Background: an optimization exercise with open tools, aiming at small area, a short achievable clock period and few clock cycles per item. Do not read the settings as production practice. Function was checked by simulation only, so behaviour that the tests miss may differ from the original. Some runs may be left out. An edit can pass the tests and still lose a function that they never use.

<file path="flow/run.sh">
#!/bin/bash
# synth_recipe.tcl (not shown) runs the flow's synth.tcl, then flattens the netlist and writes it again
# the make line also repeats each setting of config.mk as NAME=value (left out here)
make -C /OpenROAD-flow-scripts/flow DESIGN_CONFIG=/design/flow/config.mk WORK_HOME=/design/flow/orfs CLKGATE_MAP_FILE= SYNTH_SCRIPT=/design/flow/synth_recipe.tcl finish
</file>
<file path="flow/config.mk">
export PLATFORM = sky130hd
export DESIGN_NAME = net_4_8_12_16_16_1_10
export DESIGN_NICKNAME = net_4_8_12_16_16_1_10
export VERILOG_FILES = /design/flow/design.v
export SDC_FILE = /design/flow/constraint.sdc
export NUM_CORES = 4
export LEC_CHECK = 0
export CAP_MARGIN = 20
export CORE_MARGIN = 2
export CORE_UTILIZATION = 40
export SETUP_SLACK_MARGIN = 4.5
export SLEW_MARGIN = 20
</file>
<file path="flow/constraint.sdc">
create_clock -name core_clock -period 8.0 [get_ports {clk}]
set_input_delay 1.6000 -clock core_clock [delete_from_list [all_inputs] [get_ports {clk}]]
set_output_delay 1.6000 -clock core_clock [all_outputs]
set_load 0.01 [all_outputs]
</file>
<file path="flow/design.v">
module net_4_8_12_16_16_1_10(clk, reset, input_valid, input_ready, input_data, output_valid, output_ready, output_data);
    input                    clk, reset, input_valid, output_ready;
    input  signed [15:0]     input_data;
    output                   output_valid, input_ready;
    output signed [15:0]     output_data;
    logic [3:0]  ph;           
    logic [3:0]  fvs;          
    logic [2:0]  wcnt;         
    logic        in_v;         
    logic signed [15:0] in_r;
    logic        v0, v1;       
    logic [14:0] o0, o1;       
    wire         en = ~v1;
    wire         wr = in_v && (wcnt < 3'd4) && (!fvs[0] || ph >= {1'b0, wcnt} + 4'd5);
    wire         launch = en && (ph == 4'd15);
    assign input_ready = ~in_v;
    logic        rst_q;
    always_ff @(posedge clk) begin
        rst_q <= reset;
        if (rst_q) ph <= 4'd7;
        else if (en) ph <= ph + 4'd1;
    end
    always_ff @(posedge clk) begin
        if (reset) begin
            fvs <= 4'd0;
            wcnt <= 3'd0;
            in_v <= 1'b0;
        end else begin
            if (launch) fvs <= {fvs[2:0], wcnt == 3'd4};
            if (launch && wcnt == 3'd4) wcnt <= 3'd0;
            else if (wr) wcnt <= wcnt + 3'd1;
            if (in_v) in_v <= ~wr;
            else in_v <= input_valid;
        end
    end
    always_ff @(posedge clk)
        if (!in_v) in_r <= input_data;
    logic signed [15:0] x1_0;
    logic signed [15:0] x1_1;
    logic signed [15:0] x1_2;
    logic signed [15:0] x1_3;
    logic signed [15:0] xb_0;
    logic [14:0] h1_0;      
    logic signed [15:0] xb_1;
    logic [14:0] h1_1;      
    logic signed [15:0] xb_2;
    logic [14:0] h1_2;      
    logic signed [15:0] xb_3;
    logic [14:0] h1_3;      
    logic signed [15:0] xb_4;
    logic [14:0] h1_4;      
    logic signed [15:0] xb_5;
    logic [14:0] h1_5;      
    logic signed [15:0] xb_6;
    logic [14:0] h1_6;      
    logic signed [15:0] xb_7;
    logic [14:0] h1_7;      
    logic [14:0] x3_0;
    logic [14:0] x3_1;
    logic [14:0] x3_2;
    logic [14:0] x3_3;
    logic [14:0] x3_4;
    logic [14:0] x3_5;
    logic [14:0] x3_6;
    logic [14:0] x3_7;
    logic [14:0] x3_8;
    logic [14:0] x3_9;
    logic [14:0] x3_10;
    logic [14:0] x3_11;
    logic [5:0] cb_0;
    logic signed [15:0] fb_0, gb_0;   
    logic fob_0, gob_0;   
    logic [5:0] cb_1;
    logic signed [15:0] fb_1, gb_1;   
    logic fob_1, gob_1;   
    logic [5:0] cb_2;
    logic signed [15:0] fb_2, gb_2;   
    logic fob_2, gob_2;   
    logic [5:0] cb_3;
    logic signed [15:0] fb_3, gb_3;   
    logic fob_3, gob_3;   
    logic [5:0] cb_4;
    logic signed [15:0] fb_4, gb_4;   
    logic fob_4, gob_4;   
    logic [5:0] cb_5;
    logic signed [15:0] fb_5, gb_5;   
    logic fob_5, gob_5;   
    logic [5:0] cb_6;
    logic signed [15:0] fb_6, gb_6;   
    logic fob_6, gob_6;   
    logic [5:0] cb_7;
    logic signed [15:0] fb_7, gb_7;   
    logic fob_7, gob_7;   
    logic [5:0] c3_0;
    logic signed [15:0] f3_0, g3_0;   
    logic fo3_0, go3_0;   
    logic [5:0] c3_1;
    logic signed [15:0] f3_1, g3_1;   
    logic fo3_1, go3_1;   
    logic [5:0] c3_2;
    logic signed [15:0] f3_2, g3_2;   
    logic fo3_2, go3_2;   
    logic [5:0] c3_3;
    logic signed [15:0] f3_3, g3_3;   
    logic fo3_3, go3_3;   
    logic [5:0] c3_4;
    logic signed [15:0] f3_4, g3_4;   
    logic fo3_4, go3_4;   
    logic [5:0] c3_5;
    logic signed [15:0] f3_5, g3_5;   
    logic fo3_5, go3_5;   
    logic [5:0] c3_6;
    logic signed [15:0] f3_6, g3_6;   
    logic fo3_6, go3_6;   
    logic [5:0] c3_7;
    logic signed [15:0] f3_7, g3_7;   
    logic fo3_7, go3_7;   
    logic [5:0] c3_8;
    logic signed [15:0] f3_8, g3_8;   
    logic fo3_8, go3_8;   
    logic [5:0] c3_9;
    logic signed [15:0] f3_9, g3_9;   
    logic fo3_9, go3_9;   
    logic [5:0] c3_10;
    logic signed [15:0] f3_10, g3_10;   
    logic fo3_10, go3_10;   
    logic [5:0] c3_11;
    logic signed [15:0] f3_11, g3_11;   
    logic fo3_11, go3_11;   
    always_comb begin
        case (ph)
            4'd0: cb_0 = 6'b110110;
            4'd1: cb_0 = 6'b010101;
            4'd2: cb_0 = 6'b000001;
            4'd3: cb_0 = 6'b000000;
            4'd4: cb_0 = 6'b110110;
            4'd5: cb_0 = 6'b001001;
            4'd6: cb_0 = 6'b000000;
            4'd7: cb_0 = 6'b110000;
            4'd8: cb_0 = 6'b100001;
            4'd9: cb_0 = 6'b101101;
            4'd10: cb_0 = 6'b101110;
            4'd11: cb_0 = 6'b101000;
            4'd12: cb_0 = 6'b001110;
            4'd13: cb_0 = 6'b010101;
            4'd14: cb_0 = 6'b101000;
            4'd15: cb_0 = 6'b001001;
            default: cb_0 = 6'b000000;
        endcase
    end
    wire cb_0_v = (cb_0 == 6'b110000 && ((~xb_0[15] & (xb_0[14] | (xb_0[13] | xb_0[12]))) || (xb_0[15] & (~xb_0[14] | (~xb_0[13] | (~xb_0[12] | (~xb_0[11] & (~xb_0[10] & (~xb_0[9] & (~xb_0[8] & (~xb_0[7] & (~xb_0[6] & (~xb_0[5] & (~xb_0[4] & (~xb_0[3] & (~xb_0[2] & (~xb_0[1] & ~xb_0[0]))))))))))))))))) || (cb_0 == 6'b110110 && ((~xb_0[15] & (xb_0[14] | (xb_0[13] | (xb_0[12] & (xb_0[11] | (xb_0[10] & (xb_0[9] | (xb_0[8] & (xb_0[7] | (xb_0[6] & (xb_0[5] | (xb_0[4] & (xb_0[3] | (xb_0[2] & xb_0[1])))))))))))))) || (xb_0[15] & (~xb_0[14] | (~xb_0[13] | (~xb_0[12] & (~xb_0[11] | (~xb_0[10] & (~xb_0[9] | (~xb_0[8] & (~xb_0[7] | (~xb_0[6] & (~xb_0[5] | (~xb_0[4] & (~xb_0[3] | (~xb_0[2] & (~xb_0[1] | ~xb_0[0]))))))))))))))))) || (cb_0 == 6'b101000 && ((~xb_0[15] & (xb_0[14] | xb_0[13])) || (xb_0[15] & (~xb_0[14] | (~xb_0[13] | (~xb_0[12] & (~xb_0[11] & (~xb_0[10] & (~xb_0[9] & (~xb_0[8] & (~xb_0[7] & (~xb_0[6] & (~xb_0[5] & (~xb_0[4] & (~xb_0[3] & (~xb_0[2] & (~xb_0[1] & ~xb_0[0]))))))))))))))))) || (cb_0 == 6'b101101 && ((~xb_0[15] & (xb_0[14] | (xb_0[13] & (xb_0[12] | (xb_0[11] & (xb_0[10] | (xb_0[9] & (xb_0[8] | (xb_0[7] & (xb_0[6] | (xb_0[5] & (xb_0[4] | (xb_0[3] & (xb_0[2] | (xb_0[1] & xb_0[0]))))))))))))))) || (xb_0[15] & (~xb_0[14] | (~xb_0[13] & (~xb_0[12] | (~xb_0[11] & (~xb_0[10] | (~xb_0[9] & (~xb_0[8] | (~xb_0[7] & (~xb_0[6] | (~xb_0[5] & (~xb_0[4] | (~xb_0[3] & (~xb_0[2] | ~xb_0[1])))))))))))))))) || (cb_0 == 6'b101110 && ((~xb_0[15] & xb_0[14]) || (xb_0[15] & (~xb_0[14] | (~xb_0[13] & (~xb_0[12] & (~xb_0[11] & (~xb_0[10] & (~xb_0[9] & (~xb_0[8] & (~xb_0[7] & (~xb_0[6] & (~xb_0[5] & (~xb_0[4] & (~xb_0[3] & (~xb_0[2] & (~xb_0[1] & ~xb_0[0]))))))))))))))))) || (cb_0 == 6'b100001 && ((xb_0[15] & (~xb_0[14] & (~xb_0[13] & (~xb_0[12] & (~xb_0[11] & (~xb_0[10] & (~xb_0[9] & (~xb_0[8] & (~xb_0[7] & (~xb_0[6] & (~xb_0[5] & (~xb_0[4] & (~xb_0[3] & (~xb_0[2] & (~xb_0[1] & ~xb_0[0]))))))))))))))))) || (cb_0 == 6'b000001 && ((xb_0[15] & (~xb_0[14] & (~xb_0[13] & (~xb_0[12] & (~xb_0[11] & (~xb_0[10] & (~xb_0[9] & (~xb_0[8] & (~xb_0[7] & (~xb_0[6] & (~xb_0[5] & (~xb_0[4] & (~xb_0[3] & (~xb_0[2] & (~xb_0[1] & ~xb_0[0]))))))))))))))))) || (cb_0 == 6'b001110 && ((~xb_0[15] & xb_0[14]) || (xb_0[15] & (~xb_0[14] | (~xb_0[13] & (~xb_0[12] & (~xb_0[11] & (~xb_0[10] & (~xb_0[9] & (~xb_0[8] & (~xb_0[7] & (~xb_0[6] & (~xb_0[5] & (~xb_0[4] & (~xb_0[3] & (~xb_0[2] & (~xb_0[1] & ~xb_0[0]))))))))))))))))) || (cb_0 == 6'b001001 && ((~xb_0[15] & (xb_0[14] | (xb_0[13] | (xb_0[12] & (xb_0[11] & (xb_0[10] | (xb_0[9] | (xb_0[8] & (xb_0[7] & (xb_0[6] | (xb_0[5] | (xb_0[4] & (xb_0[3] & (xb_0[2] | xb_0[1])))))))))))))) || (xb_0[15] & (~xb_0[14] | (~xb_0[13] | (~xb_0[12] & (~xb_0[11] & (~xb_0[10] | (~xb_0[9] | (~xb_0[8] & (~xb_0[7] & (~xb_0[6] | (~xb_0[5] | (~xb_0[4] & (~xb_0[3] & (~xb_0[2] | (~xb_0[1] | ~xb_0[0]))))))))))))))))) || (cb_0 == 6'b010101 && ((~xb_0[15] & (xb_0[14] | (xb_0[13] | (xb_0[12] & (xb_0[11] | (xb_0[10] | (xb_0[9] & (xb_0[8] | (xb_0[7] | (xb_0[6] & (xb_0[5] | (xb_0[4] | (xb_0[3] & (xb_0[2] | xb_0[1])))))))))))))) || (xb_0[15] & (~xb_0[14] | (~xb_0[13] | (~xb_0[12] & (~xb_0[11] | (~xb_0[10] | (~xb_0[9] & (~xb_0[8] | (~xb_0[7] | (~xb_0[6] & (~xb_0[5] | (~xb_0[4] | (~xb_0[3] & (~xb_0[2] | (~xb_0[1] | ~xb_0[0])))))))))))))))));
    always_comb begin
        case (ph)
            4'd0: cb_1 = 6'b010101;
            4'd1: cb_1 = 6'b000001;
            4'd2: cb_1 = 6'b000001;
            4'd3: cb_1 = 6'b010101;
            4'd4: cb_1 = 6'b101101;
            4'd5: cb_1 = 6'b010110;
            4'd6: cb_1 = 6'b101001;
            4'd7: cb_1 = 6'b000001;
            4'd8: cb_1 = 6'b110110;
            4'd9: cb_1 = 6'b101110;
            4'd10: cb_1 = 6'b001000;
            4'd11: cb_1 = 6'b000001;
            4'd12: cb_1 = 6'b100001;
            4'd13: cb_1 = 6'b101110;
            4'd14: cb_1 = 6'b001110;
            4'd15: cb_1 = 6'b101101;
            default: cb_1 = 6'b000000;
        endcase
    end
    wire cb_1_v = (cb_1 == 6'b110110 && ((~xb_1[15] & (xb_1[14] | (xb_1[13] | (xb_1[12] & (xb_1[11] | (xb_1[10] & (xb_1[9] | (xb_1[8] & (xb_1[7] | (xb_1[6] & (xb_1[5] | (xb_1[4] & (xb_1[3] | (xb_1[2] & xb_1[1])))))))))))))) || (xb_1[15] & (~xb_1[14] | (~xb_1[13] | (~xb_1[12] & (~xb_1[11] | (~xb_1[10] & (~xb_1[9] | (~xb_1[8] & (~xb_1[7] | (~xb_1[6] & (~xb_1[5] | (~xb_1[4] & (~xb_1[3] | (~xb_1[2] & (~xb_1[1] | ~xb_1[0]))))))))))))))))) || (cb_1 == 6'b101001 && ((~xb_1[15] & (xb_1[14] | (xb_1[13] | (xb_1[12] & (xb_1[11] & (xb_1[10] | (xb_1[9] | (xb_1[8] & (xb_1[7] & (xb_1[6] | (xb_1[5] | (xb_1[4] & (xb_1[3] & (xb_1[2] | xb_1[1])))))))))))))) || (xb_1[15] & (~xb_1[14] | (~xb_1[13] | (~xb_1[12] & (~xb_1[11] & (~xb_1[10] | (~xb_1[9] | (~xb_1[8] & (~xb_1[7] & (~xb_1[6] | (~xb_1[5] | (~xb_1[4] & (~xb_1[3] & (~xb_1[2] | (~xb_1[1] | ~xb_1[0]))))))))))))))))) || (cb_1 == 6'b101101 && ((~xb_1[15] & (xb_1[14] | (xb_1[13] & (xb_1[12] | (xb_1[11] & (xb_1[10] | (xb_1[9] & (xb_1[8] | (xb_1[7] & (xb_1[6] | (xb_1[5] & (xb_1[4] | (xb_1[3] & (xb_1[2] | (xb_1[1] & xb_1[0]))))))))))))))) || (xb_1[15] & (~xb_1[14] | (~xb_1[13] & (~xb_1[12] | (~xb_1[11] & (~xb_1[10] | (~xb_1[9] & (~xb_1[8] | (~xb_1[7] & (~xb_1[6] | (~xb_1[5] & (~xb_1[4] | (~xb_1[3] & (~xb_1[2] | ~xb_1[1])))))))))))))))) || (cb_1 == 6'b101110 && ((~xb_1[15] & xb_1[14]) || (xb_1[15] & (~xb_1[14] | (~xb_1[13] & (~xb_1[12] & (~xb_1[11] & (~xb_1[10] & (~xb_1[9] & (~xb_1[8] & (~xb_1[7] & (~xb_1[6] & (~xb_1[5] & (~xb_1[4] & (~xb_1[3] & (~xb_1[2] & (~xb_1[1] & ~xb_1[0]))))))))))))))))) || (cb_1 == 6'b100001 && ((xb_1[15] & (~xb_1[14] & (~xb_1[13] & (~xb_1[12] & (~xb_1[11] & (~xb_1[10] & (~xb_1[9] & (~xb_1[8] & (~xb_1[7] & (~xb_1[6] & (~xb_1[5] & (~xb_1[4] & (~xb_1[3] & (~xb_1[2] & (~xb_1[1] & ~xb_1[0]))))))))))))))))) || (cb_1 == 6'b000001 && ((xb_1[15] & (~xb_1[14] & (~xb_1[13] & (~xb_1[12] & (~xb_1[11] & (~xb_1[10] & (~xb_1[9] & (~xb_1[8] & (~xb_1[7] & (~xb_1[6] & (~xb_1[5] & (~xb_1[4] & (~xb_1[3] & (~xb_1[2] & (~xb_1[1] & ~xb_1[0]))))))))))))))))) || (cb_1 == 6'b001110 && ((~xb_1[15] & xb_1[14]) || (xb_1[15] & (~xb_1[14] | (~xb_1[13] & (~xb_1[12] & (~xb_1[11] & (~xb_1[10] & (~xb_1[9] & (~xb_1[8] & (~xb_1[7] & (~xb_1[6] & (~xb_1[5] & (~xb_1[4] & (~xb_1[3] & (~xb_1[2] & (~xb_1[1] & ~xb_1[0]))))))))))))))))) || (cb_1 == 6'b001000 && ((~xb_1[15] & (xb_1[14] | xb_1[13])) || (xb_1[15] & (~xb_1[14] | (~xb_1[13] | (~xb_1[12] & (~xb_1[11] & (~xb_1[10] & (~xb_1[9] & (~xb_1[8] & (~xb_1[7] & (~xb_1[6] & (~xb_1[5] & (~xb_1[4] & (~xb_1[3] & (~xb_1[2] & (~xb_1[1] & ~xb_1[0]))))))))))))))))) || (cb_1 == 6'b010110 && ((~xb_1[15] & (xb_1[14] | (xb_1[13] | (xb_1[12] & (xb_1[11] | (xb_1[10] & (xb_1[9] | (xb_1[8] & (xb_1[7] | (xb_1[6] & (xb_1[5] | (xb_1[4] & (xb_1[3] | (xb_1[2] & xb_1[1])))))))))))))) || (xb_1[15] & (~xb_1[14] | (~xb_1[13] | (~xb_1[12] & (~xb_1[11] | (~xb_1[10] & (~xb_1[9] | (~xb_1[8] & (~xb_1[7] | (~xb_1[6] & (~xb_1[5] | (~xb_1[4] & (~xb_1[3] | (~xb_1[2] & (~xb_1[1] | ~xb_1[0]))))))))))))))))) || (cb_1 == 6'b010101 && ((~xb_1[15] & (xb_1[14] | (xb_1[13] | (xb_1[12] & (xb_1[11] | (xb_1[10] | (xb_1[9] & (xb_1[8] | (xb_1[7] | (xb_1[6] & (xb_1[5] | (xb_1[4] | (xb_1[3] & (xb_1[2] | xb_1[1])))))))))))))) || (xb_1[15] & (~xb_1[14] | (~xb_1[13] | (~xb_1[12] & (~xb_1[11] | (~xb_1[10] | (~xb_1[9] & (~xb_1[8] | (~xb_1[7] | (~xb_1[6] & (~xb_1[5] | (~xb_1[4] | (~xb_1[3] & (~xb_1[2] | (~xb_1[1] | ~xb_1[0])))))))))))))))));
    always_comb begin
        case (ph)
            4'd0: cb_2 = 6'b001110;
            4'd1: cb_2 = 6'b000000;
            4'd2: cb_2 = 6'b101001;
            4'd3: cb_2 = 6'b101000;
            4'd4: cb_2 = 6'b001110;
            4'd5: cb_2 = 6'b001110;
            4'd6: cb_2 = 6'b110110;
            4'd7: cb_2 = 6'b000000;
            4'd8: cb_2 = 6'b101101;
            4'd9: cb_2 = 6'b001101;
            4'd10: cb_2 = 6'b110110;
            4'd11: cb_2 = 6'b010110;
            4'd12: cb_2 = 6'b110101;
            4'd13: cb_2 = 6'b000001;
            4'd14: cb_2 = 6'b110000;
            4'd15: cb_2 = 6'b101110;
            default: cb_2 = 6'b000000;
        endcase
    end
    wire cb_2_v = (cb_2 == 6'b110000 && ((~xb_2[15] & (xb_2[14] | (xb_2[13] | xb_2[12]))) || (xb_2[15] & (~xb_2[14] | (~xb_2[13] | (~xb_2[12] | (~xb_2[11] & (~xb_2[10] & (~xb_2[9] & (~xb_2[8] & (~xb_2[7] & (~xb_2[6] & (~xb_2[5] & (~xb_2[4] & (~xb_2[3] & (~xb_2[2] & (~xb_2[1] & ~xb_2[0]))))))))))))))))) || (cb_2 == 6'b110101 && ((~xb_2[15] & (xb_2[14] | (xb_2[13] | (xb_2[12] & (xb_2[11] | (xb_2[10] | (xb_2[9] & (xb_2[8] | (xb_2[7] | (xb_2[6] & (xb_2[5] | (xb_2[4] | (xb_2[3] & (xb_2[2] | xb_2[1])))))))))))))) || (xb_2[15] & (~xb_2[14] | (~xb_2[13] | (~xb_2[12] & (~xb_2[11] | (~xb_2[10] | (~xb_2[9] & (~xb_2[8] | (~xb_2[7] | (~xb_2[6] & (~xb_2[5] | (~xb_2[4] | (~xb_2[3] & (~xb_2[2] | (~xb_2[1] | ~xb_2[0]))))))))))))))))) || (cb_2 == 6'b110110 && ((~xb_2[15] & (xb_2[14] | (xb_2[13] | (xb_2[12] & (xb_2[11] | (xb_2[10] & (xb_2[9] | (xb_2[8] & (xb_2[7] | (xb_2[6] & (xb_2[5] | (xb_2[4] & (xb_2[3] | (xb_2[2] & xb_2[1])))))))))))))) || (xb_2[15] & (~xb_2[14] | (~xb_2[13] | (~xb_2[12] & (~xb_2[11] | (~xb_2[10] & (~xb_2[9] | (~xb_2[8] & (~xb_2[7] | (~xb_2[6] & (~xb_2[5] | (~xb_2[4] & (~xb_2[3] | (~xb_2[2] & (~xb_2[1] | ~xb_2[0]))))))))))))))))) || (cb_2 == 6'b101001 && ((~xb_2[15] & (xb_2[14] | (xb_2[13] | (xb_2[12] & (xb_2[11] & (xb_2[10] | (xb_2[9] | (xb_2[8] & (xb_2[7] & (xb_2[6] | (xb_2[5] | (xb_2[4] & (xb_2[3] & (xb_2[2] | xb_2[1])))))))))))))) || (xb_2[15] & (~xb_2[14] | (~xb_2[13] | (~xb_2[12] & (~xb_2[11] & (~xb_2[10] | (~xb_2[9] | (~xb_2[8] & (~xb_2[7] & (~xb_2[6] | (~xb_2[5] | (~xb_2[4] & (~xb_2[3] & (~xb_2[2] | (~xb_2[1] | ~xb_2[0]))))))))))))))))) || (cb_2 == 6'b101000 && ((~xb_2[15] & (xb_2[14] | xb_2[13])) || (xb_2[15] & (~xb_2[14] | (~xb_2[13] | (~xb_2[12] & (~xb_2[11] & (~xb_2[10] & (~xb_2[9] & (~xb_2[8] & (~xb_2[7] & (~xb_2[6] & (~xb_2[5] & (~xb_2[4] & (~xb_2[3] & (~xb_2[2] & (~xb_2[1] & ~xb_2[0]))))))))))))))))) || (cb_2 == 6'b101101 && ((~xb_2[15] & (xb_2[14] | (xb_2[13] & (xb_2[12] | (xb_2[11] & (xb_2[10] | (xb_2[9] & (xb_2[8] | (xb_2[7] & (xb_2[6] | (xb_2[5] & (xb_2[4] | (xb_2[3] & (xb_2[2] | (xb_2[1] & xb_2[0]))))))))))))))) || (xb_2[15] & (~xb_2[14] | (~xb_2[13] & (~xb_2[12] | (~xb_2[11] & (~xb_2[10] | (~xb_2[9] & (~xb_2[8] | (~xb_2[7] & (~xb_2[6] | (~xb_2[5] & (~xb_2[4] | (~xb_2[3] & (~xb_2[2] | ~xb_2[1])))))))))))))))) || (cb_2 == 6'b101110 && ((~xb_2[15] & xb_2[14]) || (xb_2[15] & (~xb_2[14] | (~xb_2[13] & (~xb_2[12] & (~xb_2[11] & (~xb_2[10] & (~xb_2[9] & (~xb_2[8] & (~xb_2[7] & (~xb_2[6] & (~xb_2[5] & (~xb_2[4] & (~xb_2[3] & (~xb_2[2] & (~xb_2[1] & ~xb_2[0]))))))))))))))))) || (cb_2 == 6'b000001 && ((xb_2[15] & (~xb_2[14] & (~xb_2[13] & (~xb_2[12] & (~xb_2[11] & (~xb_2[10] & (~xb_2[9] & (~xb_2[8] & (~xb_2[7] & (~xb_2[6] & (~xb_2[5] & (~xb_2[4] & (~xb_2[3] & (~xb_2[2] & (~xb_2[1] & ~xb_2[0]))))))))))))))))) || (cb_2 == 6'b001110 && ((~xb_2[15] & xb_2[14]) || (xb_2[15] & (~xb_2[14] | (~xb_2[13] & (~xb_2[12] & (~xb_2[11] & (~xb_2[10] & (~xb_2[9] & (~xb_2[8] & (~xb_2[7] & (~xb_2[6] & (~xb_2[5] & (~xb_2[4] & (~xb_2[3] & (~xb_2[2] & (~xb_2[1] & ~xb_2[0]))))))))))))))))) || (cb_2 == 6'b001101 && ((~xb_2[15] & (xb_2[14] | (xb_2[13] & (xb_2[12] | (xb_2[11] & (xb_2[10] | (xb_2[9] & (xb_2[8] | (xb_2[7] & (xb_2[6] | (xb_2[5] & (xb_2[4] | (xb_2[3] & (xb_2[2] | (xb_2[1] & xb_2[0]))))))))))))))) || (xb_2[15] & (~xb_2[14] | (~xb_2[13] & (~xb_2[12] | (~xb_2[11] & (~xb_2[10] | (~xb_2[9] & (~xb_2[8] | (~xb_2[7] & (~xb_2[6] | (~xb_2[5] & (~xb_2[4] | (~xb_2[3] & (~xb_2[2] | ~xb_2[1])))))))))))))))) || (cb_2 == 6'b010110 && ((~xb_2[15] & (xb_2[14] | (xb_2[13] | (xb_2[12] & (xb_2[11] | (xb_2[10] & (xb_2[9] | (xb_2[8] & (xb_2[7] | (xb_2[6] & (xb_2[5] | (xb_2[4] & (xb_2[3] | (xb_2[2] & xb_2[1])))))))))))))) || (xb_2[15] & (~xb_2[14] | (~xb_2[13] | (~xb_2[12] & (~xb_2[11] | (~xb_2[10] & (~xb_2[9] | (~xb_2[8] & (~xb_2[7] | (~xb_2[6] & (~xb_2[5] | (~xb_2[4] & (~xb_2[3] | (~xb_2[2] & (~xb_2[1] | ~xb_2[0])))))))))))))))));
    always_comb begin
        case (ph)
            4'd0: cb_3 = 6'b010110;
            4'd1: cb_3 = 6'b101101;
            4'd2: cb_3 = 6'b100001;
            4'd3: cb_3 = 6'b001101;
            4'd4: cb_3 = 6'b101001;
            4'd5: cb_3 = 6'b100001;
            4'd6: cb_3 = 6'b001110;
            4'd7: cb_3 = 6'b101110;
            4'd8: cb_3 = 6'b100001;
            4'd9: cb_3 = 6'b001110;
            4'd10: cb_3 = 6'b100001;
            4'd11: cb_3 = 6'b010110;
            4'd12: cb_3 = 6'b000000;
            4'd13: cb_3 = 6'b001001;
            4'd14: cb_3 = 6'b001000;
            4'd15: cb_3 = 6'b101000;
            default: cb_3 = 6'b000000;
        endcase
    end
    wire cb_3_v = (cb_3 == 6'b101001 && ((~xb_3[15] & (xb_3[14] | (xb_3[13] | (xb_3[12] & (xb_3[11] & (xb_3[10] | (xb_3[9] | (xb_3[8] & (xb_3[7] & (xb_3[6] | (xb_3[5] | (xb_3[4] & (xb_3[3] & (xb_3[2] | xb_3[1])))))))))))))) || (xb_3[15] & (~xb_3[14] | (~xb_3[13] | (~xb_3[12] & (~xb_3[11] & (~xb_3[10] | (~xb_3[9] | (~xb_3[8] & (~xb_3[7] & (~xb_3[6] | (~xb_3[5] | (~xb_3[4] & (~xb_3[3] & (~xb_3[2] | (~xb_3[1] | ~xb_3[0]))))))))))))))))) || (cb_3 == 6'b101000 && ((~xb_3[15] & (xb_3[14] | xb_3[13])) || (xb_3[15] & (~xb_3[14] | (~xb_3[13] | (~xb_3[12] & (~xb_3[11] & (~xb_3[10] & (~xb_3[9] & (~xb_3[8] & (~xb_3[7] & (~xb_3[6] & (~xb_3[5] & (~xb_3[4] & (~xb_3[3] & (~xb_3[2] & (~xb_3[1] & ~xb_3[0]))))))))))))))))) || (cb_3 == 6'b101101 && ((~xb_3[15] & (xb_3[14] | (xb_3[13] & (xb_3[12] | (xb_3[11] & (xb_3[10] | (xb_3[9] & (xb_3[8] | (xb_3[7] & (xb_3[6] | (xb_3[5] & (xb_3[4] | (xb_3[3] & (xb_3[2] | (xb_3[1] & xb_3[0]))))))))))))))) || (xb_3[15] & (~xb_3[14] | (~xb_3[13] & (~xb_3[12] | (~xb_3[11] & (~xb_3[10] | (~xb_3[9] & (~xb_3[8] | (~xb_3[7] & (~xb_3[6] | (~xb_3[5] & (~xb_3[4] | (~xb_3[3] & (~xb_3[2] | ~xb_3[1])))))))))))))))) || (cb_3 == 6'b101110 && ((~xb_3[15] & xb_3[14]) || (xb_3[15] & (~xb_3[14] | (~xb_3[13] & (~xb_3[12] & (~xb_3[11] & (~xb_3[10] & (~xb_3[9] & (~xb_3[8] & (~xb_3[7] & (~xb_3[6] & (~xb_3[5] & (~xb_3[4] & (~xb_3[3] & (~xb_3[2] & (~xb_3[1] & ~xb_3[0]))))))))))))))))) || (cb_3 == 6'b100001 && ((xb_3[15] & (~xb_3[14] & (~xb_3[13] & (~xb_3[12] & (~xb_3[11] & (~xb_3[10] & (~xb_3[9] & (~xb_3[8] & (~xb_3[7] & (~xb_3[6] & (~xb_3[5] & (~xb_3[4] & (~xb_3[3] & (~xb_3[2] & (~xb_3[1] & ~xb_3[0]))))))))))))))))) || (cb_3 == 6'b001110 && ((~xb_3[15] & xb_3[14]) || (xb_3[15] & (~xb_3[14] | (~xb_3[13] & (~xb_3[12] & (~xb_3[11] & (~xb_3[10] & (~xb_3[9] & (~xb_3[8] & (~xb_3[7] & (~xb_3[6] & (~xb_3[5] & (~xb_3[4] & (~xb_3[3] & (~xb_3[2] & (~xb_3[1] & ~xb_3[0]))))))))))))))))) || (cb_3 == 6'b001101 && ((~xb_3[15] & (xb_3[14] | (xb_3[13] & (xb_3[12] | (xb_3[11] & (xb_3[10] | (xb_3[9] & (xb_3[8] | (xb_3[7] & (xb_3[6] | (xb_3[5] & (xb_3[4] | (xb_3[3] & (xb_3[2] | (xb_3[1] & xb_3[0]))))))))))))))) || (xb_3[15] & (~xb_3[14] | (~xb_3[13] & (~xb_3[12] | (~xb_3[11] & (~xb_3[10] | (~xb_3[9] & (~xb_3[8] | (~xb_3[7] & (~xb_3[6] | (~xb_3[5] & (~xb_3[4] | (~xb_3[3] & (~xb_3[2] | ~xb_3[1])))))))))))))))) || (cb_3 == 6'b001000 && ((~xb_3[15] & (xb_3[14] | xb_3[13])) || (xb_3[15] & (~xb_3[14] | (~xb_3[13] | (~xb_3[12] & (~xb_3[11] & (~xb_3[10] & (~xb_3[9] & (~xb_3[8] & (~xb_3[7] & (~xb_3[6] & (~xb_3[5] & (~xb_3[4] & (~xb_3[3] & (~xb_3[2] & (~xb_3[1] & ~xb_3[0]))))))))))))))))) || (cb_3 == 6'b001001 && ((~xb_3[15] & (xb_3[14] | (xb_3[13] | (xb_3[12] & (xb_3[11] & (xb_3[10] | (xb_3[9] | (xb_3[8] & (xb_3[7] & (xb_3[6] | (xb_3[5] | (xb_3[4] & (xb_3[3] & (xb_3[2] | xb_3[1])))))))))))))) || (xb_3[15] & (~xb_3[14] | (~xb_3[13] | (~xb_3[12] & (~xb_3[11] & (~xb_3[10] | (~xb_3[9] | (~xb_3[8] & (~xb_3[7] & (~xb_3[6] | (~xb_3[5] | (~xb_3[4] & (~xb_3[3] & (~xb_3[2] | (~xb_3[1] | ~xb_3[0]))))))))))))))))) || (cb_3 == 6'b010110 && ((~xb_3[15] & (xb_3[14] | (xb_3[13] | (xb_3[12] & (xb_3[11] | (xb_3[10] & (xb_3[9] | (xb_3[8] & (xb_3[7] | (xb_3[6] & (xb_3[5] | (xb_3[4] & (xb_3[3] | (xb_3[2] & xb_3[1])))))))))))))) || (xb_3[15] & (~xb_3[14] | (~xb_3[13] | (~xb_3[12] & (~xb_3[11] | (~xb_3[10] & (~xb_3[9] | (~xb_3[8] & (~xb_3[7] | (~xb_3[6] & (~xb_3[5] | (~xb_3[4] & (~xb_3[3] | (~xb_3[2] & (~xb_3[1] | ~xb_3[0])))))))))))))))));
    always_comb begin
        case (ph)
            4'd0: cb_4 = 6'b000000;
            4'd1: cb_4 = 6'b100001;
            4'd2: cb_4 = 6'b100001;
            4'd3: cb_4 = 6'b101000;
            4'd4: cb_4 = 6'b001001;
            4'd5: cb_4 = 6'b100001;
            4'd6: cb_4 = 6'b100001;
            4'd7: cb_4 = 6'b010101;
            4'd8: cb_4 = 6'b101110;
            4'd9: cb_4 = 6'b101001;
            4'd10: cb_4 = 6'b100001;
            4'd11: cb_4 = 6'b000000;
            4'd12: cb_4 = 6'b001110;
            4'd13: cb_4 = 6'b010110;
            4'd14: cb_4 = 6'b110101;
            4'd15: cb_4 = 6'b001110;
            default: cb_4 = 6'b000000;
        endcase
    end
    wire cb_4_v = (cb_4 == 6'b110101 && ((~xb_4[15] & (xb_4[14] | (xb_4[13] | (xb_4[12] & (xb_4[11] | (xb_4[10] | (xb_4[9] & (xb_4[8] | (xb_4[7] | (xb_4[6] & (xb_4[5] | (xb_4[4] | (xb_4[3] & (xb_4[2] | xb_4[1])))))))))))))) || (xb_4[15] & (~xb_4[14] | (~xb_4[13] | (~xb_4[12] & (~xb_4[11] | (~xb_4[10] | (~xb_4[9] & (~xb_4[8] | (~xb_4[7] | (~xb_4[6] & (~xb_4[5] | (~xb_4[4] | (~xb_4[3] & (~xb_4[2] | (~xb_4[1] | ~xb_4[0]))))))))))))))))) || (cb_4 == 6'b101001 && ((~xb_4[15] & (xb_4[14] | (xb_4[13] | (xb_4[12] & (xb_4[11] & (xb_4[10] | (xb_4[9] | (xb_4[8] & (xb_4[7] & (xb_4[6] | (xb_4[5] | (xb_4[4] & (xb_4[3] & (xb_4[2] | xb_4[1])))))))))))))) || (xb_4[15] & (~xb_4[14] | (~xb_4[13] | (~xb_4[12] & (~xb_4[11] & (~xb_4[10] | (~xb_4[9] | (~xb_4[8] & (~xb_4[7] & (~xb_4[6] | (~xb_4[5] | (~xb_4[4] & (~xb_4[3] & (~xb_4[2] | (~xb_4[1] | ~xb_4[0]))))))))))))))))) || (cb_4 == 6'b101000 && ((~xb_4[15] & (xb_4[14] | xb_4[13])) || (xb_4[15] & (~xb_4[14] | (~xb_4[13] | (~xb_4[12] & (~xb_4[11] & (~xb_4[10] & (~xb_4[9] & (~xb_4[8] & (~xb_4[7] & (~xb_4[6] & (~xb_4[5] & (~xb_4[4] & (~xb_4[3] & (~xb_4[2] & (~xb_4[1] & ~xb_4[0]))))))))))))))))) || (cb_4 == 6'b101110 && ((~xb_4[15] & xb_4[14]) || (xb_4[15] & (~xb_4[14] | (~xb_4[13] & (~xb_4[12] & (~xb_4[11] & (~xb_4[10] & (~xb_4[9] & (~xb_4[8] & (~xb_4[7] & (~xb_4[6] & (~xb_4[5] & (~xb_4[4] & (~xb_4[3] & (~xb_4[2] & (~xb_4[1] & ~xb_4[0]))))))))))))))))) || (cb_4 == 6'b100001 && ((xb_4[15] & (~xb_4[14] & (~xb_4[13] & (~xb_4[12] & (~xb_4[11] & (~xb_4[10] & (~xb_4[9] & (~xb_4[8] & (~xb_4[7] & (~xb_4[6] & (~xb_4[5] & (~xb_4[4] & (~xb_4[3] & (~xb_4[2] & (~xb_4[1] & ~xb_4[0]))))))))))))))))) || (cb_4 == 6'b001110 && ((~xb_4[15] & xb_4[14]) || (xb_4[15] & (~xb_4[14] | (~xb_4[13] & (~xb_4[12] & (~xb_4[11] & (~xb_4[10] & (~xb_4[9] & (~xb_4[8] & (~xb_4[7] & (~xb_4[6] & (~xb_4[5] & (~xb_4[4] & (~xb_4[3] & (~xb_4[2] & (~xb_4[1] & ~xb_4[0]))))))))))))))))) || (cb_4 == 6'b001001 && ((~xb_4[15] & (xb_4[14] | (xb_4[13] | (xb_4[12] & (xb_4[11] & (xb_4[10] | (xb_4[9] | (xb_4[8] & (xb_4[7] & (xb_4[6] | (xb_4[5] | (xb_4[4] & (xb_4[3] & (xb_4[2] | xb_4[1])))))))))))))) || (xb_4[15] & (~xb_4[14] | (~xb_4[13] | (~xb_4[12] & (~xb_4[11] & (~xb_4[10] | (~xb_4[9] | (~xb_4[8] & (~xb_4[7] & (~xb_4[6] | (~xb_4[5] | (~xb_4[4] & (~xb_4[3] & (~xb_4[2] | (~xb_4[1] | ~xb_4[0]))))))))))))))))) || (cb_4 == 6'b010110 && ((~xb_4[15] & (xb_4[14] | (xb_4[13] | (xb_4[12] & (xb_4[11] | (xb_4[10] & (xb_4[9] | (xb_4[8] & (xb_4[7] | (xb_4[6] & (xb_4[5] | (xb_4[4] & (xb_4[3] | (xb_4[2] & xb_4[1])))))))))))))) || (xb_4[15] & (~xb_4[14] | (~xb_4[13] | (~xb_4[12] & (~xb_4[11] | (~xb_4[10] & (~xb_4[9] | (~xb_4[8] & (~xb_4[7] | (~xb_4[6] & (~xb_4[5] | (~xb_4[4] & (~xb_4[3] | (~xb_4[2] & (~xb_4[1] | ~xb_4[0]))))))))))))))))) || (cb_4 == 6'b010101 && ((~xb_4[15] & (xb_4[14] | (xb_4[13] | (xb_4[12] & (xb_4[11] | (xb_4[10] | (xb_4[9] & (xb_4[8] | (xb_4[7] | (xb_4[6] & (xb_4[5] | (xb_4[4] | (xb_4[3] & (xb_4[2] | xb_4[1])))))))))))))) || (xb_4[15] & (~xb_4[14] | (~xb_4[13] | (~xb_4[12] & (~xb_4[11] | (~xb_4[10] | (~xb_4[9] & (~xb_4[8] | (~xb_4[7] | (~xb_4[6] & (~xb_4[5] | (~xb_4[4] | (~xb_4[3] & (~xb_4[2] | (~xb_4[1] | ~xb_4[0])))))))))))))))));
    always_comb begin
        case (ph)
            4'd0: cb_5 = 6'b101000;
            4'd1: cb_5 = 6'b101001;
            4'd2: cb_5 = 6'b001110;
            4'd3: cb_5 = 6'b101110;
            4'd4: cb_5 = 6'b001000;
            4'd5: cb_5 = 6'b010101;
            4'd6: cb_5 = 6'b000001;
            4'd7: cb_5 = 6'b101110;
            4'd8: cb_5 = 6'b101000;
            4'd9: cb_5 = 6'b101000;
            4'd10: cb_5 = 6'b110110;
            4'd11: cb_5 = 6'b100001;
            4'd12: cb_5 = 6'b101001;
            4'd13: cb_5 = 6'b110110;
            4'd14: cb_5 = 6'b001001;
            4'd15: cb_5 = 6'b110110;
            default: cb_5 = 6'b000000;
        endcase
    end
    wire cb_5_v = (cb_5 == 6'b110110 && ((~xb_5[15] & (xb_5[14] | (xb_5[13] | (xb_5[12] & (xb_5[11] | (xb_5[10] & (xb_5[9] | (xb_5[8] & (xb_5[7] | (xb_5[6] & (xb_5[5] | (xb_5[4] & (xb_5[3] | (xb_5[2] & xb_5[1])))))))))))))) || (xb_5[15] & (~xb_5[14] | (~xb_5[13] | (~xb_5[12] & (~xb_5[11] | (~xb_5[10] & (~xb_5[9] | (~xb_5[8] & (~xb_5[7] | (~xb_5[6] & (~xb_5[5] | (~xb_5[4] & (~xb_5[3] | (~xb_5[2] & (~xb_5[1] | ~xb_5[0]))))))))))))))))) || (cb_5 == 6'b101001 && ((~xb_5[15] & (xb_5[14] | (xb_5[13] | (xb_5[12] & (xb_5[11] & (xb_5[10] | (xb_5[9] | (xb_5[8] & (xb_5[7] & (xb_5[6] | (xb_5[5] | (xb_5[4] & (xb_5[3] & (xb_5[2] | xb_5[1])))))))))))))) || (xb_5[15] & (~xb_5[14] | (~xb_5[13] | (~xb_5[12] & (~xb_5[11] & (~xb_5[10] | (~xb_5[9] | (~xb_5[8] & (~xb_5[7] & (~xb_5[6] | (~xb_5[5] | (~xb_5[4] & (~xb_5[3] & (~xb_5[2] | (~xb_5[1] | ~xb_5[0]))))))))))))))))) || (cb_5 == 6'b101000 && ((~xb_5[15] & (xb_5[14] | xb_5[13])) || (xb_5[15] & (~xb_5[14] | (~xb_5[13] | (~xb_5[12] & (~xb_5[11] & (~xb_5[10] & (~xb_5[9] & (~xb_5[8] & (~xb_5[7] & (~xb_5[6] & (~xb_5[5] & (~xb_5[4] & (~xb_5[3] & (~xb_5[2] & (~xb_5[1] & ~xb_5[0]))))))))))))))))) || (cb_5 == 6'b101110 && ((~xb_5[15] & xb_5[14]) || (xb_5[15] & (~xb_5[14] | (~xb_5[13] & (~xb_5[12] & (~xb_5[11] & (~xb_5[10] & (~xb_5[9] & (~xb_5[8] & (~xb_5[7] & (~xb_5[6] & (~xb_5[5] & (~xb_5[4] & (~xb_5[3] & (~xb_5[2] & (~xb_5[1] & ~xb_5[0]))))))))))))))))) || (cb_5 == 6'b100001 && ((xb_5[15] & (~xb_5[14] & (~xb_5[13] & (~xb_5[12] & (~xb_5[11] & (~xb_5[10] & (~xb_5[9] & (~xb_5[8] & (~xb_5[7] & (~xb_5[6] & (~xb_5[5] & (~xb_5[4] & (~xb_5[3] & (~xb_5[2] & (~xb_5[1] & ~xb_5[0]))))))))))))))))) || (cb_5 == 6'b000001 && ((xb_5[15] & (~xb_5[14] & (~xb_5[13] & (~xb_5[12] & (~xb_5[11] & (~xb_5[10] & (~xb_5[9] & (~xb_5[8] & (~xb_5[7] & (~xb_5[6] & (~xb_5[5] & (~xb_5[4] & (~xb_5[3] & (~xb_5[2] & (~xb_5[1] & ~xb_5[0]))))))))))))))))) || (cb_5 == 6'b001110 && ((~xb_5[15] & xb_5[14]) || (xb_5[15] & (~xb_5[14] | (~xb_5[13] & (~xb_5[12] & (~xb_5[11] & (~xb_5[10] & (~xb_5[9] & (~xb_5[8] & (~xb_5[7] & (~xb_5[6] & (~xb_5[5] & (~xb_5[4] & (~xb_5[3] & (~xb_5[2] & (~xb_5[1] & ~xb_5[0]))))))))))))))))) || (cb_5 == 6'b001000 && ((~xb_5[15] & (xb_5[14] | xb_5[13])) || (xb_5[15] & (~xb_5[14] | (~xb_5[13] | (~xb_5[12] & (~xb_5[11] & (~xb_5[10] & (~xb_5[9] & (~xb_5[8] & (~xb_5[7] & (~xb_5[6] & (~xb_5[5] & (~xb_5[4] & (~xb_5[3] & (~xb_5[2] & (~xb_5[1] & ~xb_5[0]))))))))))))))))) || (cb_5 == 6'b001001 && ((~xb_5[15] & (xb_5[14] | (xb_5[13] | (xb_5[12] & (xb_5[11] & (xb_5[10] | (xb_5[9] | (xb_5[8] & (xb_5[7] & (xb_5[6] | (xb_5[5] | (xb_5[4] & (xb_5[3] & (xb_5[2] | xb_5[1])))))))))))))) || (xb_5[15] & (~xb_5[14] | (~xb_5[13] | (~xb_5[12] & (~xb_5[11] & (~xb_5[10] | (~xb_5[9] | (~xb_5[8] & (~xb_5[7] & (~xb_5[6] | (~xb_5[5] | (~xb_5[4] & (~xb_5[3] & (~xb_5[2] | (~xb_5[1] | ~xb_5[0]))))))))))))))))) || (cb_5 == 6'b010101 && ((~xb_5[15] & (xb_5[14] | (xb_5[13] | (xb_5[12] & (xb_5[11] | (xb_5[10] | (xb_5[9] & (xb_5[8] | (xb_5[7] | (xb_5[6] & (xb_5[5] | (xb_5[4] | (xb_5[3] & (xb_5[2] | xb_5[1])))))))))))))) || (xb_5[15] & (~xb_5[14] | (~xb_5[13] | (~xb_5[12] & (~xb_5[11] | (~xb_5[10] | (~xb_5[9] & (~xb_5[8] | (~xb_5[7] | (~xb_5[6] & (~xb_5[5] | (~xb_5[4] | (~xb_5[3] & (~xb_5[2] | (~xb_5[1] | ~xb_5[0])))))))))))))))));
    always_comb begin
        case (ph)
            4'd0: cb_6 = 6'b001101;
            4'd1: cb_6 = 6'b101000;
            4'd2: cb_6 = 6'b001000;
            4'd3: cb_6 = 6'b101000;
            4'd4: cb_6 = 6'b101110;
            4'd5: cb_6 = 6'b000001;
            4'd6: cb_6 = 6'b000001;
            4'd7: cb_6 = 6'b110101;
            4'd8: cb_6 = 6'b000000;
            4'd9: cb_6 = 6'b001110;
            4'd10: cb_6 = 6'b010101;
            4'd11: cb_6 = 6'b010110;
            4'd12: cb_6 = 6'b110101;
            4'd13: cb_6 = 6'b001101;
            4'd14: cb_6 = 6'b101001;
            4'd15: cb_6 = 6'b101000;
            default: cb_6 = 6'b000000;
        endcase
    end
    wire cb_6_v = (cb_6 == 6'b110101 && ((~xb_6[15] & (xb_6[14] | (xb_6[13] | (xb_6[12] & (xb_6[11] | (xb_6[10] | (xb_6[9] & (xb_6[8] | (xb_6[7] | (xb_6[6] & (xb_6[5] | (xb_6[4] | (xb_6[3] & (xb_6[2] | xb_6[1])))))))))))))) || (xb_6[15] & (~xb_6[14] | (~xb_6[13] | (~xb_6[12] & (~xb_6[11] | (~xb_6[10] | (~xb_6[9] & (~xb_6[8] | (~xb_6[7] | (~xb_6[6] & (~xb_6[5] | (~xb_6[4] | (~xb_6[3] & (~xb_6[2] | (~xb_6[1] | ~xb_6[0]))))))))))))))))) || (cb_6 == 6'b101001 && ((~xb_6[15] & (xb_6[14] | (xb_6[13] | (xb_6[12] & (xb_6[11] & (xb_6[10] | (xb_6[9] | (xb_6[8] & (xb_6[7] & (xb_6[6] | (xb_6[5] | (xb_6[4] & (xb_6[3] & (xb_6[2] | xb_6[1])))))))))))))) || (xb_6[15] & (~xb_6[14] | (~xb_6[13] | (~xb_6[12] & (~xb_6[11] & (~xb_6[10] | (~xb_6[9] | (~xb_6[8] & (~xb_6[7] & (~xb_6[6] | (~xb_6[5] | (~xb_6[4] & (~xb_6[3] & (~xb_6[2] | (~xb_6[1] | ~xb_6[0]))))))))))))))))) || (cb_6 == 6'b101000 && ((~xb_6[15] & (xb_6[14] | xb_6[13])) || (xb_6[15] & (~xb_6[14] | (~xb_6[13] | (~xb_6[12] & (~xb_6[11] & (~xb_6[10] & (~xb_6[9] & (~xb_6[8] & (~xb_6[7] & (~xb_6[6] & (~xb_6[5] & (~xb_6[4] & (~xb_6[3] & (~xb_6[2] & (~xb_6[1] & ~xb_6[0]))))))))))))))))) || (cb_6 == 6'b101110 && ((~xb_6[15] & xb_6[14]) || (xb_6[15] & (~xb_6[14] | (~xb_6[13] & (~xb_6[12] & (~xb_6[11] & (~xb_6[10] & (~xb_6[9] & (~xb_6[8] & (~xb_6[7] & (~xb_6[6] & (~xb_6[5] & (~xb_6[4] & (~xb_6[3] & (~xb_6[2] & (~xb_6[1] & ~xb_6[0]))))))))))))))))) || (cb_6 == 6'b000001 && ((xb_6[15] & (~xb_6[14] & (~xb_6[13] & (~xb_6[12] & (~xb_6[11] & (~xb_6[10] & (~xb_6[9] & (~xb_6[8] & (~xb_6[7] & (~xb_6[6] & (~xb_6[5] & (~xb_6[4] & (~xb_6[3] & (~xb_6[2] & (~xb_6[1] & ~xb_6[0]))))))))))))))))) || (cb_6 == 6'b001110 && ((~xb_6[15] & xb_6[14]) || (xb_6[15] & (~xb_6[14] | (~xb_6[13] & (~xb_6[12] & (~xb_6[11] & (~xb_6[10] & (~xb_6[9] & (~xb_6[8] & (~xb_6[7] & (~xb_6[6] & (~xb_6[5] & (~xb_6[4] & (~xb_6[3] & (~xb_6[2] & (~xb_6[1] & ~xb_6[0]))))))))))))))))) || (cb_6 == 6'b001101 && ((~xb_6[15] & (xb_6[14] | (xb_6[13] & (xb_6[12] | (xb_6[11] & (xb_6[10] | (xb_6[9] & (xb_6[8] | (xb_6[7] & (xb_6[6] | (xb_6[5] & (xb_6[4] | (xb_6[3] & (xb_6[2] | (xb_6[1] & xb_6[0]))))))))))))))) || (xb_6[15] & (~xb_6[14] | (~xb_6[13] & (~xb_6[12] | (~xb_6[11] & (~xb_6[10] | (~xb_6[9] & (~xb_6[8] | (~xb_6[7] & (~xb_6[6] | (~xb_6[5] & (~xb_6[4] | (~xb_6[3] & (~xb_6[2] | ~xb_6[1])))))))))))))))) || (cb_6 == 6'b001000 && ((~xb_6[15] & (xb_6[14] | xb_6[13])) || (xb_6[15] & (~xb_6[14] | (~xb_6[13] | (~xb_6[12] & (~xb_6[11] & (~xb_6[10] & (~xb_6[9] & (~xb_6[8] & (~xb_6[7] & (~xb_6[6] & (~xb_6[5] & (~xb_6[4] & (~xb_6[3] & (~xb_6[2] & (~xb_6[1] & ~xb_6[0]))))))))))))))))) || (cb_6 == 6'b010110 && ((~xb_6[15] & (xb_6[14] | (xb_6[13] | (xb_6[12] & (xb_6[11] | (xb_6[10] & (xb_6[9] | (xb_6[8] & (xb_6[7] | (xb_6[6] & (xb_6[5] | (xb_6[4] & (xb_6[3] | (xb_6[2] & xb_6[1])))))))))))))) || (xb_6[15] & (~xb_6[14] | (~xb_6[13] | (~xb_6[12] & (~xb_6[11] | (~xb_6[10] & (~xb_6[9] | (~xb_6[8] & (~xb_6[7] | (~xb_6[6] & (~xb_6[5] | (~xb_6[4] & (~xb_6[3] | (~xb_6[2] & (~xb_6[1] | ~xb_6[0]))))))))))))))))) || (cb_6 == 6'b010101 && ((~xb_6[15] & (xb_6[14] | (xb_6[13] | (xb_6[12] & (xb_6[11] | (xb_6[10] | (xb_6[9] & (xb_6[8] | (xb_6[7] | (xb_6[6] & (xb_6[5] | (xb_6[4] | (xb_6[3] & (xb_6[2] | xb_6[1])))))))))))))) || (xb_6[15] & (~xb_6[14] | (~xb_6[13] | (~xb_6[12] & (~xb_6[11] | (~xb_6[10] | (~xb_6[9] & (~xb_6[8] | (~xb_6[7] | (~xb_6[6] & (~xb_6[5] | (~xb_6[4] | (~xb_6[3] & (~xb_6[2] | (~xb_6[1] | ~xb_6[0])))))))))))))))));
    always_comb begin
        case (ph)
            4'd0: cb_7 = 6'b101110;
            4'd1: cb_7 = 6'b110101;
            4'd2: cb_7 = 6'b110110;
            4'd3: cb_7 = 6'b010110;
            4'd4: cb_7 = 6'b001001;
            4'd5: cb_7 = 6'b001101;
            4'd6: cb_7 = 6'b010110;
            4'd7: cb_7 = 6'b001000;
            4'd8: cb_7 = 6'b001001;
            4'd9: cb_7 = 6'b101000;
            4'd10: cb_7 = 6'b001101;
            4'd11: cb_7 = 6'b101101;
            4'd12: cb_7 = 6'b001101;
            4'd13: cb_7 = 6'b010110;
            4'd14: cb_7 = 6'b100001;
            4'd15: cb_7 = 6'b100001;
            default: cb_7 = 6'b000000;
        endcase
    end
    wire cb_7_v = (cb_7 == 6'b110101 && ((~xb_7[15] & (xb_7[14] | (xb_7[13] | (xb_7[12] & (xb_7[11] | (xb_7[10] | (xb_7[9] & (xb_7[8] | (xb_7[7] | (xb_7[6] & (xb_7[5] | (xb_7[4] | (xb_7[3] & (xb_7[2] | xb_7[1])))))))))))))) || (xb_7[15] & (~xb_7[14] | (~xb_7[13] | (~xb_7[12] & (~xb_7[11] | (~xb_7[10] | (~xb_7[9] & (~xb_7[8] | (~xb_7[7] | (~xb_7[6] & (~xb_7[5] | (~xb_7[4] | (~xb_7[3] & (~xb_7[2] | (~xb_7[1] | ~xb_7[0]))))))))))))))))) || (cb_7 == 6'b110110 && ((~xb_7[15] & (xb_7[14] | (xb_7[13] | (xb_7[12] & (xb_7[11] | (xb_7[10] & (xb_7[9] | (xb_7[8] & (xb_7[7] | (xb_7[6] & (xb_7[5] | (xb_7[4] & (xb_7[3] | (xb_7[2] & xb_7[1])))))))))))))) || (xb_7[15] & (~xb_7[14] | (~xb_7[13] | (~xb_7[12] & (~xb_7[11] | (~xb_7[10] & (~xb_7[9] | (~xb_7[8] & (~xb_7[7] | (~xb_7[6] & (~xb_7[5] | (~xb_7[4] & (~xb_7[3] | (~xb_7[2] & (~xb_7[1] | ~xb_7[0]))))))))))))))))) || (cb_7 == 6'b101000 && ((~xb_7[15] & (xb_7[14] | xb_7[13])) || (xb_7[15] & (~xb_7[14] | (~xb_7[13] | (~xb_7[12] & (~xb_7[11] & (~xb_7[10] & (~xb_7[9] & (~xb_7[8] & (~xb_7[7] & (~xb_7[6] & (~xb_7[5] & (~xb_7[4] & (~xb_7[3] & (~xb_7[2] & (~xb_7[1] & ~xb_7[0]))))))))))))))))) || (cb_7 == 6'b101101 && ((~xb_7[15] & (xb_7[14] | (xb_7[13] & (xb_7[12] | (xb_7[11] & (xb_7[10] | (xb_7[9] & (xb_7[8] | (xb_7[7] & (xb_7[6] | (xb_7[5] & (xb_7[4] | (xb_7[3] & (xb_7[2] | (xb_7[1] & xb_7[0]))))))))))))))) || (xb_7[15] & (~xb_7[14] | (~xb_7[13] & (~xb_7[12] | (~xb_7[11] & (~xb_7[10] | (~xb_7[9] & (~xb_7[8] | (~xb_7[7] & (~xb_7[6] | (~xb_7[5] & (~xb_7[4] | (~xb_7[3] & (~xb_7[2] | ~xb_7[1])))))))))))))))) || (cb_7 == 6'b101110 && ((~xb_7[15] & xb_7[14]) || (xb_7[15] & (~xb_7[14] | (~xb_7[13] & (~xb_7[12] & (~xb_7[11] & (~xb_7[10] & (~xb_7[9] & (~xb_7[8] & (~xb_7[7] & (~xb_7[6] & (~xb_7[5] & (~xb_7[4] & (~xb_7[3] & (~xb_7[2] & (~xb_7[1] & ~xb_7[0]))))))))))))))))) || (cb_7 == 6'b100001 && ((xb_7[15] & (~xb_7[14] & (~xb_7[13] & (~xb_7[12] & (~xb_7[11] & (~xb_7[10] & (~xb_7[9] & (~xb_7[8] & (~xb_7[7] & (~xb_7[6] & (~xb_7[5] & (~xb_7[4] & (~xb_7[3] & (~xb_7[2] & (~xb_7[1] & ~xb_7[0]))))))))))))))))) || (cb_7 == 6'b001101 && ((~xb_7[15] & (xb_7[14] | (xb_7[13] & (xb_7[12] | (xb_7[11] & (xb_7[10] | (xb_7[9] & (xb_7[8] | (xb_7[7] & (xb_7[6] | (xb_7[5] & (xb_7[4] | (xb_7[3] & (xb_7[2] | (xb_7[1] & xb_7[0]))))))))))))))) || (xb_7[15] & (~xb_7[14] | (~xb_7[13] & (~xb_7[12] | (~xb_7[11] & (~xb_7[10] | (~xb_7[9] & (~xb_7[8] | (~xb_7[7] & (~xb_7[6] | (~xb_7[5] & (~xb_7[4] | (~xb_7[3] & (~xb_7[2] | ~xb_7[1])))))))))))))))) || (cb_7 == 6'b001000 && ((~xb_7[15] & (xb_7[14] | xb_7[13])) || (xb_7[15] & (~xb_7[14] | (~xb_7[13] | (~xb_7[12] & (~xb_7[11] & (~xb_7[10] & (~xb_7[9] & (~xb_7[8] & (~xb_7[7] & (~xb_7[6] & (~xb_7[5] & (~xb_7[4] & (~xb_7[3] & (~xb_7[2] & (~xb_7[1] & ~xb_7[0]))))))))))))))))) || (cb_7 == 6'b001001 && ((~xb_7[15] & (xb_7[14] | (xb_7[13] | (xb_7[12] & (xb_7[11] & (xb_7[10] | (xb_7[9] | (xb_7[8] & (xb_7[7] & (xb_7[6] | (xb_7[5] | (xb_7[4] & (xb_7[3] & (xb_7[2] | xb_7[1])))))))))))))) || (xb_7[15] & (~xb_7[14] | (~xb_7[13] | (~xb_7[12] & (~xb_7[11] & (~xb_7[10] | (~xb_7[9] | (~xb_7[8] & (~xb_7[7] & (~xb_7[6] | (~xb_7[5] | (~xb_7[4] & (~xb_7[3] & (~xb_7[2] | (~xb_7[1] | ~xb_7[0]))))))))))))))))) || (cb_7 == 6'b010110 && ((~xb_7[15] & (xb_7[14] | (xb_7[13] | (xb_7[12] & (xb_7[11] | (xb_7[10] & (xb_7[9] | (xb_7[8] & (xb_7[7] | (xb_7[6] & (xb_7[5] | (xb_7[4] & (xb_7[3] | (xb_7[2] & xb_7[1])))))))))))))) || (xb_7[15] & (~xb_7[14] | (~xb_7[13] | (~xb_7[12] & (~xb_7[11] | (~xb_7[10] & (~xb_7[9] | (~xb_7[8] & (~xb_7[7] | (~xb_7[6] & (~xb_7[5] | (~xb_7[4] & (~xb_7[3] | (~xb_7[2] & (~xb_7[1] | ~xb_7[0])))))))))))))))));
    always_comb begin
        case (ph)
            4'd0: c3_0 = 6'b010101;
            4'd1: c3_0 = 6'b101110;
            4'd2: c3_0 = 6'b000001;
            4'd3: c3_0 = 6'b110101;
            4'd4: c3_0 = 6'b101101;
            4'd5: c3_0 = 6'b000000;
            4'd6: c3_0 = 6'b110101;
            4'd7: c3_0 = 6'b100001;
            4'd8: c3_0 = 6'b110101;
            4'd9: c3_0 = 6'b000000;
            4'd10: c3_0 = 6'b000000;
            4'd11: c3_0 = 6'b110000;
            4'd12: c3_0 = 6'b000000;
            4'd13: c3_0 = 6'b101110;
            4'd14: c3_0 = 6'b001110;
            4'd15: c3_0 = 6'b000001;
            default: c3_0 = 6'b000000;
        endcase
    end
    wire c3_0_v = (c3_0 == 6'b110000 && ((x3_0[14] | (x3_0[13] | x3_0[12])))) || (c3_0 == 6'b110101 && ((x3_0[14] | (x3_0[13] | (x3_0[12] & (x3_0[11] | (x3_0[10] | (x3_0[9] & (x3_0[8] | (x3_0[7] | (x3_0[6] & (x3_0[5] | (x3_0[4] | (x3_0[3] & (x3_0[2] | x3_0[1]))))))))))))))) || (c3_0 == 6'b101101 && ((x3_0[14] | (x3_0[13] & (x3_0[12] | (x3_0[11] & (x3_0[10] | (x3_0[9] & (x3_0[8] | (x3_0[7] & (x3_0[6] | (x3_0[5] & (x3_0[4] | (x3_0[3] & (x3_0[2] | (x3_0[1] & x3_0[0])))))))))))))))) || (c3_0 == 6'b101110 && (x3_0[14])) || (c3_0 == 6'b001110 && (x3_0[14])) || (c3_0 == 6'b010101 && ((x3_0[14] | (x3_0[13] | (x3_0[12] & (x3_0[11] | (x3_0[10] | (x3_0[9] & (x3_0[8] | (x3_0[7] | (x3_0[6] & (x3_0[5] | (x3_0[4] | (x3_0[3] & (x3_0[2] | x3_0[1])))))))))))))));
    always_comb begin
        case (ph)
            4'd0: c3_1 = 6'b010101;
            4'd1: c3_1 = 6'b000001;
            4'd2: c3_1 = 6'b010110;
            4'd3: c3_1 = 6'b101110;
            4'd4: c3_1 = 6'b010110;
            4'd5: c3_1 = 6'b101101;
            4'd6: c3_1 = 6'b110101;
            4'd7: c3_1 = 6'b001110;
            4'd8: c3_1 = 6'b001001;
            4'd9: c3_1 = 6'b001001;
            4'd10: c3_1 = 6'b000001;
            4'd11: c3_1 = 6'b010101;
            4'd12: c3_1 = 6'b001001;
            4'd13: c3_1 = 6'b110000;
            4'd14: c3_1 = 6'b110000;
            4'd15: c3_1 = 6'b000001;
            default: c3_1 = 6'b000000;
        endcase
    end
    wire c3_1_v = (c3_1 == 6'b110000 && ((x3_1[14] | (x3_1[13] | x3_1[12])))) || (c3_1 == 6'b110101 && ((x3_1[14] | (x3_1[13] | (x3_1[12] & (x3_1[11] | (x3_1[10] | (x3_1[9] & (x3_1[8] | (x3_1[7] | (x3_1[6] & (x3_1[5] | (x3_1[4] | (x3_1[3] & (x3_1[2] | x3_1[1]))))))))))))))) || (c3_1 == 6'b101101 && ((x3_1[14] | (x3_1[13] & (x3_1[12] | (x3_1[11] & (x3_1[10] | (x3_1[9] & (x3_1[8] | (x3_1[7] & (x3_1[6] | (x3_1[5] & (x3_1[4] | (x3_1[3] & (x3_1[2] | (x3_1[1] & x3_1[0])))))))))))))))) || (c3_1 == 6'b101110 && (x3_1[14])) || (c3_1 == 6'b001110 && (x3_1[14])) || (c3_1 == 6'b001001 && ((x3_1[14] | (x3_1[13] | (x3_1[12] & (x3_1[11] & (x3_1[10] | (x3_1[9] | (x3_1[8] & (x3_1[7] & (x3_1[6] | (x3_1[5] | (x3_1[4] & (x3_1[3] & (x3_1[2] | x3_1[1]))))))))))))))) || (c3_1 == 6'b010110 && ((x3_1[14] | (x3_1[13] | (x3_1[12] & (x3_1[11] | (x3_1[10] & (x3_1[9] | (x3_1[8] & (x3_1[7] | (x3_1[6] & (x3_1[5] | (x3_1[4] & (x3_1[3] | (x3_1[2] & x3_1[1]))))))))))))))) || (c3_1 == 6'b010101 && ((x3_1[14] | (x3_1[13] | (x3_1[12] & (x3_1[11] | (x3_1[10] | (x3_1[9] & (x3_1[8] | (x3_1[7] | (x3_1[6] & (x3_1[5] | (x3_1[4] | (x3_1[3] & (x3_1[2] | x3_1[1])))))))))))))));
    always_comb begin
        case (ph)
            4'd0: c3_2 = 6'b001000;
            4'd1: c3_2 = 6'b001110;
            4'd2: c3_2 = 6'b100001;
            4'd3: c3_2 = 6'b000001;
            4'd4: c3_2 = 6'b000001;
            4'd5: c3_2 = 6'b001000;
            4'd6: c3_2 = 6'b001110;
            4'd7: c3_2 = 6'b100001;
            4'd8: c3_2 = 6'b001000;
            4'd9: c3_2 = 6'b010110;
            4'd10: c3_2 = 6'b001000;
            4'd11: c3_2 = 6'b000000;
            4'd12: c3_2 = 6'b001110;
            4'd13: c3_2 = 6'b100001;
            4'd14: c3_2 = 6'b101000;
            4'd15: c3_2 = 6'b001110;
            default: c3_2 = 6'b000000;
        endcase
    end
    wire c3_2_v = (c3_2 == 6'b101000 && ((x3_2[14] | x3_2[13]))) || (c3_2 == 6'b001110 && (x3_2[14])) || (c3_2 == 6'b001000 && ((x3_2[14] | x3_2[13]))) || (c3_2 == 6'b010110 && ((x3_2[14] | (x3_2[13] | (x3_2[12] & (x3_2[11] | (x3_2[10] & (x3_2[9] | (x3_2[8] & (x3_2[7] | (x3_2[6] & (x3_2[5] | (x3_2[4] & (x3_2[3] | (x3_2[2] & x3_2[1])))))))))))))));
    always_comb begin
        case (ph)
            4'd0: c3_3 = 6'b010110;
            4'd1: c3_3 = 6'b000001;
            4'd2: c3_3 = 6'b110101;
            4'd3: c3_3 = 6'b001000;
            4'd4: c3_3 = 6'b101001;
            4'd5: c3_3 = 6'b010110;
            4'd6: c3_3 = 6'b001000;
            4'd7: c3_3 = 6'b100001;
            4'd8: c3_3 = 6'b010110;
            4'd9: c3_3 = 6'b100001;
            4'd10: c3_3 = 6'b110000;
            4'd11: c3_3 = 6'b110101;
            4'd12: c3_3 = 6'b010110;
            4'd13: c3_3 = 6'b010110;
            4'd14: c3_3 = 6'b100001;
            4'd15: c3_3 = 6'b000000;
            default: c3_3 = 6'b000000;
        endcase
    end
    wire c3_3_v = (c3_3 == 6'b110000 && ((x3_3[14] | (x3_3[13] | x3_3[12])))) || (c3_3 == 6'b110101 && ((x3_3[14] | (x3_3[13] | (x3_3[12] & (x3_3[11] | (x3_3[10] | (x3_3[9] & (x3_3[8] | (x3_3[7] | (x3_3[6] & (x3_3[5] | (x3_3[4] | (x3_3[3] & (x3_3[2] | x3_3[1]))))))))))))))) || (c3_3 == 6'b101001 && ((x3_3[14] | (x3_3[13] | (x3_3[12] & (x3_3[11] & (x3_3[10] | (x3_3[9] | (x3_3[8] & (x3_3[7] & (x3_3[6] | (x3_3[5] | (x3_3[4] & (x3_3[3] & (x3_3[2] | x3_3[1]))))))))))))))) || (c3_3 == 6'b001000 && ((x3_3[14] | x3_3[13]))) || (c3_3 == 6'b010110 && ((x3_3[14] | (x3_3[13] | (x3_3[12] & (x3_3[11] | (x3_3[10] & (x3_3[9] | (x3_3[8] & (x3_3[7] | (x3_3[6] & (x3_3[5] | (x3_3[4] & (x3_3[3] | (x3_3[2] & x3_3[1])))))))))))))));
    always_comb begin
        case (ph)
            4'd0: c3_4 = 6'b110110;
            4'd1: c3_4 = 6'b101000;
            4'd2: c3_4 = 6'b010110;
            4'd3: c3_4 = 6'b001110;
            4'd4: c3_4 = 6'b000001;
            4'd5: c3_4 = 6'b001001;
            4'd6: c3_4 = 6'b010101;
            4'd7: c3_4 = 6'b001101;
            4'd8: c3_4 = 6'b010101;
            4'd9: c3_4 = 6'b110110;
            4'd10: c3_4 = 6'b010110;
            4'd11: c3_4 = 6'b000001;
            4'd12: c3_4 = 6'b100001;
            4'd13: c3_4 = 6'b010110;
            4'd14: c3_4 = 6'b010101;
            4'd15: c3_4 = 6'b101101;
            default: c3_4 = 6'b000000;
        endcase
    end
    wire c3_4_v = (c3_4 == 6'b110110 && ((x3_4[14] | (x3_4[13] | (x3_4[12] & (x3_4[11] | (x3_4[10] & (x3_4[9] | (x3_4[8] & (x3_4[7] | (x3_4[6] & (x3_4[5] | (x3_4[4] & (x3_4[3] | (x3_4[2] & x3_4[1]))))))))))))))) || (c3_4 == 6'b101000 && ((x3_4[14] | x3_4[13]))) || (c3_4 == 6'b101101 && ((x3_4[14] | (x3_4[13] & (x3_4[12] | (x3_4[11] & (x3_4[10] | (x3_4[9] & (x3_4[8] | (x3_4[7] & (x3_4[6] | (x3_4[5] & (x3_4[4] | (x3_4[3] & (x3_4[2] | (x3_4[1] & x3_4[0])))))))))))))))) || (c3_4 == 6'b001110 && (x3_4[14])) || (c3_4 == 6'b001101 && ((x3_4[14] | (x3_4[13] & (x3_4[12] | (x3_4[11] & (x3_4[10] | (x3_4[9] & (x3_4[8] | (x3_4[7] & (x3_4[6] | (x3_4[5] & (x3_4[4] | (x3_4[3] & (x3_4[2] | (x3_4[1] & x3_4[0])))))))))))))))) || (c3_4 == 6'b001001 && ((x3_4[14] | (x3_4[13] | (x3_4[12] & (x3_4[11] & (x3_4[10] | (x3_4[9] | (x3_4[8] & (x3_4[7] & (x3_4[6] | (x3_4[5] | (x3_4[4] & (x3_4[3] & (x3_4[2] | x3_4[1]))))))))))))))) || (c3_4 == 6'b010110 && ((x3_4[14] | (x3_4[13] | (x3_4[12] & (x3_4[11] | (x3_4[10] & (x3_4[9] | (x3_4[8] & (x3_4[7] | (x3_4[6] & (x3_4[5] | (x3_4[4] & (x3_4[3] | (x3_4[2] & x3_4[1]))))))))))))))) || (c3_4 == 6'b010101 && ((x3_4[14] | (x3_4[13] | (x3_4[12] & (x3_4[11] | (x3_4[10] | (x3_4[9] & (x3_4[8] | (x3_4[7] | (x3_4[6] & (x3_4[5] | (x3_4[4] | (x3_4[3] & (x3_4[2] | x3_4[1])))))))))))))));
    always_comb begin
        case (ph)
            4'd0: c3_5 = 6'b101110;
            4'd1: c3_5 = 6'b001110;
            4'd2: c3_5 = 6'b001000;
            4'd3: c3_5 = 6'b000000;
            4'd4: c3_5 = 6'b010101;
            4'd5: c3_5 = 6'b010101;
            4'd6: c3_5 = 6'b110110;
            4'd7: c3_5 = 6'b001000;
            4'd8: c3_5 = 6'b100001;
            4'd9: c3_5 = 6'b110110;
            4'd10: c3_5 = 6'b110101;
            4'd11: c3_5 = 6'b110101;
            4'd12: c3_5 = 6'b101101;
            4'd13: c3_5 = 6'b001000;
            4'd14: c3_5 = 6'b101001;
            4'd15: c3_5 = 6'b001110;
            default: c3_5 = 6'b000000;
        endcase
    end
    wire c3_5_v = (c3_5 == 6'b110101 && ((x3_5[14] | (x3_5[13] | (x3_5[12] & (x3_5[11] | (x3_5[10] | (x3_5[9] & (x3_5[8] | (x3_5[7] | (x3_5[6] & (x3_5[5] | (x3_5[4] | (x3_5[3] & (x3_5[2] | x3_5[1]))))))))))))))) || (c3_5 == 6'b110110 && ((x3_5[14] | (x3_5[13] | (x3_5[12] & (x3_5[11] | (x3_5[10] & (x3_5[9] | (x3_5[8] & (x3_5[7] | (x3_5[6] & (x3_5[5] | (x3_5[4] & (x3_5[3] | (x3_5[2] & x3_5[1]))))))))))))))) || (c3_5 == 6'b101001 && ((x3_5[14] | (x3_5[13] | (x3_5[12] & (x3_5[11] & (x3_5[10] | (x3_5[9] | (x3_5[8] & (x3_5[7] & (x3_5[6] | (x3_5[5] | (x3_5[4] & (x3_5[3] & (x3_5[2] | x3_5[1]))))))))))))))) || (c3_5 == 6'b101101 && ((x3_5[14] | (x3_5[13] & (x3_5[12] | (x3_5[11] & (x3_5[10] | (x3_5[9] & (x3_5[8] | (x3_5[7] & (x3_5[6] | (x3_5[5] & (x3_5[4] | (x3_5[3] & (x3_5[2] | (x3_5[1] & x3_5[0])))))))))))))))) || (c3_5 == 6'b101110 && (x3_5[14])) || (c3_5 == 6'b001110 && (x3_5[14])) || (c3_5 == 6'b001000 && ((x3_5[14] | x3_5[13]))) || (c3_5 == 6'b010101 && ((x3_5[14] | (x3_5[13] | (x3_5[12] & (x3_5[11] | (x3_5[10] | (x3_5[9] & (x3_5[8] | (x3_5[7] | (x3_5[6] & (x3_5[5] | (x3_5[4] | (x3_5[3] & (x3_5[2] | x3_5[1])))))))))))))));
    always_comb begin
        case (ph)
            4'd0: c3_6 = 6'b100001;
            4'd1: c3_6 = 6'b001000;
            4'd2: c3_6 = 6'b110101;
            4'd3: c3_6 = 6'b001001;
            4'd4: c3_6 = 6'b100001;
            4'd5: c3_6 = 6'b010110;
            4'd6: c3_6 = 6'b101001;
            4'd7: c3_6 = 6'b110000;
            4'd8: c3_6 = 6'b001110;
            4'd9: c3_6 = 6'b001110;
            4'd10: c3_6 = 6'b110110;
            4'd11: c3_6 = 6'b001001;
            4'd12: c3_6 = 6'b001110;
            4'd13: c3_6 = 6'b000001;
            4'd14: c3_6 = 6'b001101;
            4'd15: c3_6 = 6'b101000;
            default: c3_6 = 6'b000000;
        endcase
    end
    wire c3_6_v = (c3_6 == 6'b110000 && ((x3_6[14] | (x3_6[13] | x3_6[12])))) || (c3_6 == 6'b110101 && ((x3_6[14] | (x3_6[13] | (x3_6[12] & (x3_6[11] | (x3_6[10] | (x3_6[9] & (x3_6[8] | (x3_6[7] | (x3_6[6] & (x3_6[5] | (x3_6[4] | (x3_6[3] & (x3_6[2] | x3_6[1]))))))))))))))) || (c3_6 == 6'b110110 && ((x3_6[14] | (x3_6[13] | (x3_6[12] & (x3_6[11] | (x3_6[10] & (x3_6[9] | (x3_6[8] & (x3_6[7] | (x3_6[6] & (x3_6[5] | (x3_6[4] & (x3_6[3] | (x3_6[2] & x3_6[1]))))))))))))))) || (c3_6 == 6'b101001 && ((x3_6[14] | (x3_6[13] | (x3_6[12] & (x3_6[11] & (x3_6[10] | (x3_6[9] | (x3_6[8] & (x3_6[7] & (x3_6[6] | (x3_6[5] | (x3_6[4] & (x3_6[3] & (x3_6[2] | x3_6[1]))))))))))))))) || (c3_6 == 6'b101000 && ((x3_6[14] | x3_6[13]))) || (c3_6 == 6'b001110 && (x3_6[14])) || (c3_6 == 6'b001101 && ((x3_6[14] | (x3_6[13] & (x3_6[12] | (x3_6[11] & (x3_6[10] | (x3_6[9] & (x3_6[8] | (x3_6[7] & (x3_6[6] | (x3_6[5] & (x3_6[4] | (x3_6[3] & (x3_6[2] | (x3_6[1] & x3_6[0])))))))))))))))) || (c3_6 == 6'b001000 && ((x3_6[14] | x3_6[13]))) || (c3_6 == 6'b001001 && ((x3_6[14] | (x3_6[13] | (x3_6[12] & (x3_6[11] & (x3_6[10] | (x3_6[9] | (x3_6[8] & (x3_6[7] & (x3_6[6] | (x3_6[5] | (x3_6[4] & (x3_6[3] & (x3_6[2] | x3_6[1]))))))))))))))) || (c3_6 == 6'b010110 && ((x3_6[14] | (x3_6[13] | (x3_6[12] & (x3_6[11] | (x3_6[10] & (x3_6[9] | (x3_6[8] & (x3_6[7] | (x3_6[6] & (x3_6[5] | (x3_6[4] & (x3_6[3] | (x3_6[2] & x3_6[1])))))))))))))));
    always_comb begin
        case (ph)
            4'd0: c3_7 = 6'b101110;
            4'd1: c3_7 = 6'b110101;
            4'd2: c3_7 = 6'b001001;
            4'd3: c3_7 = 6'b001110;
            4'd4: c3_7 = 6'b101101;
            4'd5: c3_7 = 6'b101110;
            4'd6: c3_7 = 6'b010110;
            4'd7: c3_7 = 6'b001001;
            4'd8: c3_7 = 6'b100001;
            4'd9: c3_7 = 6'b010110;
            4'd10: c3_7 = 6'b110101;
            4'd11: c3_7 = 6'b000001;
            4'd12: c3_7 = 6'b101001;
            4'd13: c3_7 = 6'b101001;
            4'd14: c3_7 = 6'b110101;
            4'd15: c3_7 = 6'b000000;
            default: c3_7 = 6'b000000;
        endcase
    end
    wire c3_7_v = (c3_7 == 6'b110101 && ((x3_7[14] | (x3_7[13] | (x3_7[12] & (x3_7[11] | (x3_7[10] | (x3_7[9] & (x3_7[8] | (x3_7[7] | (x3_7[6] & (x3_7[5] | (x3_7[4] | (x3_7[3] & (x3_7[2] | x3_7[1]))))))))))))))) || (c3_7 == 6'b101001 && ((x3_7[14] | (x3_7[13] | (x3_7[12] & (x3_7[11] & (x3_7[10] | (x3_7[9] | (x3_7[8] & (x3_7[7] & (x3_7[6] | (x3_7[5] | (x3_7[4] & (x3_7[3] & (x3_7[2] | x3_7[1]))))))))))))))) || (c3_7 == 6'b101101 && ((x3_7[14] | (x3_7[13] & (x3_7[12] | (x3_7[11] & (x3_7[10] | (x3_7[9] & (x3_7[8] | (x3_7[7] & (x3_7[6] | (x3_7[5] & (x3_7[4] | (x3_7[3] & (x3_7[2] | (x3_7[1] & x3_7[0])))))))))))))))) || (c3_7 == 6'b101110 && (x3_7[14])) || (c3_7 == 6'b001110 && (x3_7[14])) || (c3_7 == 6'b001001 && ((x3_7[14] | (x3_7[13] | (x3_7[12] & (x3_7[11] & (x3_7[10] | (x3_7[9] | (x3_7[8] & (x3_7[7] & (x3_7[6] | (x3_7[5] | (x3_7[4] & (x3_7[3] & (x3_7[2] | x3_7[1]))))))))))))))) || (c3_7 == 6'b010110 && ((x3_7[14] | (x3_7[13] | (x3_7[12] & (x3_7[11] | (x3_7[10] & (x3_7[9] | (x3_7[8] & (x3_7[7] | (x3_7[6] & (x3_7[5] | (x3_7[4] & (x3_7[3] | (x3_7[2] & x3_7[1])))))))))))))));
    always_comb begin
        case (ph)
            4'd0: c3_8 = 6'b100001;
            4'd1: c3_8 = 6'b110000;
            4'd2: c3_8 = 6'b000000;
            4'd3: c3_8 = 6'b010101;
            4'd4: c3_8 = 6'b001110;
            4'd5: c3_8 = 6'b001110;
            4'd6: c3_8 = 6'b000000;
            4'd7: c3_8 = 6'b101000;
            4'd8: c3_8 = 6'b001101;
            4'd9: c3_8 = 6'b110101;
            4'd10: c3_8 = 6'b101110;
            4'd11: c3_8 = 6'b101110;
            4'd12: c3_8 = 6'b000001;
            4'd13: c3_8 = 6'b010101;
            4'd14: c3_8 = 6'b101110;
            4'd15: c3_8 = 6'b101110;
            default: c3_8 = 6'b000000;
        endcase
    end
    wire c3_8_v = (c3_8 == 6'b110000 && ((x3_8[14] | (x3_8[13] | x3_8[12])))) || (c3_8 == 6'b110101 && ((x3_8[14] | (x3_8[13] | (x3_8[12] & (x3_8[11] | (x3_8[10] | (x3_8[9] & (x3_8[8] | (x3_8[7] | (x3_8[6] & (x3_8[5] | (x3_8[4] | (x3_8[3] & (x3_8[2] | x3_8[1]))))))))))))))) || (c3_8 == 6'b101000 && ((x3_8[14] | x3_8[13]))) || (c3_8 == 6'b101110 && (x3_8[14])) || (c3_8 == 6'b001110 && (x3_8[14])) || (c3_8 == 6'b001101 && ((x3_8[14] | (x3_8[13] & (x3_8[12] | (x3_8[11] & (x3_8[10] | (x3_8[9] & (x3_8[8] | (x3_8[7] & (x3_8[6] | (x3_8[5] & (x3_8[4] | (x3_8[3] & (x3_8[2] | (x3_8[1] & x3_8[0])))))))))))))))) || (c3_8 == 6'b010101 && ((x3_8[14] | (x3_8[13] | (x3_8[12] & (x3_8[11] | (x3_8[10] | (x3_8[9] & (x3_8[8] | (x3_8[7] | (x3_8[6] & (x3_8[5] | (x3_8[4] | (x3_8[3] & (x3_8[2] | x3_8[1])))))))))))))));
    always_comb begin
        case (ph)
            4'd0: c3_9 = 6'b110000;
            4'd1: c3_9 = 6'b100001;
            4'd2: c3_9 = 6'b110110;
            4'd3: c3_9 = 6'b101000;
            4'd4: c3_9 = 6'b101101;
            4'd5: c3_9 = 6'b001101;
            4'd6: c3_9 = 6'b101000;
            4'd7: c3_9 = 6'b001101;
            4'd8: c3_9 = 6'b000001;
            4'd9: c3_9 = 6'b001001;
            4'd10: c3_9 = 6'b001110;
            4'd11: c3_9 = 6'b110101;
            4'd12: c3_9 = 6'b101001;
            4'd13: c3_9 = 6'b001000;
            4'd14: c3_9 = 6'b000001;
            4'd15: c3_9 = 6'b101101;
            default: c3_9 = 6'b000000;
        endcase
    end
    wire c3_9_v = (c3_9 == 6'b110000 && ((x3_9[14] | (x3_9[13] | x3_9[12])))) || (c3_9 == 6'b110101 && ((x3_9[14] | (x3_9[13] | (x3_9[12] & (x3_9[11] | (x3_9[10] | (x3_9[9] & (x3_9[8] | (x3_9[7] | (x3_9[6] & (x3_9[5] | (x3_9[4] | (x3_9[3] & (x3_9[2] | x3_9[1]))))))))))))))) || (c3_9 == 6'b110110 && ((x3_9[14] | (x3_9[13] | (x3_9[12] & (x3_9[11] | (x3_9[10] & (x3_9[9] | (x3_9[8] & (x3_9[7] | (x3_9[6] & (x3_9[5] | (x3_9[4] & (x3_9[3] | (x3_9[2] & x3_9[1]))))))))))))))) || (c3_9 == 6'b101001 && ((x3_9[14] | (x3_9[13] | (x3_9[12] & (x3_9[11] & (x3_9[10] | (x3_9[9] | (x3_9[8] & (x3_9[7] & (x3_9[6] | (x3_9[5] | (x3_9[4] & (x3_9[3] & (x3_9[2] | x3_9[1]))))))))))))))) || (c3_9 == 6'b101000 && ((x3_9[14] | x3_9[13]))) || (c3_9 == 6'b101101 && ((x3_9[14] | (x3_9[13] & (x3_9[12] | (x3_9[11] & (x3_9[10] | (x3_9[9] & (x3_9[8] | (x3_9[7] & (x3_9[6] | (x3_9[5] & (x3_9[4] | (x3_9[3] & (x3_9[2] | (x3_9[1] & x3_9[0])))))))))))))))) || (c3_9 == 6'b001110 && (x3_9[14])) || (c3_9 == 6'b001101 && ((x3_9[14] | (x3_9[13] & (x3_9[12] | (x3_9[11] & (x3_9[10] | (x3_9[9] & (x3_9[8] | (x3_9[7] & (x3_9[6] | (x3_9[5] & (x3_9[4] | (x3_9[3] & (x3_9[2] | (x3_9[1] & x3_9[0])))))))))))))))) || (c3_9 == 6'b001000 && ((x3_9[14] | x3_9[13]))) || (c3_9 == 6'b001001 && ((x3_9[14] | (x3_9[13] | (x3_9[12] & (x3_9[11] & (x3_9[10] | (x3_9[9] | (x3_9[8] & (x3_9[7] & (x3_9[6] | (x3_9[5] | (x3_9[4] & (x3_9[3] & (x3_9[2] | x3_9[1])))))))))))))));
    always_comb begin
        case (ph)
            4'd0: c3_10 = 6'b001110;
            4'd1: c3_10 = 6'b110000;
            4'd2: c3_10 = 6'b010101;
            4'd3: c3_10 = 6'b101110;
            4'd4: c3_10 = 6'b110110;
            4'd5: c3_10 = 6'b001000;
            4'd6: c3_10 = 6'b000001;
            4'd7: c3_10 = 6'b001000;
            4'd8: c3_10 = 6'b010110;
            4'd9: c3_10 = 6'b101001;
            4'd10: c3_10 = 6'b001101;
            4'd11: c3_10 = 6'b000000;
            4'd12: c3_10 = 6'b001110;
            4'd13: c3_10 = 6'b101101;
            4'd14: c3_10 = 6'b100001;
            4'd15: c3_10 = 6'b110000;
            default: c3_10 = 6'b000000;
        endcase
    end
    wire c3_10_v = (c3_10 == 6'b110000 && ((x3_10[14] | (x3_10[13] | x3_10[12])))) || (c3_10 == 6'b110110 && ((x3_10[14] | (x3_10[13] | (x3_10[12] & (x3_10[11] | (x3_10[10] & (x3_10[9] | (x3_10[8] & (x3_10[7] | (x3_10[6] & (x3_10[5] | (x3_10[4] & (x3_10[3] | (x3_10[2] & x3_10[1]))))))))))))))) || (c3_10 == 6'b101001 && ((x3_10[14] | (x3_10[13] | (x3_10[12] & (x3_10[11] & (x3_10[10] | (x3_10[9] | (x3_10[8] & (x3_10[7] & (x3_10[6] | (x3_10[5] | (x3_10[4] & (x3_10[3] & (x3_10[2] | x3_10[1]))))))))))))))) || (c3_10 == 6'b101101 && ((x3_10[14] | (x3_10[13] & (x3_10[12] | (x3_10[11] & (x3_10[10] | (x3_10[9] & (x3_10[8] | (x3_10[7] & (x3_10[6] | (x3_10[5] & (x3_10[4] | (x3_10[3] & (x3_10[2] | (x3_10[1] & x3_10[0])))))))))))))))) || (c3_10 == 6'b101110 && (x3_10[14])) || (c3_10 == 6'b001110 && (x3_10[14])) || (c3_10 == 6'b001101 && ((x3_10[14] | (x3_10[13] & (x3_10[12] | (x3_10[11] & (x3_10[10] | (x3_10[9] & (x3_10[8] | (x3_10[7] & (x3_10[6] | (x3_10[5] & (x3_10[4] | (x3_10[3] & (x3_10[2] | (x3_10[1] & x3_10[0])))))))))))))))) || (c3_10 == 6'b001000 && ((x3_10[14] | x3_10[13]))) || (c3_10 == 6'b010110 && ((x3_10[14] | (x3_10[13] | (x3_10[12] & (x3_10[11] | (x3_10[10] & (x3_10[9] | (x3_10[8] & (x3_10[7] | (x3_10[6] & (x3_10[5] | (x3_10[4] & (x3_10[3] | (x3_10[2] & x3_10[1]))))))))))))))) || (c3_10 == 6'b010101 && ((x3_10[14] | (x3_10[13] | (x3_10[12] & (x3_10[11] | (x3_10[10] | (x3_10[9] & (x3_10[8] | (x3_10[7] | (x3_10[6] & (x3_10[5] | (x3_10[4] | (x3_10[3] & (x3_10[2] | x3_10[1])))))))))))))));
    always_comb begin
        case (ph)
            4'd0: c3_11 = 6'b001110;
            4'd1: c3_11 = 6'b101101;
            4'd2: c3_11 = 6'b000001;
            4'd3: c3_11 = 6'b101101;
            4'd4: c3_11 = 6'b000001;
            4'd5: c3_11 = 6'b010101;
            4'd6: c3_11 = 6'b010110;
            4'd7: c3_11 = 6'b000001;
            4'd8: c3_11 = 6'b010101;
            4'd9: c3_11 = 6'b001101;
            4'd10: c3_11 = 6'b001000;
            4'd11: c3_11 = 6'b010110;
            4'd12: c3_11 = 6'b001101;
            4'd13: c3_11 = 6'b010101;
            4'd14: c3_11 = 6'b101001;
            4'd15: c3_11 = 6'b000000;
            default: c3_11 = 6'b000000;
        endcase
    end
    wire c3_11_v = (c3_11 == 6'b101001 && ((x3_11[14] | (x3_11[13] | (x3_11[12] & (x3_11[11] & (x3_11[10] | (x3_11[9] | (x3_11[8] & (x3_11[7] & (x3_11[6] | (x3_11[5] | (x3_11[4] & (x3_11[3] & (x3_11[2] | x3_11[1]))))))))))))))) || (c3_11 == 6'b101101 && ((x3_11[14] | (x3_11[13] & (x3_11[12] | (x3_11[11] & (x3_11[10] | (x3_11[9] & (x3_11[8] | (x3_11[7] & (x3_11[6] | (x3_11[5] & (x3_11[4] | (x3_11[3] & (x3_11[2] | (x3_11[1] & x3_11[0])))))))))))))))) || (c3_11 == 6'b001110 && (x3_11[14])) || (c3_11 == 6'b001101 && ((x3_11[14] | (x3_11[13] & (x3_11[12] | (x3_11[11] & (x3_11[10] | (x3_11[9] & (x3_11[8] | (x3_11[7] & (x3_11[6] | (x3_11[5] & (x3_11[4] | (x3_11[3] & (x3_11[2] | (x3_11[1] & x3_11[0])))))))))))))))) || (c3_11 == 6'b001000 && ((x3_11[14] | x3_11[13]))) || (c3_11 == 6'b010110 && ((x3_11[14] | (x3_11[13] | (x3_11[12] & (x3_11[11] | (x3_11[10] & (x3_11[9] | (x3_11[8] & (x3_11[7] | (x3_11[6] & (x3_11[5] | (x3_11[4] & (x3_11[3] | (x3_11[2] & x3_11[1]))))))))))))))) || (c3_11 == 6'b010101 && ((x3_11[14] | (x3_11[13] | (x3_11[12] & (x3_11[11] | (x3_11[10] | (x3_11[9] & (x3_11[8] | (x3_11[7] | (x3_11[6] & (x3_11[5] | (x3_11[4] | (x3_11[3] & (x3_11[2] | x3_11[1])))))))))))))));
    always_ff @(posedge clk) if (wr && wcnt == 3'd0) x1_0 <= in_r;
    always_ff @(posedge clk) if (wr && wcnt == 3'd1) x1_1 <= in_r;
    always_ff @(posedge clk) if (wr && wcnt == 3'd2) x1_2 <= in_r;
    always_ff @(posedge clk) if (wr && wcnt == 3'd3) x1_3 <= in_r;
    always_ff @(posedge clk) if (en && ph == 4'd0) xb_0 <= x1_0;
    else if (en && ph == 4'd4) xb_0 <= {1'b0, h1_0};
    always_ff @(posedge clk) if (en && ph == 4'd1) xb_1 <= x1_1;
    else if (en && ph == 4'd5) xb_1 <= {1'b0, h1_1};
    always_ff @(posedge clk) if (en && ph == 4'd2) xb_2 <= x1_2;
    else if (en && ph == 4'd6) xb_2 <= {1'b0, h1_2};
    always_ff @(posedge clk) if (en && ph == 4'd3) xb_3 <= x1_3;
    else if (en && ph == 4'd7) xb_3 <= {1'b0, h1_3};
    always_ff @(posedge clk) if (en && ph == 4'd4) xb_4 <= x1_0;
    else if (en && ph == 4'd8) xb_4 <= {1'b0, h1_4};
    always_ff @(posedge clk) if (en && ph == 4'd5) xb_5 <= x1_1;
    else if (en && ph == 4'd9) xb_5 <= {1'b0, h1_5};
    always_ff @(posedge clk) if (en && ph == 4'd6) xb_6 <= x1_2;
    else if (en && ph == 4'd10) xb_6 <= {1'b0, h1_6};
    always_ff @(posedge clk) if (en && ph == 4'd7) xb_7 <= x1_3;
    else if (en && ph == 4'd11) xb_7 <= {1'b0, h1_7};
    always_ff @(posedge clk) if (en && ph == 4'd6) h1_0 <= (fb_3[15] ? {15{fob_3}} : (fb_3[14:0] & {15{~fob_3}}));
    always_ff @(posedge clk) if (en && ph == 4'd7) h1_1 <= (fb_3[15] ? {15{fob_3}} : (fb_3[14:0] & {15{~fob_3}}));
    always_ff @(posedge clk) if (en && ph == 4'd8) h1_2 <= (fb_3[15] ? {15{fob_3}} : (fb_3[14:0] & {15{~fob_3}}));
    always_ff @(posedge clk) if (en && ph == 4'd9) h1_3 <= (fb_3[15] ? {15{fob_3}} : (fb_3[14:0] & {15{~fob_3}}));
    always_ff @(posedge clk) if (en && ph == 4'd10) h1_4 <= (fb_7[15] ? {15{fob_7}} : (fb_7[14:0] & {15{~fob_7}}));
    always_ff @(posedge clk) if (en && ph == 4'd11) h1_5 <= (fb_7[15] ? {15{fob_7}} : (fb_7[14:0] & {15{~fob_7}}));
    always_ff @(posedge clk) if (en && ph == 4'd12) h1_6 <= (fb_7[15] ? {15{fob_7}} : (fb_7[14:0] & {15{~fob_7}}));
    always_ff @(posedge clk) if (en && ph == 4'd13) h1_7 <= (fb_7[15] ? {15{fob_7}} : (fb_7[14:0] & {15{~fob_7}}));
    always_ff @(posedge clk) if (en && ph == 4'd14) x3_0 <= (fb_7[15] ? {15{fob_7}} : (fb_7[14:0] & {15{~fob_7}}));
    always_ff @(posedge clk) if (en && ph == 4'd15) x3_1 <= (fb_7[15] ? {15{fob_7}} : (fb_7[14:0] & {15{~fob_7}}));
    always_ff @(posedge clk) if (en && ph == 4'd0) x3_2 <= (fb_7[15] ? {15{fob_7}} : (fb_7[14:0] & {15{~fob_7}}));
    always_ff @(posedge clk) if (en && ph == 4'd1) x3_3 <= (fb_7[15] ? {15{fob_7}} : (fb_7[14:0] & {15{~fob_7}}));
    always_ff @(posedge clk) if (en && ph == 4'd2) x3_4 <= (fb_7[15] ? {15{fob_7}} : (fb_7[14:0] & {15{~fob_7}}));
    always_ff @(posedge clk) if (en && ph == 4'd3) x3_5 <= (fb_7[15] ? {15{fob_7}} : (fb_7[14:0] & {15{~fob_7}}));
    always_ff @(posedge clk) if (en && ph == 4'd4) x3_6 <= (fb_7[15] ? {15{fob_7}} : (fb_7[14:0] & {15{~fob_7}}));
    always_ff @(posedge clk) if (en && ph == 4'd5) x3_7 <= (fb_7[15] ? {15{fob_7}} : (fb_7[14:0] & {15{~fob_7}}));
    always_ff @(posedge clk) if (en && ph == 4'd6) x3_8 <= (fb_7[15] ? {15{fob_7}} : (fb_7[14:0] & {15{~fob_7}}));
    always_ff @(posedge clk) if (en && ph == 4'd7) x3_9 <= (fb_7[15] ? {15{fob_7}} : (fb_7[14:0] & {15{~fob_7}}));
    always_ff @(posedge clk) if (en && ph == 4'd8) x3_10 <= (fb_7[15] ? {15{fob_7}} : (fb_7[14:0] & {15{~fob_7}}));
    always_ff @(posedge clk) if (en && ph == 4'd9) x3_11 <= (fb_7[15] ? {15{fob_7}} : (fb_7[14:0] & {15{~fob_7}}));
    wire fresh4 = ph == 4'd6 || ph == 4'd7 || ph == 4'd8 || ph == 4'd9;
    wire [16:0] pnb_0;
    logic [16:0] prb_0;
    mulp ub_0(.xe({{2{xb_0[15]}}, xb_0}), .c(cb_0), .ovf(cb_0_v), .ps(cb_0[5] ^ xb_0[15]), .p(pnb_0));
    always_ff @(posedge clk) if (en) prb_0 <= pnb_0;
    acc ab_0(.f(16'sd0), .fo(1'b0), .a(prb_0[15:0]), .ci(prb_0[16]), .g(gb_0), .go(gob_0));
    always_ff @(posedge clk) if (en) begin fb_0 <= gb_0; fob_0 <= gob_0; end
    wire [16:0] pnb_1;
    logic [16:0] prb_1;
    mulp ub_1(.xe({{2{xb_1[15]}}, xb_1}), .c(cb_1), .ovf(cb_1_v), .ps(cb_1[5] ^ xb_1[15]), .p(pnb_1));
    always_ff @(posedge clk) if (en) prb_1 <= pnb_1;
    acc ab_1(.f(fb_0), .fo(fob_0), .a(prb_1[15:0]), .ci(prb_1[16]), .g(gb_1), .go(gob_1));
    always_ff @(posedge clk) if (en) begin fb_1 <= gb_1; fob_1 <= gob_1; end
    wire [16:0] pnb_2;
    logic [16:0] prb_2;
    mulp ub_2(.xe({{2{xb_2[15]}}, xb_2}), .c(cb_2), .ovf(cb_2_v), .ps(cb_2[5] ^ xb_2[15]), .p(pnb_2));
    always_ff @(posedge clk) if (en) prb_2 <= pnb_2;
    acc ab_2(.f(fb_1), .fo(fob_1), .a(prb_2[15:0]), .ci(prb_2[16]), .g(gb_2), .go(gob_2));
    always_ff @(posedge clk) if (en) begin fb_2 <= gb_2; fob_2 <= gob_2; end
    wire [16:0] pnb_3;
    logic [16:0] prb_3;
    mulp ub_3(.xe({{2{xb_3[15]}}, xb_3}), .c(cb_3), .ovf(cb_3_v), .ps(cb_3[5] ^ xb_3[15]), .p(pnb_3));
    always_ff @(posedge clk) if (en) prb_3 <= pnb_3;
    acc ab_3(.f(fb_2), .fo(fob_2), .a(prb_3[15:0]), .ci(prb_3[16]), .g(gb_3), .go(gob_3));
    always_ff @(posedge clk) if (en) begin fb_3 <= gb_3; fob_3 <= gob_3; end
    wire [16:0] pnb_4;
    logic [16:0] prb_4;
    mulp ub_4(.xe({{2{xb_4[15]}}, xb_4}), .c(cb_4), .ovf(cb_4_v), .ps(cb_4[5] ^ xb_4[15]), .p(pnb_4));
    always_ff @(posedge clk) if (en) prb_4 <= pnb_4;
    acc ab_4(.f((fb_3 & {16{~fresh4}})), .fo((fob_3 & ~fresh4)), .a(prb_4[15:0]), .ci(prb_4[16]), .g(gb_4), .go(gob_4));
    always_ff @(posedge clk) if (en) begin fb_4 <= gb_4; fob_4 <= gob_4; end
    wire [16:0] pnb_5;
    logic [16:0] prb_5;
    mulp ub_5(.xe({{2{xb_5[15]}}, xb_5}), .c(cb_5), .ovf(cb_5_v), .ps(cb_5[5] ^ xb_5[15]), .p(pnb_5));
    always_ff @(posedge clk) if (en) prb_5 <= pnb_5;
    acc ab_5(.f(fb_4), .fo(fob_4), .a(prb_5[15:0]), .ci(prb_5[16]), .g(gb_5), .go(gob_5));
    always_ff @(posedge clk) if (en) begin fb_5 <= gb_5; fob_5 <= gob_5; end
    wire [16:0] pnb_6;
    logic [16:0] prb_6;
    mulp ub_6(.xe({{2{xb_6[15]}}, xb_6}), .c(cb_6), .ovf(cb_6_v), .ps(cb_6[5] ^ xb_6[15]), .p(pnb_6));
    always_ff @(posedge clk) if (en) prb_6 <= pnb_6;
    acc ab_6(.f(fb_5), .fo(fob_5), .a(prb_6[15:0]), .ci(prb_6[16]), .g(gb_6), .go(gob_6));
    always_ff @(posedge clk) if (en) begin fb_6 <= gb_6; fob_6 <= gob_6; end
    wire [16:0] pnb_7;
    logic [16:0] prb_7;
    mulp ub_7(.xe({{2{xb_7[15]}}, xb_7}), .c(cb_7), .ovf(cb_7_v), .ps(cb_7[5] ^ xb_7[15]), .p(pnb_7));
    always_ff @(posedge clk) if (en) prb_7 <= pnb_7;
    acc ab_7(.f(fb_6), .fo(fob_6), .a(prb_7[15:0]), .ci(prb_7[16]), .g(gb_7), .go(gob_7));
    always_ff @(posedge clk) if (en) begin fb_7 <= gb_7; fob_7 <= gob_7; end
    wire [16:0] pn3_0;
    logic [16:0] pr3_0;
    mulp u3_0(.xe({3'b000, x3_0}), .c(c3_0), .ovf(c3_0_v), .ps(c3_0[5]), .p(pn3_0));
    always_ff @(posedge clk) if (en) pr3_0 <= pn3_0;
    acc a3_0(.f(16'sd0), .fo(1'b0), .a(pr3_0[15:0]), .ci(pr3_0[16]), .g(g3_0), .go(go3_0));
    always_ff @(posedge clk) if (en) begin f3_0 <= g3_0; fo3_0 <= go3_0; end
    wire [16:0] pn3_1;
    logic [16:0] pr3_1;
    mulp u3_1(.xe({3'b000, x3_1}), .c(c3_1), .ovf(c3_1_v), .ps(c3_1[5]), .p(pn3_1));
    always_ff @(posedge clk) if (en) pr3_1 <= pn3_1;
    acc a3_1(.f(f3_0), .fo(fo3_0), .a(pr3_1[15:0]), .ci(pr3_1[16]), .g(g3_1), .go(go3_1));
    always_ff @(posedge clk) if (en) begin f3_1 <= g3_1; fo3_1 <= go3_1; end
    wire [16:0] pn3_2;
    logic [16:0] pr3_2;
    mulp u3_2(.xe({3'b000, x3_2}), .c(c3_2), .ovf(c3_2_v), .ps(c3_2[5]), .p(pn3_2));
    always_ff @(posedge clk) if (en) pr3_2 <= pn3_2;
    acc a3_2(.f(f3_1), .fo(fo3_1), .a(pr3_2[15:0]), .ci(pr3_2[16]), .g(g3_2), .go(go3_2));
    always_ff @(posedge clk) if (en) begin f3_2 <= g3_2; fo3_2 <= go3_2; end
    wire [16:0] pn3_3;
    logic [16:0] pr3_3;
    mulp u3_3(.xe({3'b000, x3_3}), .c(c3_3), .ovf(c3_3_v), .ps(c3_3[5]), .p(pn3_3));
    always_ff @(posedge clk) if (en) pr3_3 <= pn3_3;
    acc a3_3(.f(f3_2), .fo(fo3_2), .a(pr3_3[15:0]), .ci(pr3_3[16]), .g(g3_3), .go(go3_3));
    always_ff @(posedge clk) if (en) begin f3_3 <= g3_3; fo3_3 <= go3_3; end
    wire [16:0] pn3_4;
    logic [16:0] pr3_4;
    mulp u3_4(.xe({3'b000, x3_4}), .c(c3_4), .ovf(c3_4_v), .ps(c3_4[5]), .p(pn3_4));
    always_ff @(posedge clk) if (en) pr3_4 <= pn3_4;
    acc a3_4(.f(f3_3), .fo(fo3_3), .a(pr3_4[15:0]), .ci(pr3_4[16]), .g(g3_4), .go(go3_4));
    always_ff @(posedge clk) if (en) begin f3_4 <= g3_4; fo3_4 <= go3_4; end
    wire [16:0] pn3_5;
    logic [16:0] pr3_5;
    mulp u3_5(.xe({3'b000, x3_5}), .c(c3_5), .ovf(c3_5_v), .ps(c3_5[5]), .p(pn3_5));
    always_ff @(posedge clk) if (en) pr3_5 <= pn3_5;
    acc a3_5(.f(f3_4), .fo(fo3_4), .a(pr3_5[15:0]), .ci(pr3_5[16]), .g(g3_5), .go(go3_5));
    always_ff @(posedge clk) if (en) begin f3_5 <= g3_5; fo3_5 <= go3_5; end
    wire [16:0] pn3_6;
    logic [16:0] pr3_6;
    mulp u3_6(.xe({3'b000, x3_6}), .c(c3_6), .ovf(c3_6_v), .ps(c3_6[5]), .p(pn3_6));
    always_ff @(posedge clk) if (en) pr3_6 <= pn3_6;
    acc a3_6(.f(f3_5), .fo(fo3_5), .a(pr3_6[15:0]), .ci(pr3_6[16]), .g(g3_6), .go(go3_6));
    always_ff @(posedge clk) if (en) begin f3_6 <= g3_6; fo3_6 <= go3_6; end
    wire [16:0] pn3_7;
    logic [16:0] pr3_7;
    mulp u3_7(.xe({3'b000, x3_7}), .c(c3_7), .ovf(c3_7_v), .ps(c3_7[5]), .p(pn3_7));
    always_ff @(posedge clk) if (en) pr3_7 <= pn3_7;
    acc a3_7(.f(f3_6), .fo(fo3_6), .a(pr3_7[15:0]), .ci(pr3_7[16]), .g(g3_7), .go(go3_7));
    always_ff @(posedge clk) if (en) begin f3_7 <= g3_7; fo3_7 <= go3_7; end
    wire [16:0] pn3_8;
    logic [16:0] pr3_8;
    mulp u3_8(.xe({3'b000, x3_8}), .c(c3_8), .ovf(c3_8_v), .ps(c3_8[5]), .p(pn3_8));
    always_ff @(posedge clk) if (en) pr3_8 <= pn3_8;
    acc a3_8(.f(f3_7), .fo(fo3_7), .a(pr3_8[15:0]), .ci(pr3_8[16]), .g(g3_8), .go(go3_8));
    always_ff @(posedge clk) if (en) begin f3_8 <= g3_8; fo3_8 <= go3_8; end
    wire [16:0] pn3_9;
    logic [16:0] pr3_9;
    mulp u3_9(.xe({3'b000, x3_9}), .c(c3_9), .ovf(c3_9_v), .ps(c3_9[5]), .p(pn3_9));
    always_ff @(posedge clk) if (en) pr3_9 <= pn3_9;
    acc a3_9(.f(f3_8), .fo(fo3_8), .a(pr3_9[15:0]), .ci(pr3_9[16]), .g(g3_9), .go(go3_9));
    always_ff @(posedge clk) if (en) begin f3_9 <= g3_9; fo3_9 <= go3_9; end
    wire [16:0] pn3_10;
    logic [16:0] pr3_10;
    mulp u3_10(.xe({3'b000, x3_10}), .c(c3_10), .ovf(c3_10_v), .ps(c3_10[5]), .p(pn3_10));
    always_ff @(posedge clk) if (en) pr3_10 <= pn3_10;
    acc a3_10(.f(f3_9), .fo(fo3_9), .a(pr3_10[15:0]), .ci(pr3_10[16]), .g(g3_10), .go(go3_10));
    always_ff @(posedge clk) if (en) begin f3_10 <= g3_10; fo3_10 <= go3_10; end
    wire [16:0] pn3_11;
    logic [16:0] pr3_11;
    mulp u3_11(.xe({3'b000, x3_11}), .c(c3_11), .ovf(c3_11_v), .ps(c3_11[5]), .p(pn3_11));
    always_ff @(posedge clk) if (en) pr3_11 <= pn3_11;
    acc a3_11(.f(f3_10), .fo(fo3_10), .a(pr3_11[15:0]), .ci(pr3_11[16]), .g(g3_11), .go(go3_11));
    always_ff @(posedge clk) if (en) begin f3_11 <= g3_11; fo3_11 <= go3_11; end
    wire [14:0] yr = (f3_11[15] ? {15{fo3_11}} : (f3_11[14:0] & {15{~fo3_11}}));
    wire push = en && (ph >= 4'd12 ? fvs[2] : fvs[3]);
    wire pop = v0 && output_ready;
    always_ff @(posedge clk) begin
        if (reset) begin
            v0 <= 1'b0;
            v1 <= 1'b0;
        end else begin
            if (!v0) v0 <= push;
            else if (!v1) begin
                if (pop && !push) v0 <= 1'b0;
                if (!pop && push) v1 <= 1'b1;
            end else if (pop) v1 <= 1'b0;
        end
    end
    always_ff @(posedge clk) begin
        if (!v0 || (!v1 && pop)) begin
            if (push) o0 <= yr;
        end else if (v1 && pop) o0 <= o1;
        if (v0 && !v1 && !pop && push) o1 <= yr;
    end
    assign output_valid = v0;
    assign output_data = {1'b0, o0};
endmodule
module mulp(xe, c, ovf, ps, p);
    input         [17:0] xe;      
    input         [5:0]  c;
    input                ovf;
    input                ps;
    output        [16:0] p;
    wire        s = c[5];
    wire        n0 = c[5] ^ c[2];
    wire [15:0] t1 = ({16{c[4]}} & {xe[12:0], 3'b000}) | ({16{c[3]}} & {xe[13:0], 2'b00});    
    wire [15:0] t0 = ({16{c[1]}} & {xe[14:0], 1'b0}) | ({16{c[0]}} & xe[15:0]);            
    wire [15:0] m;
    padd16 ad(.a(t1 ^ {16{s}}), .b(t0 ^ {16{n0}}), .ci(s), .s(m));
    assign p = ovf ? {1'b0, ps, {15{~ps}}} : {n0, m};
endmodule
module acc(f, fo, a, ci, g, go);
    input  signed [15:0] f;       
    input                fo;      
    input  signed [15:0] a;
    input                ci;
    output signed [15:0] g;       
    output               go;
    wire   [15:0] fc = fo ? {~f[15], {15{f[15]}}} : f;
    wire   [15:0] sum;
    wire   [1:0]  cy;
    padd16c ad(.a(fc), .b(a), .ci(ci), .s(sum), .c(cy));
    assign g = sum;
    assign go = cy[1] ^ cy[0];
endmodule
module padd16(a, b, ci, s);
    input  [15:0] a, b;
    input            ci;
    output [15:0] s;
    wire   [15:0] p = a ^ b;
    wire   [15:0] g0 = a & b;
    wire gc0 = g0[0] | (p[0] & ci);
    wire g_1 = g0[1] | (p[1] & gc0);
    wire p_1 = p[1] & p[0];
    wire g_2 = g0[3] | (p[3] & g0[2]);
    wire p_2 = p[3] & p[2];
    wire g_3 = g0[5] | (p[5] & g0[4]);
    wire p_3 = p[5] & p[4];
    wire g_4 = g0[7] | (p[7] & g0[6]);
    wire p_4 = p[7] & p[6];
    wire g_5 = g0[9] | (p[9] & g0[8]);
    wire p_5 = p[9] & p[8];
    wire g_6 = g0[11] | (p[11] & g0[10]);
    wire p_6 = p[11] & p[10];
    wire g_7 = g0[13] | (p[13] & g0[12]);
    wire p_7 = p[13] & p[12];
    wire g_8 = g0[15] | (p[15] & g0[14]);
    wire p_8 = p[15] & p[14];
    wire g_9 = g0[2] | (p[2] & g_1);
    wire p_9 = p[2] & p_1;
    wire g_10 = g_2 | (p_2 & g_1);
    wire p_10 = p_2 & p_1;
    wire g_11 = g0[6] | (p[6] & g_3);
    wire p_11 = p[6] & p_3;
    wire g_12 = g_4 | (p_4 & g_3);
    wire p_12 = p_4 & p_3;
    wire g_13 = g0[10] | (p[10] & g_5);
    wire p_13 = p[10] & p_5;
    wire g_14 = g_6 | (p_6 & g_5);
    wire p_14 = p_6 & p_5;
    wire g_15 = g0[14] | (p[14] & g_7);
    wire p_15 = p[14] & p_7;
    wire g_16 = g_8 | (p_8 & g_7);
    wire p_16 = p_8 & p_7;
    wire g_17 = g0[4] | (p[4] & g_10);
    wire p_17 = p[4] & p_10;
    wire g_18 = g_3 | (p_3 & g_10);
    wire p_18 = p_3 & p_10;
    wire g_19 = g_11 | (p_11 & g_10);
    wire p_19 = p_11 & p_10;
    wire g_20 = g_12 | (p_12 & g_10);
    wire p_20 = p_12 & p_10;
    wire g_21 = g0[12] | (p[12] & g_14);
    wire p_21 = p[12] & p_14;
    wire g_22 = g_7 | (p_7 & g_14);
    wire p_22 = p_7 & p_14;
    wire g_23 = g_15 | (p_15 & g_14);
    wire p_23 = p_15 & p_14;
    wire g_24 = g_16 | (p_16 & g_14);
    wire p_24 = p_16 & p_14;
    wire g_25 = g0[8] | (p[8] & g_20);
    wire p_25 = p[8] & p_20;
    wire g_26 = g_5 | (p_5 & g_20);
    wire p_26 = p_5 & p_20;
    wire g_27 = g_13 | (p_13 & g_20);
    wire p_27 = p_13 & p_20;
    wire g_28 = g_14 | (p_14 & g_20);
    wire p_28 = p_14 & p_20;
    wire g_29 = g_21 | (p_21 & g_20);
    wire p_29 = p_21 & p_20;
    wire g_30 = g_22 | (p_22 & g_20);
    wire p_30 = p_22 & p_20;
    wire g_31 = g_23 | (p_23 & g_20);
    wire p_31 = p_23 & p_20;
    wire g_32 = g_24 | (p_24 & g_20);
    wire p_32 = p_24 & p_20;
    assign s[0] = p[0] ^ ci;
    assign s[1] = p[1] ^ gc0;
    assign s[2] = p[2] ^ g_1;
    assign s[3] = p[3] ^ g_9;
    assign s[4] = p[4] ^ g_10;
    assign s[5] = p[5] ^ g_17;
    assign s[6] = p[6] ^ g_18;
    assign s[7] = p[7] ^ g_19;
    assign s[8] = p[8] ^ g_20;
    assign s[9] = p[9] ^ g_25;
    assign s[10] = p[10] ^ g_26;
    assign s[11] = p[11] ^ g_27;
    assign s[12] = p[12] ^ g_28;
    assign s[13] = p[13] ^ g_29;
    assign s[14] = p[14] ^ g_30;
    assign s[15] = p[15] ^ g_31;
endmodule
module padd16c(a, b, ci, s, c);
    input  [15:0] a, b;
    input            ci;
    output [15:0] s;
    output [1:0]     c;
    wire   [15:0] p = a ^ b;
    wire   [15:0] g0 = a & b;
    wire gc0 = g0[0] | (p[0] & ci);
    wire g_1 = g0[1] | (p[1] & gc0);
    wire p_1 = p[1] & p[0];
    wire g_2 = g0[3] | (p[3] & g0[2]);
    wire p_2 = p[3] & p[2];
    wire g_3 = g0[5] | (p[5] & g0[4]);
    wire p_3 = p[5] & p[4];
    wire g_4 = g0[7] | (p[7] & g0[6]);
    wire p_4 = p[7] & p[6];
    wire g_5 = g0[9] | (p[9] & g0[8]);
    wire p_5 = p[9] & p[8];
    wire g_6 = g0[11] | (p[11] & g0[10]);
    wire p_6 = p[11] & p[10];
    wire g_7 = g0[13] | (p[13] & g0[12]);
    wire p_7 = p[13] & p[12];
    wire g_8 = g0[15] | (p[15] & g0[14]);
    wire p_8 = p[15] & p[14];
    wire g_9 = g0[2] | (p[2] & g_1);
    wire p_9 = p[2] & p_1;
    wire g_10 = g_2 | (p_2 & g_1);
    wire p_10 = p_2 & p_1;
    wire g_11 = g0[6] | (p[6] & g_3);
    wire p_11 = p[6] & p_3;
    wire g_12 = g_4 | (p_4 & g_3);
    wire p_12 = p_4 & p_3;
    wire g_13 = g0[10] | (p[10] & g_5);
    wire p_13 = p[10] & p_5;
    wire g_14 = g_6 | (p_6 & g_5);
    wire p_14 = p_6 & p_5;
    wire g_15 = g0[14] | (p[14] & g_7);
    wire p_15 = p[14] & p_7;
    wire g_16 = g_8 | (p_8 & g_7);
    wire p_16 = p_8 & p_7;
    wire g_17 = g0[4] | (p[4] & g_10);
    wire p_17 = p[4] & p_10;
    wire g_18 = g_3 | (p_3 & g_10);
    wire p_18 = p_3 & p_10;
    wire g_19 = g_11 | (p_11 & g_10);
    wire p_19 = p_11 & p_10;
    wire g_20 = g_12 | (p_12 & g_10);
    wire p_20 = p_12 & p_10;
    wire g_21 = g0[12] | (p[12] & g_14);
    wire p_21 = p[12] & p_14;
    wire g_22 = g_7 | (p_7 & g_14);
    wire p_22 = p_7 & p_14;
    wire g_23 = g_15 | (p_15 & g_14);
    wire p_23 = p_15 & p_14;
    wire g_24 = g_16 | (p_16 & g_14);
    wire p_24 = p_16 & p_14;
    wire g_25 = g0[8] | (p[8] & g_20);
    wire p_25 = p[8] & p_20;
    wire g_26 = g_5 | (p_5 & g_20);
    wire p_26 = p_5 & p_20;
    wire g_27 = g_13 | (p_13 & g_20);
    wire p_27 = p_13 & p_20;
    wire g_28 = g_14 | (p_14 & g_20);
    wire p_28 = p_14 & p_20;
    wire g_29 = g_21 | (p_21 & g_20);
    wire p_29 = p_21 & p_20;
    wire g_30 = g_22 | (p_22 & g_20);
    wire p_30 = p_22 & p_20;
    wire g_31 = g_23 | (p_23 & g_20);
    wire p_31 = p_23 & p_20;
    wire g_32 = g_24 | (p_24 & g_20);
    wire p_32 = p_24 & p_20;
    assign s[0] = p[0] ^ ci;
    assign s[1] = p[1] ^ gc0;
    assign s[2] = p[2] ^ g_1;
    assign s[3] = p[3] ^ g_9;
    assign s[4] = p[4] ^ g_10;
    assign s[5] = p[5] ^ g_17;
    assign s[6] = p[6] ^ g_18;
    assign s[7] = p[7] ^ g_19;
    assign s[8] = p[8] ^ g_20;
    assign s[9] = p[9] ^ g_25;
    assign s[10] = p[10] ^ g_26;
    assign s[11] = p[11] ^ g_27;
    assign s[12] = p[12] ^ g_28;
    assign s[13] = p[13] ^ g_29;
    assign s[14] = p[14] ^ g_30;
    assign s[15] = p[15] ^ g_31;
    assign c = {g_32, g_31};
endmodule
</file>
### The metal 1 layer, run 1

Scale bar: 100 um.
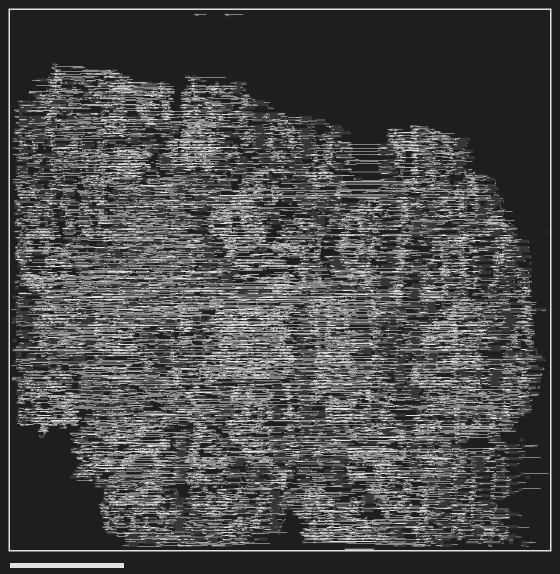
wire length on this layer: 106 mm
main direction: horizontal

### The metal 2 layer, run 1

Scale bar: 100 um.
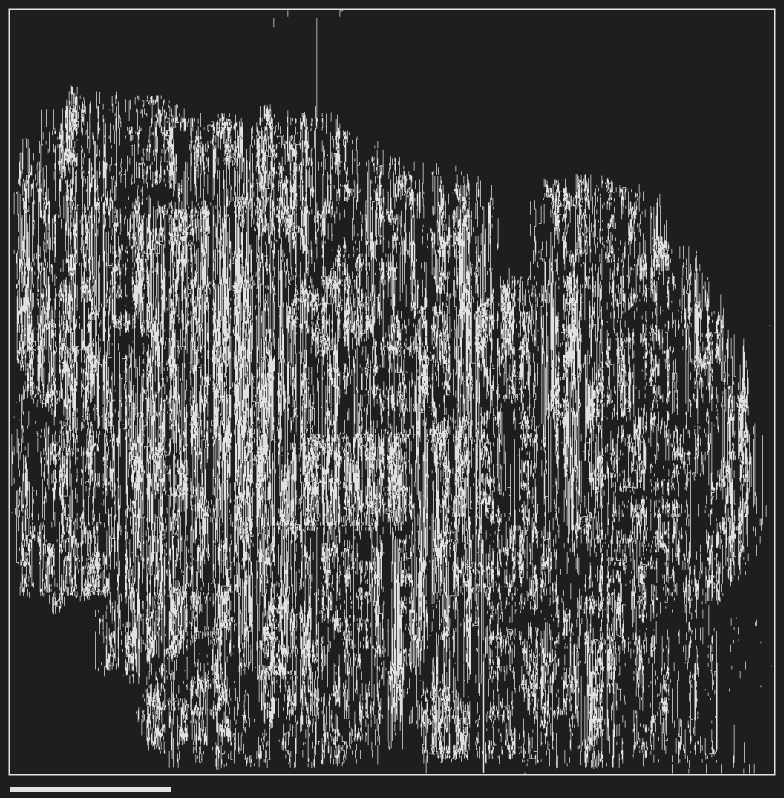
wire length on this layer: 117 mm
share of all routed wire: 48%

### Track usage over the die, run 1

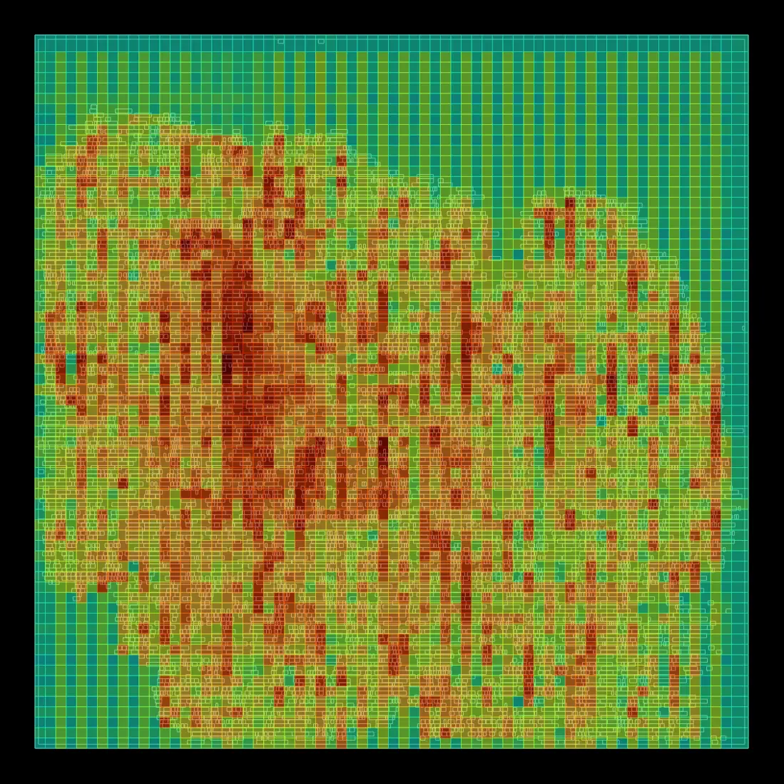
total track usage: 0.211
Finished Core Util: 0.453
GRT met2 Usage: 0.354
Global Route met3 Usage: 0.0291
met1 Use GR: 0.278

==> impl_metrics.csv, run 1 <==
group,metric,value,unit
run_status,status,"finished clean",
layout,final_area,99400,sq um
floorplanning,die_y,473,um
hold_path,hold_path_end,"fvs[3]",
placed_design,gp_congestion,0.930,
sta,worstMarginPinSlew,1.18,ns
critical_path,timing.reg2reg.setup_slack,4.48,ns
sta,fmax,284,MHz
sta,hold_viol,0,
critical_path,reg2reg_from,"fo3_8",
grt,grt_first_pass_wirelength,368,mm
sta,finalCritPeriodShare,0.441,
hold_path,hp-start,"fvs[3]",
critical_path,worst_r2r_path_depth,12,
layout,stdcell_count,11246,
floorplanning,core,219000,sq um
clock_network,hold_buffers,0,
sta,fin_crit,3.52,ns
synth,ys_seq_area_frac,0.445,
grt,overflow,0,
layout,fillCellCount,19974,
hold_path,hp-class,"flop to flop",
synth,synth_edf_count,1218,
placed_design,dp_cells,10719,
sta,setup_viol,0,
critical_path,cp-end-kind,"flop",
detailed_routing,drc,0,
layout,syn_to_final_growth,12.8,%
synth,netlist_area,88100,sq um
synth,avgSynthCellArea,10.6,sq um
critical_path,r2r-end,"fo3_9",
layout,multi_input_area,46500,sq um
critical_path,worst_ep_required_time,8.56,ns
placed_design,place_area,90600,sq um
placed_design,portBuffers,36,
floorplanning,num_rows,172,
layout,seq_area,39500,sq um
clock_network,insertion_delay,0.82,ns
synth,yosys_warnings,1,
synth,async_reset_ff_frac,0,
clock_network,clkSlewWorstSetupHoldPaths,0.06,ns
sta,timing.hold.ws,0.474,ns
detailed_routing,via_count,63928,
detailed_routing,totalWireLength,245,mm
hold_path,hold_path_depth,2,
floorplanning,dieArea,224000,sq um
critical_path,path_max_fanout,3,
grt,antenna_found_initial,22,
clock_network,clkSinkCount,1352,
grt,grt_max_degree,171,
sta,fin_setup_tns,0,ns
Testbench counts for the RTL of run 1, summed over its fixed seeds: cycles 15,792, items 960.
## run 1: synthesized netlist by cell type, types with 18 or more instances
| library cell | n | area, sq um |
|---|---|---|
| edfxtp_1 | 1218 | 36600 |
| xnor2_1 | 802 | 7020 |
| o21ai_0 | 569 | 2850 |
| ha_1 | 546 | 6830 |
| a22oi_1 | 543 | 4080 |
| clkbuf_1 | 492 | 1850 |
| nor2_1 | 442 | 1660 |
| inv_1 | 423 | 1590 |
| a21oi_1 | 386 | 1930 |
| nand2_1 | 360 | 1350 |
| a21o_1 | 296 | 2220 |
| xor2_1 | 253 | 2220 |
| mux2_2 | 150 | 1690 |
| nor3_1 | 150 | 751 |
| dfxtp_1 | 134 | 2680 |
| fa_1 | 130 | 2600 |
| nand3_1 | 95 | 475 |
| nor2b_1 | 90 | 563 |
| nand2b_1 | 87 | 544 |
| and3_1 | 82 | 513 |
| o21a_1 | 72 | 541 |
| and2_1 | 68 | 425 |
| buf_1 | 60 | 225 |
| nor4_1 | 58 | 363 |
| a211oi_1 | 53 | 398 |
| a31oi_1 | 53 | 332 |
| o211ai_1 | 51 | 383 |
| o31ai_1 | 44 | 330 |
| o21bai_1 | 42 | 315 |
| mux2i_1 | 40 | 400 |
| buf_2 | 37 | 185 |
| a211o_1 | 34 | 298 |
| a311oi_1 | 29 | 254 |
| or3_1 | 27 | 169 |
| nand3b_1 | 24 | 180 |
| nand4_1 | 22 | 138 |
| or2_2 | 22 | 138 |
| o31a_1 | 18 | 158 |
## run 1: cell families after synthesis
family,count (synthesis),share of synthesized area
buffers and inverters,1020,0.0441
DFF,1352,0.445
muxes,190,0.0237
adders and majority gates,678,0.107
xor gates and xnor gates,1057,0.105
other,1,0.0000425
AOI/OAI and AO/OA,2412,0.183
and+or+nand+nor,1613,0.0909
## run 1: cells in the final DEF (no fill, tap or decap), drive strengths merged, types with 56 or more instances in the layout
master,n
nand2b,87
inv,442
o21a,72
nand2,360
a22oi,543
nand3,95
nor4,58
dfxtp,134
mux2,150
buf,309
ha,546
and3,82
clkinv,61
fa,130
nor2b,91
nor3,150
a211oi,56
clkbuf,196
xor2,253
and2,68
xnor2,802
o21ai,575
nor2,445
a21oi,386
a21o,296
edfxtp,1218
## run 1: per-stage QoR
stage / setup slack, ns / util
finish: 4.48 / 0.453
global route: 4.31 / 0.453
CTS: 4.37 / 0.444
detailed placement: 3.13 / 0.413
global placement: 3.10 / 0.413
floorplan: -3.60 / -
## run 1: timing repair
item	CTS	global route
gates cloned	3	8
endpoints found under the setup margin	319	272
resized for setup	273	228
buffers inserted	115	110
pin swaps	96	121
## run 1: how the worst max path moves through the flow
stage	start	cells past startpoint	end	slack, ns
finish	fo3_8	12	fo3_9	4.48
global route	ph[0]	19	fb_4[15]	4.31
CTS	fo3_5	12	fo3_6	4.37
detailed placement	c3_10[5]	12	pr3_10[9]	3.13
global placement	c3_10[5]	12	pr3_10[9]	3.10
floorplan	v1	8	cb_7[2]	-3.60
## run 1: area by class of cell
class	instances	share of cell area
multi-input cells	5951	0.467
repair buffers	356	0.0330
diodes	10	0.000252
flip-flops and latches	1352	0.397
clock buffers	188	0.0404
inverters	425	0.0161
well taps	2871	0.0361
clock inverters	93	0.0100
## run 1: layer usage
metal	track usage	share of wire	vias up
met2	0.354	0.48	1915
met3	0.0291	0.052	406
met5	0	0.00012	-
met1	0.278	0.43	31173
li1	-	-	30430
met4	0.0755	0.037	4
## run 1: critical path, stage by stage (launching register included)
cell       delay [ns]
edfxtp_1         0.45
mux2i_2          0.23
fa_2             0.23
inv_2            0.04
fa_2             0.37
a21o_1           0.16
a21o_1           0.19
a2111oi_4        0.43
nor3_2           0.08
o31a_1           0.28
o41a_1           0.37
a221oi_2         0.33
o32ai_2          0.11
==> run 2: changes to the inputs <==
--- a/flow/config.mk
+++ b/flow/config.mk
@@ -8,5 +8,5 @@
 export CAP_MARGIN = 20
 export CORE_MARGIN = 2
 export CORE_UTILIZATION = 40
-export SETUP_SLACK_MARGIN = 4.5
+export SETUP_SLACK_MARGIN = 4.8
 export SLEW_MARGIN = 20
### The metal 4 layer, run 2

Scale bar: 100 um.
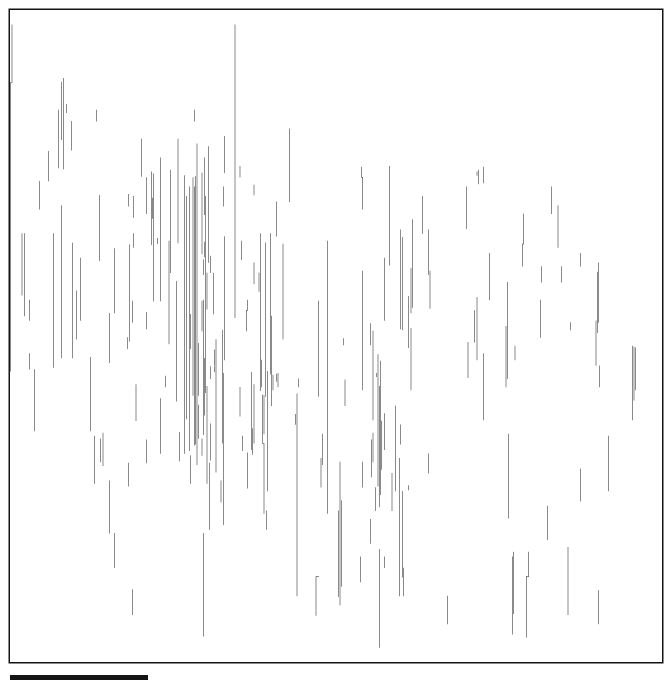
main direction: vertical
nets with wire on the layer: 133
wire length on this layer: 9,770 um
share of all routed wire: 3.9%

### Track usage over the die, run 2

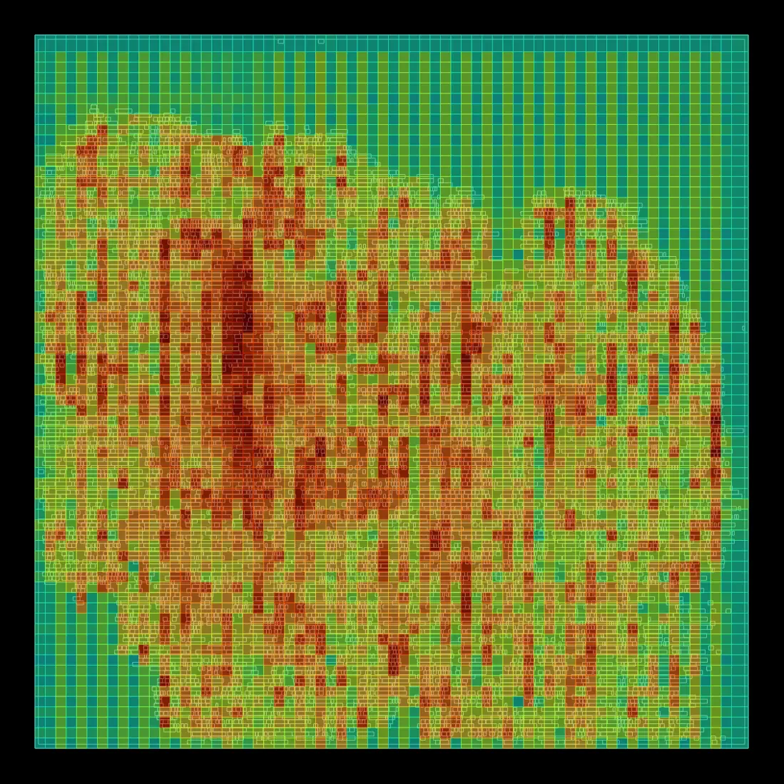
GRT met2 Usage: 0.362
met1 Use GR: 0.282
total track usage: 0.216
routed length per instance: 21.9 um

==> run 2 against run 1 <==
Final area rose by 4.6%; flip-flop and latch count did not move; synthesized area did not move; first-iteration DRC count rose by 5.4%; hold slack barely moved; cell count rose by 2.6%; highest routed layer unchanged.
==> impl_metrics.csv, run 2 <==
group,metric,value,unit
sta,hold_viol,0,
critical_path,cp_cell_sequence,"mux2i_2 > fa_2 > inv_2 > fa_2 > a21o_1 > a21o_1 > a2111oi_4 > nor3_2 > o31a_1 > o41a_1 > a221oi_2 > o32ai_2",
placed_design,portBuffers,36,
synth,yosys_warnings,1,
critical_path,worst_ep_required_time,8.56,ns
synth,synth_top_family_by_area,"compound AO/OA/AOI/OAI gates",
detailed_routing,drc,0,
critical_path,cp-end-kind,"flop",
layout,stdcell_count,11534,
synth,synth_commonest_cells,"1,218 x edfxtp_1, 802 x xnor2_1, 569 x o21ai_0",
synth,synth_fa_ha_area_frac,0.107,
grt,grt_max_degree,171,
hold_path,hp-class,"flop to flop",
floorplanning,die_y,473,um
placed_design,post-place-ws,3.13,ns
clock_network,clkSlewWorstSetupHoldPaths,0.06,ns
sta,worstMarginPinSlew,1.31,ns
layout,final_core_util,0.474,
sta,fmax,284,MHz
sta,timing.hold.ws,0.474,ns
synth,ys_seq_area_frac,0.445,
synth,synth_edf_count,1218,
synth,yosys.area.top_type_share,0.415,
clock_network,clkSinkCount,1352,
layout,syn_to_final_growth,18.0,%
sta,fin_crit,3.52,ns
critical_path,path_max_fanout,3,
synth,synth.area.top_cells,"edfxtp_1 41%, xnor2_1 8.0%, ha_1 7.8%",
synth,yosysMostFrequentCell,"edfxtp_1",
layout,final_cell_mix,"1,218 x edfxtp_1, 723 x xnor2_1, 515 x ha_1",
layout,layout_commonest_cell,"edfxtp_1",
synth,avgSynthCellArea,10.6,sq um
grt,grt_first_pass_wirelength,376,mm
synth,synth-simple-area-share,0.0909,
synth,synth_mux_area_frac,0.0237,
layout,fillCellCount,19527,
sta,finalCritPeriodShare,0.439,
synth,synth-compound-area-share,0.183,
critical_path,worst_r2r_path_depth,12,
synth,async_reset_ff_frac,0,
detailed_routing,via_count,65665,
run_status,status,"finished clean",
sta,setup_viol,0,
critical_path,max_stage_delay,0.44,ns
floorplanning,core,219000,sq um
hold_path,hold_path_depth,2,
synth,yosysTopAreaCell,"edfxtp_1",
placed_design,gp_congestion,0.930,
sta,setup_ws,4.48,ns
### Full-chip view from the flow's report step, run 2

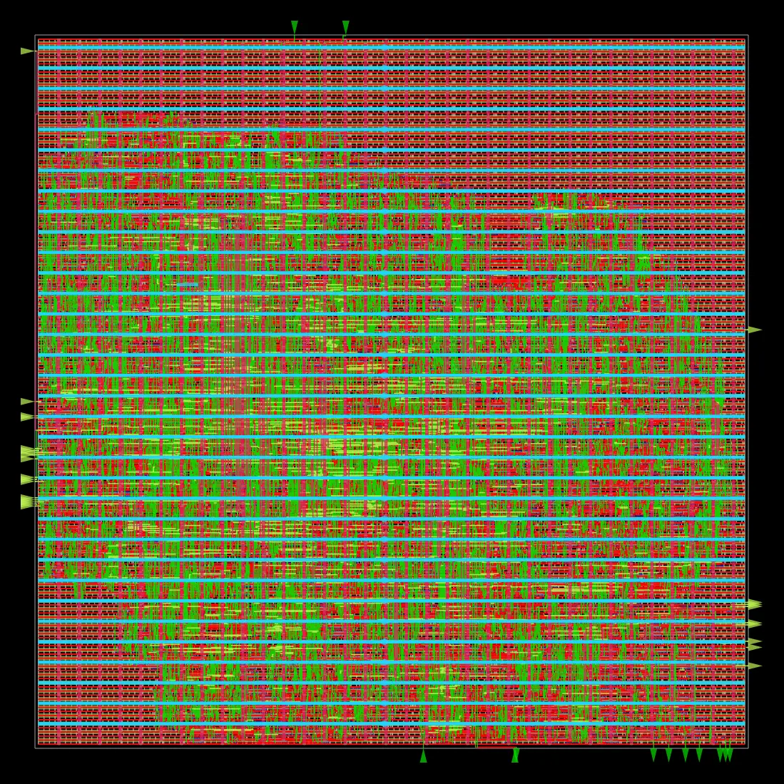
die area: 224,000 sq um
num rows: 172
final wirelength: 253 mm
io pins: 38
Final Cell Area: 104,000 sq um

run 2: area by class of cell:
cell class | instances | area [sq um] | area share
Antenna cell | 8 | 20.0 | 0.000192
Multi-Input combinational cell | 5951 | 48400 | 0.465
Sequential cell | 1352 | 39600 | 0.380
Inverter | 425 | 1600 | 0.0154
Clock buffer | 188 | 4020 | 0.0386
Tap cell | 2871 | 3590 | 0.0345
Clock inverter | 93 | 998 | 0.00960
Timing Repair Buffer | 646 | 5870 | 0.0564
run 2: critical path: cells and delay by family (launching register included):
| kind | cells | cell delay [ns] |
|---|---|---|
| adders and majority gates | 2 | 0.60 |
| AOI/OAI and AO/OA | 7 | 1.85 |
| DFF | 1 | 0.44 |
| buffers and inverters | 1 | 0.04 |
| muxes | 1 | 0.23 |
| and+or+nand+nor | 1 | 0.09 |
run 2: through the flow:
step | setup TNS, ns | instance area (sq um)
after floorplan | -2537.88 | 88200
final | 0 | 104000
after detailed placement | 0 | 90600
after global placement | 0 | 90600
after CTS | 0 | 100000
after global routing | 0 | 104000
run 2: final timing paths:
| path | end | slack, ns | start |
|---|---|---|---|
| worst min register to register | fvs[3] | 0.47 | fvs[3] |
| worst min-delay path | fvs[3] | 0.47 | fvs[3] |
| worst max register to register | fo3_9 | 4.48 | fo3_8 |
| worst max-delay path | fo3_9 | 4.48 | fo3_8 |
run 2: cell families after synthesis:
logic type	after synthesis
compound gates	2412
simple gates	1613
flops	1352
xor+xnor	1057
buf+inv	1020
fa+ha+maj	678
mux	190
other cells	1
run 2: timing repair:
| action | in CTS | in global routing |
|---|---|---|
| resized for setup | 632 | 437 |
| pin swaps | 229 | 280 |
| buffers inserted | 291 | 219 |
| hold buffers | 0 | 0 |
| gates cloned | 11 | 5 |
| endpoints found under the hold margin | 0 | 0 |
| endpoints found under the setup margin | 592 | 476 |
run 2: metal layers:
metal,wire (um),GRT usage,vias up
li1,-,-,30987
met3,14500,0.0305,454
met2,122000,0.362,2096
met1,107000,0.282,32126
met5,11,0,-
met4,9770,0.0810,2
==> run 3: changes to the inputs <==
--- a/flow/config.mk
+++ b/flow/config.mk
@@ -8,5 +8,5 @@
 export CAP_MARGIN = 20
 export CORE_MARGIN = 2
 export CORE_UTILIZATION = 40
-export SETUP_SLACK_MARGIN = 4.8
+export SETUP_SLACK_MARGIN = 4.3
 export SLEW_MARGIN = 20
### Full-chip view from the flow's report step, run 3

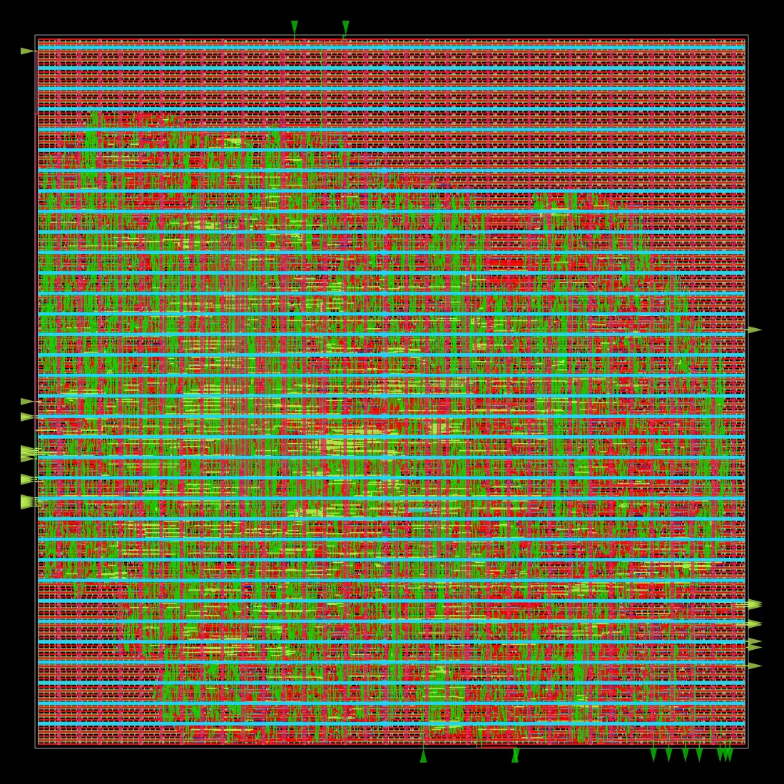
die width: 473 um
die height: 473 um

### The metal 4 layer, run 3

Scale bar: 100 um.
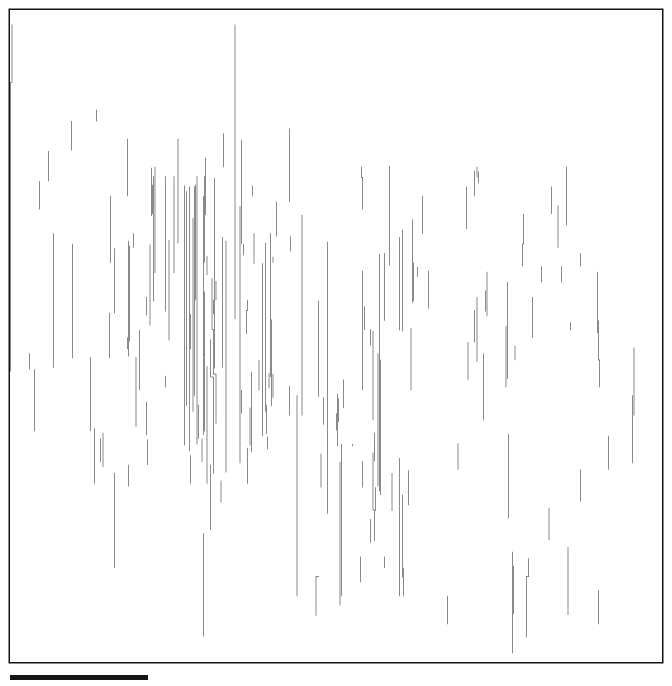
longest straight run: 214 um
main direction: vertical

==> run 3 against run 2 <==
Still clean; clock skew rose by 0.0029 ns; clock-buffer cell count did not move; sequential share of layout area rose by 2.1 points; synthesized area did not move; core utilization fell by 2.8 points; via count fell by 3.5%; maximum frequency fell by 3.2%; setup slack got worse by 0.11 ns; critical path depth did not move.
==> impl_metrics.csv, run 3 <==
group,metric,value,unit
placed_design,place_area,90600,sq um
run_status,status,"finished clean",
placed_design,gp_congestion,0.930,
hold_path,hp-class,"flop to flop",
layout,final_cell_mix,"1,218 x edfxtp_1, 797 x xnor2_1, 542 x a22oi_1",
detailed_routing,drc,0,
placed_design,dp_cells,10719,
detailed_routing,via_per_inst,5.68,
synth,yosys_warnings,1,
grt,antenna_found_initial,22,
sta,setup_ws,4.37,ns
grt,first_global_vias,60244,
synth,yosysTopAreaCell,"edfxtp_1",
placed_design,post-place-ws,3.13,ns
floorplanning,core,219000,sq um
sta,fmax,275,MHz
floorplanning,dieArea,224000,sq um
detailed_routing,totalWireLength,243,mm
clock_network,root_buffer,"clkbuf_16",
clock_network,clkSlewWorstSetupHoldPaths,0.06,ns
sta,worstMarginPinSlew,1.25,ns
detailed_routing,drtIter0Drc,5711,
layout,final_core_util,0.447,
grt,grt_max_degree,171,
floorplanning,num_rows,172,
layout,final_area,98000,sq um
sta,setup_viol,0,
clock_network,hold_buffers,0,
sta,finalCritPeriodShare,0.454,
sta,timing.hold.ws,0.474,ns
placed_design,portBuffers,36,
detailed_routing,via_count,63351,
synth,avgSynthCellArea,10.6,sq um
detailed_routing,wl_per_cell,21.7,um
synth,netlist_area,88100,sq um
layout,stdcell_count,11154,
critical_path,cp_cell_sequence,"mux2i_2 > fa_1 > inv_1 > fa_1 > a21o_1 > a21o_1 > a2111o_1 > a311oi_4 > o21ai_2 > nor4_1 > nor3_1 > mux2_2",
grt,grt_first_pass_wirelength,365,mm
sta,slew_violations,0,
critical_path,cp-end-kind,"flop",
floorplanning,ios,38,
synth,yosysMostFrequentCell,"edfxtp_1",
synth,synth_edf_count,1218,
critical_path,worst_ep_required_time,8.55,ns
synth,ys_seq_area_frac,0.445,
sta,fin_crit,3.63,ns
sta,hold_viol,0,
clock_network,clkSinkCount,1352,
synth,yosys.area.top_type_share,0.415,
synth,synth.area.top_cells,"edfxtp_1 41%, xnor2_1 8.0%, ha_1 7.8%",
layout,layout_commonest_cell,"edfxtp_1",
synth,synth_commonest_cells,"1,218 x edfxtp_1, 802 x xnor2_1, 569 x o21ai_0",
placed_design,hpwlAfterDp,173,mm
critical_path,path_max_fanout,4,
layout,syn_to_final_growth,11.1,%
grt,grtUsageTotal,0.209,
sta,fin_setup_tns,0,ns
synth,async_reset_ff_frac,0,
critical_path,max_stage_delay,0.45,ns
### M3 wires, run 3

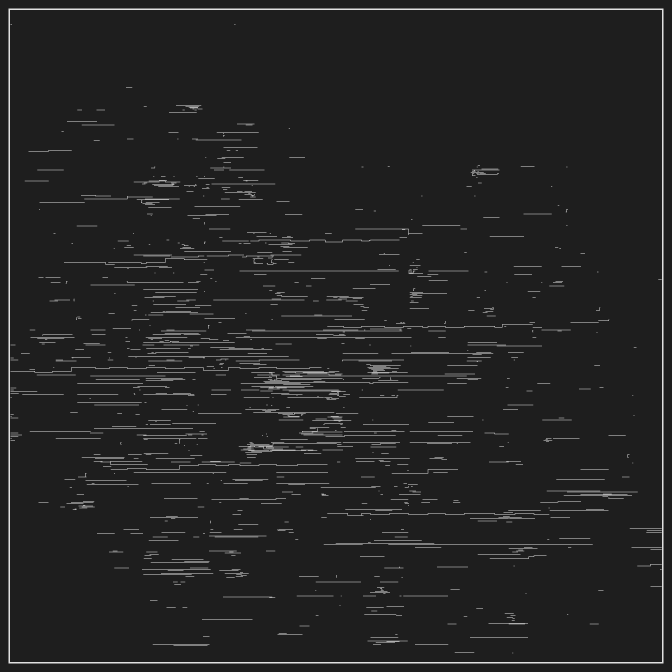
main direction: horizontal
share of all routed wire: 5.3%
wire length on this layer: 12,800 um
longest straight run: 148 um

==> run 3: cell counts after synthesis <==
Identical to the previous run, type by type.
==> run 3: repair_timing <==
action | in CTS | in global routing
setup buffers | 43 | 101
endpoints found under the setup margin | 165 | 229
gates cloned | 0 | 5
hold endpoints to repair | 0 | 0
pin swaps | 8 | 71
resized for setup | 120 | 197
==> run 3: kinds of logic (layout without fill, tap and decap cells) <==
family | Yosys count | after routing | share of synthesized area
compound gates | 2412 | 2412 | 0.183
simple gates | 1613 | 1613 | 0.0909
fa+ha+maj | 678 | 678 | 0.107
other cells | 1 | 6 | 0.0000425
flops | 1352 | 1352 | 0.445
xor+xnor | 1057 | 1057 | 0.105
buf+inv | 1020 | 975 | 0.0441
mux | 190 | 190 | 0.0237
==> run 3: worst max-delay path: cells and delay by family, from the launching register on <==
kind / cells / cell delay (ns)
AO/OA/AOI/OAI: 5 / 1.35
adder cells (fa/ha/maj): 2 / 0.64
buffers and inverters: 1 / 0.05
flip-flops: 1 / 0.45
multiplexers: 2 / 0.59
AND/OR/NAND/NOR: 2 / 0.30
==> run 3: final cells by class <==
cell class              instances  area, sq um
multi-input cells            5951        46000
fillers                     20084       121000
diodes                          5         12.5
well taps                    2871         3590
flip-flops and latches       1352        39400
repair buffers                269         2390
clock inverters                93          998
inverters                     425         1610
clock buffers                 188         4020
==> run 3: final timing paths <==
| path | start | end | slack (ns) | cells past startpoint |
|---|---|---|---|---|
| setup / recovery | fob_6 | fob_7 | 4.37 | 12 |
| hold / removal | fvs[3] | fvs[3] | 0.47 | 2 |
| setup reg to reg | fob_6 | fob_7 | 4.37 | 12 |
| hold reg to reg | fvs[3] | fvs[3] | 0.47 | 2 |
==> run 3: metal layers <==
layer / vias to the layer above / part of all wire / track usage
li1: 30230 / - / -
met1: 30906 / 0.43 / 0.276
met2: 1828 / 0.48 / 0.349
met3: 385 / 0.053 / 0.0283
met4: 2 / 0.038 / 0.0761
met5: - / 0.000054 / 0
==> run 4: changes to the inputs <==
--- a/flow/config.mk
+++ b/flow/config.mk
@@ -7,6 +7,7 @@
 export LEC_CHECK = 0
 export CAP_MARGIN = 20
 export CORE_MARGIN = 2
-export CORE_UTILIZATION = 40
-export SETUP_SLACK_MARGIN = 4.3
+export CORE_UTILIZATION = 65
+export PLACE_DENSITY = 0.75
+export SETUP_SLACK_MARGIN = 4.5
 export SLEW_MARGIN = 20
### The metal 4 layer, run 4

Scale bar: 100 um.
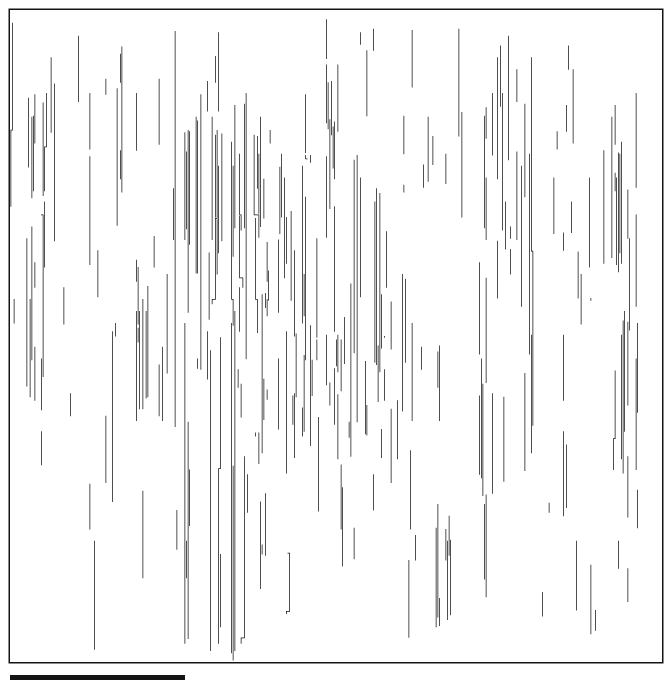
longest straight run: 226 um
wire length on this layer: 13,100 um
main direction: vertical

### M3 wires, run 4

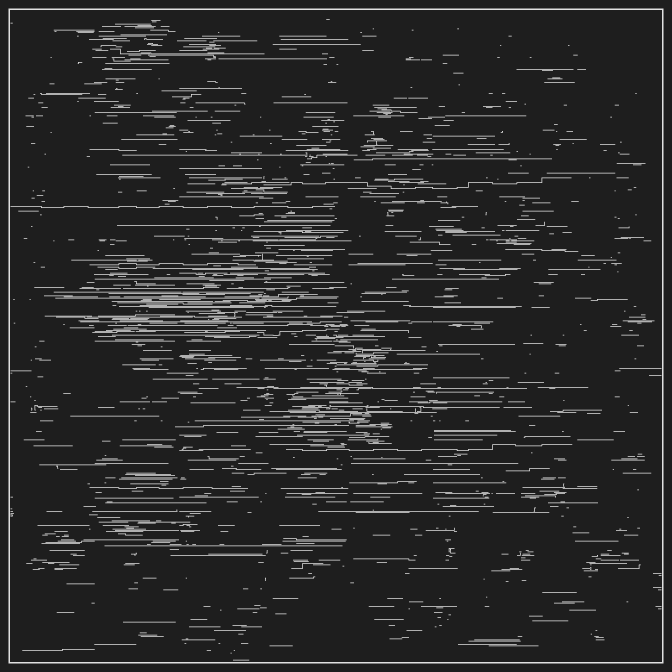
wire length on this layer: 18,300 um
longest straight run: 136 um
share of all routed wire: 7.7%

==> run 4 against run 3 <==
Still clean; die area decreased by 38%; flip-flop and latch count unchanged; synthesized cell count is the same; clock skew shrank 0.0083 ns; highest routed layer unchanged.
==> impl_metrics.csv, run 4 <==
group,metric,value,unit
grt,antenna_found_initial,18,
floorplanning,core,135000,sq um
clock_network,hold_buffers,0,
clock_network,clkSinkCount,1352,
sta,timing.hold.ws,0.456,ns
sta,setup_ws,4.44,ns
floorplanning,ios,38,
critical_path,timing.reg2reg.setup_slack,4.44,ns
grt,grt_first_pass_wirelength,352,mm
critical_path,reg2reg_from,"fo3_8",
layout,layout_commonest_cell,"edfxtp_1",
placed_design,portBuffers,36,
synth,avgSynthCellArea,10.6,sq um
synth,synth_edf_count,1218,
synth,yosys.area.top_type_share,0.415,
critical_path,r2r-end,"fo3_9",
detailed_routing,ant_nets,0,
layout,fillCellCount,9266,
run_status,status,"finished clean",
layout,syn_to_final_growth,11.5,%
synth,synthFlopType,"edfxtp_1",
critical_path,worst_ep_required_time,8.54,ns
grt,grt_max_degree,176,
detailed_routing,via_per_inst,6.42,
floorplanning,dieArea,139000,sq um
synth,yosysMostFrequentCell,"edfxtp_1",
detailed_routing,drtIter0Drc,6475,
layout,seq_area,39400,sq um
sta,fin_crit,3.56,ns
hold_path,hold_path_end,"fvs[2]",
placed_design,post-place-ws,3.61,ns
layout,final_core_util,0.728,
placed_design,hpwlAfterDp,163,mm
synth,synth.area.top_cells,"edfxtp_1 41%, xnor2_1 8.0%, ha_1 7.8%",
hold_path,hp-class,"flop to flop",
placed_design,dp_cells,9631,
sta,fin_setup_tns,0,ns
sta,slew_violations,0,
critical_path,worst_r2r_path_depth,12,
synth,netlist_area,88100,sq um
placed_design,place_area,89200,sq um
sta,finalCritPeriodShare,0.445,
sta,fmax,281,MHz
synth,yosysTopAreaCell,"edfxtp_1",
critical_path,cp-end-kind,"flop",
hold_path,hp-start,"fvs[1]",
synth,synth_nets,9019,
grt,grtUsageTotal,0.330,
clock_network,clkSlewWorstSetupHoldPaths,0.06,ns
layout,multi_input_area,46600,sq um
grt,first_global_vias,61378,
synth,ys_seq_area_frac,0.445,
synth,async_reset_ff_frac,0,
sta,setup_viol,0,
clock_network,root_buffer,"clkbuf_16",
hold_path,hold_path_depth,2,
critical_path,path_max_fanout,4,
placed_design,gp_congestion,0.938,
layout,final_cell_mix,"1,218 x edfxtp_1, 776 x xnor2_1, 536 x ha_1",
synth,yosys_warnings,1,
sta,hold_viol,0,
detailed_routing,drc,0,
layout,stdcell_count,10160,
detailed_routing,wl_per_cell,23.3,um
sta,worstMarginPinSlew,1.23,ns
### Full-chip view from the flow's report step, run 4

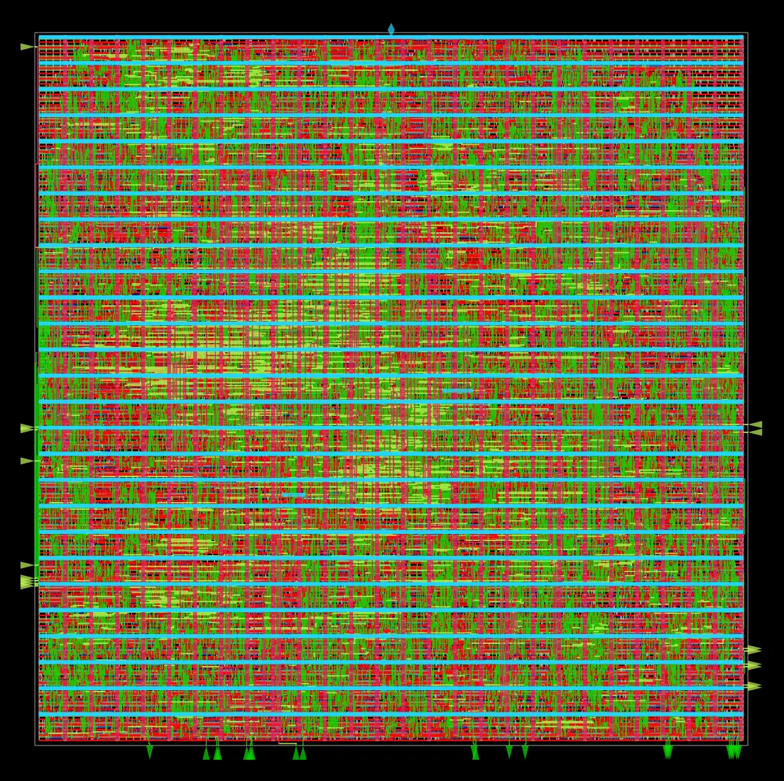
die width: 372 um
final wirelength: 236 mm
num rows: 135
Final Cell Area: 98,300 sq um

-- run 4: cell families after synthesis --
group           synth area share
fa+ha+maj                  0.107
xor+xnor                   0.105
other cells            0.0000425
flops                      0.445
compound gates             0.183
buf+inv                   0.0441
mux                       0.0237
simple gates              0.0909
-- run 4: per-layer routing --
metal / wire length [um] / track usage / vias up
li1: - / - / 30417
met1: 94300 / 0.432 / 31465
met2: 111000 / 0.532 / 2735
met3: 18300 / 0.0542 / 615
met4: 13100 / 0.169 / 4
met5: 23 / 0 / -
-- run 4: final cells by class --
type / instances / share of cell area
multi-input combinational: 5951 / 0.475
sequential: 1352 / 0.401
clock buffer: 177 / 0.0391
timing repair buffer: 373 / 0.0346
tap: 1781 / 0.0227
inverter: 425 / 0.0164
clock inverter: 93 / 0.0110
antenna: 8 / 0.000204
-- run 4: worst max-delay path by stage --
stage	from	to	slack, ns	cells after the start
after floorplan	v1	cb_7[2]	-3.60	8
after global placement	c3_9[5]	pr3_9[15]	3.67	13
after detailed placement	c3_9[5]	pr3_9[15]	3.61	13
after CTS	fo3_5	fo3_6	4.39	12
after global routing	fo3_8	fo3_9	4.23	12
final	fo3_8	fo3_9	4.44	12
-- run 4: worst max-delay path, stage by stage (launching register included) --
cell and delay, ns:
edfxtp_1 0.46, mux2i_2 0.23, fa_2 0.24, inv_2 0.04, fa_2 0.36, a21o_1 0.17
a21o_1 0.20, a2111oi_4 0.35, nor3_2 0.10, o31a_1 0.30, o41a_1 0.41, a221oi_2 0.31
o32ai_1 0.13
-- run 4: timing repair --
item / in CTS / in global routing
setup endpoints to repair: 299 / 273
cloned: 3 / 8
gates resized for setup: 278 / 269
setup buffers: 123 / 117
pin swaps: 97 / 136
endpoints found under the hold margin: 0 / 0
==> run 5: changes to the inputs <==
--- a/flow/config.mk
+++ b/flow/config.mk
@@ -7,7 +7,8 @@
 export LEC_CHECK = 0
 export CAP_MARGIN = 20
 export CORE_MARGIN = 2
-export CORE_UTILIZATION = 65
-export PLACE_DENSITY = 0.75
+export CORE_UTILIZATION = 40
+export CTS_CLUSTER_DIAMETER = 100
+export CTS_CLUSTER_SIZE = 22
 export SETUP_SLACK_MARGIN = 4.5
 export SLEW_MARGIN = 20
### The metal 4 layer, run 5

Scale bar: 100 um.
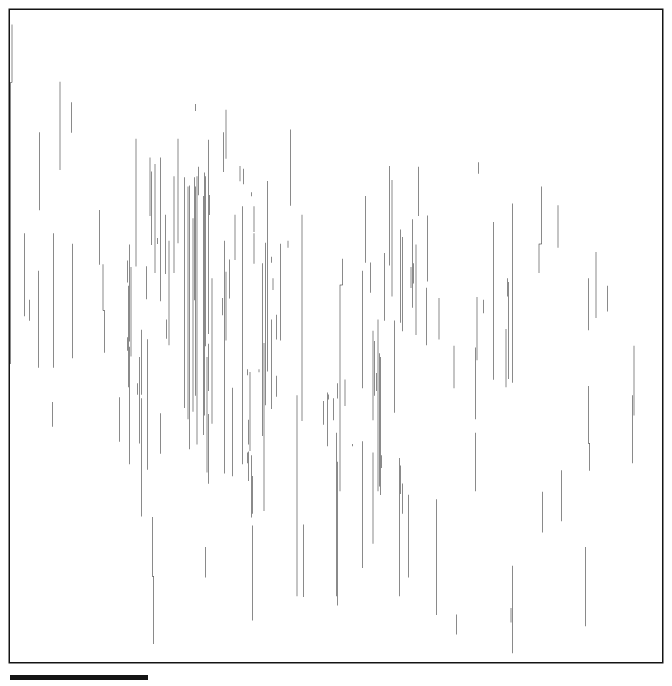
share of all routed wire: 4.0%
nets with wire on the layer: 115
wire length on this layer: 9,730 um

### Track usage over the die, run 5

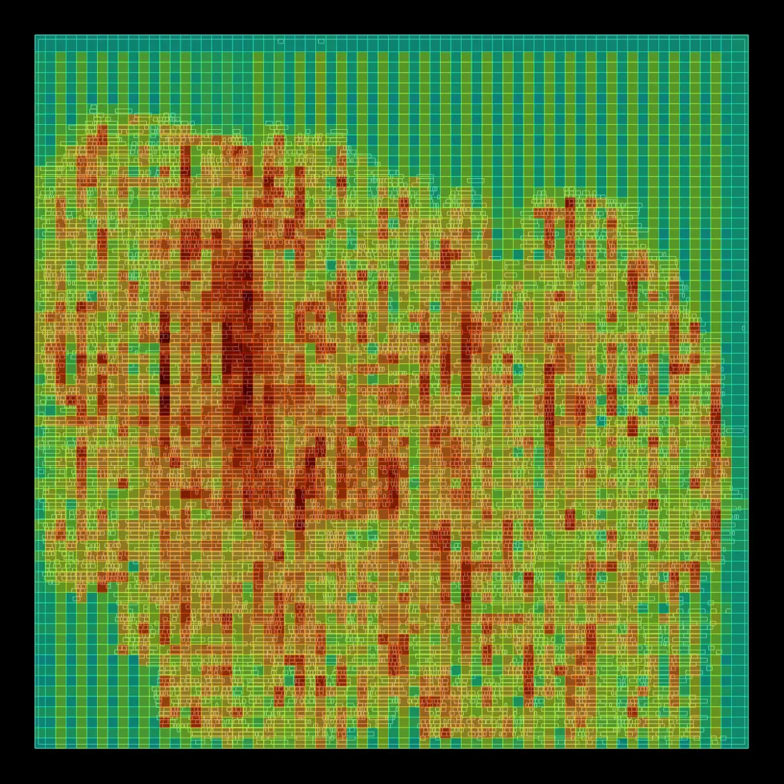
GRT Max-Usage Layer: met2
Finished Core Util: 0.442
met1 Use GR: 0.277
total track usage: 0.209
Global Route met3 Usage: 0.0256

==> run 5 against run 4 <==
Still clean on timing, DRC and antenna; maximum frequency rose by 1.1%; via count shrank 3.1%; cell count rose by 9.3%.
==> impl_metrics.csv, run 5 <==
group,metric,value,unit
run_status,status,"finished clean",
sta,fin_setup_tns,0,ns
critical_path,critPathLaunchType,"flop",
layout,final_area,96900,sq um
clock_network,cts_tree,"done",
synth,yosysMostFrequentCell,"edfxtp_1",
hold_path,hold_path_depth,2,
critical_path,cp_slowest_cell,"edfxtp_1",
grt,grt_first_pass_wirelength,366,mm
detailed_routing,ant_nets,0,
detailed_routing,totalWireLength,243,mm
placed_design,hpwlAfterDp,173,mm
sta,fin_crit,3.52,ns
placed_design,portBuffers,36,
floorplanning,ios,38,
critical_path,max_stage_delay,0.46,ns
layout,syn_to_final_growth,9.94,%
floorplanning,dieArea,224000,sq um
clock_network,clkSlewWorstSetupHoldPaths,0.09,ns
clock_network,root_buffer,"clkbuf_16",
synth,synth_nets,9019,
sta,setup_viol,0,
sta,setup_ws,4.48,ns
sta,finalCritPeriodShare,0.441,
sta,finClkSkew,0.0458,ns
run,cap_violations,0,
synth,yosysTopAreaCell,"edfxtp_1",
synth,synth.area.top_cells,"edfxtp_1 41%, xnor2_1 8.0%, ha_1 7.8%",
critical_path,path_max_fanout,3,
sta,slew_headroom,0.155,
layout,final_cell_mix,"1,218 x edfxtp_1, 781 x xnor2_1, 537 x ha_1",
floorplanning,start_util,0.402,
synth,yosys_warnings,1,
critical_path,cp-end-kind,"flop",
clock_network,clockBufferDepth,3,
synth,avgSynthCellArea,10.6,sq um
sta,hold_viol,0,
sta,rsz0062_at_grt,"yes",
synth,synth_commonest_cells,"1,218 x edfxtp_1, 802 x xnor2_1, 569 x o21ai_0",
layout,nets,8874,
floorplanning,core,219000,sq um
detailed_routing,drtIter0Drc,5829,
grt,overflow,0,
grt,antenna_found_initial,22,
critical_path,crit_buf_inv,1,
synth,yosys.area.top_type_share,0.415,
hold_path,hp-class,"flop to flop",
critical_path,path_depth,12,
detailed_routing,via_per_inst,5.69,
critical_path,critical_path.top_delay_family,"compound AO/OA/AOI/OAI gates",
detailed_routing,wl_per_cell,21.9,um
floorplanning,die_w,473,um
critical_path,critPathArrivalTime,4.01,ns
sta,worstMarginPinSlew,1.27,ns
grt,first_global_vias,59918,
layout,layout_commonest_cell,"edfxtp_1",
critical_path,cp_cell_sequence,"mux2i_2 > fa_2 > inv_2 > fa_2 > a21o_1 > a21o_1 > a2111oi_4 > nor3_2 > o31a_1 > o41a_1 > a221oi_2 > o32ai_2",
detailed_routing,drc,0,
floorplanning,die_y,473,um
placed_design,post-place-ws,3.13,ns
synth,synthFlopType,"edfxtp_1",
critical_path,worst_r2r_path_depth,12,
detailed_routing,firstDrtPassIters,7,
clock_network,hold_buffers,0,
grt,grt_max_degree,171,
sta,fmax,284,MHz
critical_path,worst_ep_required_time,8.48,ns
placed_design,gp_congestion,0.930,
clock_network,clkSinkCount,1352,
synth,ys_ff_latch,1352,
synth,synth_edf_count,1218,
synth,async_reset_ff_frac,0,
synth,ys_seq_area_frac,0.445,
synth,netlist_area,88100,sq um
placed_design,place_area,90600,sq um
critical_path,crit_type,"flop to flop",
sta,slew_violations,0,
### Full-chip view from the flow's report step, run 5

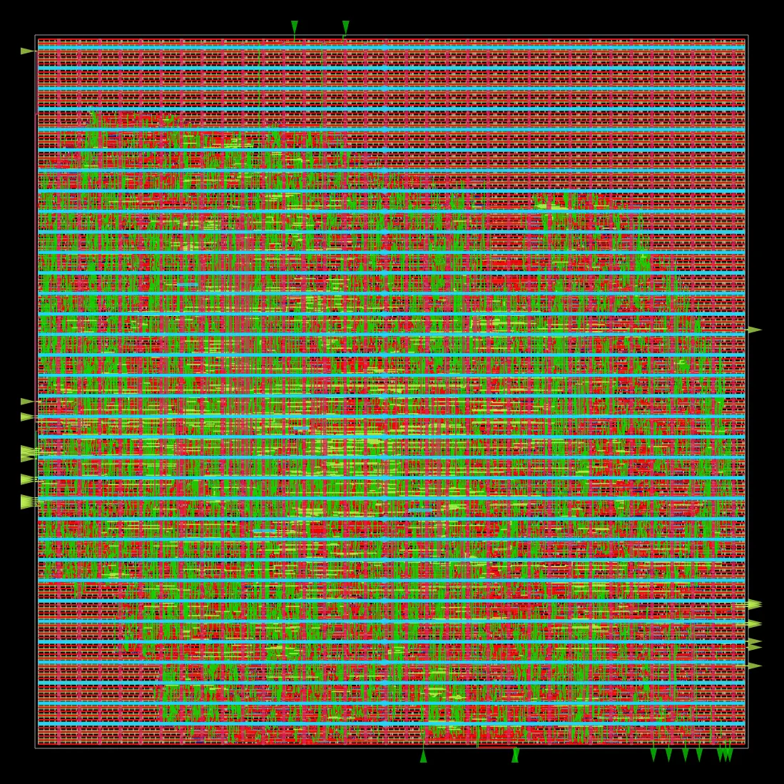
num rows: 172
Non-Filler Instances: 11,109

==> run 5: cell counts after synthesis <==
Identical to the previous run, type by type.
==> run 5: layer usage <==
layer,track usage,vias up,part of all wire
li1,-,30205,-
met1,0.277,30857,0.43
met2,0.354,1774,0.48
met3,0.0256,351,0.053
met4,0.0691,8,0.040
met5,0,-,0.00019
==> run 5: timing repair <==
action                     in CTS  in global routing
setup endpoints to repair     318                274
setup buffers                 116                125
pin swaps                      96                119
gates resized for setup       277                230
cloned                          4                  6
==> run 5: through the flow <==
stage	hold slack [ns]	cells
finish	0.467	11109
floorplan	0.432	8323
global placement	0.436	10719
detailed placement	0.451	10719
CTS	0.464	10972
global route	0.490	11106
==> run 5: worst register-to-register path, cell delays in order (launching register included) <==
cell,delay (ns)
edfxtp_1,0.46
mux2i_2,0.23
fa_2,0.23
inv_2,0.04
fa_2,0.37
a21o_1,0.16
a21o_1,0.19
a2111oi_4,0.43
nor3_2,0.08
o31a_1,0.27
o41a_1,0.37
a221oi_2,0.33
o32ai_2,0.11
==> run 5: cell families (layout without fill, tap and decap cells) <==
family	count (synthesis)	in the layout	share of synthesized area
muxes	190	190	0.0237
and+or+nand+nor	1613	1613	0.0909
DFF	1352	1352	0.445
AOI/OAI and AO/OA	2412	2412	0.183
adders and majority gates	678	678	0.107
xor gates and xnor gates	1057	1057	0.105
buffers and inverters	1020	929	0.0441
other	1	7	0.0000425
==> run 5: final timing paths <==
| path | startpoint | endpoint | slack (ns) |
|---|---|---|---|
| min reg2reg | fvs[3] | fvs[3] | 0.47 |
| max reg2reg | fo3_8 | fo3_9 | 4.48 |
| min | fvs[3] | fvs[3] | 0.47 |
| max | fo3_8 | fo3_9 | 4.48 |
==> run 5: area by class of cell <==
type / instances / area, sq um
diodes: 6 / 15.0
clock buffers: 110 / 2080
clock inverters: 23 / 304
fillers: 20130 / 122000
inverters: 425 / 1600
multi-input cells: 5951 / 46400
flip-flops and latches: 1352 / 39500
well taps: 2871 / 3590
repair buffers: 371 / 3410
--- run 6: outline of the changes from run 5 ---
flow/design.v: 960 -> 563 lines; modules unchanged: 4
  net_4_8_12_16_16_1_10: edited, 754 -> 357 lines
--- a/flow/config.mk
+++ b/flow/config.mk
@@ -9,6 +9,4 @@
 export CORE_MARGIN = 2
 export CORE_UTILIZATION = 40
-export CTS_CLUSTER_DIAMETER = 100
-export CTS_CLUSTER_SIZE = 22
 export SETUP_SLACK_MARGIN = 4.5
 export SLEW_MARGIN = 20
### Full-chip view from the flow's report step, run 6

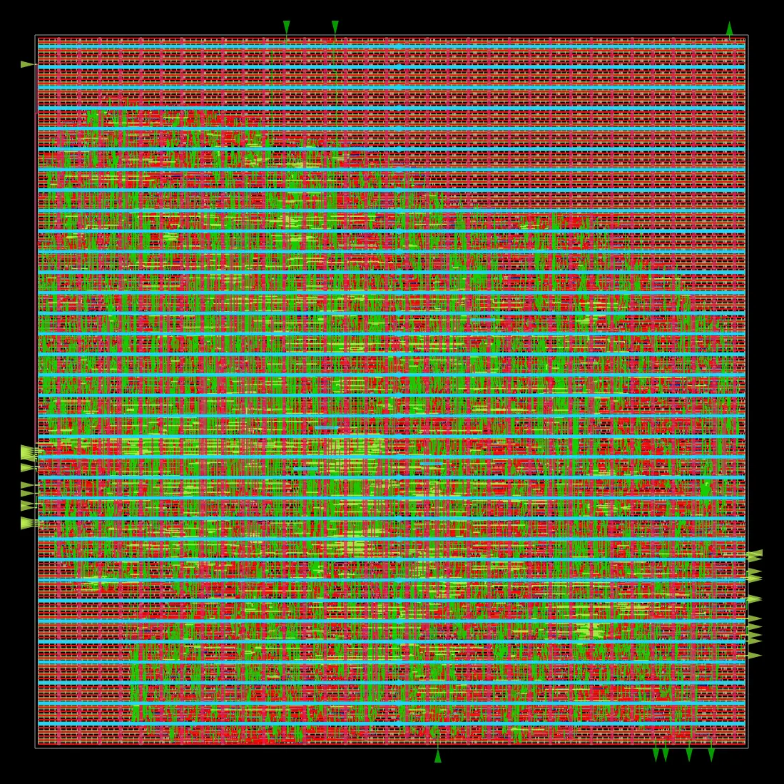
Finished Core Util: 0.448
Non-Filler Instances: 11,150
die width: 473 um
final wirelength: 241 mm
die height: 473 um

### The metal 4 layer, run 6

Scale bar: 100 um.
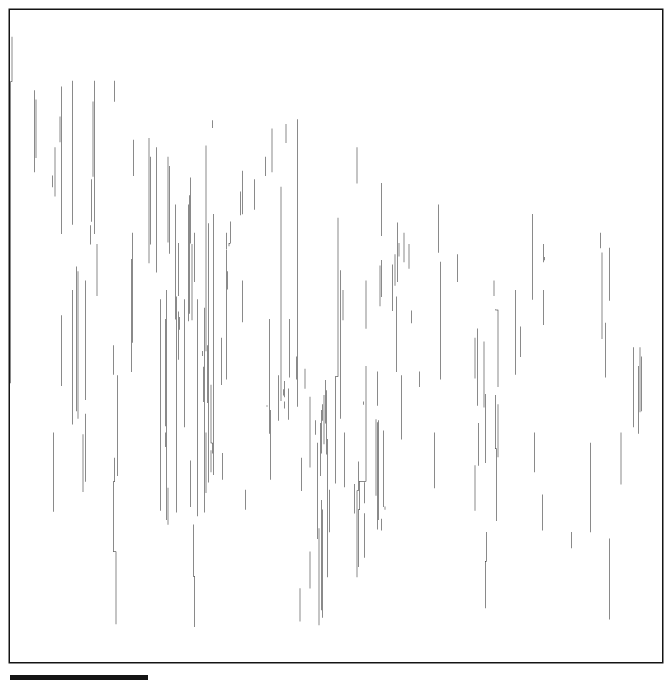
main direction: vertical
longest straight run: 219 um
nets with wire on the layer: 119
share of all routed wire: 3.8%

==> run 6 against run 5 <==
Still clean on timing, DRC and antenna; die area is 0.30% lower; clock-buffer cell count increased by 75; maximum frequency is 1.3% higher; hold slack worse by 0.014 ns; cell count rose by 0.37%; sequential share of layout area fell by 0.27 points; setup slack improved by 0.044 ns; critical path depth is 4 higher; flip-flop and latch count increased by 15; clock skew fell by 0.020 ns; non-clock buffer count is 107 lower.
==> impl_metrics.csv, run 6 <==
group,metric,value,unit
hold_path,hp-class,"flop to flop",
sta,fin_setup_tns,0,ns
sta,slew_violations,0,
floorplanning,num_rows,172,
clock_network,clkSinkCount,1367,
detailed_routing,ant_nets,0,
synth,yosys_warnings,1,
layout,syn_to_final_growth,11.7,%
synth,synth_commonest_cells,"1,218 x edfxtp_1, 824 x xnor2_1, 592 x o21ai_0",
synth,ys_seq_area_frac,0.450,
sta,worstMarginPinSlew,1.18,ns
synth,synthFlopType,"edfxtp_1",
critical_path,cp-end-kind,"flop",
synth,synth.area.top_cells,"edfxtp_1 42%, xnor2_1 8.2%, ha_1 7.6%",
detailed_routing,via_per_inst,5.68,
placed_design,portBuffers,36,
synth,synth-simple-area-share,0.0958,
layout,multi_input_area,45600,sq um
clock_network,clockBufferDepth,3,
synth,synth_nets,8988,
floorplanning,start_util,0.401,
layout,layout_commonest_cell,"edfxtp_1",
placed_design,gp_congestion,0.926,
sta,finClkSkew,0.0254,ns
clock_network,root_buffer,"clkbuf_16",
sta,slew_headroom,0.216,
sta,hold_viol,0,
run,cap_violations,0,
floorplanning,ios,38,
synth,async_reset_ff_frac,0,
clock_network,hold_buffers,0,
detailed_routing,wl_per_cell,21.6,um
critical_path,critPathArrivalTime,4.04,ns
critical_path,path_max_fanout,8,
critical_path,critPathLaunchType,"flop",
layout,final_cell_mix,"1,218 x edfxtp_1, 818 x xnor2_1, 539 x a22oi_1",
critical_path,cp_slowest_cell,"dfxtp_4",
run_status,status,"finished clean",
synth,synth_fa_ha_area_frac,0.106,
floorplanning,dieArea,223000,sq um
floorplanning,core,219000,sq um
sta,rsz0062_at_grt,"yes",
placed_design,hpwlAfterDp,172,mm
placed_design,post-place-ws,3.37,ns
detailed_routing,firstDrtPassIters,6,
synth,yosys.area.top_type_share,0.416,
synth,synth_xor_xnor_area_share,0.107,
detailed_routing,drc,0,
Testbench counts for the RTL of run 6, summed over its fixed seeds: cycles 15,792, items 960.
### The metal 1 layer, run 6

Scale bar: 100 um.
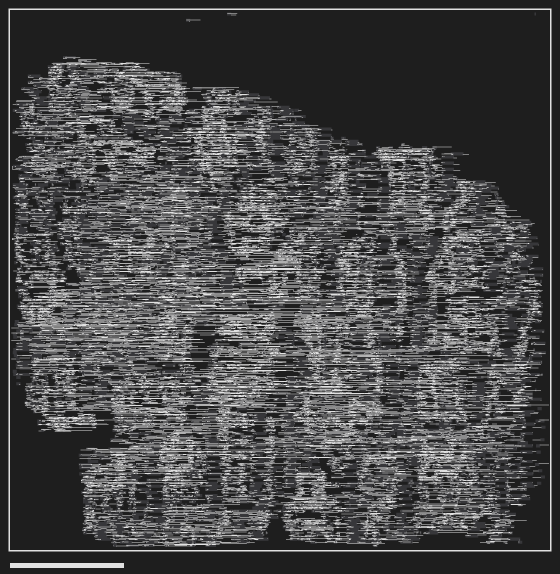
main direction: horizontal
share of all routed wire: 43%
longest straight run: 141 um

==> run 6: layout make-up <==
type / instances / area share
Timing Repair Buffer: 264 / 0.0251
Antenna cell: 13 / 0.000331
Sequential cell: 1367 / 0.404
Clock buffer: 185 / 0.0416
Multi-Input combinational cell: 5915 / 0.464
Tap cell: 2871 / 0.0366
Inverter: 437 / 0.0168
Clock inverter: 98 / 0.0110
==> run 6: layer usage <==
metal,GRT usage,vias to the layer above,share of wire
met1,0.279,30786,0.43
met3,0.0296,389,0.058
li1,-,30049,-
met4,0.0787,8,0.038
met5,0,-,0.00022
met2,0.342,2070,0.47
==> run 6: repair_timing <==
action	4_1_cts	5_1_grt
gates cloned	1	5
pin swaps	33	78
resized for setup	133	274
setup buffers	81	79
endpoints found under the setup margin	409	274
==> run 6: stage by stage <==
stage                     std cells  utilization  area [sq um]  hold WS [ns]
after global placement        10688        0.412         90300         0.438
after global routing          11139        0.448         98100         0.479
after detailed placement      10688        0.412         90300         0.446
final                         11150        0.448         98100         0.453
after CTS                     11053        0.441         96600         0.454
after floorplan                8301            -         88100         0.432
==> run 6: worst max-delay path: cells and delay by family (launching register included) <==
| kind | cells | cell delay [ns] |
|---|---|---|
| and+or+nand+nor | 2 | 0.17 |
| AOI/OAI and AO/OA | 8 | 1.48 |
| buffers and inverters | 2 | 0.15 |
| adders and majority gates | 3 | 0.74 |
| muxes | 1 | 0.31 |
| DFF | 1 | 0.38 |
==> run 6: worst paths after layout <==
kind              cells past startpoint   start     end  slack, ns
setup / recovery                     16   ph[1]   fob_4       4.52
hold / removal                        2  fvs[3]  fvs[3]       0.45
setup reg to reg                     16   ph[1]   fob_4       4.52
hold reg to reg                       2  fvs[3]  fvs[3]       0.45
==> run 6: logic make-up (layout without fill, tap and decap cells) <==
logic type                 after synthesis  in the layout
AOI/OAI and AO/OA                     2246           2246
and+or+nand+nor                       1723           1723
DFF                                   1367           1367
xor gates and xnor gates              1065           1065
buffers and inverters                 1019            984
adders and majority gates              668            668
muxes                                  212            212
other                                    1             14
==> run 7: changes to the inputs <==
--- a/flow/config.mk
+++ b/flow/config.mk
@@ -8,5 +8,7 @@
 export CAP_MARGIN = 20
 export CORE_MARGIN = 2
 export CORE_UTILIZATION = 40
+export CTS_CLUSTER_DIAMETER = 100
+export CTS_CLUSTER_SIZE = 22
 export SETUP_SLACK_MARGIN = 4.5
 export SLEW_MARGIN = 20
### M3 wires, run 7

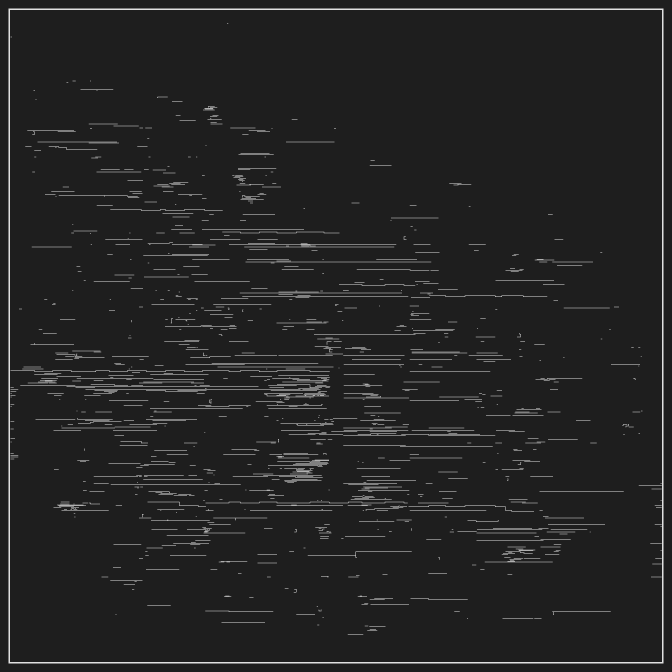
main direction: horizontal
share of all routed wire: 5.4%

### The metal 1 layer, run 7

Scale bar: 100 um.
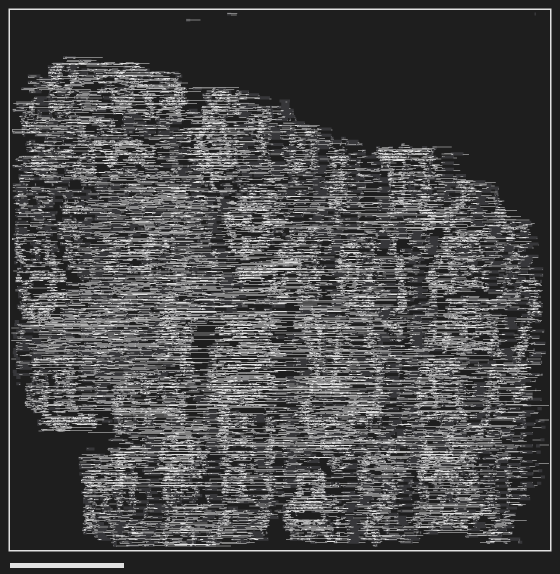
longest straight run: 122 um
wire length on this layer: 104 mm

==> run 7 against run 6 <==
Setup slack worse by 0.066 ns; synthesized area unchanged; wire length down 0.47%.
==> impl_metrics.csv, run 7 <==
group,metric,value,unit
run_status,status,"finished clean",
sta,rsz0062_at_grt,"yes",
floorplanning,start_util,0.401,
detailed_routing,firstDrtPassIters,6,
clock_network,clockBufferDepth,3,
placed_design,portBuffers,36,
hold_path,hp-class,"flop to flop",
critical_path,critPathLaunchType,"flop",
placed_design,dp_cells,10688,
placed_design,gp_congestion,0.926,
synth,synth.area.top_cells,"edfxtp_1 42%, xnor2_1 8.2%, ha_1 7.6%",
sta,slew_violations,0,
layout,final_area,95400,sq um
layout,layout_commonest_cell,"edfxtp_1",
synth,synth_commonest_cells,"1,218 x edfxtp_1, 824 x xnor2_1, 592 x o21ai_0",
sta,finClkSkew,0.0565,ns
critical_path,cp-end-kind,"flop",
grt,first_global_vias,59698,
grt,grt_first_pass_wirelength,361,mm
layout,final_cell_mix,"1,218 x edfxtp_1, 819 x xnor2_1, 539 x a22oi_1",
detailed_routing,totalWireLength,239,mm
synth,synth_fa_ha_area_frac,0.106,
floorplanning,die_y,473,um
synth,synth-compound-area-share,0.170,
critical_path,path_max_fanout,7,
detailed_routing,wl_per_cell,21.8,um
detailed_routing,ant_nets,0,
synth,ys_seq_area_frac,0.450,
detailed_routing,via_per_inst,5.70,
floorplanning,core,219000,sq um
clock_network,clkSinkCount,1367,
sta,worstMarginPinSlew,1.16,ns
clock_network,htree_levels,3,
sta,hold_viol,0,
synth,synth-simple-area-share,0.0958,
placed_design,hpwlAfterDp,172,mm
sta,slew_headroom,0.224,
floorplanning,num_rows,172,
placed_design,place_area,90300,sq um
synth,yosys.area.top_type_share,0.416,
synth,synthFlopType,"edfxtp_1",
detailed_routing,drc,0,
synth,synth_xor_xnor_area_share,0.107,
critical_path,crit_buf_inv,3,
clock_network,root_buffer,"clkbuf_16",
floorplanning,die_w,473,um
critical_path,timing.reg2reg.setup_slack,4.45,ns
run,cap_violations,0,
critical_path,critPathArrivalTime,4.04,ns
critical_path,cp_cell_sequence,"buf_4 > buf_4 > o21ai_1 > ha_1 > a211oi_4 > o21ai_2 > a311oi_2 > buf_4 > o21ai_2 > nand2_1 > o21ai_1 > nor2_1 > mux2_2",
critical_path,critical_path.top_delay_family,"compound AO/OA/AOI/OAI gates",
clock_network,hold_buffers,0,
synth,async_reset_ff_frac,0,
floorplanning,ios,38,
synth,synth_nets,8988,
layout,syn_to_final_growth,8.59,%
placed_design,post-place-ws,3.37,ns
clock_network,cts_made_buffers,78,
synth,yosys_warnings,1,
clock_network,insertion_delay,0.75,ns
critical_path,cp_slowest_cell,"edfxtp_1",
### Full-chip view from the flow's report step, run 7

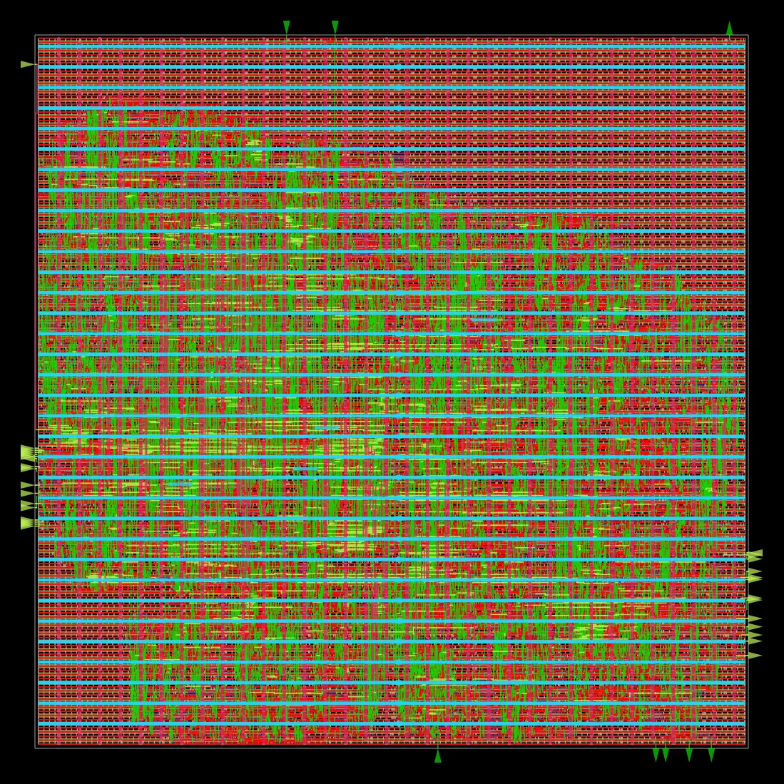
die area: 223,000 sq um
Non-Filler Instances: 10,991

[run 7: cell counts after synthesis]
Identical to the previous run, type by type.
[run 7: layer usage]
| layer | track usage | up-vias | routed length, um |
|---|---|---|---|
| met5 | 0 | - | 56 |
| li1 | - | 29793 | - |
| met3 | 0.0270 | 362 | 12800 |
| met2 | 0.340 | 1847 | 113000 |
| met1 | 0.278 | 30637 | 104000 |
| met4 | 0.0766 | 8 | 9350 |
[run 7: logic make-up after synthesis]
| family | count (synthesis) |
|---|---|
| buffers and inverters | 1019 |
| flip-flops | 1367 |
| AO/OA/AOI/OAI | 2246 |
| multiplexers | 212 |
| XOR/XNOR | 1065 |
| AND/OR/NAND/NOR | 1723 |
| other | 1 |
| adder cells (fa/ha/maj) | 668 |
[run 7: worst paths after layout]
check             startpoint      to  cells after the start
hold / removal        fvs[3]  fvs[3]                      2
setup reg to reg       fo3_2   fo3_3                     13
hold reg to reg       fvs[3]  fvs[3]                      2
setup / recovery       fo3_2   fo3_3                     13
[run 7: cell type report]
type	instances	area, sq um	share of cell area
Sequential cell	1367	39700	0.416
Tap cell	2871	3590	0.0376
Antenna cell	6	15.0	0.000157
Multi-Input combinational cell	5916	45600	0.478
Clock buffer	113	2100	0.0221
Timing Repair Buffer	258	2470	0.0259
Clock inverter	23	320	0.00336
Inverter	437	1650	0.0173
[run 7: stage by stage]
| step | hold slack (ns) | setup TNS, ns | util |
|---|---|---|---|
| 3_3_place_gp | 0.438 | 0 | 0.412 |
| 6_report | 0.459 | 0 | 0.436 |
| 2_1_floorplan | 0.432 | -2427.95 | - |
| 5_1_grt | 0.486 | 0 | 0.436 |
| 4_1_cts | 0.461 | 0 | 0.429 |
| 3_5_place_dp | 0.446 | 0 | 0.412 |
[run 7: what timing repair did]
action                                 4_1_cts  5_1_grt
endpoints found under the hold margin        0        0
pin swaps                                   29       89
setup endpoints to repair                  439      361
gates cloned                                 2        5
resized for setup                          143      277
buffers inserted                            82       72
[run 7: worst reg2reg max path, delay by kind of cell (launching register included)]
kind	cells	cell delay, ns
fa+ha+maj	1	0.36
simple gates	2	0.31
compound gates	6	1.27
mux	1	0.35
flops	1	0.48
buf+inv	3	0.51

==> layout pictures side by side <==
Track usage over the die.
shot_01.png
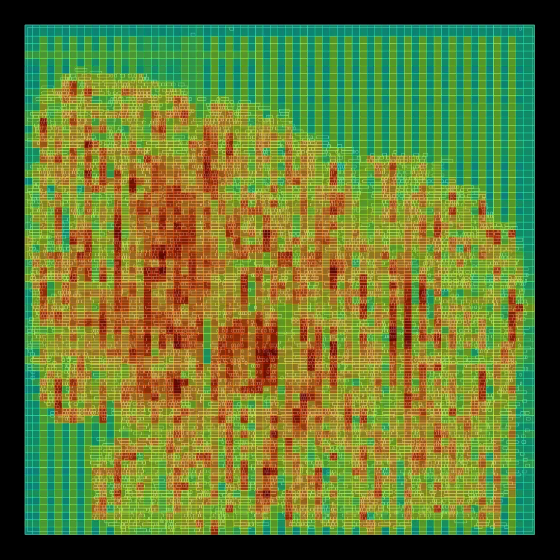
shot_02.png
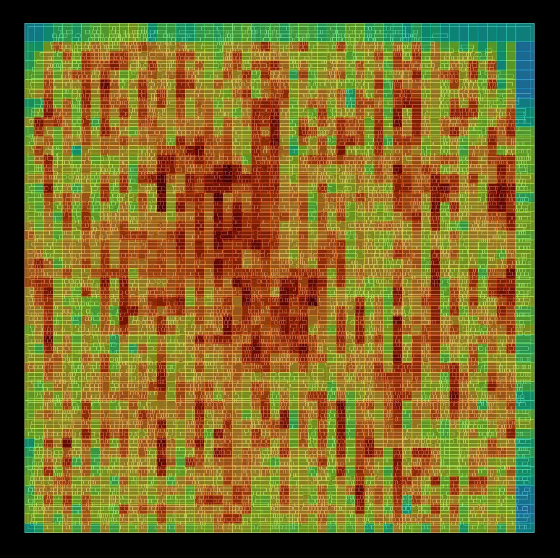
shot_02.png: run 4
shot_01.png: run 7
Of these, highest utilization: shot_02.png


## Gallery

The metal 1 layer.
Scale bar: 100 um.
Plate I
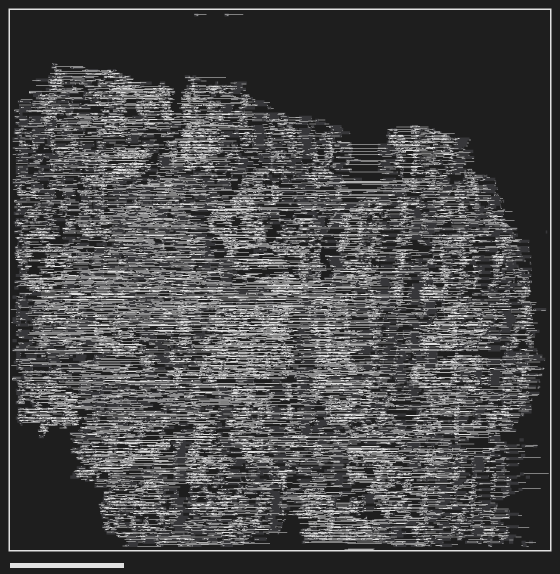
Plate II
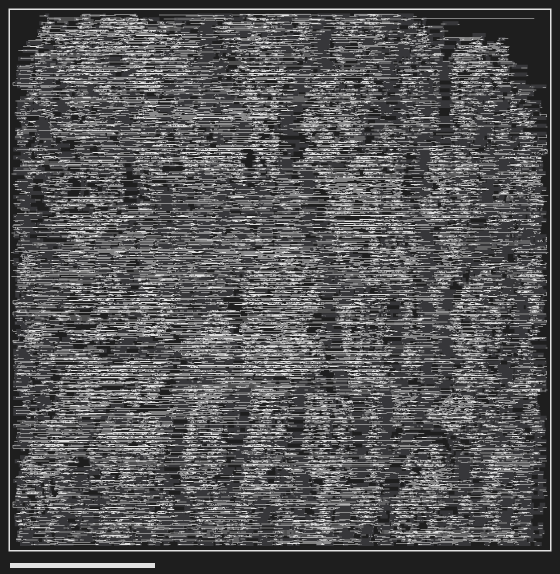
run 4 -> Plate II
run 3 -> Plate I
The one with the largest die is Plate I.

[port drivers added, routing unchanged]
How much do the figures lean on ideal ports? The routed layouts below were timed once more, with nothing changed but the port constraints.
Step 1 sets driving cells, clkbuf_16 on the clock port and buf_2 on the other inputs (assumed; they add their load-dependent delay and slew).
Step 2 moves the port delays by t, midway between the first and last clock arrival at a register: inputs arrive t later, outputs are due t later. That takes back most of the time a late clock gives input paths.
Slacks: no drivers / after step 1 / after step 2; pairs: no drivers / after step 1.
run	t, ns	setup slack, ns	slew at the worst register clock pin (ns)
run 1	0.893	4.476 / 4.476 / 4.476	0.07 / 0.07
run 2	0.896	4.484 / 4.484 / 4.475	0.07 / 0.07
run 3	0.897	4.370 / 4.366 / 4.370	0.08 / 0.08
run 4	0.879	4.437 / 4.437 / 4.437	0.07 / 0.07
run 5	0.821	4.476 / 4.476 / 4.431	0.10 / 0.10
run 6	0.887	4.519 / 4.473 / 4.391	0.07 / 0.07
run 7	0.821	4.454 / 4.454 / 4.404	0.11 / 0.11
After both steps setup and hold are still met in every run listed. The setup slack of run 6, which loses most, moves by -0.046 ns with the drivers and by -0.128 ns with both steps.
